Source: an optimization exercise on an open RTL-to-GDS flow (aim: small area, a short achievable clock period and few clock cycles per item). Production flows keep margins and buffers that such runs may drop. At most, simulation tests tie the RTL to the original design; equivalence was not proved. Some runs may be left out. An edit can pass the tests and still lose a function that they never use. For runs 6 and 7, only the layout was checked, not whether the RTL still works.

==> flow/design.v <==
module knn_sqrt_pipeline #(
    parameter [16:0] CUT = 17'b11111111111101010
)(
    input  wire        clk,
    input  wire        rst,       
    input  wire        flush,     
    input  wire        vin,
    input  wire [32:0] data_in,
    output wire        vout,
    output wire [16:0] data_out
);
    wire [35:0] rem_w [0:17];
    wire [35:0] quo_w [0:17];
    wire [35:0] rad_w [0:17];
    wire        v_w   [0:17];
    assign rem_w[0] = 36'd0;
    assign quo_w[0] = 36'd0;          
    assign rad_w[0] = {3'b000, data_in};
    assign v_w[0]   = vin;
    genvar j;
    generate
        for (j = 0; j < 17; j = j + 1) begin : step
            wire [j+2:0] r2 = {rem_w[j][j:0], rad_w[j][33-2*j:32-2*j]};
            localparam [35:0] QMASK = (36'd1 << j) - 36'd1;    
            wire [j:0]   qp = ~quo_w[j][j:0] & QMASK[j:0];
            wire [j+2:0] d  = {qp, 2'b01};
            wire [j+3:0] t  = {1'b0, r2} - {1'b0, d};
            wire         ok = !t[j+3];
            wire [j+1:0] rn = ok ? t[j+1:0] : r2[j+1:0];
            wire [j:0]   qn = {quo_w[j][j:0], !ok};
            if (CUT[j]) begin : reg_s
                reg [j+1:0]      rr;
                reg [j:0]        qr;
                reg [35:0]       sr;
                reg              vr;
                always @(posedge clk) begin
                    if (!rst) vr <= 1'b0;
                    else vr <= v_w[j] & !flush;
                end
                always @(posedge clk) begin
                    rr <= rn;
                    qr <= qn;
                    sr <= rad_w[j];
                end
                assign rem_w[j+1] = rr;
                assign quo_w[j+1] = qr;
                assign rad_w[j+1] = sr;
                assign v_w[j+1]   = vr;
            end else begin : wire_s
                assign rem_w[j+1] = rn;
                assign quo_w[j+1] = qn;
                assign rad_w[j+1] = rad_w[j];
                assign v_w[j+1]   = v_w[j];
            end
        end
    endgenerate
    assign data_out = ~quo_w[17][16:0];
    assign vout     = v_w[17];
endmodule
module knn_distance (
    input  wire        clk,
    input  wire        rst,       
    input  wire        flush,     
    input  wire        vin,
    input  wire [5:0]  k,         
    input  wire [15:0] qx,
    input  wire [15:0] qy,
    output wire        vout,
    output wire [32:0] sum_sq
);
    wire [15:0] rx =
        ({16{k[0]}} & 16'd5100) |
        ({16{k[1]}} & 16'd4900) |
        ({16{k[2]}} & 16'd4700) |
        ({16{k[3]}} & 16'd7000) |
        ({16{k[4]}} & 16'd6400) |
        ({16{k[5]}} & 16'd6900);
    wire [15:0] ry =
        ({16{k[0]}} & 16'd3500) |
        ({16{k[1]}} & 16'd3000) |
        ({16{k[2]}} & 16'd3200) |
        ({16{k[3]}} & 16'd3200) |
        ({16{k[4]}} & 16'd3200) |
        ({16{k[5]}} & 16'd3100);
    wire [16:0] dx = {1'b0, qx} - {1'b0, rx};
    wire [16:0] dy = {1'b0, qy} - {1'b0, ry};
    reg        v1;
    reg [16:0] ax, ay;      
    always @(posedge clk) begin
        if (!rst) v1 <= 1'b0;
        else v1 <= vin & !flush;
    end
    always @(posedge clk) begin
        begin
            ax <= dx;
            ay <= dy;
        end
    end
    wire [123:0] t4_d;
    reg  [123:0] t4;
    reg        t4_v;
    always @(posedge clk) begin
        if (!rst) t4_v <= 1'b0;
        else t4_v <= v1 & !flush;
    end
    always @(posedge clk) begin
        t4 <= t4_d;
    end
    wire [63:0] t6_d;
    reg  [63:0] t6;
    reg        t6_v;
    always @(posedge clk) begin
        if (!rst) t6_v <= 1'b0;
        else t6_v <= t4_v & !flush;
    end
    always @(posedge clk) begin
        t6 <= t6_d;
    end
    wire p1;
    wire p2;
    wire p3;
    wire p4;
    wire p5;
    wire p6;
    wire p7;
    wire p8;
    wire p9;
    wire p10;
    wire p11;
    wire p12;
    wire p13;
    wire p14;
    wire p15;
    wire p16;
    wire p17;
    wire p18;
    wire p19;
    wire p20;
    wire p21;
    wire p22;
    wire p23;
    wire p24;
    wire p25;
    wire p26;
    wire p27;
    wire p28;
    wire p29;
    wire p30;
    wire p31;
    wire p32;
    wire p33;
    wire p34;
    wire p35;
    wire p36;
    wire p37;
    wire p38;
    wire p39;
    wire p40;
    wire p41;
    wire p42;
    wire p43;
    wire p44;
    wire p45;
    wire p46;
    wire p47;
    wire p48;
    wire p49;
    wire p50;
    wire p51;
    wire p52;
    wire p53;
    wire p54;
    wire p55;
    wire p56;
    wire p57;
    wire p58;
    wire p59;
    wire p60;
    wire p61;
    wire p62;
    wire p63;
    wire p64;
    wire p65;
    wire p66;
    wire p67;
    wire p68;
    wire p69;
    wire p70;
    wire p71;
    wire p72;
    wire p73;
    wire p74;
    wire p75;
    wire p76;
    wire p77;
    wire p78;
    wire p79;
    wire p80;
    wire p81;
    wire p82;
    wire p83;
    wire p84;
    wire p85;
    wire p86;
    wire p87;
    wire p88;
    wire p89;
    wire p90;
    wire p91;
    wire p92;
    wire p93;
    wire p94;
    wire p95;
    wire p96;
    wire p97;
    wire p98;
    wire p99;
    wire p100;
    wire p101;
    wire p102;
    wire p103;
    wire p104;
    wire p105;
    wire p106;
    wire p107;
    wire p108;
    wire p109;
    wire p110;
    wire p111;
    wire p112;
    wire p113;
    wire p114;
    wire p115;
    wire p116;
    wire p117;
    wire p118;
    wire p119;
    wire p120;
    wire n121;
    wire n122;
    wire n123;
    wire n124;
    wire n125;
    wire n126;
    wire n127;
    wire n128;
    wire n129;
    wire n130;
    wire n131;
    wire n132;
    wire n133;
    wire n134;
    wire n135;
    wire n136;
    wire p137;
    wire p138;
    wire p139;
    wire p140;
    wire p141;
    wire p142;
    wire p143;
    wire p144;
    wire p145;
    wire p146;
    wire p147;
    wire p148;
    wire p149;
    wire p150;
    wire p151;
    wire p152;
    wire p153;
    wire p154;
    wire p155;
    wire p156;
    wire p157;
    wire p158;
    wire p159;
    wire p160;
    wire p161;
    wire p162;
    wire p163;
    wire p164;
    wire p165;
    wire p166;
    wire p167;
    wire p168;
    wire p169;
    wire p170;
    wire p171;
    wire p172;
    wire p173;
    wire p174;
    wire p175;
    wire p176;
    wire p177;
    wire p178;
    wire p179;
    wire p180;
    wire p181;
    wire p182;
    wire p183;
    wire p184;
    wire p185;
    wire p186;
    wire p187;
    wire p188;
    wire p189;
    wire p190;
    wire p191;
    wire p192;
    wire p193;
    wire p194;
    wire p195;
    wire p196;
    wire p197;
    wire p198;
    wire p199;
    wire p200;
    wire p201;
    wire p202;
    wire p203;
    wire p204;
    wire p205;
    wire p206;
    wire p207;
    wire p208;
    wire p209;
    wire p210;
    wire p211;
    wire p212;
    wire p213;
    wire p214;
    wire p215;
    wire p216;
    wire p217;
    wire p218;
    wire p219;
    wire p220;
    wire p221;
    wire p222;
    wire p223;
    wire p224;
    wire p225;
    wire p226;
    wire p227;
    wire p228;
    wire p229;
    wire p230;
    wire p231;
    wire p232;
    wire p233;
    wire p234;
    wire p235;
    wire p236;
    wire p237;
    wire p238;
    wire p239;
    wire p240;
    wire p241;
    wire p242;
    wire p243;
    wire p244;
    wire p245;
    wire p246;
    wire p247;
    wire p248;
    wire p249;
    wire p250;
    wire p251;
    wire p252;
    wire p253;
    wire p254;
    wire p255;
    wire p256;
    wire n257;
    wire n258;
    wire n259;
    wire n260;
    wire n261;
    wire n262;
    wire n263;
    wire n264;
    wire n265;
    wire n266;
    wire n267;
    wire n268;
    wire n269;
    wire n270;
    wire n271;
    wire n272;
    wire s273;
    wire c274;
    wire s275;
    wire c276;
    wire s277;
    wire c278;
    wire s279;
    wire c280;
    wire s281;
    wire c282;
    wire s283;
    wire c284;
    wire s285;
    wire c286;
    wire s287;
    wire c288;
    wire s289;
    wire c290;
    wire s291;
    wire c292;
    wire s293;
    wire c294;
    wire s295;
    wire c296;
    wire s297;
    wire c298;
    wire s299;
    wire c300;
    wire s301;
    wire c302;
    wire s303;
    wire c304;
    wire s305;
    wire c306;
    wire s307;
    wire c308;
    wire s309;
    wire c310;
    wire s311;
    wire c312;
    wire s313;
    wire c314;
    wire s315;
    wire c316;
    wire s317;
    wire c318;
    wire s319;
    wire c320;
    wire s321;
    wire c322;
    wire s323;
    wire c324;
    wire s325;
    wire c326;
    wire s327;
    wire c328;
    wire s329;
    wire c330;
    wire s331;
    wire c332;
    wire s333;
    wire c334;
    wire s335;
    wire c336;
    wire s337;
    wire c338;
    wire s339;
    wire c340;
    wire s341;
    wire c342;
    wire s343;
    wire c344;
    wire s345;
    wire c346;
    wire s347;
    wire c348;
    wire s349;
    wire c350;
    wire s351;
    wire c352;
    wire s353;
    wire c354;
    wire s355;
    wire c356;
    wire s357;
    wire c358;
    wire s359;
    wire c360;
    wire s361;
    wire c362;
    wire s363;
    wire c364;
    wire s365;
    wire c366;
    wire s367;
    wire c368;
    wire s369;
    wire c370;
    wire s371;
    wire c372;
    wire s373;
    wire c374;
    wire s375;
    wire c376;
    wire s377;
    wire c378;
    wire s379;
    wire c380;
    wire s381;
    wire c382;
    wire s383;
    wire c384;
    wire s385;
    wire c386;
    wire s387;
    wire c388;
    wire s389;
    wire c390;
    wire s391;
    wire c392;
    wire s393;
    wire c394;
    wire s395;
    wire c396;
    wire s397;
    wire c398;
    wire s399;
    wire c400;
    wire s401;
    wire c402;
    wire s403;
    wire c404;
    wire s405;
    wire c406;
    wire s407;
    wire c408;
    wire s409;
    wire c410;
    wire s411;
    wire c412;
    wire s413;
    wire c414;
    wire s415;
    wire c416;
    wire s417;
    wire c418;
    wire s419;
    wire c420;
    wire s421;
    wire c422;
    wire s423;
    wire c424;
    wire s425;
    wire c426;
    wire s427;
    wire c428;
    wire s429;
    wire c430;
    wire s431;
    wire c432;
    wire s433;
    wire c434;
    wire s435;
    wire c436;
    wire s437;
    wire c438;
    wire s439;
    wire c440;
    wire s441;
    wire c442;
    wire s443;
    wire c444;
    wire s445;
    wire c446;
    wire s447;
    wire c448;
    wire s449;
    wire c450;
    wire s451;
    wire c452;
    wire s453;
    wire c454;
    wire s455;
    wire c456;
    wire s457;
    wire c458;
    wire s459;
    wire c460;
    wire s461;
    wire c462;
    wire s463;
    wire c464;
    wire s465;
    wire c466;
    wire s467;
    wire c468;
    wire s469;
    wire c470;
    wire s471;
    wire c472;
    wire s473;
    wire c474;
    wire s475;
    wire c476;
    wire s477;
    wire c478;
    wire s479;
    wire c480;
    wire s481;
    wire c482;
    wire s483;
    wire c484;
    wire s485;
    wire c486;
    wire s487;
    wire c488;
    wire s489;
    wire c490;
    wire s491;
    wire c492;
    wire s493;
    wire c494;
    wire s495;
    wire c496;
    wire s497;
    wire c498;
    wire s499;
    wire c500;
    wire s501;
    wire c502;
    wire s503;
    wire c504;
    wire s505;
    wire c506;
    wire s507;
    wire c508;
    wire s509;
    wire c510;
    wire s511;
    wire c512;
    wire s513;
    wire c514;
    wire s515;
    wire c516;
    wire s517;
    wire c518;
    wire s519;
    wire c520;
    wire s521;
    wire c522;
    wire s523;
    wire c524;
    wire s525;
    wire c526;
    wire s527;
    wire c528;
    wire s529;
    wire c530;
    wire s531;
    wire c532;
    wire s533;
    wire c534;
    wire s535;
    wire c536;
    wire s537;
    wire c538;
    wire s539;
    wire c540;
    wire s541;
    wire c542;
    wire s543;
    wire c544;
    wire s545;
    wire c546;
    wire s547;
    wire c548;
    wire s549;
    wire c550;
    wire s551;
    wire c552;
    wire s553;
    wire c554;
    wire s555;
    wire c556;
    wire s557;
    wire c558;
    wire s559;
    wire c560;
    wire s561;
    wire c562;
    wire s563;
    wire c564;
    wire s565;
    wire c566;
    wire s567;
    wire c568;
    wire s569;
    wire c570;
    wire s571;
    wire c572;
    wire s573;
    wire c574;
    wire s575;
    wire c576;
    wire s577;
    wire c578;
    wire s579;
    wire c580;
    wire s581;
    wire c582;
    wire s583;
    wire c584;
    wire s585;
    wire c586;
    wire s587;
    wire c588;
    wire s589;
    wire c590;
    wire s591;
    wire c592;
    wire s593;
    wire c594;
    wire s595;
    wire c596;
    wire s597;
    wire c598;
    wire s599;
    wire c600;
    wire s601;
    wire c602;
    wire s603;
    wire c604;
    wire s605;
    wire c606;
    wire s607;
    wire c608;
    wire s609;
    wire c610;
    wire s611;
    wire c612;
    wire s613;
    wire c614;
    wire s615;
    wire c616;
    wire s617;
    wire c618;
    wire s619;
    wire c620;
    wire s621;
    wire c622;
    wire s623;
    wire c624;
    wire s625;
    wire c626;
    wire s627;
    wire c628;
    wire s629;
    wire c630;
    wire s631;
    wire c632;
    wire s633;
    wire c634;
    wire s635;
    wire c636;
    wire s637;
    wire c638;
    wire s639;
    wire c640;
    wire s641;
    wire c642;
    wire s643;
    wire c644;
    wire s645;
    wire c646;
    wire s647;
    wire c648;
    wire s649;
    wire c650;
    wire s651;
    wire c652;
    wire s653;
    wire c654;
    wire s655;
    wire c656;
    wire s657;
    wire c658;
    wire s659;
    wire c660;
    wire s661;
    wire c662;
    wire s663;
    wire c664;
    wire s665;
    wire c666;
    wire s667;
    wire c668;
    wire s669;
    wire c670;
    wire s671;
    wire c672;
    wire s673;
    wire c674;
    wire s675;
    wire c676;
    wire s677;
    wire c678;
    wire s679;
    wire c680;
    wire s681;
    wire c682;
    wire s683;
    wire c684;
    wire s685;
    wire c686;
    wire s687;
    wire c688;
    wire s689;
    wire c690;
    wire s691;
    wire c692;
    wire s693;
    wire c694;
    wire s695;
    wire c696;
    wire s697;
    wire c698;
    wire s699;
    wire c700;
    wire s701;
    wire c702;
    wire s703;
    wire c704;
    wire s705;
    wire c706;
    wire s707;
    wire c708;
    wire s709;
    wire c710;
    wire s711;
    wire c712;
    wire s713;
    wire c714;
    wire s715;
    wire c716;
    wire s717;
    wire c718;
    wire s719;
    wire c720;
    wire s721;
    wire c722;
    wire s723;
    wire c724;
    wire s725;
    wire c726;
    wire s727;
    wire c728;
    wire s729;
    wire c730;
    wire s731;
    wire c732;
    wire s733;
    wire c734;
    wire s735;
    wire c736;
    wire s737;
    wire c738;
    wire s739;
    wire c740;
    wire s741;
    wire c742;
    wire s743;
    wire c744;
    wire s745;
    wire c746;
    wire s747;
    wire c748;
    wire s749;
    wire c750;
    wire s751;
    wire c752;
    wire s753;
    wire c754;
    wire s755;
    wire c756;
    wire s757;
    wire c758;
    wire s759;
    wire c760;
    wire s761;
    wire c762;
    wire s763;
    wire c764;
    wire s765;
    wire c766;
    wire s767;
    wire c768;
    wire s769;
    wire c770;
    wire s771;
    wire c772;
    wire s773;
    wire c774;
    wire s775;
    wire c776;
    wire s777;
    wire c778;
    wire s779;
    wire c780;
    wire s781;
    wire c782;
    wire s783;
    wire c784;
    wire s785;
    wire c786;
    assign p1 = ax[0] & ax[1];
    assign p2 = ax[0] & ax[2];
    assign p3 = ax[0] & ax[3];
    assign p4 = ax[0] & ax[4];
    assign p5 = ax[0] & ax[5];
    assign p6 = ax[0] & ax[6];
    assign p7 = ax[0] & ax[7];
    assign p8 = ax[0] & ax[8];
    assign p9 = ax[0] & ax[9];
    assign p10 = ax[0] & ax[10];
    assign p11 = ax[0] & ax[11];
    assign p12 = ax[0] & ax[12];
    assign p13 = ax[0] & ax[13];
    assign p14 = ax[0] & ax[14];
    assign p15 = ax[0] & ax[15];
    assign p16 = ax[1] & ax[2];
    assign p17 = ax[1] & ax[3];
    assign p18 = ax[1] & ax[4];
    assign p19 = ax[1] & ax[5];
    assign p20 = ax[1] & ax[6];
    assign p21 = ax[1] & ax[7];
    assign p22 = ax[1] & ax[8];
    assign p23 = ax[1] & ax[9];
    assign p24 = ax[1] & ax[10];
    assign p25 = ax[1] & ax[11];
    assign p26 = ax[1] & ax[12];
    assign p27 = ax[1] & ax[13];
    assign p28 = ax[1] & ax[14];
    assign p29 = ax[1] & ax[15];
    assign p30 = ax[2] & ax[3];
    assign p31 = ax[2] & ax[4];
    assign p32 = ax[2] & ax[5];
    assign p33 = ax[2] & ax[6];
    assign p34 = ax[2] & ax[7];
    assign p35 = ax[2] & ax[8];
    assign p36 = ax[2] & ax[9];
    assign p37 = ax[2] & ax[10];
    assign p38 = ax[2] & ax[11];
    assign p39 = ax[2] & ax[12];
    assign p40 = ax[2] & ax[13];
    assign p41 = ax[2] & ax[14];
    assign p42 = ax[2] & ax[15];
    assign p43 = ax[3] & ax[4];
    assign p44 = ax[3] & ax[5];
    assign p45 = ax[3] & ax[6];
    assign p46 = ax[3] & ax[7];
    assign p47 = ax[3] & ax[8];
    assign p48 = ax[3] & ax[9];
    assign p49 = ax[3] & ax[10];
    assign p50 = ax[3] & ax[11];
    assign p51 = ax[3] & ax[12];
    assign p52 = ax[3] & ax[13];
    assign p53 = ax[3] & ax[14];
    assign p54 = ax[3] & ax[15];
    assign p55 = ax[4] & ax[5];
    assign p56 = ax[4] & ax[6];
    assign p57 = ax[4] & ax[7];
    assign p58 = ax[4] & ax[8];
    assign p59 = ax[4] & ax[9];
    assign p60 = ax[4] & ax[10];
    assign p61 = ax[4] & ax[11];
    assign p62 = ax[4] & ax[12];
    assign p63 = ax[4] & ax[13];
    assign p64 = ax[4] & ax[14];
    assign p65 = ax[4] & ax[15];
    assign p66 = ax[5] & ax[6];
    assign p67 = ax[5] & ax[7];
    assign p68 = ax[5] & ax[8];
    assign p69 = ax[5] & ax[9];
    assign p70 = ax[5] & ax[10];
    assign p71 = ax[5] & ax[11];
    assign p72 = ax[5] & ax[12];
    assign p73 = ax[5] & ax[13];
    assign p74 = ax[5] & ax[14];
    assign p75 = ax[5] & ax[15];
    assign p76 = ax[6] & ax[7];
    assign p77 = ax[6] & ax[8];
    assign p78 = ax[6] & ax[9];
    assign p79 = ax[6] & ax[10];
    assign p80 = ax[6] & ax[11];
    assign p81 = ax[6] & ax[12];
    assign p82 = ax[6] & ax[13];
    assign p83 = ax[6] & ax[14];
    assign p84 = ax[6] & ax[15];
    assign p85 = ax[7] & ax[8];
    assign p86 = ax[7] & ax[9];
    assign p87 = ax[7] & ax[10];
    assign p88 = ax[7] & ax[11];
    assign p89 = ax[7] & ax[12];
    assign p90 = ax[7] & ax[13];
    assign p91 = ax[7] & ax[14];
    assign p92 = ax[7] & ax[15];
    assign p93 = ax[8] & ax[9];
    assign p94 = ax[8] & ax[10];
    assign p95 = ax[8] & ax[11];
    assign p96 = ax[8] & ax[12];
    assign p97 = ax[8] & ax[13];
    assign p98 = ax[8] & ax[14];
    assign p99 = ax[8] & ax[15];
    assign p100 = ax[9] & ax[10];
    assign p101 = ax[9] & ax[11];
    assign p102 = ax[9] & ax[12];
    assign p103 = ax[9] & ax[13];
    assign p104 = ax[9] & ax[14];
    assign p105 = ax[9] & ax[15];
    assign p106 = ax[10] & ax[11];
    assign p107 = ax[10] & ax[12];
    assign p108 = ax[10] & ax[13];
    assign p109 = ax[10] & ax[14];
    assign p110 = ax[10] & ax[15];
    assign p111 = ax[11] & ax[12];
    assign p112 = ax[11] & ax[13];
    assign p113 = ax[11] & ax[14];
    assign p114 = ax[11] & ax[15];
    assign p115 = ax[12] & ax[13];
    assign p116 = ax[12] & ax[14];
    assign p117 = ax[12] & ax[15];
    assign p118 = ax[13] & ax[14];
    assign p119 = ax[13] & ax[15];
    assign p120 = ax[14] & ax[15];
    assign n121 = ~(ax[16] & ax[0]);
    assign n122 = ~(ax[16] & ax[1]);
    assign n123 = ~(ax[16] & ax[2]);
    assign n124 = ~(ax[16] & ax[3]);
    assign n125 = ~(ax[16] & ax[4]);
    assign n126 = ~(ax[16] & ax[5]);
    assign n127 = ~(ax[16] & ax[6]);
    assign n128 = ~(ax[16] & ax[7]);
    assign n129 = ~(ax[16] & ax[8]);
    assign n130 = ~(ax[16] & ax[9]);
    assign n131 = ~(ax[16] & ax[10]);
    assign n132 = ~(ax[16] & ax[11]);
    assign n133 = ~(ax[16] & ax[12]);
    assign n134 = ~(ax[16] & ax[13]);
    assign n135 = ~(ax[16] & ax[14]);
    assign n136 = ~(ax[16] & ax[15]);
    assign p137 = ay[0] & ay[1];
    assign p138 = ay[0] & ay[2];
    assign p139 = ay[0] & ay[3];
    assign p140 = ay[0] & ay[4];
    assign p141 = ay[0] & ay[5];
    assign p142 = ay[0] & ay[6];
    assign p143 = ay[0] & ay[7];
    assign p144 = ay[0] & ay[8];
    assign p145 = ay[0] & ay[9];
    assign p146 = ay[0] & ay[10];
    assign p147 = ay[0] & ay[11];
    assign p148 = ay[0] & ay[12];
    assign p149 = ay[0] & ay[13];
    assign p150 = ay[0] & ay[14];
    assign p151 = ay[0] & ay[15];
    assign p152 = ay[1] & ay[2];
    assign p153 = ay[1] & ay[3];
    assign p154 = ay[1] & ay[4];
    assign p155 = ay[1] & ay[5];
    assign p156 = ay[1] & ay[6];
    assign p157 = ay[1] & ay[7];
    assign p158 = ay[1] & ay[8];
    assign p159 = ay[1] & ay[9];
    assign p160 = ay[1] & ay[10];
    assign p161 = ay[1] & ay[11];
    assign p162 = ay[1] & ay[12];
    assign p163 = ay[1] & ay[13];
    assign p164 = ay[1] & ay[14];
    assign p165 = ay[1] & ay[15];
    assign p166 = ay[2] & ay[3];
    assign p167 = ay[2] & ay[4];
    assign p168 = ay[2] & ay[5];
    assign p169 = ay[2] & ay[6];
    assign p170 = ay[2] & ay[7];
    assign p171 = ay[2] & ay[8];
    assign p172 = ay[2] & ay[9];
    assign p173 = ay[2] & ay[10];
    assign p174 = ay[2] & ay[11];
    assign p175 = ay[2] & ay[12];
    assign p176 = ay[2] & ay[13];
    assign p177 = ay[2] & ay[14];
    assign p178 = ay[2] & ay[15];
    assign p179 = ay[3] & ay[4];
    assign p180 = ay[3] & ay[5];
    assign p181 = ay[3] & ay[6];
    assign p182 = ay[3] & ay[7];
    assign p183 = ay[3] & ay[8];
    assign p184 = ay[3] & ay[9];
    assign p185 = ay[3] & ay[10];
    assign p186 = ay[3] & ay[11];
    assign p187 = ay[3] & ay[12];
    assign p188 = ay[3] & ay[13];
    assign p189 = ay[3] & ay[14];
    assign p190 = ay[3] & ay[15];
    assign p191 = ay[4] & ay[5];
    assign p192 = ay[4] & ay[6];
    assign p193 = ay[4] & ay[7];
    assign p194 = ay[4] & ay[8];
    assign p195 = ay[4] & ay[9];
    assign p196 = ay[4] & ay[10];
    assign p197 = ay[4] & ay[11];
    assign p198 = ay[4] & ay[12];
    assign p199 = ay[4] & ay[13];
    assign p200 = ay[4] & ay[14];
    assign p201 = ay[4] & ay[15];
    assign p202 = ay[5] & ay[6];
    assign p203 = ay[5] & ay[7];
    assign p204 = ay[5] & ay[8];
    assign p205 = ay[5] & ay[9];
    assign p206 = ay[5] & ay[10];
    assign p207 = ay[5] & ay[11];
    assign p208 = ay[5] & ay[12];
    assign p209 = ay[5] & ay[13];
    assign p210 = ay[5] & ay[14];
    assign p211 = ay[5] & ay[15];
    assign p212 = ay[6] & ay[7];
    assign p213 = ay[6] & ay[8];
    assign p214 = ay[6] & ay[9];
    assign p215 = ay[6] & ay[10];
    assign p216 = ay[6] & ay[11];
    assign p217 = ay[6] & ay[12];
    assign p218 = ay[6] & ay[13];
    assign p219 = ay[6] & ay[14];
    assign p220 = ay[6] & ay[15];
    assign p221 = ay[7] & ay[8];
    assign p222 = ay[7] & ay[9];
    assign p223 = ay[7] & ay[10];
    assign p224 = ay[7] & ay[11];
    assign p225 = ay[7] & ay[12];
    assign p226 = ay[7] & ay[13];
    assign p227 = ay[7] & ay[14];
    assign p228 = ay[7] & ay[15];
    assign p229 = ay[8] & ay[9];
    assign p230 = ay[8] & ay[10];
    assign p231 = ay[8] & ay[11];
    assign p232 = ay[8] & ay[12];
    assign p233 = ay[8] & ay[13];
    assign p234 = ay[8] & ay[14];
    assign p235 = ay[8] & ay[15];
    assign p236 = ay[9] & ay[10];
    assign p237 = ay[9] & ay[11];
    assign p238 = ay[9] & ay[12];
    assign p239 = ay[9] & ay[13];
    assign p240 = ay[9] & ay[14];
    assign p241 = ay[9] & ay[15];
    assign p242 = ay[10] & ay[11];
    assign p243 = ay[10] & ay[12];
    assign p244 = ay[10] & ay[13];
    assign p245 = ay[10] & ay[14];
    assign p246 = ay[10] & ay[15];
    assign p247 = ay[11] & ay[12];
    assign p248 = ay[11] & ay[13];
    assign p249 = ay[11] & ay[14];
    assign p250 = ay[11] & ay[15];
    assign p251 = ay[12] & ay[13];
    assign p252 = ay[12] & ay[14];
    assign p253 = ay[12] & ay[15];
    assign p254 = ay[13] & ay[14];
    assign p255 = ay[13] & ay[15];
    assign p256 = ay[14] & ay[15];
    assign n257 = ~(ay[16] & ay[0]);
    assign n258 = ~(ay[16] & ay[1]);
    assign n259 = ~(ay[16] & ay[2]);
    assign n260 = ~(ay[16] & ay[3]);
    assign n261 = ~(ay[16] & ay[4]);
    assign n262 = ~(ay[16] & ay[5]);
    assign n263 = ~(ay[16] & ay[6]);
    assign n264 = ~(ay[16] & ay[7]);
    assign n265 = ~(ay[16] & ay[8]);
    assign n266 = ~(ay[16] & ay[9]);
    assign n267 = ~(ay[16] & ay[10]);
    assign n268 = ~(ay[16] & ay[11]);
    assign n269 = ~(ay[16] & ay[12]);
    assign n270 = ~(ay[16] & ay[13]);
    assign n271 = ~(ay[16] & ay[14]);
    assign n272 = ~(ay[16] & ay[15]);
    assign s273 = p11 ^ p24;
    assign c274 = p11 & p24;
    assign s275 = p13 ^ p26 ^ p38;
    assign c276 = (p13 & p26) | (p13 & p38) | (p26 & p38);
    assign s277 = p49 ^ p59;
    assign c278 = p49 & p59;
    assign s279 = p14 ^ p27 ^ p39;
    assign c280 = (p14 & p27) | (p14 & p39) | (p27 & p39);
    assign s281 = p50 ^ p60;
    assign c282 = p50 & p60;
    assign s283 = p15 ^ p28 ^ p40;
    assign c284 = (p15 & p28) | (p15 & p40) | (p28 & p40);
    assign s285 = p51 ^ p61 ^ p70;
    assign c286 = (p51 & p61) | (p51 & p70) | (p61 & p70);
    assign s287 = p78 ^ p85 ^ ax[8];
    assign c288 = (p78 & p85) | (p78 & ax[8]) | (p85 & ax[8]);
    assign s289 = p151 ^ p164;
    assign c290 = p151 & p164;
    assign s291 = p29 ^ p41 ^ p52;
    assign c292 = (p29 & p41) | (p29 & p52) | (p41 & p52);
    assign s293 = p62 ^ p71 ^ p79;
    assign c294 = (p62 & p71) | (p62 & p79) | (p71 & p79);
    assign s295 = p86 ^ n121 ^ p165;
    assign c296 = (p86 & n121) | (p86 & p165) | (n121 & p165);
    assign s297 = p177 ^ p188;
    assign c298 = p177 & p188;
    assign s299 = p42 ^ p53 ^ p63;
    assign c300 = (p42 & p53) | (p42 & p63) | (p53 & p63);
    assign s301 = p72 ^ p80 ^ p87;
    assign c302 = (p72 & p80) | (p72 & p87) | (p80 & p87);
    assign s303 = p93 ^ ax[9] ^ n122;
    assign c304 = (p93 & ax[9]) | (p93 & n122) | (ax[9] & n122);
    assign s305 = p178 ^ p189 ^ p199;
    assign c306 = (p178 & p189) | (p178 & p199) | (p189 & p199);
    assign s307 = p208 ^ p216 ^ p223;
    assign c308 = (p208 & p216) | (p208 & p223) | (p216 & p223);
    assign s309 = p54 ^ p64 ^ p73;
    assign c310 = (p54 & p64) | (p54 & p73) | (p64 & p73);
    assign s311 = p81 ^ p88 ^ p94;
    assign c312 = (p81 & p88) | (p81 & p94) | (p88 & p94);
    assign s313 = n123 ^ p190 ^ p200;
    assign c314 = (n123 & p190) | (n123 & p200) | (p190 & p200);
    assign s315 = p65 ^ p74 ^ p82;
    assign c316 = (p65 & p74) | (p65 & p82) | (p74 & p82);
    assign s317 = p89 ^ p95 ^ p100;
    assign c318 = (p89 & p95) | (p89 & p100) | (p95 & p100);
    assign s319 = ax[10] ^ n124 ^ p201;
    assign c320 = (ax[10] & n124) | (ax[10] & p201) | (n124 & p201);
    assign s321 = p75 ^ p83 ^ p90;
    assign c322 = (p75 & p83) | (p75 & p90) | (p83 & p90);
    assign s323 = p84 ^ p91 ^ p97;
    assign c324 = (p84 & p91) | (p84 & p97) | (p91 & p97);
    assign s325 = p7 ^ p20;
    assign c326 = p7 & p20;
    assign s327 = p9 ^ p22 ^ p34;
    assign c328 = (p9 & p22) | (p9 & p34) | (p22 & p34);
    assign s329 = p45 ^ p55;
    assign c330 = p45 & p55;
    assign s331 = p10 ^ p23 ^ p35;
    assign c332 = (p10 & p23) | (p10 & p35) | (p23 & p35);
    assign s333 = p46 ^ p56;
    assign c334 = p46 & p56;
    assign s335 = p36 ^ p47 ^ p57;
    assign c336 = (p36 & p47) | (p36 & p57) | (p47 & p57);
    assign s337 = p66 ^ ax[6] ^ p147;
    assign c338 = (p66 & ax[6]) | (p66 & p147) | (ax[6] & p147);
    assign s339 = p160 ^ p172 ^ p183;
    assign c340 = (p160 & p172) | (p160 & p183) | (p172 & p183);
    assign s341 = p12 ^ p25 ^ p37;
    assign c342 = (p12 & p25) | (p12 & p37) | (p25 & p37);
    assign s343 = p48 ^ p58 ^ p67;
    assign c344 = (p48 & p58) | (p48 & p67) | (p58 & p67);
    assign s345 = p148 ^ p161 ^ p173;
    assign c346 = (p148 & p161) | (p148 & p173) | (p161 & p173);
    assign s347 = p184 ^ p194;
    assign c348 = p184 & p194;
    assign s349 = p68 ^ p76 ^ ax[7];
    assign c350 = (p68 & p76) | (p68 & ax[7]) | (p76 & ax[7]);
    assign s351 = p149 ^ p162 ^ p174;
    assign c352 = (p149 & p162) | (p149 & p174) | (p162 & p174);
    assign s353 = p185 ^ p195 ^ p204;
    assign c354 = (p185 & p195) | (p185 & p204) | (p195 & p204);
    assign s355 = p212 ^ ay[7] ^ s275;
    assign c356 = (p212 & ay[7]) | (p212 & s275) | (ay[7] & s275);
    assign s357 = p69 ^ p77 ^ p150;
    assign c358 = (p69 & p77) | (p69 & p150) | (p77 & p150);
    assign s359 = p163 ^ p175 ^ p186;
    assign c360 = (p163 & p175) | (p163 & p186) | (p175 & p186);
    assign s361 = p196 ^ p205 ^ p213;
    assign c362 = (p196 & p205) | (p196 & p213) | (p205 & p213);
    assign s363 = s279 ^ s281 ^ c276;
    assign c364 = (s279 & s281) | (s279 & c276) | (s281 & c276);
    assign s365 = p176 ^ p187 ^ p197;
    assign c366 = (p176 & p187) | (p176 & p197) | (p187 & p197);
    assign s367 = p206 ^ p214 ^ p221;
    assign c368 = (p206 & p214) | (p206 & p221) | (p214 & p221);
    assign s369 = ay[8] ^ s283 ^ s285;
    assign c370 = (ay[8] & s283) | (ay[8] & s285) | (s283 & s285);
    assign s371 = s287 ^ s289 ^ c280;
    assign c372 = (s287 & s289) | (s287 & c280) | (s289 & c280);
    assign s373 = p198 ^ p207 ^ p215;
    assign c374 = (p198 & p207) | (p198 & p215) | (p207 & p215);
    assign s375 = p222 ^ n257 ^ s291;
    assign c376 = (p222 & n257) | (p222 & s291) | (n257 & s291);
    assign s377 = s293 ^ s295 ^ s297;
    assign c378 = (s293 & s295) | (s293 & s297) | (s295 & s297);
    assign s379 = c284 ^ c286 ^ c288;
    assign c380 = (c284 & c286) | (c284 & c288) | (c286 & c288);
    assign s381 = p229 ^ ay[9] ^ n258;
    assign c382 = (p229 & ay[9]) | (p229 & n258) | (ay[9] & n258);
    assign s383 = 1'b1 ^ s299 ^ s301;
    assign c384 = (1'b1 & s299) | (1'b1 & s301) | (s299 & s301);
    assign s385 = s303 ^ s305 ^ s307;
    assign c386 = (s303 & s305) | (s303 & s307) | (s305 & s307);
    assign s387 = c292 ^ c294 ^ c296;
    assign c388 = (c292 & c294) | (c292 & c296) | (c294 & c296);
    assign s389 = p209 ^ p217 ^ p224;
    assign c390 = (p209 & p217) | (p209 & p224) | (p217 & p224);
    assign s391 = p230 ^ n259 ^ s309;
    assign c392 = (p230 & n259) | (p230 & s309) | (n259 & s309);
    assign s393 = s311 ^ s313 ^ c300;
    assign c394 = (s311 & s313) | (s311 & c300) | (s313 & c300);
    assign s395 = c302 ^ c304 ^ c306;
    assign c396 = (c302 & c304) | (c302 & c306) | (c304 & c306);
    assign s397 = p210 ^ p218 ^ p225;
    assign c398 = (p210 & p218) | (p210 & p225) | (p218 & p225);
    assign s399 = p231 ^ p236 ^ ay[10];
    assign c400 = (p231 & p236) | (p231 & ay[10]) | (p236 & ay[10]);
    assign s401 = n260 ^ s315 ^ s317;
    assign c402 = (n260 & s315) | (n260 & s317) | (s315 & s317);
    assign s403 = s319 ^ c310 ^ c312;
    assign c404 = (s319 & c310) | (s319 & c312) | (c310 & c312);
    assign s405 = p96 ^ p101 ^ n125;
    assign c406 = (p96 & p101) | (p96 & n125) | (p101 & n125);
    assign s407 = p211 ^ p219 ^ p226;
    assign c408 = (p211 & p219) | (p211 & p226) | (p219 & p226);
    assign s409 = p232 ^ p237 ^ n261;
    assign c410 = (p232 & p237) | (p232 & n261) | (p237 & n261);
    assign s411 = s321 ^ c316 ^ c318;
    assign c412 = (s321 & c316) | (s321 & c318) | (c316 & c318);
    assign s413 = p102 ^ p106 ^ ax[11];
    assign c414 = (p102 & p106) | (p102 & ax[11]) | (p106 & ax[11]);
    assign s415 = n126 ^ p220 ^ p227;
    assign c416 = (n126 & p220) | (n126 & p227) | (p220 & p227);
    assign s417 = p233 ^ p238 ^ p242;
    assign c418 = (p233 & p238) | (p233 & p242) | (p238 & p242);
    assign s419 = ay[11] ^ n262 ^ s323;
    assign c420 = (ay[11] & n262) | (ay[11] & s323) | (n262 & s323);
    assign s421 = p92 ^ p98 ^ p103;
    assign c422 = (p92 & p98) | (p92 & p103) | (p98 & p103);
    assign s423 = p107 ^ n127 ^ p228;
    assign c424 = (p107 & n127) | (p107 & p228) | (n127 & p228);
    assign s425 = p234 ^ p239 ^ p243;
    assign c426 = (p234 & p239) | (p234 & p243) | (p239 & p243);
    assign s427 = p99 ^ p104 ^ p108;
    assign c428 = (p99 & p104) | (p99 & p108) | (p104 & p108);
    assign s429 = p111 ^ ax[12] ^ n128;
    assign c430 = (p111 & ax[12]) | (p111 & n128) | (ax[12] & n128);
    assign s431 = p235 ^ p240 ^ p244;
    assign c432 = (p235 & p240) | (p235 & p244) | (p240 & p244);
    assign s433 = p105 ^ p109 ^ p112;
    assign c434 = (p105 & p109) | (p105 & p112) | (p109 & p112);
    assign s435 = p110 ^ p113 ^ p115;
    assign c436 = (p110 & p113) | (p110 & p115) | (p113 & p115);
    assign s437 = p5 ^ p18 ^ p30;
    assign c438 = (p5 & p18) | (p5 & p30) | (p18 & p30);
    assign s439 = p6 ^ p19;
    assign c440 = p6 & p19;
    assign s441 = p32 ^ p43 ^ ax[4];
    assign c442 = (p32 & p43) | (p32 & ax[4]) | (p43 & ax[4]);
    assign s443 = p143 ^ p156 ^ p168;
    assign c444 = (p143 & p156) | (p143 & p168) | (p156 & p168);
    assign s445 = p8 ^ p21 ^ p33;
    assign c446 = (p8 & p21) | (p8 & p33) | (p21 & p33);
    assign s447 = p44 ^ p144 ^ p157;
    assign c448 = (p44 & p144) | (p44 & p157) | (p144 & p157);
    assign s449 = p169 ^ p180;
    assign c450 = p169 & p180;
    assign s451 = ax[5] ^ p145 ^ p158;
    assign c452 = (ax[5] & p145) | (ax[5] & p158) | (p145 & p158);
    assign s453 = p170 ^ p181 ^ p191;
    assign c454 = (p170 & p181) | (p170 & p191) | (p181 & p191);
    assign s455 = ay[5] ^ s327 ^ s329;
    assign c456 = (ay[5] & s327) | (ay[5] & s329) | (s327 & s329);
    assign s457 = p146 ^ p159 ^ p171;
    assign c458 = (p146 & p159) | (p146 & p171) | (p159 & p171);
    assign s459 = p182 ^ p192 ^ s331;
    assign c460 = (p182 & p192) | (p182 & s331) | (p192 & s331);
    assign s461 = s333 ^ c328 ^ c330;
    assign c462 = (s333 & c328) | (s333 & c330) | (c328 & c330);
    assign s463 = p193 ^ p202 ^ ay[6];
    assign c464 = (p193 & p202) | (p193 & ay[6]) | (p202 & ay[6]);
    assign s465 = s273 ^ s335 ^ s337;
    assign c466 = (s273 & s335) | (s273 & s337) | (s335 & s337);
    assign s467 = s339 ^ c332 ^ c334;
    assign c468 = (s339 & c332) | (s339 & c334) | (c332 & c334);
    assign s469 = p203 ^ c274 ^ s341;
    assign c470 = (p203 & c274) | (p203 & s341) | (c274 & s341);
    assign s471 = s343 ^ s345 ^ s347;
    assign c472 = (s343 & s345) | (s343 & s347) | (s345 & s347);
    assign s473 = c336 ^ c338 ^ c340;
    assign c474 = (c336 & c338) | (c336 & c340) | (c338 & c340);
    assign s475 = s277 ^ s349 ^ s351;
    assign c476 = (s277 & s349) | (s277 & s351) | (s349 & s351);
    assign s477 = s353 ^ s355 ^ c342;
    assign c478 = (s353 & s355) | (s353 & c342) | (s355 & c342);
    assign s479 = c344 ^ c346 ^ c348;
    assign c480 = (c344 & c346) | (c344 & c348) | (c346 & c348);
    assign s481 = c278 ^ s357 ^ s359;
    assign c482 = (c278 & s357) | (c278 & s359) | (s357 & s359);
    assign s483 = s361 ^ s363 ^ c350;
    assign c484 = (s361 & s363) | (s361 & c350) | (s363 & c350);
    assign s485 = c352 ^ c354 ^ c356;
    assign c486 = (c352 & c354) | (c352 & c356) | (c354 & c356);
    assign s487 = c282 ^ s365 ^ s367;
    assign c488 = (c282 & s365) | (c282 & s367) | (s365 & s367);
    assign s489 = s369 ^ s371 ^ c358;
    assign c490 = (s369 & s371) | (s369 & c358) | (s371 & c358);
    assign s491 = c360 ^ c362 ^ c364;
    assign c492 = (c360 & c362) | (c360 & c364) | (c362 & c364);
    assign s493 = c290 ^ s373 ^ s375;
    assign c494 = (c290 & s373) | (c290 & s375) | (s373 & s375);
    assign s495 = s377 ^ s379 ^ c366;
    assign c496 = (s377 & s379) | (s377 & c366) | (s379 & c366);
    assign s497 = c368 ^ c370 ^ c372;
    assign c498 = (c368 & c370) | (c368 & c372) | (c370 & c372);
    assign s499 = c298 ^ s381 ^ s383;
    assign c500 = (c298 & s381) | (c298 & s383) | (s381 & s383);
    assign s501 = s385 ^ s387 ^ c374;
    assign c502 = (s385 & s387) | (s385 & c374) | (s387 & c374);
    assign s503 = c376 ^ c378 ^ c380;
    assign c504 = (c376 & c378) | (c376 & c380) | (c378 & c380);
    assign s505 = c308 ^ s389 ^ s391;
    assign c506 = (c308 & s389) | (c308 & s391) | (s389 & s391);
    assign s507 = s393 ^ s395 ^ c382;
    assign c508 = (s393 & s395) | (s393 & c382) | (s395 & c382);
    assign s509 = c384 ^ c386 ^ c388;
    assign c510 = (c384 & c386) | (c384 & c388) | (c386 & c388);
    assign s511 = c314 ^ s397 ^ s399;
    assign c512 = (c314 & s397) | (c314 & s399) | (s397 & s399);
    assign s513 = s401 ^ s403 ^ c390;
    assign c514 = (s401 & s403) | (s401 & c390) | (s403 & c390);
    assign s515 = c392 ^ c394 ^ c396;
    assign c516 = (c392 & c394) | (c392 & c396) | (c394 & c396);
    assign s517 = c320 ^ s405 ^ s407;
    assign c518 = (c320 & s405) | (c320 & s407) | (s405 & s407);
    assign s519 = s409 ^ s411 ^ c398;
    assign c520 = (s409 & s411) | (s409 & c398) | (s411 & c398);
    assign s521 = c400 ^ c402 ^ c404;
    assign c522 = (c400 & c402) | (c400 & c404) | (c402 & c404);
    assign s523 = c322 ^ s413 ^ s415;
    assign c524 = (c322 & s413) | (c322 & s415) | (s413 & s415);
    assign s525 = s417 ^ s419 ^ c406;
    assign c526 = (s417 & s419) | (s417 & c406) | (s419 & c406);
    assign s527 = c408 ^ c410 ^ c412;
    assign c528 = (c408 & c410) | (c408 & c412) | (c410 & c412);
    assign s529 = n263 ^ c324 ^ s421;
    assign c530 = (n263 & c324) | (n263 & s421) | (c324 & s421);
    assign s531 = s423 ^ s425 ^ c414;
    assign c532 = (s423 & s425) | (s423 & c414) | (s425 & c414);
    assign s533 = c416 ^ c418 ^ c420;
    assign c534 = (c416 & c418) | (c416 & c420) | (c418 & c420);
    assign s535 = p247 ^ ay[12] ^ n264;
    assign c536 = (p247 & ay[12]) | (p247 & n264) | (ay[12] & n264);
    assign s537 = s427 ^ s429 ^ s431;
    assign c538 = (s427 & s429) | (s427 & s431) | (s429 & s431);
    assign s539 = c422 ^ c424 ^ c426;
    assign c540 = (c422 & c424) | (c422 & c426) | (c424 & c426);
    assign s541 = n129 ^ p241 ^ p245;
    assign c542 = (n129 & p241) | (n129 & p245) | (p241 & p245);
    assign s543 = p248 ^ n265 ^ s433;
    assign c544 = (p248 & n265) | (p248 & s433) | (n265 & s433);
    assign s545 = c428 ^ c430 ^ c432;
    assign c546 = (c428 & c430) | (c428 & c432) | (c430 & c432);
    assign s547 = ax[13] ^ n130 ^ p246;
    assign c548 = (ax[13] & n130) | (ax[13] & p246) | (n130 & p246);
    assign s549 = p249 ^ p251 ^ ay[13];
    assign c550 = (p249 & p251) | (p249 & ay[13]) | (p251 & ay[13]);
    assign s551 = n266 ^ s435 ^ c434;
    assign c552 = (n266 & s435) | (n266 & c434) | (s435 & c434);
    assign s553 = p114 ^ p116 ^ n131;
    assign c554 = (p114 & p116) | (p114 & n131) | (p116 & n131);
    assign s555 = p250 ^ p252 ^ n267;
    assign c556 = (p250 & p252) | (p250 & n267) | (p252 & n267);
    assign s557 = p117 ^ p118 ^ ax[14];
    assign c558 = (p117 & p118) | (p117 & ax[14]) | (p118 & ax[14]);
    assign s559 = n132 ^ p253 ^ p254;
    assign c560 = (n132 & p253) | (n132 & p254) | (p253 & p254);
    assign s561 = p3 ^ p16 ^ ax[2];
    assign c562 = (p3 & p16) | (p3 & ax[2]) | (p16 & ax[2]);
    assign s563 = p4 ^ p17;
    assign c564 = p4 & p17;
    assign s565 = ax[3] ^ p141 ^ p154;
    assign c566 = (ax[3] & p141) | (ax[3] & p154) | (p141 & p154);
    assign s567 = p166 ^ ay[3];
    assign c568 = p166 & ay[3];
    assign s569 = p31 ^ p142 ^ p155;
    assign c570 = (p31 & p142) | (p31 & p155) | (p142 & p155);
    assign s571 = p167 ^ s439 ^ c438;
    assign c572 = (p167 & s439) | (p167 & c438) | (s439 & c438);
    assign s573 = p179 ^ ay[4] ^ s325;
    assign c574 = (p179 & ay[4]) | (p179 & s325) | (ay[4] & s325);
    assign s575 = s441 ^ s443 ^ c440;
    assign c576 = (s441 & s443) | (s441 & c440) | (s443 & c440);
    assign s577 = c326 ^ s445 ^ s447;
    assign c578 = (c326 & s445) | (c326 & s447) | (s445 & s447);
    assign s579 = s449 ^ c442 ^ c444;
    assign c580 = (s449 & c442) | (s449 & c444) | (c442 & c444);
    assign s581 = s451 ^ s453 ^ s455;
    assign c582 = (s451 & s453) | (s451 & s455) | (s453 & s455);
    assign s583 = c446 ^ c448 ^ c450;
    assign c584 = (c446 & c448) | (c446 & c450) | (c448 & c450);
    assign s585 = s457 ^ s459 ^ s461;
    assign c586 = (s457 & s459) | (s457 & s461) | (s459 & s461);
    assign s587 = c452 ^ c454 ^ c456;
    assign c588 = (c452 & c454) | (c452 & c456) | (c454 & c456);
    assign s589 = s463 ^ s465 ^ s467;
    assign c590 = (s463 & s465) | (s463 & s467) | (s465 & s467);
    assign s591 = c458 ^ c460 ^ c462;
    assign c592 = (c458 & c460) | (c458 & c462) | (c460 & c462);
    assign s593 = s469 ^ s471 ^ s473;
    assign c594 = (s469 & s471) | (s469 & s473) | (s471 & s473);
    assign s595 = c464 ^ c466 ^ c468;
    assign c596 = (c464 & c466) | (c464 & c468) | (c466 & c468);
    assign s597 = s475 ^ s477 ^ s479;
    assign c598 = (s475 & s477) | (s475 & s479) | (s477 & s479);
    assign s599 = c470 ^ c472 ^ c474;
    assign c600 = (c470 & c472) | (c470 & c474) | (c472 & c474);
    assign s601 = s481 ^ s483 ^ s485;
    assign c602 = (s481 & s483) | (s481 & s485) | (s483 & s485);
    assign s603 = c476 ^ c478 ^ c480;
    assign c604 = (c476 & c478) | (c476 & c480) | (c478 & c480);
    assign s605 = s487 ^ s489 ^ s491;
    assign c606 = (s487 & s489) | (s487 & s491) | (s489 & s491);
    assign s607 = c482 ^ c484 ^ c486;
    assign c608 = (c482 & c484) | (c482 & c486) | (c484 & c486);
    assign s609 = s493 ^ s495 ^ s497;
    assign c610 = (s493 & s495) | (s493 & s497) | (s495 & s497);
    assign s611 = c488 ^ c490 ^ c492;
    assign c612 = (c488 & c490) | (c488 & c492) | (c490 & c492);
    assign s613 = s499 ^ s501 ^ s503;
    assign c614 = (s499 & s501) | (s499 & s503) | (s501 & s503);
    assign s615 = c494 ^ c496 ^ c498;
    assign c616 = (c494 & c496) | (c494 & c498) | (c496 & c498);
    assign s617 = s505 ^ s507 ^ s509;
    assign c618 = (s505 & s507) | (s505 & s509) | (s507 & s509);
    assign s619 = c500 ^ c502 ^ c504;
    assign c620 = (c500 & c502) | (c500 & c504) | (c502 & c504);
    assign s621 = s511 ^ s513 ^ s515;
    assign c622 = (s511 & s513) | (s511 & s515) | (s513 & s515);
    assign s623 = c506 ^ c508 ^ c510;
    assign c624 = (c506 & c508) | (c506 & c510) | (c508 & c510);
    assign s625 = s517 ^ s519 ^ s521;
    assign c626 = (s517 & s519) | (s517 & s521) | (s519 & s521);
    assign s627 = c512 ^ c514 ^ c516;
    assign c628 = (c512 & c514) | (c512 & c516) | (c514 & c516);
    assign s629 = s523 ^ s525 ^ s527;
    assign c630 = (s523 & s525) | (s523 & s527) | (s525 & s527);
    assign s631 = c518 ^ c520 ^ c522;
    assign c632 = (c518 & c520) | (c518 & c522) | (c520 & c522);
    assign s633 = s529 ^ s531 ^ s533;
    assign c634 = (s529 & s531) | (s529 & s533) | (s531 & s533);
    assign s635 = c524 ^ c526 ^ c528;
    assign c636 = (c524 & c526) | (c524 & c528) | (c526 & c528);
    assign s637 = s535 ^ s537 ^ s539;
    assign c638 = (s535 & s537) | (s535 & s539) | (s537 & s539);
    assign s639 = c530 ^ c532 ^ c534;
    assign c640 = (c530 & c532) | (c530 & c534) | (c532 & c534);
    assign s641 = s541 ^ s543 ^ s545;
    assign c642 = (s541 & s543) | (s541 & s545) | (s543 & s545);
    assign s643 = c536 ^ c538 ^ c540;
    assign c644 = (c536 & c538) | (c536 & c540) | (c538 & c540);
    assign s645 = s547 ^ s549 ^ s551;
    assign c646 = (s547 & s549) | (s547 & s551) | (s549 & s551);
    assign s647 = c542 ^ c544 ^ c546;
    assign c648 = (c542 & c544) | (c542 & c546) | (c544 & c546);
    assign s649 = c436 ^ s553 ^ s555;
    assign c650 = (c436 & s553) | (c436 & s555) | (s553 & s555);
    assign s651 = c548 ^ c550 ^ c552;
    assign c652 = (c548 & c550) | (c548 & c552) | (c550 & c552);
    assign s653 = ay[14] ^ n268 ^ s557;
    assign c654 = (ay[14] & n268) | (ay[14] & s557) | (n268 & s557);
    assign s655 = s559 ^ c554 ^ c556;
    assign c656 = (s559 & c554) | (s559 & c556) | (c554 & c556);
    assign s657 = p119 ^ n133 ^ p255;
    assign c658 = (p119 & n133) | (p119 & p255) | (n133 & p255);
    assign s659 = n269 ^ c558 ^ c560;
    assign c660 = (n269 & c558) | (n269 & c560) | (c558 & c560);
    assign s661 = p120 ^ ax[15] ^ n134;
    assign c662 = (p120 & ax[15]) | (p120 & n134) | (ax[15] & n134);
    assign s663 = p256 ^ ay[15] ^ n270;
    assign c664 = (p256 & ay[15]) | (p256 & n270) | (ay[15] & n270);
    assign t4_d[0] = ax[0];
    assign t4_d[1] = ay[0];
    assign t4_d[2] = p1;
    assign t4_d[3] = ax[1];
    assign t4_d[4] = p137;
    assign t4_d[5] = ay[1];
    assign t4_d[6] = p2;
    assign t4_d[7] = p138;
    assign t4_d[8] = p139;
    assign t4_d[9] = p152;
    assign t4_d[10] = ay[2];
    assign t4_d[11] = s561;
    assign t4_d[12] = p140;
    assign t4_d[13] = p153;
    assign t4_d[14] = s563;
    assign t4_d[15] = c562;
    assign t4_d[16] = s437;
    assign t4_d[17] = s565;
    assign t4_d[18] = s567;
    assign t4_d[19] = c564;
    assign t4_d[20] = s569;
    assign t4_d[21] = s571;
    assign t4_d[22] = c566;
    assign t4_d[23] = c568;
    assign t4_d[24] = s573;
    assign t4_d[25] = s575;
    assign t4_d[26] = c570;
    assign t4_d[27] = c572;
    assign t4_d[28] = s577;
    assign t4_d[29] = s579;
    assign t4_d[30] = c574;
    assign t4_d[31] = c576;
    assign t4_d[32] = s581;
    assign t4_d[33] = s583;
    assign t4_d[34] = c578;
    assign t4_d[35] = c580;
    assign t4_d[36] = s585;
    assign t4_d[37] = s587;
    assign t4_d[38] = c582;
    assign t4_d[39] = c584;
    assign t4_d[40] = s589;
    assign t4_d[41] = s591;
    assign t4_d[42] = c586;
    assign t4_d[43] = c588;
    assign t4_d[44] = s593;
    assign t4_d[45] = s595;
    assign t4_d[46] = c590;
    assign t4_d[47] = c592;
    assign t4_d[48] = s597;
    assign t4_d[49] = s599;
    assign t4_d[50] = c594;
    assign t4_d[51] = c596;
    assign t4_d[52] = s601;
    assign t4_d[53] = s603;
    assign t4_d[54] = c598;
    assign t4_d[55] = c600;
    assign t4_d[56] = s605;
    assign t4_d[57] = s607;
    assign t4_d[58] = c602;
    assign t4_d[59] = c604;
    assign t4_d[60] = s609;
    assign t4_d[61] = s611;
    assign t4_d[62] = c606;
    assign t4_d[63] = c608;
    assign t4_d[64] = s613;
    assign t4_d[65] = s615;
    assign t4_d[66] = c610;
    assign t4_d[67] = c612;
    assign t4_d[68] = s617;
    assign t4_d[69] = s619;
    assign t4_d[70] = c614;
    assign t4_d[71] = c616;
    assign t4_d[72] = s621;
    assign t4_d[73] = s623;
    assign t4_d[74] = c618;
    assign t4_d[75] = c620;
    assign t4_d[76] = s625;
    assign t4_d[77] = s627;
    assign t4_d[78] = c622;
    assign t4_d[79] = c624;
    assign t4_d[80] = s629;
    assign t4_d[81] = s631;
    assign t4_d[82] = c626;
    assign t4_d[83] = c628;
    assign t4_d[84] = s633;
    assign t4_d[85] = s635;
    assign t4_d[86] = c630;
    assign t4_d[87] = c632;
    assign t4_d[88] = s637;
    assign t4_d[89] = s639;
    assign t4_d[90] = c634;
    assign t4_d[91] = c636;
    assign t4_d[92] = s641;
    assign t4_d[93] = s643;
    assign t4_d[94] = c638;
    assign t4_d[95] = c640;
    assign t4_d[96] = s645;
    assign t4_d[97] = s647;
    assign t4_d[98] = c642;
    assign t4_d[99] = c644;
    assign t4_d[100] = s649;
    assign t4_d[101] = s651;
    assign t4_d[102] = c646;
    assign t4_d[103] = c648;
    assign t4_d[104] = s653;
    assign t4_d[105] = s655;
    assign t4_d[106] = c650;
    assign t4_d[107] = c652;
    assign t4_d[108] = s657;
    assign t4_d[109] = s659;
    assign t4_d[110] = c654;
    assign t4_d[111] = c656;
    assign t4_d[112] = s661;
    assign t4_d[113] = s663;
    assign t4_d[114] = c658;
    assign t4_d[115] = c660;
    assign t4_d[116] = n135;
    assign t4_d[117] = n271;
    assign t4_d[118] = c662;
    assign t4_d[119] = c664;
    assign t4_d[120] = n136;
    assign t4_d[121] = ax[16];
    assign t4_d[122] = n272;
    assign t4_d[123] = ay[16];
    assign s665 = t4[2] ^ t4[3];
    assign c666 = t4[2] & t4[3];
    assign s667 = t4[8] ^ t4[9];
    assign c668 = t4[8] & t4[9];
    assign s669 = t4[12] ^ t4[13] ^ t4[14];
    assign c670 = (t4[12] & t4[13]) | (t4[12] & t4[14]) | (t4[13] & t4[14]);
    assign s671 = t4[16] ^ t4[17] ^ t4[18];
    assign c672 = (t4[16] & t4[17]) | (t4[16] & t4[18]) | (t4[17] & t4[18]);
    assign s673 = t4[20] ^ t4[21] ^ t4[22];
    assign c674 = (t4[20] & t4[21]) | (t4[20] & t4[22]) | (t4[21] & t4[22]);
    assign s675 = t4[24] ^ t4[25] ^ t4[26];
    assign c676 = (t4[24] & t4[25]) | (t4[24] & t4[26]) | (t4[25] & t4[26]);
    assign s677 = t4[28] ^ t4[29] ^ t4[30];
    assign c678 = (t4[28] & t4[29]) | (t4[28] & t4[30]) | (t4[29] & t4[30]);
    assign s679 = t4[32] ^ t4[33] ^ t4[34];
    assign c680 = (t4[32] & t4[33]) | (t4[32] & t4[34]) | (t4[33] & t4[34]);
    assign s681 = t4[36] ^ t4[37] ^ t4[38];
    assign c682 = (t4[36] & t4[37]) | (t4[36] & t4[38]) | (t4[37] & t4[38]);
    assign s683 = t4[40] ^ t4[41] ^ t4[42];
    assign c684 = (t4[40] & t4[41]) | (t4[40] & t4[42]) | (t4[41] & t4[42]);
    assign s685 = t4[44] ^ t4[45] ^ t4[46];
    assign c686 = (t4[44] & t4[45]) | (t4[44] & t4[46]) | (t4[45] & t4[46]);
    assign s687 = t4[48] ^ t4[49] ^ t4[50];
    assign c688 = (t4[48] & t4[49]) | (t4[48] & t4[50]) | (t4[49] & t4[50]);
    assign s689 = t4[52] ^ t4[53] ^ t4[54];
    assign c690 = (t4[52] & t4[53]) | (t4[52] & t4[54]) | (t4[53] & t4[54]);
    assign s691 = t4[56] ^ t4[57] ^ t4[58];
    assign c692 = (t4[56] & t4[57]) | (t4[56] & t4[58]) | (t4[57] & t4[58]);
    assign s693 = t4[60] ^ t4[61] ^ t4[62];
    assign c694 = (t4[60] & t4[61]) | (t4[60] & t4[62]) | (t4[61] & t4[62]);
    assign s695 = t4[64] ^ t4[65] ^ t4[66];
    assign c696 = (t4[64] & t4[65]) | (t4[64] & t4[66]) | (t4[65] & t4[66]);
    assign s697 = t4[68] ^ t4[69] ^ t4[70];
    assign c698 = (t4[68] & t4[69]) | (t4[68] & t4[70]) | (t4[69] & t4[70]);
    assign s699 = t4[72] ^ t4[73] ^ t4[74];
    assign c700 = (t4[72] & t4[73]) | (t4[72] & t4[74]) | (t4[73] & t4[74]);
    assign s701 = t4[76] ^ t4[77] ^ t4[78];
    assign c702 = (t4[76] & t4[77]) | (t4[76] & t4[78]) | (t4[77] & t4[78]);
    assign s703 = t4[80] ^ t4[81] ^ t4[82];
    assign c704 = (t4[80] & t4[81]) | (t4[80] & t4[82]) | (t4[81] & t4[82]);
    assign s705 = t4[84] ^ t4[85] ^ t4[86];
    assign c706 = (t4[84] & t4[85]) | (t4[84] & t4[86]) | (t4[85] & t4[86]);
    assign s707 = t4[88] ^ t4[89] ^ t4[90];
    assign c708 = (t4[88] & t4[89]) | (t4[88] & t4[90]) | (t4[89] & t4[90]);
    assign s709 = t4[92] ^ t4[93] ^ t4[94];
    assign c710 = (t4[92] & t4[93]) | (t4[92] & t4[94]) | (t4[93] & t4[94]);
    assign s711 = t4[96] ^ t4[97] ^ t4[98];
    assign c712 = (t4[96] & t4[97]) | (t4[96] & t4[98]) | (t4[97] & t4[98]);
    assign s713 = t4[100] ^ t4[101] ^ t4[102];
    assign c714 = (t4[100] & t4[101]) | (t4[100] & t4[102]) | (t4[101] & t4[102]);
    assign s715 = t4[104] ^ t4[105] ^ t4[106];
    assign c716 = (t4[104] & t4[105]) | (t4[104] & t4[106]) | (t4[105] & t4[106]);
    assign s717 = t4[108] ^ t4[109] ^ t4[110];
    assign c718 = (t4[108] & t4[109]) | (t4[108] & t4[110]) | (t4[109] & t4[110]);
    assign s719 = t4[112] ^ t4[113] ^ t4[114];
    assign c720 = (t4[112] & t4[113]) | (t4[112] & t4[114]) | (t4[113] & t4[114]);
    assign s721 = t4[116] ^ t4[117] ^ t4[118];
    assign c722 = (t4[116] & t4[117]) | (t4[116] & t4[118]) | (t4[117] & t4[118]);
    assign s723 = t4[120] ^ t4[121] ^ t4[122];
    assign c724 = (t4[120] & t4[121]) | (t4[120] & t4[122]) | (t4[121] & t4[122]);
    assign s725 = t4[4] ^ t4[5];
    assign c726 = t4[4] & t4[5];
    assign s727 = t4[6] ^ t4[7] ^ c666;
    assign c728 = (t4[6] & t4[7]) | (t4[6] & c666) | (t4[7] & c666);
    assign s729 = t4[10] ^ t4[11] ^ s667;
    assign c730 = (t4[10] & t4[11]) | (t4[10] & s667) | (t4[11] & s667);
    assign s731 = t4[15] ^ s669 ^ c668;
    assign c732 = (t4[15] & s669) | (t4[15] & c668) | (s669 & c668);
    assign s733 = t4[19] ^ s671 ^ c670;
    assign c734 = (t4[19] & s671) | (t4[19] & c670) | (s671 & c670);
    assign s735 = t4[23] ^ s673 ^ c672;
    assign c736 = (t4[23] & s673) | (t4[23] & c672) | (s673 & c672);
    assign s737 = t4[27] ^ s675 ^ c674;
    assign c738 = (t4[27] & s675) | (t4[27] & c674) | (s675 & c674);
    assign s739 = t4[31] ^ s677 ^ c676;
    assign c740 = (t4[31] & s677) | (t4[31] & c676) | (s677 & c676);
    assign s741 = t4[35] ^ s679 ^ c678;
    assign c742 = (t4[35] & s679) | (t4[35] & c678) | (s679 & c678);
    assign s743 = t4[39] ^ s681 ^ c680;
    assign c744 = (t4[39] & s681) | (t4[39] & c680) | (s681 & c680);
    assign s745 = t4[43] ^ s683 ^ c682;
    assign c746 = (t4[43] & s683) | (t4[43] & c682) | (s683 & c682);
    assign s747 = t4[47] ^ s685 ^ c684;
    assign c748 = (t4[47] & s685) | (t4[47] & c684) | (s685 & c684);
    assign s749 = t4[51] ^ s687 ^ c686;
    assign c750 = (t4[51] & s687) | (t4[51] & c686) | (s687 & c686);
    assign s751 = t4[55] ^ s689 ^ c688;
    assign c752 = (t4[55] & s689) | (t4[55] & c688) | (s689 & c688);
    assign s753 = t4[59] ^ s691 ^ c690;
    assign c754 = (t4[59] & s691) | (t4[59] & c690) | (s691 & c690);
    assign s755 = t4[63] ^ s693 ^ c692;
    assign c756 = (t4[63] & s693) | (t4[63] & c692) | (s693 & c692);
    assign s757 = t4[67] ^ s695 ^ c694;
    assign c758 = (t4[67] & s695) | (t4[67] & c694) | (s695 & c694);
    assign s759 = t4[71] ^ s697 ^ c696;
    assign c760 = (t4[71] & s697) | (t4[71] & c696) | (s697 & c696);
    assign s761 = t4[75] ^ s699 ^ c698;
    assign c762 = (t4[75] & s699) | (t4[75] & c698) | (s699 & c698);
    assign s763 = t4[79] ^ s701 ^ c700;
    assign c764 = (t4[79] & s701) | (t4[79] & c700) | (s701 & c700);
    assign s765 = t4[83] ^ s703 ^ c702;
    assign c766 = (t4[83] & s703) | (t4[83] & c702) | (s703 & c702);
    assign s767 = t4[87] ^ s705 ^ c704;
    assign c768 = (t4[87] & s705) | (t4[87] & c704) | (s705 & c704);
    assign s769 = t4[91] ^ s707 ^ c706;
    assign c770 = (t4[91] & s707) | (t4[91] & c706) | (s707 & c706);
    assign s771 = t4[95] ^ s709 ^ c708;
    assign c772 = (t4[95] & s709) | (t4[95] & c708) | (s709 & c708);
    assign s773 = t4[99] ^ s711 ^ c710;
    assign c774 = (t4[99] & s711) | (t4[99] & c710) | (s711 & c710);
    assign s775 = t4[103] ^ s713 ^ c712;
    assign c776 = (t4[103] & s713) | (t4[103] & c712) | (s713 & c712);
    assign s777 = t4[107] ^ s715 ^ c714;
    assign c778 = (t4[107] & s715) | (t4[107] & c714) | (s715 & c714);
    assign s779 = t4[111] ^ s717 ^ c716;
    assign c780 = (t4[111] & s717) | (t4[111] & c716) | (s717 & c716);
    assign s781 = t4[115] ^ s719 ^ c718;
    assign c782 = (t4[115] & s719) | (t4[115] & c718) | (s719 & c718);
    assign s783 = t4[119] ^ s721 ^ c720;
    assign c784 = (t4[119] & s721) | (t4[119] & c720) | (s721 & c720);
    assign s785 = t4[123] ^ s723 ^ c722;
    assign c786 = (t4[123] & s723) | (t4[123] & c722) | (s723 & c722);
    assign t6_d[0] = t4[0];
    assign t6_d[1] = t4[1];
    assign t6_d[2] = s665;
    assign t6_d[3] = s725;
    assign t6_d[4] = s727;
    assign t6_d[5] = c726;
    assign t6_d[6] = s729;
    assign t6_d[7] = c728;
    assign t6_d[8] = s731;
    assign t6_d[9] = c730;
    assign t6_d[10] = s733;
    assign t6_d[11] = c732;
    assign t6_d[12] = s735;
    assign t6_d[13] = c734;
    assign t6_d[14] = s737;
    assign t6_d[15] = c736;
    assign t6_d[16] = s739;
    assign t6_d[17] = c738;
    assign t6_d[18] = s741;
    assign t6_d[19] = c740;
    assign t6_d[20] = s743;
    assign t6_d[21] = c742;
    assign t6_d[22] = s745;
    assign t6_d[23] = c744;
    assign t6_d[24] = s747;
    assign t6_d[25] = c746;
    assign t6_d[26] = s749;
    assign t6_d[27] = c748;
    assign t6_d[28] = s751;
    assign t6_d[29] = c750;
    assign t6_d[30] = s753;
    assign t6_d[31] = c752;
    assign t6_d[32] = s755;
    assign t6_d[33] = c754;
    assign t6_d[34] = s757;
    assign t6_d[35] = c756;
    assign t6_d[36] = s759;
    assign t6_d[37] = c758;
    assign t6_d[38] = s761;
    assign t6_d[39] = c760;
    assign t6_d[40] = s763;
    assign t6_d[41] = c762;
    assign t6_d[42] = s765;
    assign t6_d[43] = c764;
    assign t6_d[44] = s767;
    assign t6_d[45] = c766;
    assign t6_d[46] = s769;
    assign t6_d[47] = c768;
    assign t6_d[48] = s771;
    assign t6_d[49] = c770;
    assign t6_d[50] = s773;
    assign t6_d[51] = c772;
    assign t6_d[52] = s775;
    assign t6_d[53] = c774;
    assign t6_d[54] = s777;
    assign t6_d[55] = c776;
    assign t6_d[56] = s779;
    assign t6_d[57] = c778;
    assign t6_d[58] = s781;
    assign t6_d[59] = c780;
    assign t6_d[60] = s783;
    assign t6_d[61] = c782;
    assign t6_d[62] = s785;
    assign t6_d[63] = c784;
    wire [32:0] row_a = {t6[62], t6[60], t6[58], t6[56], t6[54], t6[52], t6[50], t6[48], t6[46], t6[44], t6[42], t6[40], t6[38], t6[36], t6[34], t6[32], t6[30], t6[28], t6[26], t6[24], t6[22], t6[20], t6[18], t6[16], t6[14], t6[12], t6[10], t6[8], t6[6], t6[4], t6[2], 1'b0, t6[0]};
    wire [32:0] row_b = {t6[63], t6[61], t6[59], t6[57], t6[55], t6[53], t6[51], t6[49], t6[47], t6[45], t6[43], t6[41], t6[39], t6[37], t6[35], t6[33], t6[31], t6[29], t6[27], t6[25], t6[23], t6[21], t6[19], t6[17], t6[15], t6[13], t6[11], t6[9], t6[7], t6[5], t6[3], 1'b0, t6[1]};
    wire [32:0] sum = row_a + row_b;
    assign sum_sq = sum;
    assign vout = t6_v;
endmodule
module k_nn #(
    parameter NUMBER_ELEMENTS = 6,
    parameter DATA_WIDTH = 32,
    parameter CLASS_WIDTH = 8,
    parameter NS = 5
)(
    input  wire                     clk,
    input  wire                     rst,  
    output reg                      m_axis_tvalid,
    input  wire                     m_axis_tready,
    output wire [DATA_WIDTH-1:0]    m_axis_tdata,
    output reg                      m_axis_tlast,
    input  wire                     s_axis_tvalid,
    output wire                     s_axis_tready,
    input  wire [DATA_WIDTH-1:0]    s_axis_tdata,
    input  wire                     s_axis_tlast,
    output wire [DATA_WIDTH-1:0]    distance_result
);
    function [NS-1:0] rot (input [NS-1:0] p);
        rot = {p[NS-2:0], p[NS-1]};
    endfunction
    wire        p_v;
    wire [16:0] p_d;
    reg  [16:0] m_d;
    reg  [5:0]  ko;           
    wire        out_free = !m_axis_tvalid || m_axis_tready;
    wire        commit   = p_v && out_free;
    wire        flush    = p_v && !out_free;
    always @(posedge clk) begin
        if (!rst)
            m_axis_tvalid <= 1'b0;
        else if (out_free)
            m_axis_tvalid <= p_v;
    end
    always @(posedge clk) begin
        if (commit) begin
            m_d          <= p_d;
            m_axis_tlast <= ko[5];
        end
    end
    assign m_axis_tdata = {{(DATA_WIDTH-17){1'b0}}, m_d};
    reg  [31:0] slot [0:NS-1];
    reg  [NS-1:0] wr, com, iss;
    reg  [2:0]  ia, used;
    reg  [5:0]  ik;
    reg         s_rdy;
    reg  [31:0] cur;
    integer c;
    always @(*) begin
        cur = 32'd0;
        for (c = 0; c < NS; c = c + 1)
            cur = cur | ({32{iss[c]}} & slot[c]);
    end
    wire        accept   = s_axis_tvalid && s_rdy;
    wire        can_iss  = ia < used;
    wire        issue    = can_iss && !flush;
    wire        q_done   = commit && ko[5];
    reg  [NS-1:0] iss_n;
    reg  [2:0]  ia_n, used_n;
    reg  [5:0]  ik_n;
    always @(*) begin
        iss_n  = iss;
        ia_n   = ia;
        ik_n   = ik;
        if (flush) begin
            iss_n = com;
            ia_n  = 3'd0;
            ik_n  = ko;
        end else begin
            if (issue) begin
                if (ik[5]) begin
                    iss_n = rot(iss);
                    ia_n  = ia + 3'd1;
                    ik_n  = 6'b000001;
                end else begin
                    ik_n  = {ik[4:0], 1'b0};
                end
            end
            if (q_done)
                ia_n = ia_n - 3'd1;
        end
        used_n = used + {2'b00, accept} - {2'b00, q_done};
    end
    always @(posedge clk) begin
        if (!rst) begin
            wr    <= {{(NS-1){1'b0}}, 1'b1};
            com   <= {{(NS-1){1'b0}}, 1'b1};
            iss   <= {{(NS-1){1'b0}}, 1'b1};
            ia    <= 3'd0;
            used  <= 3'd0;
            ik    <= 6'b000001;
            ko    <= 6'b000001;
            s_rdy <= 1'b0;
        end else begin
            if (accept)
                wr <= rot(wr);
            if (q_done)
                com <= rot(com);
            if (commit)
                ko <= {ko[4:0], ko[5]};
            iss   <= iss_n;
            ia    <= ia_n;
            ik    <= ik_n;
            used  <= used_n;
            s_rdy <= q_done || (accept ? (used < NS-1) : (used < NS));
        end
    end
    assign s_axis_tready = s_rdy;
    integer i;
    always @(posedge clk) begin
        for (i = 0; i < NS; i = i + 1)
            if (s_rdy && wr[i])
                slot[i] <= s_axis_tdata;
    end
    wire        sq_v;
    wire [32:0] sum_sq;
    knn_distance dist_calc (
        .clk(clk), .rst(rst), .flush(flush),
        .vin(issue), .k(ik), .qx(cur[15:0]), .qy(cur[31:16]),
        .vout(sq_v), .sum_sq(sum_sq)
    );
    knn_sqrt_pipeline sqrt_calc (
        .clk(clk), .rst(rst), .flush(flush),
        .vin(sq_v), .data_in(sum_sq),
        .vout(p_v), .data_out(p_d)
    );
    reg  [16:0] nd, sd;
    reg  [1:0]  cnt;
    wire        lt_n = p_d < nd;
    wire        lt_s = p_d < sd;
    always @(posedge clk) begin
        if (commit) begin
            if (ko[0]) begin
                nd  <= p_d;
                sd  <= 17'h1ffff;
                cnt <= 2'd0;
            end else if (ko[1] || ko[2]) begin
                if (lt_n) begin
                    nd <= p_d;
                    sd <= nd;
                end else if (lt_s) begin
                    sd <= p_d;
                end
            end else begin
                if (lt_n)
                    nd <= p_d;
                if (lt_s)
                    cnt <= cnt + 2'd1;
            end
        end
    end
    assign distance_result = {{(CLASS_WIDTH-1){1'b0}}, cnt[1],
                              {(DATA_WIDTH-CLASS_WIDTH-17){1'b0}}, nd};
endmodule
==> flow/flow/run.sh <==
#!/bin/bash
# Standard ORFS layout (standard.sh, unchanged synthesis), with the
# resizer's setup repair aimed below the 9 ns clock: repair_timing keeps
# working until setup slack reaches SETUP_SLACK_MARGIN.
set -euo pipefail
bash standard.sh SETUP_SLACK_MARGIN=${MARGIN:-5.9} finish > standard.log 2>&1
==> flow/standard.sh <==
#!/bin/bash
# synth_recipe.tcl (not shown) runs the flow's synth.tcl, then flattens the netlist and writes it again
# the make line also repeats each setting of config.mk as NAME=value (left out here)
make -C /OpenROAD-flow-scripts/flow DESIGN_CONFIG=/design/flow/config.mk WORK_HOME=/design/flow/orfs CLKGATE_MAP_FILE= SYNTH_SCRIPT=/design/flow/synth_recipe.tcl "${@:-finish}"
==> flow/config.mk <==
export PLATFORM = sky130hd
export DESIGN_NAME = k_nn
export DESIGN_NICKNAME = k_nn
export VERILOG_FILES = /design/flow/design.v
export SDC_FILE = /design/flow/constraint.sdc
export NUM_CORES = 4
export LEC_CHECK = 0
export ABC_CLOCK_PERIOD_IN_PS = 1900
export CAP_MARGIN = 20
export CORE_MARGIN = 2
export CORE_UTILIZATION = 40
export CTS_CLUSTER_DIAMETER = 120
export CTS_CLUSTER_SIZE = 26
export SLEW_MARGIN = 20
==> flow/constraint.sdc <==
create_clock -name core_clock -period 9.0 [get_ports {clk}]
set_input_delay 1.8000 -clock core_clock [delete_from_list [all_inputs] [get_ports {clk}]]
set_output_delay 1.8000 -clock core_clock [all_outputs]
set_load 0.01 [all_outputs]
run_1/port_trees.png
Bar = 100 um.
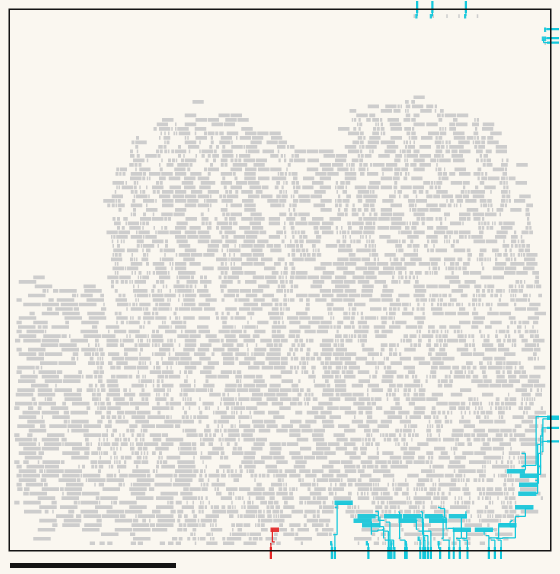
`m_axis_tready`: shown in red, direction input, end cells 1, buffers 1, wire 12.9 um. `distance_result`: shown in cyan, direction output, end cells 32, buffers 18, wire 664 um.
# IOs: 104
I/O Buffers: 73

run_1/placed.png
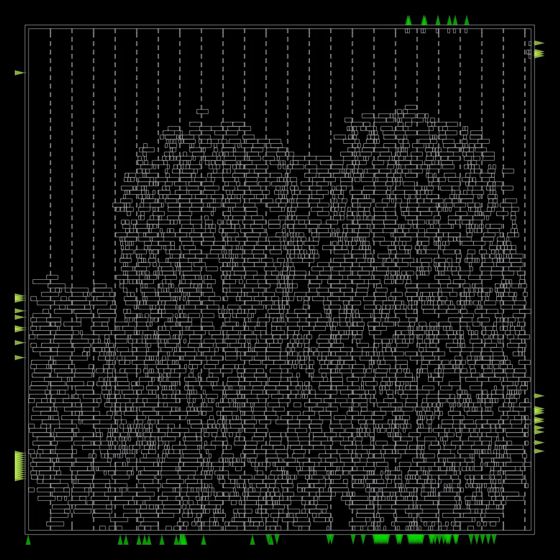
Seq/total area: 46.8%
Core Util, Final: 44.4%
seq_cells: 960
Site Rows: 118
# fillers: 9570

==> impl_metrics.toml, run 1 <==
[logic_synthesis]
yosysTopAreaCell = "dfxtp_1"
synth_mux_area_share_pct = 1.62
syn_area_per_cell_um2 = 11.6
ys.flop_type = "dfxtp_1"
ys_ff_latch = 960
synth_adder_area_share_pct = 18.8
synth_edf_count = 214
yosysMostFrequentCell = "dfxtp_1"
synth_compound_area_share_pct = 10.0
synth_top_family_by_area = "adder cells"
yosysTopAreaCellShare_pct = 36.0
yosys.area_share.simple_pct = 10.3
ys_seq_area_share_pct = 51.5
syn-instance-count = 3583
synthXorXnorAreaFrac_pct = 3.60
synth_common_cells = "dfxtp_1, nand2_1, inv_1"
ys_types = 79
synth_area_leaders = "dfxtp_1, edfxtp_1, fa_1, ha_1, and2_1"
netlist_area_um2 = 41500
yosys_warnings = 4
async_flop_share_pct = 0

[detailed_routing]
wirelength_um = 80100
postRouteAntennaNets = 0
first_pass_iters = 5
drc = 0
wl_met2_um = 38500
wl_met3_um = 3360
wl_per_cell_um = 15.8
vias_per_cell = 4.88
wl_met1_um = 36400
vias = 24800
top_layer_used = "met4"
initialDrtViolationCount = 1312

[timing]
final_hold_viol_count = 0
min_period_ns = 3.11
drv_slew = 0
setup_ws_ns = 5.89
worst_slew_pin_slew_ns = 1.05
tns_ns = 0
max_freq_mhz = 322
final-setup-viol-count = 0
fin_crit_sh_pct = 34.5
fin_skew_ns = 0.0479
rsz0062_at_grt = "yes"
slew_headroom_pct = 29.7

[clocking]
cts_tree = "yes"
cts_max_level = 2
root_buffer = "clkbuf_16"
clock_sinks = 960
cts_setup_buffers = 50
clk-insertion-delay-late_ns = 0.64
cts_buffers = 43
cts_buffer_depth = 3
cts-resized-gates = 211
path_clk_slew_ns = 0.10
hold_buffers = 0

[placed_design]
preCtsSetupSlack_ns = 4.49
gp_congestion = 0.828
hpwl_um = 55300

[floorplan]
die_w_um = 326
die-area_um2 = 106000
die_h_um = 326
initial_utilization_pct = 40.2
coreArea_um2 = 103000
n_tap_cell = 1380

[job]
drv_cap = 0

[final_layout]
n_antenna_cell = 0
drive_above_1_share_pct = 9.14
largest_cell_class = "flip-flops and latches"
fin_nets = 4211
multi_input_comb_cells = 2230
syn2layout_area_growth_pct = 10.4
clkbuf_count = 57
nNonClkInverters = 289
multi_input_area_share_pct = 41.4
mostFrequentLayoutCells = "dfxtp_1, nand2_1, inv_1"
clk_share_pct = 2.65
layout_commonest_cell = "dfxtp_1"
multi_input_comb_area_um2 = 18900
n_all_buffers = 160
area_share_nonclk_buffers_pct = 2.94

[worst_setup_path]
reg2reg_to = "sqrt_calc.step[1].reg_s.rr[0]"
r2r_cells = 17
path_cells = "ha_4, fa_2, a21o_1, nand4_1, a21oi_2, o21ai_4, o31ai_4, a21oi_2, o21ai_2, buf_4, buf_4, buf_4, buf_4, buf_4, buf_6, buf_6, xnor3_1"
end_kind = "flip-flop"
cp.required_ns = 9.51
critPathCapture = "sqrt_calc.step[1].reg_s.rr[0]"
crit_start = "dist_calc.t6[2]"
path_common_cell = "buf_4"
rr_startpoint = "dist_calc.t6[2]"
critPathMaxStageDelay_ns = 0.34
path_max_fanout = 2
worstSetupPathType = "flip-flop to flip-flop"
worst_ep_arrival_time_ns = 3.61
path_delay_family = "buffers and inverters"
critical_path_depth = 17
rrSetupSlack_ns = 5.89
slowest_stage = "dfxtp_2"
cp_num_buf_inv = 7
start_kind = "flip-flop"

[grt]
antenna_found_initial = 0
globalRoute.busiestLayer = "met2"
use_met2_pct = 25.8
use_met3_pct = 2.00
gr-total-overflow = 0
met1_usage_pct = 19.6
grt_use_total_pct = 14.9
grt_pass1_vias = 25000
grt_pass1_wl_um = 130000
grt_max_degree = 51

[hold_path]
min_path_type = "flip-flop to flip-flop"
hold_end = "sqrt_calc.step[9].reg_s.sr[6]"
holdPathStages = 0
holdCritStartpoint = "sqrt_calc.step[8].reg_s.sr[6]"

[status]
status = "complete, no violations"
Testbench counts for the RTL of run 1, summed over its fixed seeds: cycles 7,832, queries 1,280.
run_1/ff_map.png
Other sequential cells in the stronger gray, the rest of the logic in the fainter gray.
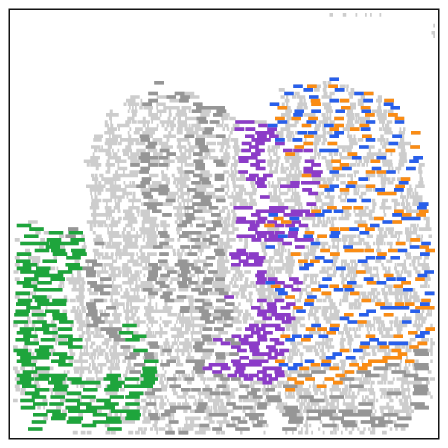
`sqrt_calc.step.reg_s.qr`: shown in orange, sequential cells 144. `slot`: shown in green, sequential cells 160, where bottom left. `sqrt_calc.step.reg_s.sr`: shown in purple, sequential cells 188. `sqrt_calc.step.reg_s.rr`: shown in blue, sequential cells 140.
Another 328 sequential cells are not colored.
register area: 21400 um2

## run 1: state kept, by name (all words and copies together), names as in the netlist, 64 cells and up
signal,flops
dist_calc.t6,64
slot,160
sqrt_calc.step.reg_s.qr,144
sqrt_calc.step.reg_s.rr,140
sqrt_calc.step.reg_s.sr,188
dist_calc.t4,124
## run 1: metrics by stage
stage | cells | hold slack, ns | util [%] | instance area [um2]
final | 5079 | 0.318 | 44.4 | 45800
after global routing | 5079 | 0.333 | 44.4 | 45800
after CTS | 5065 | 0.325 | 44.1 | 45500
after detailed placement | 4953 | 0.312 | 42.3 | 43700
after global placement | 4953 | 0.310 | 42.3 | 43700
after floorplan | 3611 | 0.310 | - | 41700
run_1/congestion_map.png
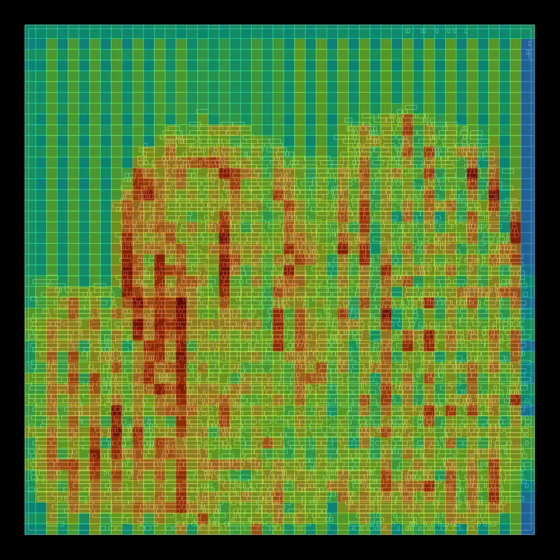

==> run 2, diff against run 1 <==
--- a/flow/design.v
+++ b/flow/design.v
@@ -1887,5 +1887,5 @@
     parameter DATA_WIDTH = 32,
     parameter CLASS_WIDTH = 8,
-    parameter NS = 5
+    parameter NS = 4
 )(
     input  wire                     clk,
run_2/congestion_map.png
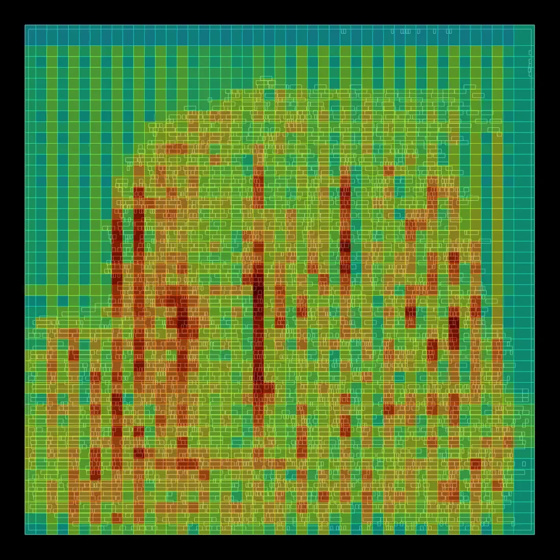
global routing usage on met3: 1.75%
gr busiest metal: met2
met2 GRT Util: 27.1%
GRT met1 Usage: 19.3%
Core Util, Final: 44.3%

run_2/placed.png
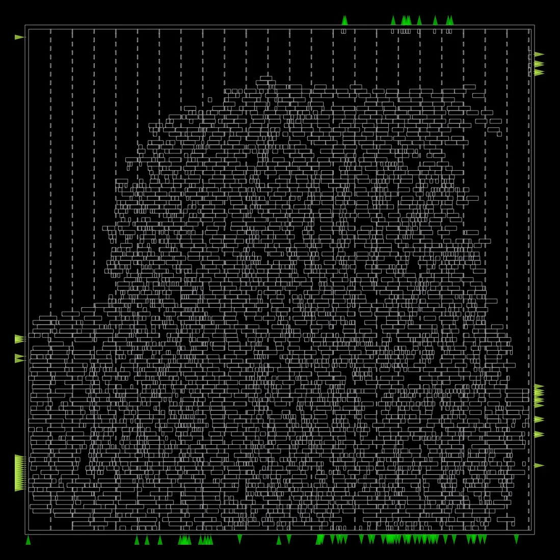
Core Box Area: 102000 um2
Layout Cells excl Fill: 5003

==> impl_metrics.toml, run 2 <==
[worst_setup_path]
cp.required_ns = 9.52
cp_num_buf_inv = 5
crit_start = "m_axis_tready"
critPathMaxStageDelay_ns = 0.34
end_kind = "flip-flop"
r2r_cells = 12
critPathCapture = "used[2]"
path_cells = "dlygate4sd2_1, nor2b_4, nand2b_4, clkinv_8, nand2_8, clkinv_8, ha_4, inv_2, ha_4, inv_2, fa_2, xnor2_1, and2_1"
rrSetupSlack_ns = 5.97
critical_path_depth = 13
rr_startpoint = "nd[6]"
worst_ep_arrival_time_ns = 3.58
slowest_stage = "fa_2"
path_max_fanout = 8
path_delay_family = "adder cells"
worstSetupPathType = "input pin to flip-flop"
reg2reg_to = "sd[15]"

[final_layout]
reg_top3 = "sqrt_calc.step.reg_s.sr (188), sqrt_calc.step.reg_s.qr (144), sqrt_calc.step.reg_s.rr (140)"
largest_reg_flops = 188
mostFrequentLayoutCells = "dfxtp_1, inv_1, ha_1"
n_antenna_cell = 0
final_area_um2 = 45000
layout_commonest_cell = "dfxtp_1"
fin_nets = 4145
syn2layout_area_growth_pct = 10.1
drive_above_1_share_pct = 9.93
top_register = "sqrt_calc.step.reg_s.sr"

[floorplan]
ios = 104
die_w_um = 324
die-area_um2 = 105000
initial_utilization_pct = 40.2

[timing]
max_freq_mhz = 327
slew_headroom_pct = 39.3
setup_ws_ns = 5.94
final-setup-viol-count = 0
drv_slew = 0
final_hold_viol_count = 0
fin_skew_ns = 0.0354
fin_crit_sh_pct = 34.0
tns_ns = 0
min_period_ns = 3.06

[detailed_routing]
first_pass_iters = 4
postRouteAntennaNets = 0
wl_per_cell_um = 15.8
wirelength_um = 79100
vias = 24200
initialDrtViolationCount = 1270
drc = 0

[grt]
grt_max_degree = 48
grt_use_total_pct = 15.1
antenna_found_initial = 0
grt_pass1_wl_um = 128000
gr-total-overflow = 0
grt_pass1_vias = 24400

[logic_synthesis]
ys_types = 98
yosysTopAreaCell = "dfxtp_1"
yosysMostFrequentCell = "dfxtp_1"
syn-instance-count = 3533
yosysTopAreaCellShare_pct = 36.4
synth_mux_area_share_pct = 3.19
netlist_area_um2 = 40900
async_flop_share_pct = 0
synth_adder_area_share_pct = 19.1
synth_common_cells = "dfxtp_1, inv_1, ha_1"
synth_compound_area_share_pct = 9.65
synth_area_leaders = "dfxtp_1, edfxtp_1, fa_1, ha_1, and2_1"
yosys_warnings = 4
yosys.area_share.simple_pct = 10.5
synthXorXnorAreaFrac_pct = 3.56
ys_ff_latch = 925
synth_edf_count = 182

[clocking]
cts_buffer_depth = 3
cts_buffers = 41
cts_setup_buffers = 28
cts_tree = "yes"
cts-resized-gates = 196
cts_max_level = 2
path_clk_slew_ns = 0.10
root_buffer = "clkbuf_16"

[hold_path]
min_path_type = "flip-flop to flip-flop"
hold_end = "sqrt_calc.step[8].reg_s.sr[0]"
holdPathStages = 0
holdCritStartpoint = "sqrt_calc.step[7].reg_s.sr[0]"

[placed_design]
port_buffers = 73
gp_congestion = 0.835
hpwl_um = 56800
preCtsSetupSlack_ns = 4.50
placed_area_um2 = 43000
dp.cells = 4901

[status]
status = "complete, no violations"

[job]
drv_cap = 0
Testbench counts for the RTL of run 2, summed over its fixed seeds: cycles 7,832, queries 1,280.
-- run 2: cell types whose count changed in the layout (fill, tap and decap cells not counted), sizes merged, moves of 12 or more --
cell    previous run  this run
nand2            298       238
o21ai            145       104
a22oi             32        59
mux2i             12        30
mux2              47        87
a21oi            140       125
edfxtp           214       182
a222oi            31         0
nor2             134       157
buf              109        83
nor3              45        57
-- run 2: layer usage --
layer | routed length [um] | global-route usage, % | share of wire [%] | vias up
li1 | - | - | - | 12100
met3 | 2950 | 1.75 | 3.7 | 111
met2 | 39100 | 27.1 | 49 | 356
met1 | 35100 | 19.3 | 44 | 11700
met5 | 0 | 0 | 0 | -
met4 | 1860 | 4.25 | 2.3 | 0
-- run 2: layout make-up --
type | count | area (um2)
clock buffer | 55 | 1100
clock inverter | 4 | 52.6
fill | 9497 | 56600
inverter | 290 | 1120
multi-input combinational | 2222 | 19400
sequential | 925 | 20400
tap | 1368 | 1710
timing repair buffer | 138 | 1180
timing repair inverter | 1 | 8.76
run_2/ff_map.png
Other sequential cells in the stronger gray, the rest of the logic in the fainter gray.
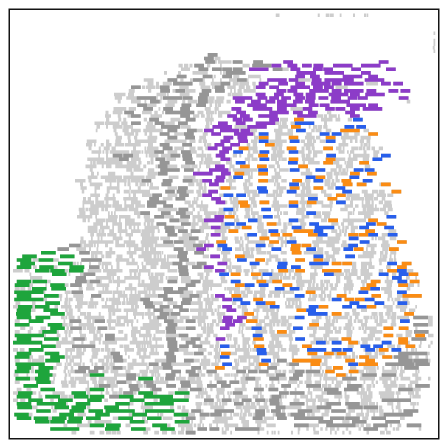

==> run 3, diff against run 2 <==
--- a/flow/config.mk
+++ b/flow/config.mk
@@ -11,4 +11,4 @@
 export CORE_UTILIZATION = 40
 export CTS_CLUSTER_DIAMETER = 120
-export CTS_CLUSTER_SIZE = 26
+export CTS_CLUSTER_SIZE = 29
 export SLEW_MARGIN = 20
run_3/ff_map.png
Other sequential cells in the stronger gray, the rest of the logic in the fainter gray.
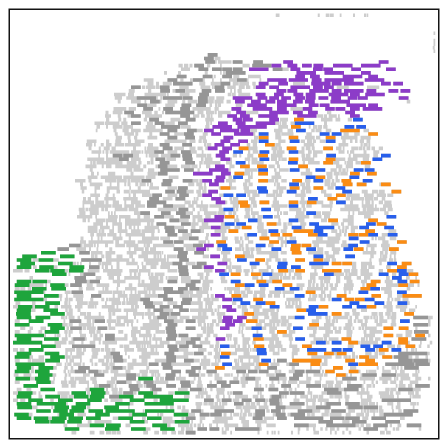
`sqrt_calc.step.reg_s.sr`: shown in purple, sequential cells 188. `slot`: shown in green, sequential cells 128, where bottom left. `sqrt_calc.step.reg_s.rr`: shown in blue, sequential cells 140. `sqrt_calc.step.reg_s.qr`: shown in orange, sequential cells 144.
Another 325 sequential cells are not colored.
Core Util, Final: 44.2%

run_3/floorplan.png
Pins as bars on the die edge.
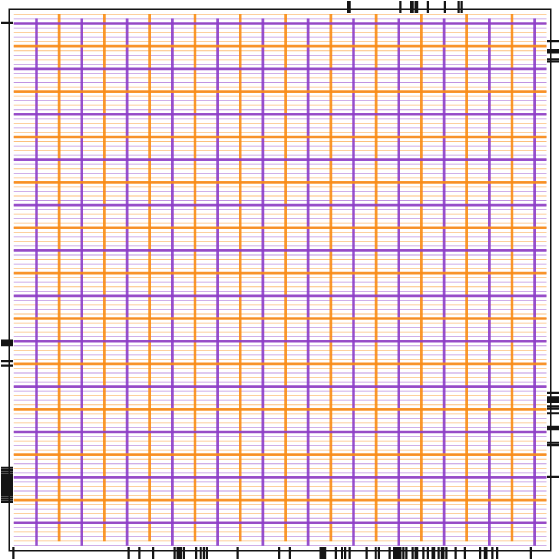
VDD: shown in orange. VSS: shown in purple.
104 signal pins sit on the boundary. 23 straps on met4. The core has 117 rows. 118 met1 rails follow the rows. 23 straps on met5.
Die Wd: 324 um
Die Ht: 324 um

==> impl_metrics.toml, run 3 <==
[clocking]
cts-resized-gates = 192
path_clk_slew_ns = 0.11
cts_setup_buffers = 28
cts_tree = "yes"
cts_max_level = 2
clock_sinks = 925
cts_buffers = 38
cts_buffer_depth = 3
hold_buffers = 0
clk-insertion-delay-late_ns = 0.63
root_buffer = "clkbuf_16"

[logic_synthesis]
ys.flop_type = "dfxtp_1"
ys_types = 98
netlist_area_um2 = 40900
synth_common_cells = "dfxtp_1, inv_1, ha_1"
syn-instance-count = 3533
yosys_warnings = 4
async_flop_share_pct = 0
synth_area_leaders = "dfxtp_1, edfxtp_1, fa_1, ha_1, and2_1"
yosysTopAreaCell = "dfxtp_1"
yosysTopAreaCellShare_pct = 36.4
yosysMostFrequentCell = "dfxtp_1"
synth_edf_count = 182
ys_seq_area_share_pct = 49.8
ys_ff_latch = 925

[grt]
met1_usage_pct = 19.2
grt_use_total_pct = 15.1
grt_max_degree = 48
use_met3_pct = 1.84
globalRoute.busiestLayer = "met2"
grt_pass1_wl_um = 127000
gr-total-overflow = 0
antenna_found_initial = 0
use_met2_pct = 27.0
grt_pass1_vias = 24400

[worst_setup_path]
path_delay_family = "adder cells"
critPathMaxStageDelay_ns = 0.34
critical_path_depth = 13
rrSetupSlack_ns = 6.01
reg2reg_to = "dist_calc.ax[14]"
crit_start = "m_axis_tready"
path_cells = "dlygate4sd2_1, nor2b_4, nand2b_4, clkinv_8, nand2_8, clkinv_8, ha_4, inv_2, ha_4, inv_2, fa_2, xnor2_1, and2_1"
critPathCapture = "used[2]"
start_kind = "input pin"
cp.required_ns = 9.53
path_max_fanout = 8
end_kind = "flip-flop"
r2r_cells = 13
worstSetupPathType = "input pin to flip-flop"
worst_ep_arrival_time_ns = 3.58
cp_num_buf_inv = 5
slowest_stage = "fa_2"
rr_startpoint = "iss[0]"

[timing]
fin_crit_sh_pct = 33.9
max_freq_mhz = 328
slew_headroom_pct = 39.0
drv_slew = 0
final-setup-viol-count = 0
tns_ns = 0
rsz0062_at_grt = "yes"
fin_skew_ns = 0.0257
whs_ns = 0.328
final_hold_viol_count = 0
min_period_ns = 3.05
worst_slew_pin_slew_ns = 0.910

[final_layout]
largest_reg_flops = 188
layout_commonest_cell = "dfxtp_1"
syn2layout_area_growth_pct = 9.77
final_area_um2 = 44900
drive_above_1_share_pct = 9.83
multi_input_comb_area_um2 = 19400
top_register = "sqrt_calc.step.reg_s.sr"
mostFrequentLayoutCells = "dfxtp_1, inv_1, ha_1"
nFillCells = 9493
reg_top3 = "sqrt_calc.step.reg_s.sr (188), sqrt_calc.step.reg_s.qr (144), sqrt_calc.step.reg_s.rr (140)"
n_antenna_cell = 0
instances_no_fill = 4998
regArea_um2 = 20400
fin_nets = 4139

[detailed_routing]
postRouteAntennaNets = 0
wl_per_cell_um = 15.8
initialDrtViolationCount = 1282
drc = 0
wirelength_um = 78800
first_pass_iters = 5
vias = 24100
vias_per_cell = 4.82

[placed_design]
port_buffers = 73
placed_area_um2 = 43000
hpwl_um = 56800
dp.cells = 4901
gp_congestion = 0.835

[floorplan]
die-area_um2 = 105000
ios = 104
coreArea_um2 = 102000
initial_utilization_pct = 40.2

[job]
drv_cap = 0

[hold_path]
holdCritStartpoint = "sqrt_calc.step[6].reg_s.sr[9]"
min_path_type = "flip-flop to flip-flop"
holdPathStages = 0
hold_end = "sqrt_calc.step[7].reg_s.sr[9]"

[status]
status = "complete, no violations"
[run 3: cell counts after synthesis]
No cell type changed its count.
[run 3: stage by stage]
step	worst slack [ns]	utilization, %
2_1_floorplan	5.45	-
3_3_place_gp	4.59	42.4
3_5_place_dp	4.50	42.4
4_1_cts	5.90	43.9
5_1_grt	5.86	44.2
6_report	5.95	44.2
[run 3: metal layers]
layer	vias to the layer above	part of all wire, %
met5	-	0
met4	0	2.5
met3	108	3.6
met2	344	49
met1	11600	45
li1	12100	-
[run 3: final cells by class]
type / instances / area share (%)
Timing Repair inverter: 1 / 0.0195
Clock inverter: 6 / 0.226
Inverter: 290 / 2.49
Clock buffer: 51 / 2.23
Sequential cell: 925 / 45.5
Timing Repair Buffer: 135 / 2.49
Tap cell: 1368 / 3.82
Multi-Input combinational cell: 2222 / 43.2
[run 3: cells by family (layout without fill, tap and decap cells)]
kind of cell	Yosys count	in the layout	synth area share, %
compound gates	572	572	9.65
xor+xnor	166	166	3.56
fa+ha+maj	489	489	19.1
buf+inv	414	483	4.22
flops	925	925	49.8
mux	117	117	3.19
other cells	1	29	0.00918
simple gates	849	849	10.5
run_3/congestion_map.png
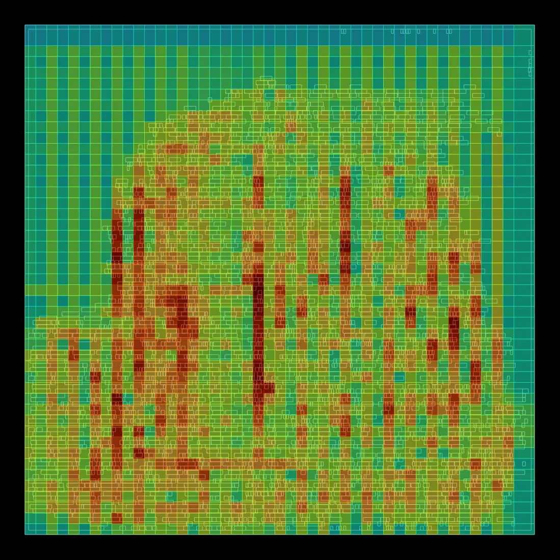

==> run 4, diff against run 3 <==
--- a/flow/design.v
+++ b/flow/design.v
@@ -1887,5 +1887,5 @@
     parameter DATA_WIDTH = 32,
     parameter CLASS_WIDTH = 8,
-    parameter NS = 4
+    parameter NS = 5
 )(
     input  wire                     clk,
--- a/flow/flow/run.sh
+++ b/flow/flow/run.sh
@@ -4,3 +4,3 @@
 # working until setup slack reaches SETUP_SLACK_MARGIN.
 set -euo pipefail
-bash standard.sh SETUP_SLACK_MARGIN=${MARGIN:-5.9} finish > standard.log 2>&1
+bash standard.sh SETUP_SLACK_MARGIN=${MARGIN:-6.15} finish > standard.log 2>&1
--- a/flow/config.mk
+++ b/flow/config.mk
@@ -11,4 +11,4 @@
 export CORE_UTILIZATION = 40
 export CTS_CLUSTER_DIAMETER = 120
-export CTS_CLUSTER_SIZE = 29
+export CTS_CLUSTER_SIZE = 26
 export SLEW_MARGIN = 20
run_4/congestion_map.png
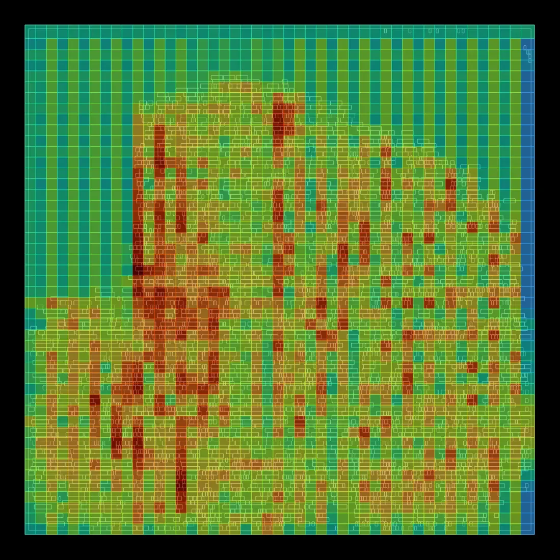
met2 GRT Util: 26.8%
global routing usage on met3: 1.97%
GRT Overall Usage: 15.6%
GRT met1 Usage: 20.6%
wire per inst: 16.3 um

run_4/placed.png
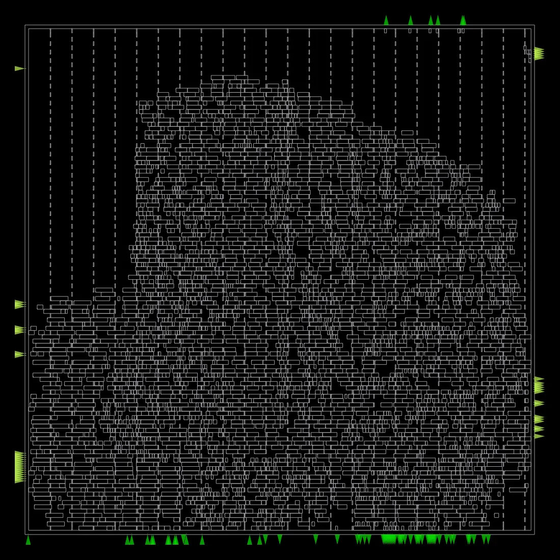
Core Box Area: 103000 um2
Layout Cells excl Fill: 5195

==> impl_metrics.toml, run 4 <==
[status]
status = "complete, no violations"

[worst_setup_path]
path_delay_family = "flip-flops"
cp_num_buf_inv = 1
r2r_cells = 15
path_cells = "buf_6"
slowest_stage = "edfxtp_1"
end_kind = "primary output"
critPathMaxStageDelay_ns = 0.49
start_kind = "flip-flop"
worst_ep_arrival_time_ns = 1.29
cp.required_ns = 7.20
critical_path_depth = 1
worstSetupPathType = "flip-flop to primary output"
path_max_fanout = 2

[floorplan]
n_tap_cell = 1380
die_w_um = 326
die-area_um2 = 106000
die_h_um = 326
initial_utilization_pct = 40.2

[final_layout]
clk_share_pct = 2.65
nFillCells = 9324
multi_input_area_share_pct = 40.9
multi_input_comb_area_um2 = 19400
design.seq.count = 960
largest_reg_flops = 188
area_share_nonclk_buffers_pct = 5.28
regArea_um2 = 21500
clkbuf_count = 57
layout_commonest_cell = "dfxtp_1"
sh_seq_area_pct = 45.2
n_all_buffers = 274
finish.utilization_pct = 46.0
fin_nets = 4327
n_antenna_cell = 0
multi_input_comb_cells = 2232
final_area_um2 = 47500
nNonClkInverters = 289
syn2layout_area_growth_pct = 14.5
top_register = "sqrt_calc.step.reg_s.sr"
drive_above_1_share_pct = 14.5
reg_top3 = "sqrt_calc.step.reg_s.sr (188), slot (160), sqrt_calc.step.reg_s.qr (144)"
largest_cell_class = "flip-flops and latches"

[grt]
grt_pass1_wl_um = 135000
gr-total-overflow = 0
grt_pass1_vias = 25700
grt_max_degree = 51
antenna_found_initial = 0
globalRoute.busiestLayer = "met2"

[timing]
final_hold_viol_count = 0
worst_slew_pin_slew_ns = 0.883
fin_skew_ns = 0.0518
slew_headroom_pct = 40.5
max_freq_mhz = 324
min_period_ns = 3.09
setup_ws_ns = 5.91
whs_ns = 0.316
fin_crit_sh_pct = 34.3
drv_slew = 0
final-setup-viol-count = 0
rsz0062_at_grt = "yes"
tns_ns = 0

[clocking]
path_clk_slew_ns = 0.10
clk-insertion-delay-late_ns = 0.64
root_buffer = "clkbuf_16"
cts_buffers = 43
cts_buffer_depth = 3
cts_max_level = 2
hold_buffers = 0

[placed_design]
port_buffers = 73
dp.cells = 4956
preCtsSetupSlack_ns = 4.75
placed_area_um2 = 43800
gp_congestion = 0.822
hpwl_um = 55700

[detailed_routing]
wirelength_um = 84600
first_pass_iters = 5
drc = 0
vias_per_cell = 4.92
postRouteAntennaNets = 0
initialDrtViolationCount = 1442

[logic_synthesis]
netlist_area_um2 = 41500
yosysMostFrequentCell = "dfxtp_1"
async_flop_share_pct = 0
ys_seq_area_share_pct = 51.5
synth_edf_count = 214
syn-instance-count = 3583
yosysTopAreaCell = "dfxtp_1"
ys_ff_latch = 960
synth_common_cells = "dfxtp_1, nand2_1, inv_1"
ys.flop_type = "dfxtp_1"
yosys_warnings = 4
synth_area_leaders = "dfxtp_1, edfxtp_1, fa_1, ha_1, and2_1"
yosysTopAreaCellShare_pct = 36.0
ys_types = 79

[hold_path]
holdPathStages = 0
min_path_type = "flip-flop to flip-flop"
Testbench counts for the RTL of run 4, summed over its fixed seeds: cycles 7,832, queries 1,280.
[run 4: timing repair]
action	CTS	global route
hold endpoints to repair	0	0
buffers inserted	124	46
pin swaps	50	82
setup endpoints to repair	199	160
resized for setup	341	126
cloned	7	1
[run 4: logic make-up (layout without fill, tap and decap cells)]
family,Yosys count,in the layout,synth area share [%]
DFF,960,960,51.5
and+or+nand+nor,863,864,10.3
AOI/OAI and AO/OA,619,621,10.0
adders and majority gates,490,490,18.8
buffers and inverters,422,623,4.17
xor gates and xnor gates,169,169,3.60
muxes,59,59,1.62
other,1,29,0.00904
[run 4: path summary, 6_finish.rpt]
| path | startpoint | end | slack [ns] |
|---|---|---|---|
| hold reg to reg | sqrt_calc.step[8].reg_s.sr[6] | sqrt_calc.step[9].reg_s.sr[6] | 0.32 |
| hold / removal | sqrt_calc.step[8].reg_s.sr[6] | sqrt_calc.step[9].reg_s.sr[6] | 0.32 |
| setup / recovery | nd[7] | distance_result[7] | 5.91 |
| setup reg to reg | iss[1] | dist_calc.ay[14] | 5.93 |
[run 4: layer usage]
layer | vias to the layer above | part of all wire (%)
met5 | - | 0
met4 | 0 | 3.0
met3 | 138 | 4.1
met2 | 480 | 48
met1 | 12500 | 45
li1 | 12500 | -
run_4/floorplan.png
Pins as bars on the die edge.
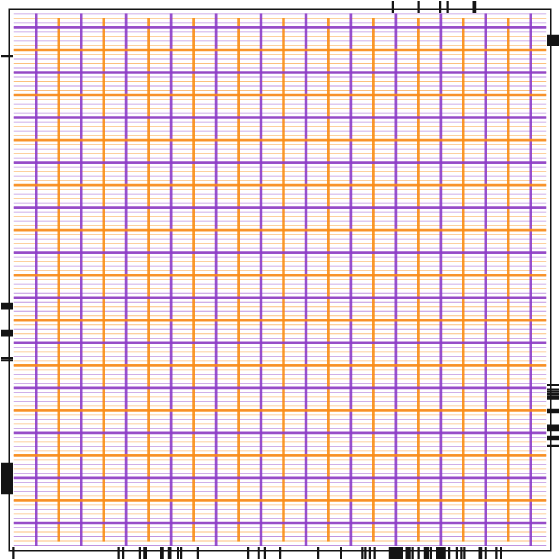

==> run 5, diff against run 4 <==
--- a/flow/design.v
+++ b/flow/design.v
@@ -1887,5 +1887,5 @@
     parameter DATA_WIDTH = 32,
     parameter CLASS_WIDTH = 8,
-    parameter NS = 5
+    parameter NS = 4
 )(
     input  wire                     clk,
--- a/flow/flow/run.sh
+++ b/flow/flow/run.sh
@@ -4,3 +4,3 @@
 # working until setup slack reaches SETUP_SLACK_MARGIN.
 set -euo pipefail
-bash standard.sh SETUP_SLACK_MARGIN=${MARGIN:-6.15} finish > standard.log 2>&1
+bash standard.sh SETUP_SLACK_MARGIN=${MARGIN:-5.75} finish > standard.log 2>&1
run_5/floorplan.png
Pins as bars on the die edge.
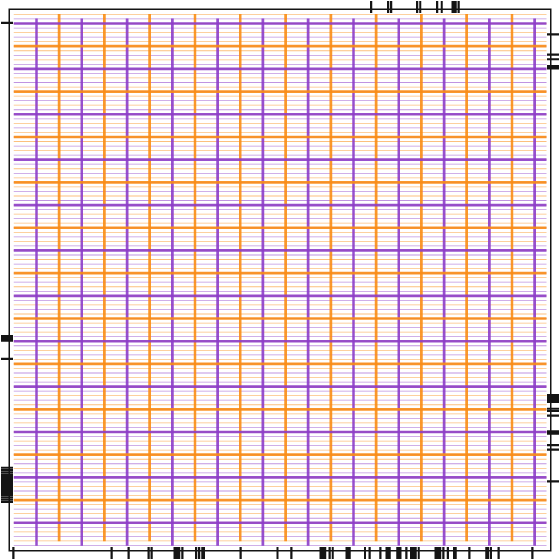
VDD: shown in orange. VSS: shown in purple.
23 straps on met5. 23 straps on met4. 118 met1 rails follow the rows.
Core Box Area: 102000 um2

==> impl_metrics.toml, run 5 <==
[job]
drv_cap = 0

[hold_path]
min_path_type = "flip-flop to flip-flop"
hold_end = "sqrt_calc.step[3].reg_s.sr[22]"
holdCritStartpoint = "sqrt_calc.step[1].reg_s.sr[22]"
holdPathStages = 0

[logic_synthesis]
netlist_area_um2 = 40900
ys_types = 98
syn_area_per_cell_um2 = 11.6
syn-instance-count = 3533
yosysMostFrequentCell = "dfxtp_1"
synth_common_cells = "dfxtp_1, inv_1, ha_1"
yosysTopAreaCellShare_pct = 36.4
ys_ff_latch = 925
yosys_warnings = 4
synth_edf_count = 182
yosysTopAreaCell = "dfxtp_1"
ys_seq_area_share_pct = 49.8
synth_area_leaders = "dfxtp_1, edfxtp_1, fa_1, ha_1, and2_1"
ys.flop_type = "dfxtp_1"
async_flop_share_pct = 0

[worst_setup_path]
start_kind = "input pin"
path_delay_family = "adder cells"
slowest_stage = "clkdlybuf4s50_1"
crit_start = "s_axis_tvalid"
worstSetupPathType = "input pin to flip-flop"
cp.required_ns = 9.52
path_max_fanout = 6
reg2reg_to = "dist_calc.ax[16]"
r2r_cells = 13
cp_num_buf_inv = 3
critPathCapture = "used[2]"
critPathMaxStageDelay_ns = 0.59
rrSetupSlack_ns = 5.90
end_kind = "flip-flop"
path_cells = "clkdlybuf4s50_1, nand2_1, ha_4, inv_2, ha_4, inv_2, fa_2, xnor2_1, and2_1"
critical_path_depth = 9
worst_ep_arrival_time_ns = 3.70
rr_startpoint = "iss[1]"

[detailed_routing]
initialDrtViolationCount = 1222
wirelength_um = 78000
vias_per_cell = 4.85
postRouteAntennaNets = 0
wl_per_cell_um = 15.7
first_pass_iters = 5
vias = 24200
drc = 0

[floorplan]
rows = 117
ios = 104
die-area_um2 = 105000
die_h_um = 324
initial_utilization_pct = 40.2
die_w_um = 324

[placed_design]
gp_congestion = 0.831
placed_area_um2 = 43100
hpwl_um = 56400
port_buffers = 73
dp.cells = 4903
preCtsSetupSlack_ns = 4.81

[clocking]
cts_tree = "yes"
hold_buffers = 0
cts_buffer_depth = 3
root_buffer = "clkbuf_16"
clock_sinks = 925
clk-insertion-delay-late_ns = 0.61
cts_buffers = 41
cts-resized-gates = 79
cts_max_level = 2
path_clk_slew_ns = 0.11
cts_setup_buffers = 11

[final_layout]
layout_commonest_cell = "dfxtp_1"
n_antenna_cell = 0
drive_above_1_share_pct = 7.78
top_register = "sqrt_calc.step.reg_s.sr"
finish.utilization_pct = 43.9
syn2layout_area_growth_pct = 9.23
final_area_um2 = 44600
instances_no_fill = 4981
reg_top3 = "sqrt_calc.step.reg_s.sr (188), sqrt_calc.step.reg_s.qr (144), sqrt_calc.step.reg_s.rr (140)"
fin_nets = 4125
mostFrequentLayoutCells = "dfxtp_1, inv_1, ha_1"
largest_reg_flops = 188

[status]
status = "complete, no violations"

[timing]
min_period_ns = 3.18
worst_slew_pin_slew_ns = 0.922
fin_crit_sh_pct = 35.4
rsz0062_at_grt = "yes"
setup_ws_ns = 5.82
drv_slew = 0
max_freq_mhz = 314
final_hold_viol_count = 0
final-setup-viol-count = 0
tns_ns = 0
fin_skew_ns = 0.0373
slew_headroom_pct = 38.2
whs_ns = 0.322

[grt]
grt_pass1_wl_um = 126000
antenna_found_initial = 1
gr-total-overflow = 0
grt_pass1_vias = 24100
grt_max_degree = 48
Testbench counts for the RTL of run 5, summed over its fixed seeds: cycles 7,832, queries 1,280.
run_5/congestion_map.png
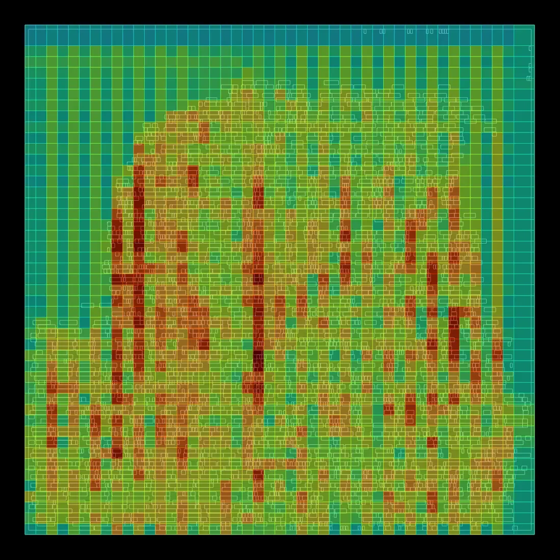
GRT met1 Usage: 19.2%
met2 GRT Util: 26.9%
GRT Overall Usage: 15.0%

[run 5: logic make-up after synthesis]
| group | Yosys count | share of synthesized area, % |
|---|---|---|
| AO/OA/AOI/OAI | 572 | 9.65 |
| XOR/XNOR | 166 | 3.56 |
| adder cells (fa/ha/maj) | 489 | 19.1 |
| buffers and inverters | 414 | 4.22 |
| flip-flops | 925 | 49.8 |
| multiplexers | 117 | 3.19 |
| other | 1 | 0.00918 |
| AND/OR/NAND/NOR | 849 | 10.5 |
[run 5: per-layer routing]
layer  part of all wire, %  routed length, um  global-route usage, %
met4                   2.6               2060                   4.47
met5                     0                  0                      0
met1                    45              34900                   19.2
met3                   3.0               2350                   1.57
met2                    50              38700                   26.9
[run 5: final cells by class]
| cell class | instances | area [um2] |
|---|---|---|
| inverter | 290 | 1120 |
| timing repair buffer | 118 | 1060 |
| clock buffer | 53 | 1090 |
| tap | 1368 | 1710 |
| multi-input combinational | 2222 | 19200 |
| sequential | 925 | 20400 |
| fill | 9556 | 57000 |
| timing repair inverter | 1 | 8.76 |
| clock inverter | 4 | 47.5 |
run_5/util_map.png
The die is cut into 32 by 32 equal tiles; white is low, dark blue is high, 0 to 100% covered.
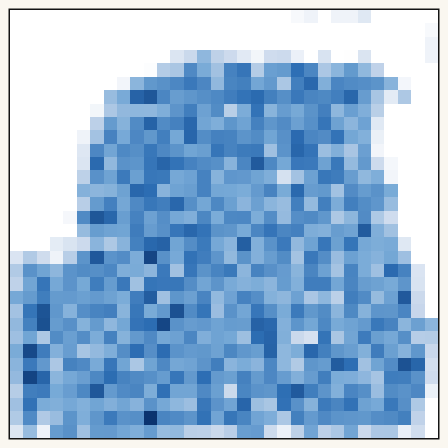

==> run 6, diff against run 5 <==
--- a/flow/design.v
+++ b/flow/design.v
@@ -1,4 +1,4 @@
 module knn_sqrt_pipeline #(
-    parameter [16:0] CUT = 17'b11111111111101010
+    parameter [16:0] CUT = 17'b11111111110101010
 )(
     input  wire        clk,
--- a/flow/flow/run.sh
+++ b/flow/flow/run.sh
@@ -4,3 +4,3 @@
 # working until setup slack reaches SETUP_SLACK_MARGIN.
 set -euo pipefail
-bash standard.sh SETUP_SLACK_MARGIN=${MARGIN:-5.75} finish > standard.log 2>&1
+bash standard.sh SETUP_SLACK_MARGIN=${MARGIN:-5.9} finish > standard.log 2>&1
run_6/util_map.png
The die is cut into 32 by 32 equal tiles; white is low, dark blue is high, 0 to 100% covered.
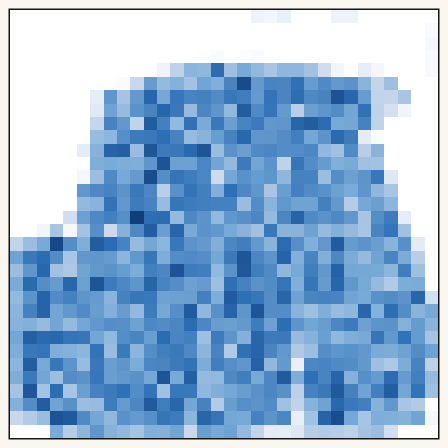
The emptiest ninth of the die: top left. 8.0% of the tiles are over 75% full. The fullest tile reaches 95%. The mean over all tiles is 42%.
Core Util, Final: 45.1%
Initial Util: 40.5%
Core Box Area: 98600 um2

run_6/placed.png
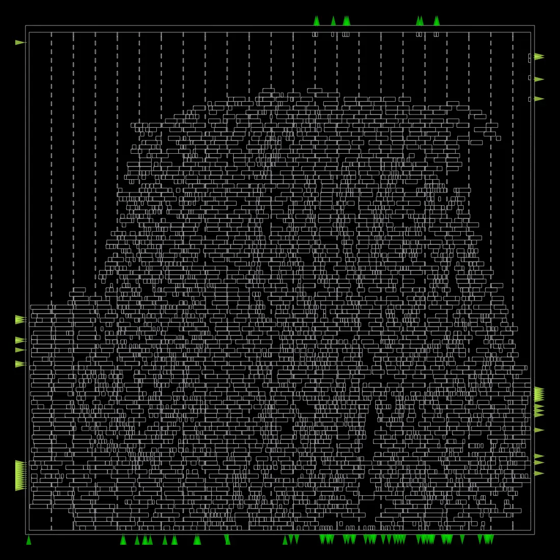
Site Rows: 115
Seq/total area: 44.4%
Layout Cells excl Fill: 4932
seq_cells: 889

==> impl_metrics.toml, run 6 <==
[logic_synthesis]
synth_adder_area_share_pct = 19.6
synth_edf_count = 182
synth_top_family_by_area = "adder cells"
synth_mux_area_share_pct = 2.48
yosysMostFrequentCell = "dfxtp_1"
synth_common_cells = "dfxtp_1, inv_1, ha_1"
syn-instance-count = 3504
ys_seq_area_share_pct = 49.2
ys_ff_latch = 889
yosys.area_share.simple_pct = 11.2
yosys_warnings = 4
synthXorXnorAreaFrac_pct = 3.73
ys.flop_type = "dfxtp_1"

[clocking]
cts_setup_buffers = 45
root_buffer = "clkbuf_16"
cts_max_level = 2
path_clk_slew_ns = 0.10
clk-insertion-delay-late_ns = 0.62
cts-resized-gates = 207
cts_buffer_depth = 3

[timing]
slew_headroom_pct = 35.4
drv_slew = 0
min_period_ns = 3.35
worst_slew_pin_slew_ns = 0.970

[detailed_routing]
drc = 0
initialDrtViolationCount = 1022
wl_per_cell_um = 15.8
top_layer_used = "met4"
postRouteAntennaNets = 0

[floorplan]
die-area_um2 = 102000
ios = 104

[grt]
met1_usage_pct = 19.7
gr-total-overflow = 0
grt_use_total_pct = 15.1
grt_pass1_wl_um = 125000
grt_max_degree = 47
use_met2_pct = 26.4
antenna_found_initial = 1

[worst_setup_path]
start_kind = "flip-flop"
critPathCapture = "sqrt_calc.step[7].reg_s.rr[8]"
critical_path_depth = 14
path_delay_family = "compound AO/OA/AOI/OAI gates"
reg2reg_to = "sqrt_calc.step[7].reg_s.rr[8]"
worstSetupPathType = "flip-flop to flip-flop"
critPathMaxStageDelay_ns = 0.38

[placed_design]
port_buffers = 73
placed_area_um2 = 42200

[final_layout]
n_all_buffers = 176
reg_top3 = "sqrt_calc.step.reg_s.sr (168), sqrt_calc.step.reg_s.qr (137), sqrt_calc.step.reg_s.rr (132)"
largest_reg_flops = 168
multi_input_area_share_pct = 43.5
drive_above_1_share_pct = 11.5
multi_input_comb_area_um2 = 19300
n_antenna_cell = 1
regArea_um2 = 19700
syn2layout_area_growth_pct = 11.5
top_register = "sqrt_calc.step.reg_s.sr"
final_area_um2 = 44500
clk_share_pct = 2.57

[hold_path]
hold_end = "sqrt_calc.step[3].reg_s.sr[13]"
holdPathStages = 0
holdCritStartpoint = "sqrt_calc.step[1].reg_s.sr[13]"

[status]
status = "complete, no violations"
[run 6: changes by cell type in the layout (fill, tap and decap cells not counted), sizes merged, moves of 12 or more]
cell / delta
nor2: +30
a21oi: +13
buf: +74
inv: +12
dfxtp: -36
dlygate4sd2: -38
mux2: -23
clkdlybuf4s15: +12
and2: +19
nand2b: +18
nand2: -32
[run 6: stage by stage]
step | hold WS [ns] | utilization (%) | std cells | worst slack (ns)
after global routing | 0.320 | 45.1 | 4931 | 5.54
after detailed placement | 0.312 | 42.8 | 4793 | 4.86
after floorplan | 0.310 | - | 3532 | 5.48
final | 0.316 | 45.1 | 4932 | 5.65
after CTS | 0.316 | 44.6 | 4897 | 5.67
after global placement | 0.310 | 42.8 | 4793 | 4.88
run_6/ff_map.png
Other sequential cells in the stronger gray, the rest of the logic in the fainter gray.
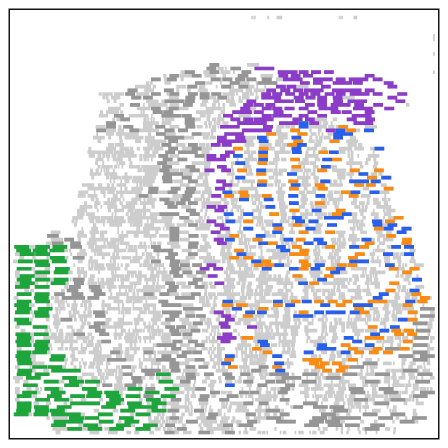

==> run 7, diff against run 6 <==
--- a/flow/design.v
+++ b/flow/design.v
@@ -1,4 +1,4 @@
 module knn_sqrt_pipeline #(
-    parameter [16:0] CUT = 17'b11111111110101010
+    parameter [16:0] CUT = 17'b11111111111010100
 )(
     input  wire        clk,
@@ -107,14 +107,4 @@
         t4 <= t4_d;
     end
-    wire [63:0] t6_d;
-    reg  [63:0] t6;
-    reg        t6_v;
-    always @(posedge clk) begin
-        if (!rst) t6_v <= 1'b0;
-        else t6_v <= t4_v & !flush;
-    end
-    always @(posedge clk) begin
-        t6 <= t6_d;
-    end
     wire p1;
     wire p2;
@@ -1813,73 +1803,23 @@
     assign s785 = t4[123] ^ s723 ^ c722;
     assign c786 = (t4[123] & s723) | (t4[123] & c722) | (s723 & c722);
-    assign t6_d[0] = t4[0];
-    assign t6_d[1] = t4[1];
-    assign t6_d[2] = s665;
-    assign t6_d[3] = s725;
-    assign t6_d[4] = s727;
-    assign t6_d[5] = c726;
-    assign t6_d[6] = s729;
-    assign t6_d[7] = c728;
-    assign t6_d[8] = s731;
-    assign t6_d[9] = c730;
-    assign t6_d[10] = s733;
-    assign t6_d[11] = c732;
-    assign t6_d[12] = s735;
-    assign t6_d[13] = c734;
-    assign t6_d[14] = s737;
-    assign t6_d[15] = c736;
-    assign t6_d[16] = s739;
-    assign t6_d[17] = c738;
-    assign t6_d[18] = s741;
-    assign t6_d[19] = c740;
-    assign t6_d[20] = s743;
-    assign t6_d[21] = c742;
-    assign t6_d[22] = s745;
-    assign t6_d[23] = c744;
-    assign t6_d[24] = s747;
-    assign t6_d[25] = c746;
-    assign t6_d[26] = s749;
-    assign t6_d[27] = c748;
-    assign t6_d[28] = s751;
-    assign t6_d[29] = c750;
-    assign t6_d[30] = s753;
-    assign t6_d[31] = c752;
-    assign t6_d[32] = s755;
-    assign t6_d[33] = c754;
-    assign t6_d[34] = s757;
-    assign t6_d[35] = c756;
-    assign t6_d[36] = s759;
-    assign t6_d[37] = c758;
-    assign t6_d[38] = s761;
-    assign t6_d[39] = c760;
-    assign t6_d[40] = s763;
-    assign t6_d[41] = c762;
-    assign t6_d[42] = s765;
-    assign t6_d[43] = c764;
-    assign t6_d[44] = s767;
-    assign t6_d[45] = c766;
-    assign t6_d[46] = s769;
-    assign t6_d[47] = c768;
-    assign t6_d[48] = s771;
-    assign t6_d[49] = c770;
-    assign t6_d[50] = s773;
-    assign t6_d[51] = c772;
-    assign t6_d[52] = s775;
-    assign t6_d[53] = c774;
-    assign t6_d[54] = s777;
-    assign t6_d[55] = c776;
-    assign t6_d[56] = s779;
-    assign t6_d[57] = c778;
-    assign t6_d[58] = s781;
-    assign t6_d[59] = c780;
-    assign t6_d[60] = s783;
-    assign t6_d[61] = c782;
-    assign t6_d[62] = s785;
-    assign t6_d[63] = c784;
-    wire [32:0] row_a = {t6[62], t6[60], t6[58], t6[56], t6[54], t6[52], t6[50], t6[48], t6[46], t6[44], t6[42], t6[40], t6[38], t6[36], t6[34], t6[32], t6[30], t6[28], t6[26], t6[24], t6[22], t6[20], t6[18], t6[16], t6[14], t6[12], t6[10], t6[8], t6[6], t6[4], t6[2], 1'b0, t6[0]};
-    wire [32:0] row_b = {t6[63], t6[61], t6[59], t6[57], t6[55], t6[53], t6[51], t6[49], t6[47], t6[45], t6[43], t6[41], t6[39], t6[37], t6[35], t6[33], t6[31], t6[29], t6[27], t6[25], t6[23], t6[21], t6[19], t6[17], t6[15], t6[13], t6[11], t6[9], t6[7], t6[5], t6[3], 1'b0, t6[1]};
-    wire [32:0] sum = row_a + row_b;
+    wire [32:0] row_a = {s785, s783, s781, s779, s777, s775, s773, s771, s769, s767, s765, s763, s761, s759, s757, s755, s753, s751, s749, s747, s745, s743, s741, s739, s737, s735, s733, s731, s729, s727, s665, 1'b0, t4[0]};
+    wire [32:0] row_b = {c784, c782, c780, c778, c776, c774, c772, c770, c768, c766, c764, c762, c760, c758, c756, c754, c752, c750, c748, c746, c744, c742, c740, c738, c736, c734, c732, c730, c728, c726, s725, 1'b0, t4[1]};
+    wire [18:0] lo = {1'b0, row_a[17:0]} + {1'b0, row_b[17:0]};
+    reg  [18:0] lo_r;
+    reg  [14:0] ha_r, hb_r;
+    reg         sp_v;
+    always @(posedge clk) begin
+        if (!rst) sp_v <= 1'b0;
+        else sp_v <= t4_v & !flush;
+    end
+    always @(posedge clk) begin
+        lo_r <= lo;
+        ha_r <= row_a[32:18];
+        hb_r <= row_b[32:18];
+    end
+    wire [14:0] hi = ha_r + hb_r + {{(14){1'b0}}, lo_r[18]};
+    wire [32:0] sum = {hi, lo_r[17:0]};
     assign sum_sq = sum;
-    assign vout = t6_v;
+    assign vout = sp_v;
 endmodule
 module k_nn #(
run_7/ff_map.png
Other sequential cells in the stronger gray, the rest of the logic in the fainter gray.
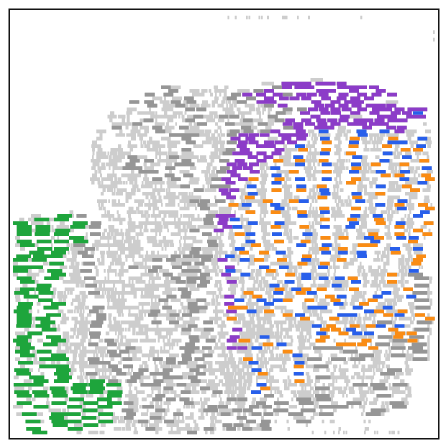
`sqrt_calc.step.reg_s.sr`: shown in purple, sequential cells 162. `sqrt_calc.step.reg_s.rr`: shown in blue, sequential cells 135. `slot`: shown in green, sequential cells 128. `sqrt_calc.step.reg_s.qr`: shown in orange, sequential cells 140.
Another 309 sequential cells are not colored.
Core Util, Final: 45.3%
register area: 19400 um2
Seq/total area: 44.2%

run_7/port_trees.png
Bar = 100 um.
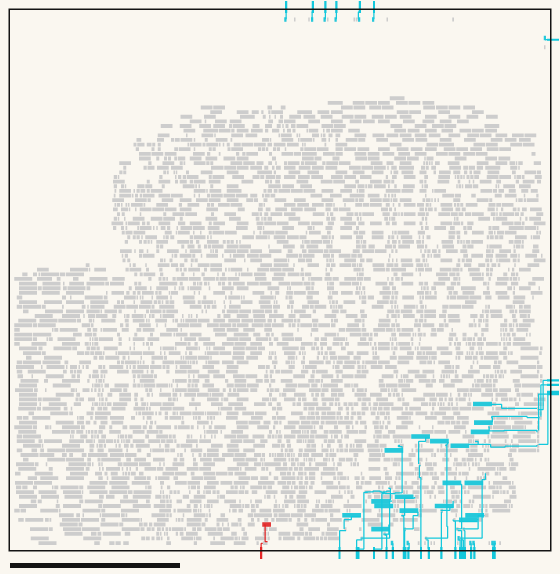
`m_axis_tready`: shown in red, direction input, end cells 1, buffers 1, wire 16.2 um. `distance_result`: shown in cyan, direction output, end cells 32, buffers 18, wire 987 um.

==> impl_metrics.toml, run 7 <==
[floorplan]
ios = 104
die_h_um = 317
rows = 114
die-area_um2 = 100000
die_w_um = 317
coreArea_um2 = 96900
initial_utilization_pct = 40.5

[grt]
gr-total-overflow = 0
globalRoute.busiestLayer = "met2"
grt_use_total_pct = 15.5
grt_max_degree = 39
use_met2_pct = 27.6
met1_usage_pct = 19.8
use_met3_pct = 2.12
antenna_found_initial = 2
grt_pass1_wl_um = 125000
grt_pass1_vias = 24000

[worst_setup_path]
path_cells = "fa_2, inv_2, fa_2, nor2b_4, o31ai_4, a21oi_2, nand2b_4, a41o_4, o21ai_2, nor2b_4, xnor2_4, ha_4, inv_4, mux2_4, inv_2, ha_4, a21oi_4, nand2_2, nor4b_4, a31oi_1, o211ai_1"
r2r_cells = 21
path_max_fanout = 3
cp_num_buf_inv = 3
critical_path_depth = 21
cp.required_ns = 9.50
critPathCapture = "sqrt_calc.step[2].reg_s.rr[2]"
worst_ep_arrival_time_ns = 4.27
rrSetupSlack_ns = 5.22
slowest_stage = "fa_2"
path_delay_family = "compound AO/OA/AOI/OAI gates"
critPathMaxStageDelay_ns = 0.39
reg2reg_to = "sqrt_calc.step[2].reg_s.rr[2]"
crit_start = "dist_calc.lo_r[18]"
start_kind = "flip-flop"
end_kind = "flip-flop"
worstSetupPathType = "flip-flop to flip-flop"
rr_startpoint = "dist_calc.lo_r[18]"

[detailed_routing]
drc = 0
vias = 23700
initialDrtViolationCount = 1245
top_layer_used = "met5"
postRouteAntennaNets = 0
wl_met3_um = 2860
vias_per_cell = 4.87
wl_met2_um = 38200
first_pass_iters = 5
wl_met1_um = 34500
wl_per_cell_um = 15.9
wirelength_um = 77600

[final_layout]
layout_commonest_cell = "dfxtp_1"
mostFrequentLayoutCells = "dfxtp_1, inv_1, ha_1"
reg_top3 = "sqrt_calc.step.reg_s.sr (162), sqrt_calc.step.reg_s.qr (140), sqrt_calc.step.reg_s.rr (135)"
instances_no_fill = 4871
largest_reg_flops = 162
syn2layout_area_growth_pct = 12.0
drive_above_1_share_pct = 11.4
n_antenna_cell = 0
top_register = "sqrt_calc.step.reg_s.sr"
final_area_um2 = 43900
fin_nets = 4105

[clocking]
cts_tree = "yes"
cts_setup_buffers = 59
path_clk_slew_ns = 0.10
cts_buffer_depth = 3
root_buffer = "clkbuf_16"
hold_buffers = 0
clock_sinks = 874
cts_buffers = 40
cts_max_level = 2
clk-insertion-delay-late_ns = 0.64
cts-resized-gates = 192

[timing]
worst_slew_pin_slew_ns = 0.919
final_hold_viol_count = 0
drv_slew = 0
slew_headroom_pct = 38.6
max_freq_mhz = 265
fin_skew_ns = 0.0640
final-setup-viol-count = 0
min_period_ns = 3.78
tns_ns = 0
fin_crit_sh_pct = 41.9
whs_ns = 0.276
setup_ws_ns = 5.22
rsz0062_at_grt = "yes"

[placed_design]
dp.cells = 4723
preCtsSetupSlack_ns = 4.75
placed_area_um2 = 41500
gp_congestion = 0.798
port_buffers = 73
hpwl_um = 54000

[logic_synthesis]
netlist_area_um2 = 39200
ys.flop_type = "dfxtp_1"
yosysMostFrequentCell = "dfxtp_1"
yosysTopAreaCellShare_pct = 35.4
syn_area_per_cell_um2 = 11.4
yosys_warnings = 4
synth_edf_count = 182
ys_types = 88
ys_ff_latch = 874
synth_area_leaders = "dfxtp_1, edfxtp_1, fa_1, ha_1, and2_1"
synthXorXnorAreaFrac_pct = 3.80
synth_common_cells = "dfxtp_1, inv_1, ha_1"
yosys.area_share.simple_pct = 11.0
synth_mux_area_share_pct = 1.67
yosysTopAreaCell = "dfxtp_1"
ys_seq_area_share_pct = 49.3
synth_top_family_by_area = "adder cells"
synth_compound_area_share_pct = 9.83
synth_adder_area_share_pct = 19.9
async_flop_share_pct = 0
syn-instance-count = 3444

[hold_path]
holdPathStages = 0
holdCritStartpoint = "sqrt_calc.step[2].reg_s.sr[20]"
min_path_type = "flip-flop to flip-flop"

[job]
drv_cap = 0

[status]
status = "complete, no violations"
==> run 7: cell count changes in the layout (fill, tap and decap cells not counted), sizes merged, moves of 8 or more <==
cell,delta
a21oi,-17
buf,+15
clkdlybuf4s15,-8
dfxtp,-15
mux2,-17
mux2i,-12
nand2,+19
nor2,-29
nor3,+15
o21ai,+23
or2,-10
xnor2,-15
xor2,+15
==> run 7: worst min-delay path by stage <==
| stage | to | slack, ns |
|---|---|---|
| floorplan | sqrt_calc.step[10].reg_s.sr[0] | 0.31 |
| global placement | sqrt_calc.step[6].reg_s.sr[14] | 0.31 |
| detailed placement | sqrt_calc.step[10].reg_s.sr[3] | 0.31 |
| CTS | sqrt_calc.step[4].reg_s.sr[20] | 0.27 |
| global route | sqrt_calc.step[4].reg_s.sr[20] | 0.28 |
| finish | sqrt_calc.step[4].reg_s.sr[20] | 0.28 |
==> run 7: final cells by class <==
type                    count  area (um2)
clock buffers              52        1050
clock inverters             6         103
fillers                  8887       53000
inverters                 299        1150
multi-input cells        2174       19000
flip-flops and latches    874       19400
well taps                1276        1600
repair buffers            189        1590
repair inverters            1        8.76
run_7/placed.png
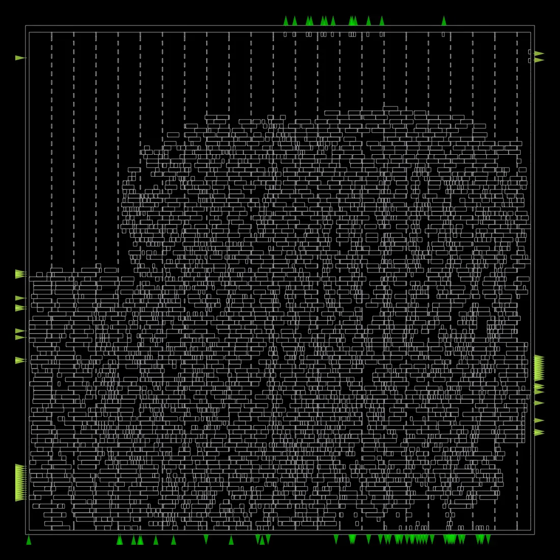

==> run 8, diff against run 7 <==
--- a/flow/design.v
+++ b/flow/design.v
@@ -1,4 +1,4 @@
 module knn_sqrt_pipeline #(
-    parameter [16:0] CUT = 17'b11111111111010100
+    parameter [16:0] CUT = 17'b11111111111101010
 )(
     input  wire        clk,
run_8/placed.png
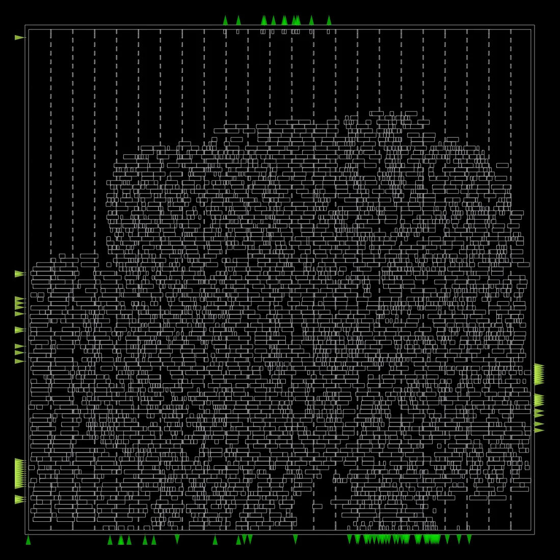
Core Box Area: 99900 um2
Layout Cells excl Fill: 4978

==> impl_metrics.toml, run 8 <==
[worst_setup_path]
rrSetupSlack_ns = 5.94
critPathMaxStageDelay_ns = 0.34
path_cells = "clkdlybuf4s15_1, nor2b_4, nand2b_4, clkinv_8, nand2_8, clkinv_8, ha_4, inv_4, ha_4, inv_2, fa_2, xnor2_1, and2_1"
path_max_fanout = 5
slowest_stage = "fa_2"
path_delay_family = "adder cells"
cp.required_ns = 9.52
worstSetupPathType = "input pin to flip-flop"
start_kind = "input pin"
end_kind = "flip-flop"
cp_num_buf_inv = 5
worst_ep_arrival_time_ns = 3.59

[logic_synthesis]
syn-instance-count = 3585
synth_area_leaders = "dfxtp_1, edfxtp_1, fa_1, ha_1, inv_1"
synthXorXnorAreaFrac_pct = 3.94
synth_common_cells = "dfxtp_1, inv_1, nand2_1"
ys_ff_latch = 910
synth_edf_count = 182
synth_compound_area_share_pct = 9.96
synth_top_family_by_area = "adder cells"
yosys.area_share.simple_pct = 10.5
yosys_warnings = 4
yosysTopAreaCellShare_pct = 36.2
yosysMostFrequentCell = "dfxtp_1"
yosysTopAreaCell = "dfxtp_1"
syn_area_per_cell_um2 = 11.2
netlist_area_um2 = 40200
ys_seq_area_share_pct = 49.8
synth_adder_area_share_pct = 19.5
async_flop_share_pct = 0
ys_types = 77
ys.flop_type = "dfxtp_1"
synth_mux_area_share_pct = 1.38

[clocking]
cts_buffer_depth = 3
clk-insertion-delay-late_ns = 0.62
cts_buffers = 41
cts_tree = "yes"
path_clk_slew_ns = 0.10
root_buffer = "clkbuf_16"
cts_max_level = 2
hold_buffers = 0
clock_sinks = 910

[floorplan]
ios = 104
die-area_um2 = 103000
initial_utilization_pct = 40.3
rows = 116

[final_layout]
n_antenna_cell = 0
layout_commonest_cell = "dfxtp_1"
final_area_um2 = 44300
drive_above_1_share_pct = 8.04
top_register = "sqrt_calc.step.reg_s.sr"
finish.utilization_pct = 44.3
reg_top3 = "sqrt_calc.step.reg_s.sr (188), sqrt_calc.step.reg_s.qr (144), sqrt_calc.step.reg_s.rr (140)"
largest_reg_flops = 188
syn2layout_area_growth_pct = 10.1
mostFrequentLayoutCells = "dfxtp_1, inv_1, nand2_1"
fin_nets = 4192

[placed_design]
hpwl_um = 52900
dp.cells = 4877
preCtsSetupSlack_ns = 4.52
port_buffers = 73
gp_congestion = 0.827
placed_area_um2 = 42300

[timing]
slew_headroom_pct = 33.1
fin_crit_sh_pct = 34.1
fin_skew_ns = 0.0257
worst_slew_pin_slew_ns = 1.00
max_freq_mhz = 326
tns_ns = 0
setup_ws_ns = 5.93
final_hold_viol_count = 0
whs_ns = 0.325
rsz0062_at_grt = "yes"
drv_slew = 0
final-setup-viol-count = 0
min_period_ns = 3.07

[grt]
antenna_found_initial = 0
grt_pass1_vias = 24200
grt_pass1_wl_um = 123000
grt_use_total_pct = 14.6
grt_max_degree = 48
gr-total-overflow = 0

[detailed_routing]
first_pass_iters = 5
vias = 24100
drc = 0
wl_per_cell_um = 15.1
postRouteAntennaNets = 0
vias_per_cell = 4.84
initialDrtViolationCount = 1231
wirelength_um = 75200

[job]
drv_cap = 0

[hold_path]
min_path_type = "flip-flop to flip-flop"

[status]
status = "complete, no violations"
Testbench counts for the RTL of run 8, summed over its fixed seeds: cycles 7,832, queries 1,280.
run_8/floorplan.png
Pins as bars on the die edge.
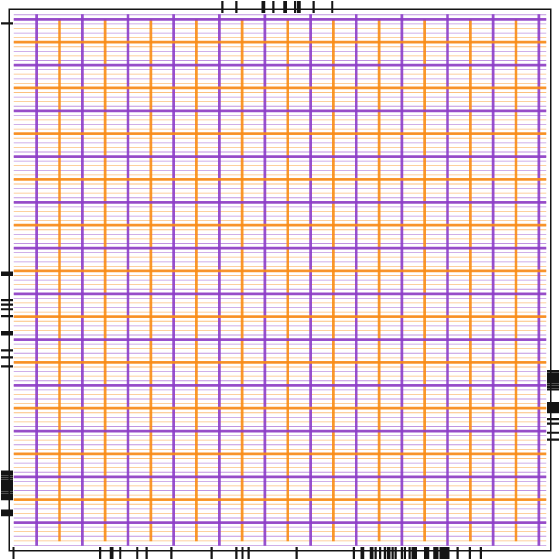
VDD: shown in orange. VSS: shown in purple.
23 straps on met5. The core has 116 rows.
Die Wd: 321 um
Die Ht: 321 um

## run 8: final timing paths
| kind | to | cells past startpoint | from |
|---|---|---|---|
| setup reg to reg | sqrt_calc.step[5].reg_s.rr[5] | 12 | sqrt_calc.step[3].reg_s.rr[0] |
| hold reg to reg | sqrt_calc.step[6].reg_s.sr[18] | 0 | sqrt_calc.step[5].reg_s.sr[18] |
| setup / recovery | used[2] | 13 | m_axis_tready |
| hold / removal | sqrt_calc.step[6].reg_s.sr[18] | 0 | sqrt_calc.step[5].reg_s.sr[18] |
## run 8: final cells by class
class                      count  area, um2
inverter                     350       1340
clock buffer                  52       1070
timing repair inverter         1       8.76
clock inverter                 6       95.1
timing repair buffer         136       1140
multi-input combinational   2225      18900
sequential                   910      20100
fill                        9389      55600
tap                         1298       1620
## run 8: per-layer routing
layer | global-route usage [%] | share of wire [%] | vias up
met2 | 24.9 | 48 | 356
met5 | 0 | 0 | -
li1 | - | - | 12100
met1 | 19.6 | 46 | 11600
met3 | 2.13 | 3.9 | 105
met4 | 3.74 | 2.0 | 0
## run 8: repair_timing
action	CTS	global route
gates cloned	2	0
endpoints found under the setup margin	123	60
gates resized for setup	190	77
buffers inserted	31	10
pin swaps	18	31
run_8/ff_map.png
Other sequential cells in the stronger gray, the rest of the logic in the fainter gray.
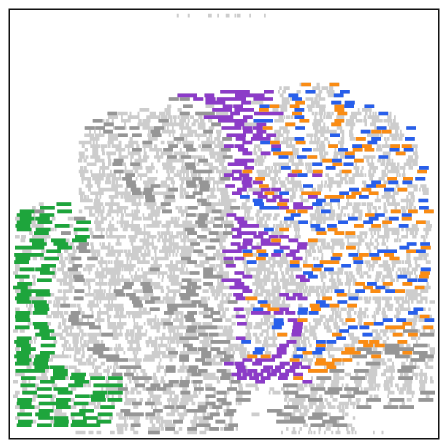

==> run 9, diff against run 8 <==
--- a/flow/config.mk
+++ b/flow/config.mk
@@ -11,4 +11,4 @@
 export CORE_UTILIZATION = 40
 export CTS_CLUSTER_DIAMETER = 120
-export CTS_CLUSTER_SIZE = 26
+export CTS_CLUSTER_SIZE = 29
 export SLEW_MARGIN = 20
run_9/ff_map.png
Other sequential cells in the stronger gray, the rest of the logic in the fainter gray.
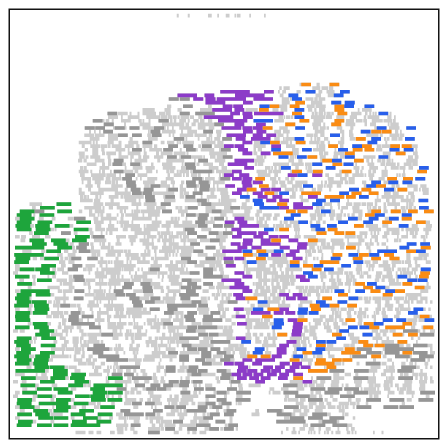
`sqrt_calc.step.reg_s.rr`: shown in blue, sequential cells 140. `slot`: shown in green, sequential cells 128. `sqrt_calc.step.reg_s.qr`: shown in orange, sequential cells 144. `sqrt_calc.step.reg_s.sr`: shown in purple, sequential cells 188, where a vertical strip down the middle.
Another 310 sequential cells are not colored.
Seq/total area: 45.6%
Core Util, Final: 44.2%
register area: 20100 um2

==> impl_metrics.toml, run 9 <==
[final_layout]
reg_top3 = "sqrt_calc.step.reg_s.sr (188), sqrt_calc.step.reg_s.qr (144), sqrt_calc.step.reg_s.rr (140)"
instances_no_fill = 4978
top_register = "sqrt_calc.step.reg_s.sr"
drive_above_1_share_pct = 8.02
layout_commonest_cell = "dfxtp_1"
final_area_um2 = 44100
mostFrequentLayoutCells = "dfxtp_1, inv_1, nand2_1"
largest_reg_flops = 188
n_antenna_cell = 0
multi_input_comb_area_um2 = 18900
fin_nets = 4192
syn2layout_area_growth_pct = 9.79

[worst_setup_path]
critPathCapture = "distance_result[3]"
r2r_cells = 13
worst_ep_arrival_time_ns = 1.27
critPathMaxStageDelay_ns = 0.43
path_cells = "buf_6, buf_6"
cp.required_ns = 7.20
crit_start = "nd[3]"
reg2reg_to = "dist_calc.lo_r[17]"
rr_startpoint = "dist_calc.t4[24]"
path_common_cell = "buf_6"
path_delay_family = "flip-flops"
end_kind = "primary output"
critical_path_depth = 2
slowest_stage = "edfxtp_1"
rrSetupSlack_ns = 5.93
start_kind = "flip-flop"
worstSetupPathType = "flip-flop to primary output"
path_max_fanout = 2
cp_num_buf_inv = 2

[logic_synthesis]
ys_types = 77
synth_compound_area_share_pct = 9.96
ys_ff_latch = 910
ys_seq_area_share_pct = 49.8
yosys_warnings = 4
synthXorXnorAreaFrac_pct = 3.94
async_flop_share_pct = 0
synth_common_cells = "dfxtp_1, inv_1, nand2_1"
syn-instance-count = 3585
netlist_area_um2 = 40200
yosysTopAreaCellShare_pct = 36.2
syn_area_per_cell_um2 = 11.2
synth_top_family_by_area = "adder cells"
ys.flop_type = "dfxtp_1"
yosysMostFrequentCell = "dfxtp_1"
yosysTopAreaCell = "dfxtp_1"
synth_edf_count = 182
yosys.area_share.simple_pct = 10.5
synth_adder_area_share_pct = 19.5
synth_mux_area_share_pct = 1.38
synth_area_leaders = "dfxtp_1, edfxtp_1, fa_1, ha_1, inv_1"

[timing]
max_freq_mhz = 326
tns_ns = 0
slew_headroom_pct = 32.8
fin_skew_ns = 0.0311
setup_ws_ns = 5.93
fin_crit_sh_pct = 34.1
whs_ns = 0.321
rsz0062_at_grt = "yes"
drv_slew = 0
min_period_ns = 3.07
worst_slew_pin_slew_ns = 1.01
final_hold_viol_count = 0
final-setup-viol-count = 0

[grt]
grt_pass1_wl_um = 123000
grt_max_degree = 48
globalRoute.busiestLayer = "met2"
met1_usage_pct = 19.6
antenna_found_initial = 0
grt_pass1_vias = 24200
use_met3_pct = 1.99
gr-total-overflow = 0
use_met2_pct = 24.9
grt_use_total_pct = 14.6

[detailed_routing]
vias_per_cell = 4.83
wl_per_cell_um = 15.1
wl_met1_um = 35200
wl_met3_um = 2460
first_pass_iters = 5
top_layer_used = "met4"
wl_met2_um = 35700
wirelength_um = 75000
initialDrtViolationCount = 1277
drc = 0
postRouteAntennaNets = 0
vias = 24000

[floorplan]
die_h_um = 321
initial_utilization_pct = 40.3
coreArea_um2 = 99900
die_w_um = 321
die-area_um2 = 103000
ios = 104

[job]
drv_cap = 0

[clocking]
cts_tree = "yes"
cts_buffers = 37
root_buffer = "clkbuf_16"
cts_buffer_depth = 3
path_clk_slew_ns = 0.11
clock_sinks = 910
clk-insertion-delay-late_ns = 0.62
cts_max_level = 2

[hold_path]
hold_end = "sqrt_calc.step[3].reg_s.sr[22]"
holdCritStartpoint = "sqrt_calc.step[1].reg_s.sr[22]"
min_path_type = "flip-flop to flip-flop"
holdPathStages = 0

[status]
status = "complete, no violations"

[placed_design]
hpwl_um = 52900
dp.cells = 4877
placed_area_um2 = 42300
gp_congestion = 0.827
port_buffers = 73
preCtsSetupSlack_ns = 4.52
run_9/placed.png
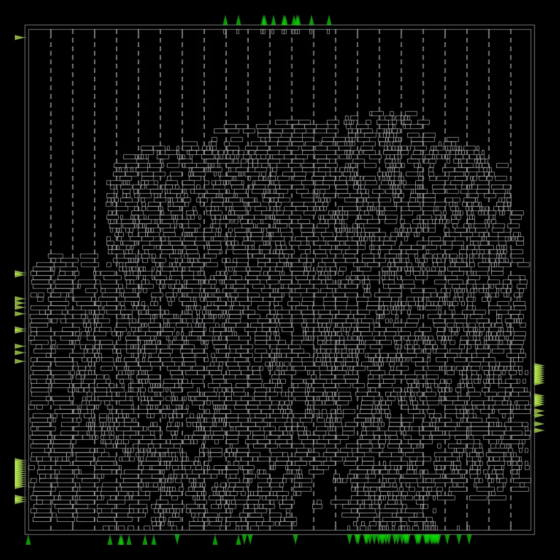
Site Rows: 116
tap cells: 1298
# fillers: 9409
seq_cells: 910

[run 9: changes by cell type in the layout (fill, tap and decap cells not counted), moves of 2 or more]
cell,before,now
clkbuf_2,2,9
clkdlybuf4s15_1,12,10
clkbuf_16,41,37
clkdlybuf4s15_2,6,0
dlygate4sd2_1,0,2
buf_2,19,16
buf_6,2,7
[run 9: timing repair]
| item | CTS | global route |
|---|---|---|
| setup buffers | 31 | 14 |
| pin swaps | 19 | 39 |
| gates resized for setup | 180 | 86 |
| cloned | 2 | 0 |
| endpoints found under the setup margin | 123 | 87 |
| hold buffers | 0 | 0 |
[run 9: area by class of cell]
type / count / share of cell area, %
Tap cell: 1298 / 3.68
Sequential cell: 910 / 45.6
Inverter: 350 / 3.04
Multi-Input combinational cell: 2225 / 42.7
Clock inverter: 5 / 0.142
Timing Repair Buffer: 140 / 2.62
Clock buffer: 49 / 2.20
Timing Repair inverter: 1 / 0.0198
run_9/util_map.png
The die is cut into 32 by 32 equal tiles; white is low, dark blue is high, 0 to 100% covered.
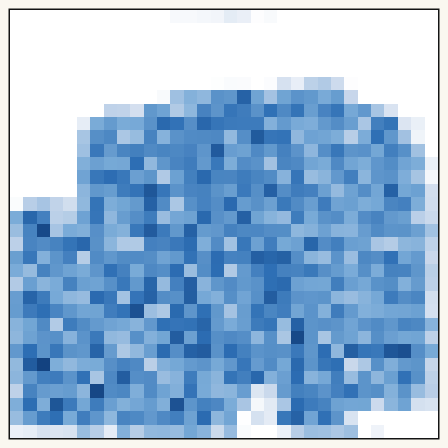

## Run 10: large edit since run 9, in outline
flow/design.v: 1978 -> 1937 lines; modules unchanged: 2
  knn_distance: edited, 1765 -> 1724 lines
--- a/flow/config.mk
+++ b/flow/config.mk
@@ -8,7 +8,9 @@
 export ABC_CLOCK_PERIOD_IN_PS = 1900
 export CAP_MARGIN = 20
+export CELL_PAD_IN_SITES_DETAIL_PLACEMENT = 0
+export CELL_PAD_IN_SITES_GLOBAL_PLACEMENT = 0
 export CORE_MARGIN = 2
 export CORE_UTILIZATION = 40
 export CTS_CLUSTER_DIAMETER = 120
-export CTS_CLUSTER_SIZE = 29
+export CTS_CLUSTER_SIZE = 26
 export SLEW_MARGIN = 20
run_10/util_map.png
The die is cut into 32 by 32 equal tiles; white is low, dark blue is high, 0 to 100% covered.
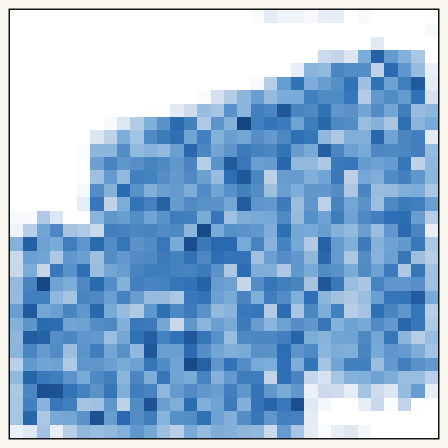
The emptiest ninth of the die: top left. 5.7% of the tiles are over 75% full. 23% of the tiles are nearly empty. The fullest tile reaches 92%. The mean over all tiles is 41%.

==> impl_metrics.toml, run 10 <==
[status]
status = "complete, no violations"

[detailed_routing]
wirelength_um = 76200
wl_met1_um = 35300
drc = 0
wl_met3_um = 2560
vias = 23800
initialDrtViolationCount = 976
vias_per_cell = 4.88
first_pass_iters = 5
postRouteAntennaNets = 0
top_layer_used = "met4"
wl_per_cell_um = 15.6
wl_met2_um = 36900

[clocking]
clk-insertion-delay-late_ns = 0.63
clock_sinks = 873
cts_max_level = 2
cts_buffers = 40
cts_tree = "yes"
path_clk_slew_ns = 0.11
cts_buffer_depth = 3
root_buffer = "clkbuf_16"

[logic_synthesis]
netlist_area_um2 = 39700
synth_edf_count = 182
yosysTopAreaCell = "dfxtp_1"
yosysTopAreaCellShare_pct = 34.8
ys_ff_latch = 873
ys.flop_type = "dfxtp_1"
ys_seq_area_share_pct = 48.6
synth_common_cells = "dfxtp_1, inv_1, ha_1"
yosysMostFrequentCell = "dfxtp_1"
yosys_warnings = 4
synth_area_leaders = "dfxtp_1, edfxtp_1, fa_1, ha_1, inv_1"
syn_area_per_cell_um2 = 11.3
async_flop_share_pct = 0
ys_types = 91
syn-instance-count = 3509

[worst_setup_path]
rrSetupSlack_ns = 5.91
rr_startpoint = "dist_calc.ay[10]"
critPathCapture = "dist_calc.t4[69]"
worst_ep_arrival_time_ns = 3.58
cp.required_ns = 9.49
path_max_fanout = 17
end_kind = "flip-flop"
worstSetupPathType = "flip-flop to flip-flop"
reg2reg_to = "dist_calc.t4[69]"
r2r_cells = 7
start_kind = "flip-flop"
crit_start = "dist_calc.ay[10]"

[grt]
grt_use_total_pct = 14.9
met1_usage_pct = 19.3
grt_pass1_wl_um = 124000
grt_pass1_vias = 24300
use_met3_pct = 1.86
gr-total-overflow = 0
antenna_found_initial = 0
use_met2_pct = 26.4
globalRoute.busiestLayer = "met2"
grt_max_degree = 48

[hold_path]
holdCritStartpoint = "sqrt_calc.step[5].reg_s.sr[19]"
hold_end = "sqrt_calc.step[6].reg_s.sr[19]"
min_path_type = "flip-flop to flip-flop"
holdPathStages = 0

[floorplan]
initial_utilization_pct = 40.3
coreArea_um2 = 98400
die_w_um = 319
die_h_um = 319
die-area_um2 = 102000
rows = 115
ios = 104

[final_layout]
reg_top3 = "sqrt_calc.step.reg_s.sr (188), sqrt_calc.step.reg_s.qr (144), sqrt_calc.step.reg_s.rr (140)"
n_antenna_cell = 0
finish.utilization_pct = 44.3
final_area_um2 = 43600
mostFrequentLayoutCells = "dfxtp_1, inv_1, ha_1"
largest_reg_flops = 188
instances_no_fill = 4887
layout_commonest_cell = "dfxtp_1"
nFillCells = 9236
top_register = "sqrt_calc.step.reg_s.sr"
syn2layout_area_growth_pct = 9.82
drive_above_1_share_pct = 9.56
fin_nets = 4107

[timing]
whs_ns = 0.315
setup_ws_ns = 5.91
fin_skew_ns = 0.0352
final_hold_viol_count = 0
slew_headroom_pct = 48.1
rsz0062_at_grt = "yes"
fin_crit_sh_pct = 34.3
worst_slew_pin_slew_ns = 0.779
drv_slew = 0
min_period_ns = 3.09
max_freq_mhz = 324
tns_ns = 0
final-setup-viol-count = 0

[placed_design]
gp_congestion = 0.816
port_buffers = 73
placed_area_um2 = 41800
hpwl_um = 54200
preCtsSetupSlack_ns = 4.54
dp.cells = 4787

[job]
drv_cap = 0
Testbench counts for the RTL of run 10, summed over its fixed seeds: cycles 7,832, queries 1,280.
run_10/ff_map.png
Other sequential cells in the stronger gray, the rest of the logic in the fainter gray.
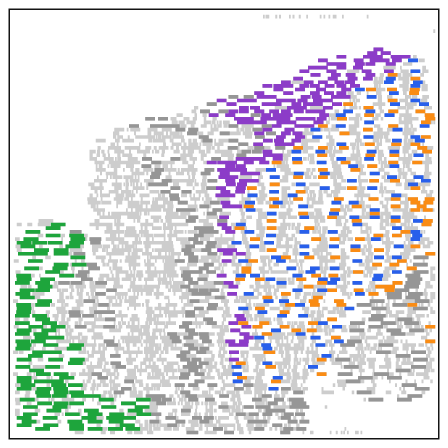
`sqrt_calc.step.reg_s.qr`: shown in orange, sequential cells 144. `sqrt_calc.step.reg_s.rr`: shown in blue, sequential cells 140. `sqrt_calc.step.reg_s.sr`: shown in purple, sequential cells 188. `slot`: shown in green, sequential cells 128, where bottom left.

-- run 10: cells by family after synthesis --
family	share of synthesized area (%)
xor+xnor	3.63
other cells	0.00944
simple gates	10.4
buf+inv	4.80
compound gates	9.64
flops	48.6
mux	3.33
fa+ha+maj	19.5
-- run 10: layout make-up --
class	count	area (um2)	area share (%)
sequential	873	19400	44.5
clock buffer	51	1040	2.39
inverter	344	1320	3.02
tap	1287	1610	3.69
clock inverter	6	120	0.275
multi-input combinational	2194	19000	43.6
timing repair buffer	131	1110	2.54
timing repair inverter	1	8.76	0.0201
-- run 10: worst max-delay path: stages (launching register included) --
cell	delay, ns
dfxtp_2	0.66
and2_1	0.22
fa_1	0.44
fa_1	0.55
inv_1	0.06
fa_1	0.52
inv_1	0.05
fa_1	0.45
-- run 10: repair_timing --
action | CTS | global route
gates resized for setup | 204 | 67
buffers inserted | 25 | 16
hold buffers | 0 | 0
pin swaps | 13 | 28
gates cloned | 1 | 1
endpoints found under the setup margin | 149 | 87
==> run 11, diff against run 10 <==
--- a/flow/config.mk
+++ b/flow/config.mk
@@ -8,6 +8,4 @@
 export ABC_CLOCK_PERIOD_IN_PS = 1900
 export CAP_MARGIN = 20
-export CELL_PAD_IN_SITES_DETAIL_PLACEMENT = 0
-export CELL_PAD_IN_SITES_GLOBAL_PLACEMENT = 0
 export CORE_MARGIN = 2
 export CORE_UTILIZATION = 40
run_11/port_trees.png
Bar = 100 um.
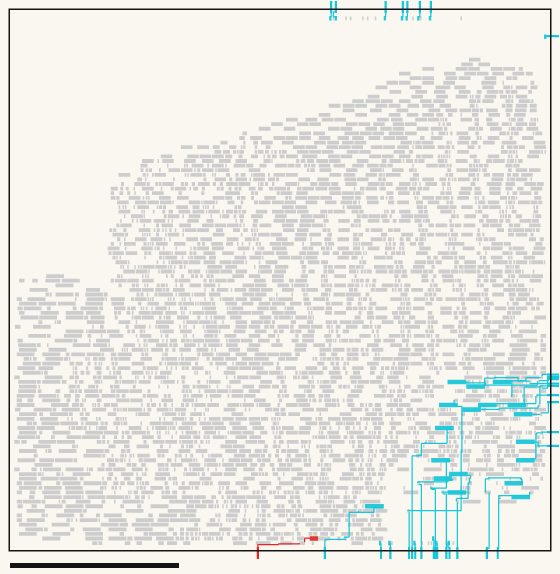
`distance_result`: shown in cyan, direction output, end cells 32, buffers 18, wire 996 um. `m_axis_tready`: shown in red, direction input, end cells 1, buffers 1, wire 34.0 um.

==> impl_metrics.toml, run 11 <==
[clocking]
hold_buffers = 0
cts_max_level = 2
cts_buffer_depth = 3
path_clk_slew_ns = 0.11
cts-resized-gates = 204
clock_sinks = 873
cts_tree = "yes"
cts_setup_buffers = 25
clk-insertion-delay-late_ns = 0.63
root_buffer = "clkbuf_16"
cts_buffers = 40

[timing]
final-setup-viol-count = 0
min_period_ns = 3.09
fin_skew_ns = 0.0352
tns_ns = 0
rsz0062_at_grt = "yes"
fin_crit_sh_pct = 34.3
setup_ws_ns = 5.91
final_hold_viol_count = 0
slew_headroom_pct = 48.1
drv_slew = 0
whs_ns = 0.315
worst_slew_pin_slew_ns = 0.779
max_freq_mhz = 324

[placed_design]
placed_area_um2 = 41800
preCtsSetupSlack_ns = 4.54
dp.cells = 4787
port_buffers = 73
gp_congestion = 0.816
hpwl_um = 54200

[floorplan]
ios = 104
initial_utilization_pct = 40.3
die_h_um = 319
die-area_um2 = 102000
die_w_um = 319

[worst_setup_path]
reg2reg_to = "dist_calc.t4[69]"
critical_path_depth = 7
cp_num_buf_inv = 2
path_delay_family = "adder cells"
r2r_cells = 7
start_kind = "flip-flop"
path_common_cell = "fa_1"
path_max_fanout = 17
end_kind = "flip-flop"
slowest_stage = "dfxtp_2"
worst_ep_arrival_time_ns = 3.58
rr_startpoint = "dist_calc.ay[10]"
critPathMaxStageDelay_ns = 0.66
critPathCapture = "dist_calc.t4[69]"
cp.required_ns = 9.49
rrSetupSlack_ns = 5.91
crit_start = "dist_calc.ay[10]"
worstSetupPathType = "flip-flop to flip-flop"
path_cells = "and2_1, fa_1, fa_1, inv_1, fa_1, inv_1, fa_1"

[status]
status = "complete, no violations"

[final_layout]
layout_commonest_cell = "dfxtp_1"
n_antenna_cell = 0
reg_top3 = "sqrt_calc.step.reg_s.sr (188), sqrt_calc.step.reg_s.qr (144), sqrt_calc.step.reg_s.rr (140)"
final_area_um2 = 43600
fin_nets = 4107
syn2layout_area_growth_pct = 9.82
largest_reg_flops = 188
top_register = "sqrt_calc.step.reg_s.sr"
mostFrequentLayoutCells = "dfxtp_1, inv_1, ha_1"
finish.utilization_pct = 44.3
drive_above_1_share_pct = 9.56

[logic_synthesis]
netlist_area_um2 = 39700
synth_edf_count = 182
ys_types = 91
synth_common_cells = "dfxtp_1, inv_1, ha_1"
ys.flop_type = "dfxtp_1"
ys_ff_latch = 873
yosys_warnings = 4
syn-instance-count = 3509
yosysTopAreaCellShare_pct = 34.8
syn_area_per_cell_um2 = 11.3
async_flop_share_pct = 0
yosysMostFrequentCell = "dfxtp_1"
ys_seq_area_share_pct = 48.6
synth_area_leaders = "dfxtp_1, edfxtp_1, fa_1, ha_1, inv_1"
yosysTopAreaCell = "dfxtp_1"

[hold_path]
holdCritStartpoint = "sqrt_calc.step[5].reg_s.sr[19]"
hold_end = "sqrt_calc.step[6].reg_s.sr[19]"
min_path_type = "flip-flop to flip-flop"
holdPathStages = 0

[job]
drv_cap = 0

[detailed_routing]
vias = 23800
first_pass_iters = 5
vias_per_cell = 4.88
drc = 0
postRouteAntennaNets = 0
wirelength_um = 76200
initialDrtViolationCount = 976
wl_per_cell_um = 15.6

[grt]
gr-total-overflow = 0
grt_pass1_wl_um = 124000
grt_use_total_pct = 14.9
antenna_found_initial = 0
grt_max_degree = 48
grt_pass1_vias = 24300
run_11/placed.png
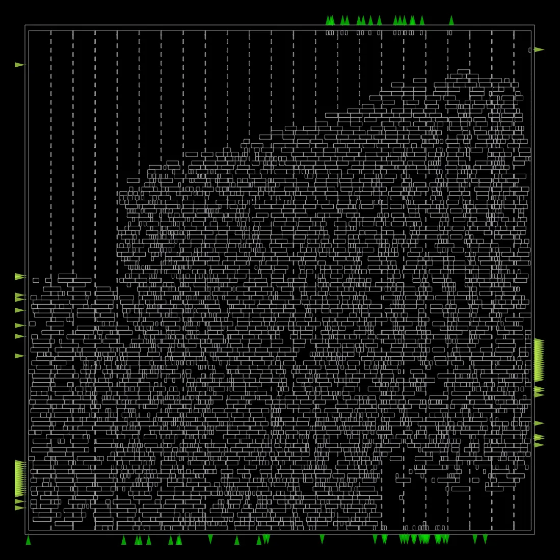
Core Box Area: 98400 um2
Layout Cells excl Fill: 4887
Site Rows: 115
# fillers: 9236

[run 11: per-layer routing]
metal / up-vias / wire length, um / GRT usage (%)
met2: 333 / 36900 / 26.4
met3: 90 / 2560 / 1.86
li1: 11900 / - / -
met5: - / 0 / 0
met1: 11500 / 35300 / 19.3
met4: 0 / 1440 / 3.46
[run 11: cell type report]
class | instances | area (um2) | share of cell area, %
clock buffers | 51 | 1040 | 2.39
clock inverters | 6 | 120 | 0.275
inverters | 344 | 1320 | 3.02
multi-input cells | 2194 | 19000 | 43.6
flip-flops and latches | 873 | 19400 | 44.5
well taps | 1287 | 1610 | 3.69
repair buffers | 131 | 1110 | 2.54
repair inverters | 1 | 8.76 | 0.0201
[run 11: cell families (layout without fill, tap and decap cells)]
kind of cell | count (synthesis) | in the layout | synth area share (%)
other | 1 | 29 | 0.00944
AO/OA/AOI/OAI | 549 | 549 | 9.64
adder cells (fa/ha/maj) | 485 | 485 | 19.5
buffers and inverters | 470 | 533 | 4.80
AND/OR/NAND/NOR | 847 | 847 | 10.4
XOR/XNOR | 163 | 163 | 3.63
multiplexers | 121 | 121 | 3.33
flip-flops | 873 | 873 | 48.6
run_11/congestion_map.png
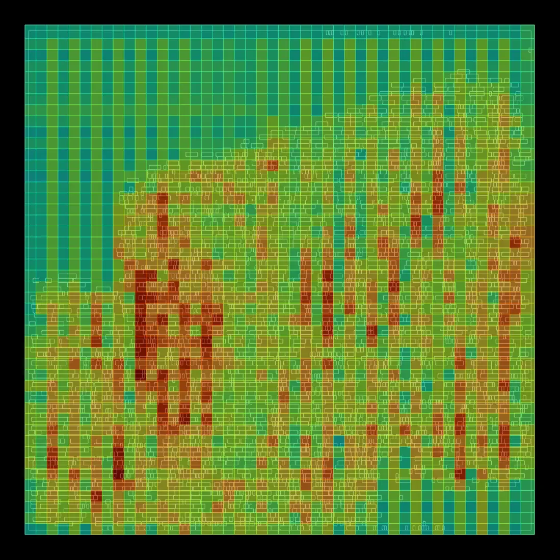

==> run 12, diff against run 11 <==
--- a/flow/config.mk
+++ b/flow/config.mk
@@ -9,5 +9,5 @@
 export CAP_MARGIN = 20
 export CORE_MARGIN = 2
-export CORE_UTILIZATION = 40
+export CORE_UTILIZATION = 55
 export CTS_CLUSTER_DIAMETER = 120
 export CTS_CLUSTER_SIZE = 26
run_12/congestion_map.png
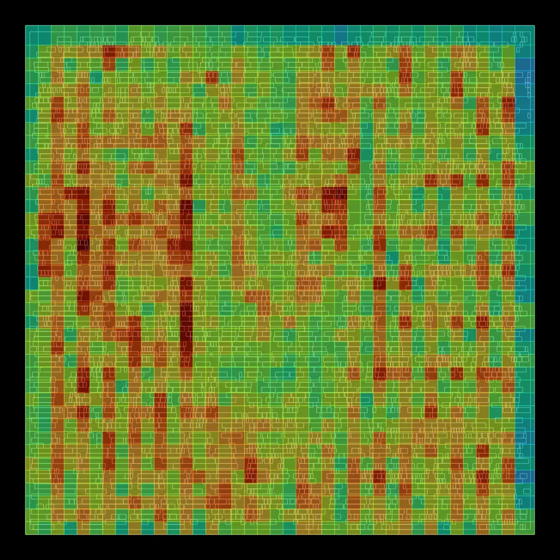
GRT Overall Usage: 21.3%
wire per inst: 17.3 um
Core Util, Final: 60.8%

==> impl_metrics.toml, run 12 <==
[clocking]
clk-insertion-delay-late_ns = 0.60
cts_buffers = 39
clock_sinks = 873
hold_buffers = 0
cts_tree = "yes"
root_buffer = "clkbuf_16"
cts_max_level = 2
cts_buffer_depth = 3
path_clk_slew_ns = 0.10

[grt]
gr-total-overflow = 0
use_met3_pct = 2.19
use_met2_pct = 38.0
grt_pass1_wl_um = 128000
grt_max_degree = 48
grt_pass1_vias = 25200
met1_usage_pct = 27.4
globalRoute.busiestLayer = "met2"
antenna_found_initial = 0

[logic_synthesis]
netlist_area_um2 = 39700
ys_types = 91
yosysTopAreaCell = "dfxtp_1"
synth_edf_count = 182
async_flop_share_pct = 0
syn-instance-count = 3509
syn_area_per_cell_um2 = 11.3
yosys.area_share.simple_pct = 10.4
yosys_warnings = 4
synth_mux_area_share_pct = 3.33
synth_adder_area_share_pct = 19.5
synthXorXnorAreaFrac_pct = 3.63
yosysTopAreaCellShare_pct = 34.8
yosysMostFrequentCell = "dfxtp_1"
ys_ff_latch = 873
ys.flop_type = "dfxtp_1"
ys_seq_area_share_pct = 48.6
synth_area_leaders = "dfxtp_1, edfxtp_1, fa_1, ha_1, inv_1"
synth_compound_area_share_pct = 9.64
synth_top_family_by_area = "adder cells"
synth_common_cells = "dfxtp_1, inv_1, ha_1"

[final_layout]
regArea_um2 = 19400
syn2layout_area_growth_pct = 9.41
multi_input_comb_area_um2 = 19000
fin_nets = 4130
layout_commonest_cell = "dfxtp_1"
mostFrequentLayoutCells = "dfxtp_1, inv_1, ha_1"
top_register = "sqrt_calc.step.reg_s.sr"
reg_top3 = "sqrt_calc.step.reg_s.sr (188), sqrt_calc.step.reg_s.qr (144), sqrt_calc.step.reg_s.rr (140)"
nFillCells = 5796
n_antenna_cell = 0
drive_above_1_share_pct = 9.86
largest_reg_flops = 188
instances_no_fill = 4571

[floorplan]
rows = 98
coreArea_um2 = 71500
ios = 104
die-area_um2 = 74400
initial_utilization_pct = 55.5
die_h_um = 273
die_w_um = 273

[detailed_routing]
wl_met3_um = 2940
postRouteAntennaNets = 0
first_pass_iters = 6
initialDrtViolationCount = 1238
wirelength_um = 78900
vias = 24500
top_layer_used = "met4"
vias_per_cell = 5.37
drc = 0
wl_met1_um = 34400
wl_met2_um = 39800

[timing]
worst_slew_pin_slew_ns = 0.814
final_hold_viol_count = 0
tns_ns = 0
max_freq_mhz = 327
fin_skew_ns = 0.0242
rsz0062_at_grt = "yes"
min_period_ns = 3.06
final-setup-viol-count = 0
setup_ws_ns = 5.94
fin_crit_sh_pct = 34.0
slew_headroom_pct = 44.3
drv_slew = 0

[worst_setup_path]
critical_path_depth = 1
slowest_stage = "edfxtp_1"
worst_ep_arrival_time_ns = 1.26
start_kind = "flip-flop"
critPathMaxStageDelay_ns = 0.43
critPathCapture = "distance_result[15]"
path_max_fanout = 2
cp_num_buf_inv = 1
path_cells = "clkdlybuf4s15_2"
reg2reg_to = "dist_calc.ay[12]"
rrSetupSlack_ns = 5.97
worstSetupPathType = "flip-flop to primary output"
cp.required_ns = 7.20
end_kind = "primary output"
crit_start = "nd[15]"
path_delay_family = "flip-flops"
r2r_cells = 13

[hold_path]
holdPathStages = 0
hold_end = "dist_calc.ha_r[11]"
holdCritStartpoint = "dist_calc.t4[80]"
min_path_type = "flip-flop to flip-flop"

[placed_design]
dp.cells = 4450
port_buffers = 73
preCtsSetupSlack_ns = 4.47
gp_congestion = 0.855
hpwl_um = 55900

[status]
status = "complete, no violations"

[job]
drv_cap = 0
run_12/ff_map.png
Other sequential cells in the stronger gray, the rest of the logic in the fainter gray.
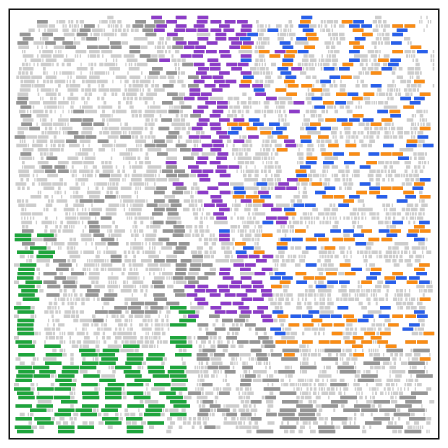
`sqrt_calc.step.reg_s.sr`: shown in purple, sequential cells 188, where a vertical strip down the middle. `sqrt_calc.step.reg_s.rr`: shown in blue, sequential cells 140. `sqrt_calc.step.reg_s.qr`: shown in orange, sequential cells 144. `slot`: shown in green, sequential cells 128, where bottom left.

## run 12: stage by stage
| stage | hold slack (ns) | cell area [um2] | util [%] |
|---|---|---|---|
| after floorplan | 0.310 | 39900 | - |
| after global placement | 0.310 | 41300 | 57.8 |
| after detailed placement | 0.312 | 41300 | 57.8 |
| after CTS | 0.329 | 42900 | 60.0 |
| after global routing | 0.338 | 43400 | 60.8 |
| final | 0.322 | 43400 | 60.8 |
## run 12: final cells by class
cell class / count / area share (%)
timing repair buffer: 155 / 3.28
inverter: 344 / 3.03
timing repair inverter: 1 / 0.0202
tap: 950 / 2.74
sequential: 873 / 44.7
multi-input combinational: 2194 / 43.7
clock inverter: 2 / 0.0346
clock buffer: 52 / 2.46
## run 12: kinds of logic (layout without fill, tap and decap cells)
kind of cell	after synthesis	in the layout
adders and majority gates	485	485
and+or+nand+nor	847	847
xor gates and xnor gates	163	163
buffers and inverters	470	554
muxes	121	121
AOI/OAI and AO/OA	549	549
other	1	29
DFF	873	873
## run 12: what timing repair did
item,4_1_cts,5_1_grt
resized for setup,179,82
buffers inserted,29,33
setup endpoints to repair,152,97
cloned,1,4
pin swaps,12,25

==> screenshots <==
Wires at chosen ports, followed through buffers.
Bar = 100 um.
image #1
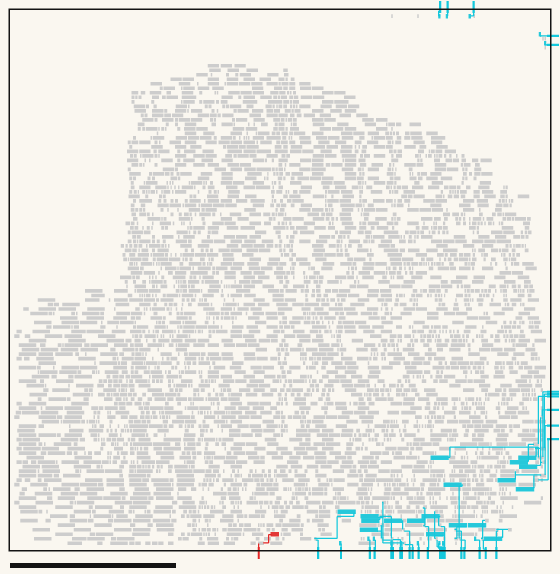
image #2
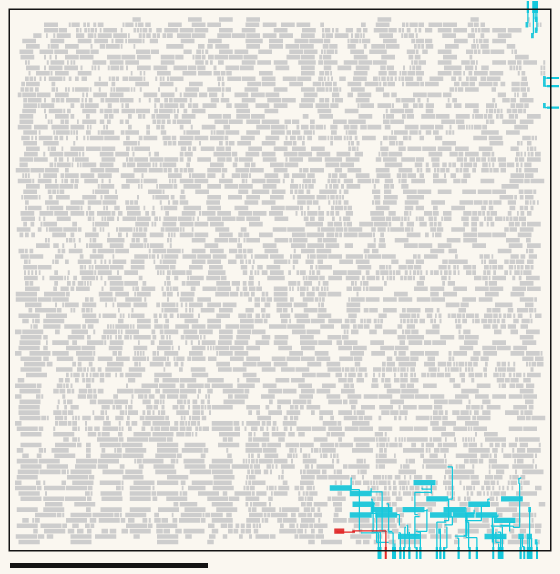
For run 4, see image #1.
For run 12, see image #2.
The one with the largest die is image #1.


==> gallery <==
Placement density heat map.
shot_01.png
The die is cut into 33 by 33 equal tiles; white is low, dark blue is high, 0 to 100% covered.
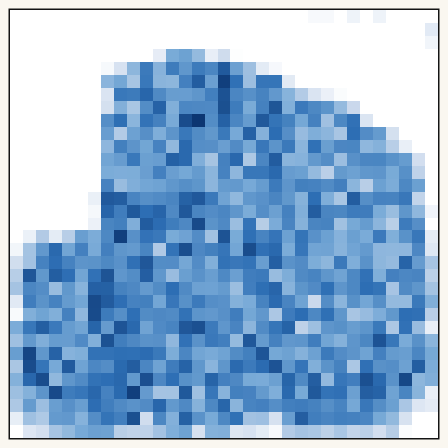
shot_02.png
The die is cut into 32 by 32 equal tiles; white is low, dark blue is high, 0 to 100% covered.
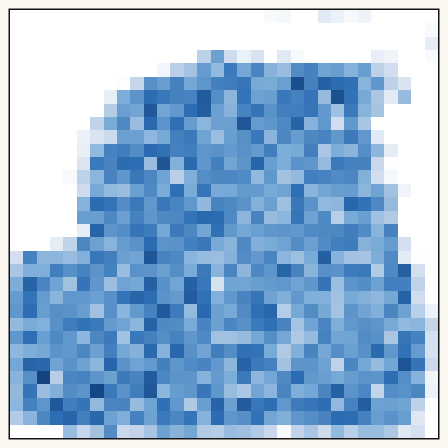
shot_03.png
The die is cut into 27 by 27 equal tiles; white is low, dark blue is high, 0 to 100% covered.
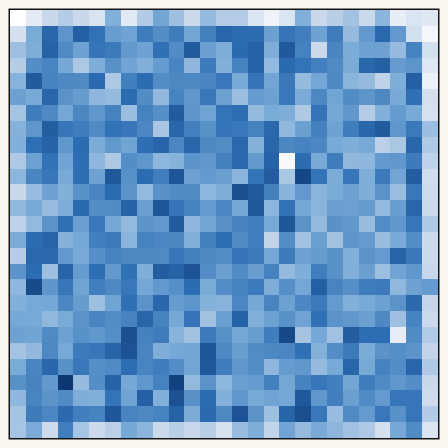
shot_01.png is run 4.
shot_02.png is run 3.
shot_03.png is run 12.
Of these, highest utilization: shot_03.png

Key to shot_01.png:
24% of the tiles are nearly empty. The fullest tile reaches 98%. The mean over all tiles is 43%. 9.7% of the tiles are over 75% full.

[afterwards: timing with drivers on the ports]
How much do the figures lean on ideal ports? The routed layouts below were timed once more, with nothing changed but the port constraints. Step 1, drivers: a clkbuf_16 drives clk and a buf_2 each remaining input, both assumed. Step 2, shift: input delay + t, output delay - t, t = (earliest + latest rising clock arrival at the registers) / 2. This alone moves slack from input paths to output paths. a / b / c = ideal / step 1 / step 2; a / b = the first two.
run | t, ns | setup slack, ns | hold slack, ns | worst setup path after step 2 | clock arrival spread, ns
run 1 | 0.676 | 5.894 / 5.892 / 5.287 | 0.318 / 0.318 / 0.318 | input to register | 0.051 / 0.052
run 2 | 0.673 | 5.937 / 5.893 / 5.308 | 0.327 / 0.327 / 0.327 | input to register | 0.044 / 0.044
run 3 | 0.676 | 5.950 / 5.897 / 5.317 | 0.328 / 0.328 / 0.328 | input to register | 0.029 / 0.029
run 4 | 0.676 | 5.910 / 5.846 / 5.490 | 0.316 / 0.316 / 0.316 | input to register | 0.054 / 0.054
run 5 | 0.665 | 5.818 / 5.764 / 5.193 | 0.322 / 0.322 / 0.322 | input to register | 0.044 / 0.044
run 6 | 0.668 | 5.648 / 5.648 / 5.449 | 0.316 / 0.316 / 0.316 | input to register | 0.046 / 0.046
run 7 | 0.670 | 5.225 / 5.225 / 5.225 | 0.276 / 0.276 / 0.276 | register to register | 0.068 / 0.067
run 8 | 0.678 | 5.933 / 5.888 / 5.305 | 0.325 / 0.325 / 0.325 | input to register | 0.038 / 0.037
run 9 | 0.664 | 5.930 / 5.863 / 5.430 | 0.321 / 0.321 / 0.321 | input to register | 0.040 / 0.040
run 10 | 0.672 | 5.910 / 5.869 / 5.335 | 0.315 / 0.315 / 0.315 | input to register | 0.039 / 0.040
run 11 | 0.672 | 5.910 / 5.869 / 5.335 | 0.315 / 0.315 / 0.315 | input to register | 0.039 / 0.040
run 12 | 0.655 | 5.944 / 5.878 / 5.411 | 0.322 / 0.322 / 0.322 | input to register | 0.030 / 0.030
After both steps every run listed still meets setup and hold. The setup slack of run 3, which loses most, moves by -0.053 ns with the drivers and by -0.633 ns with both steps.
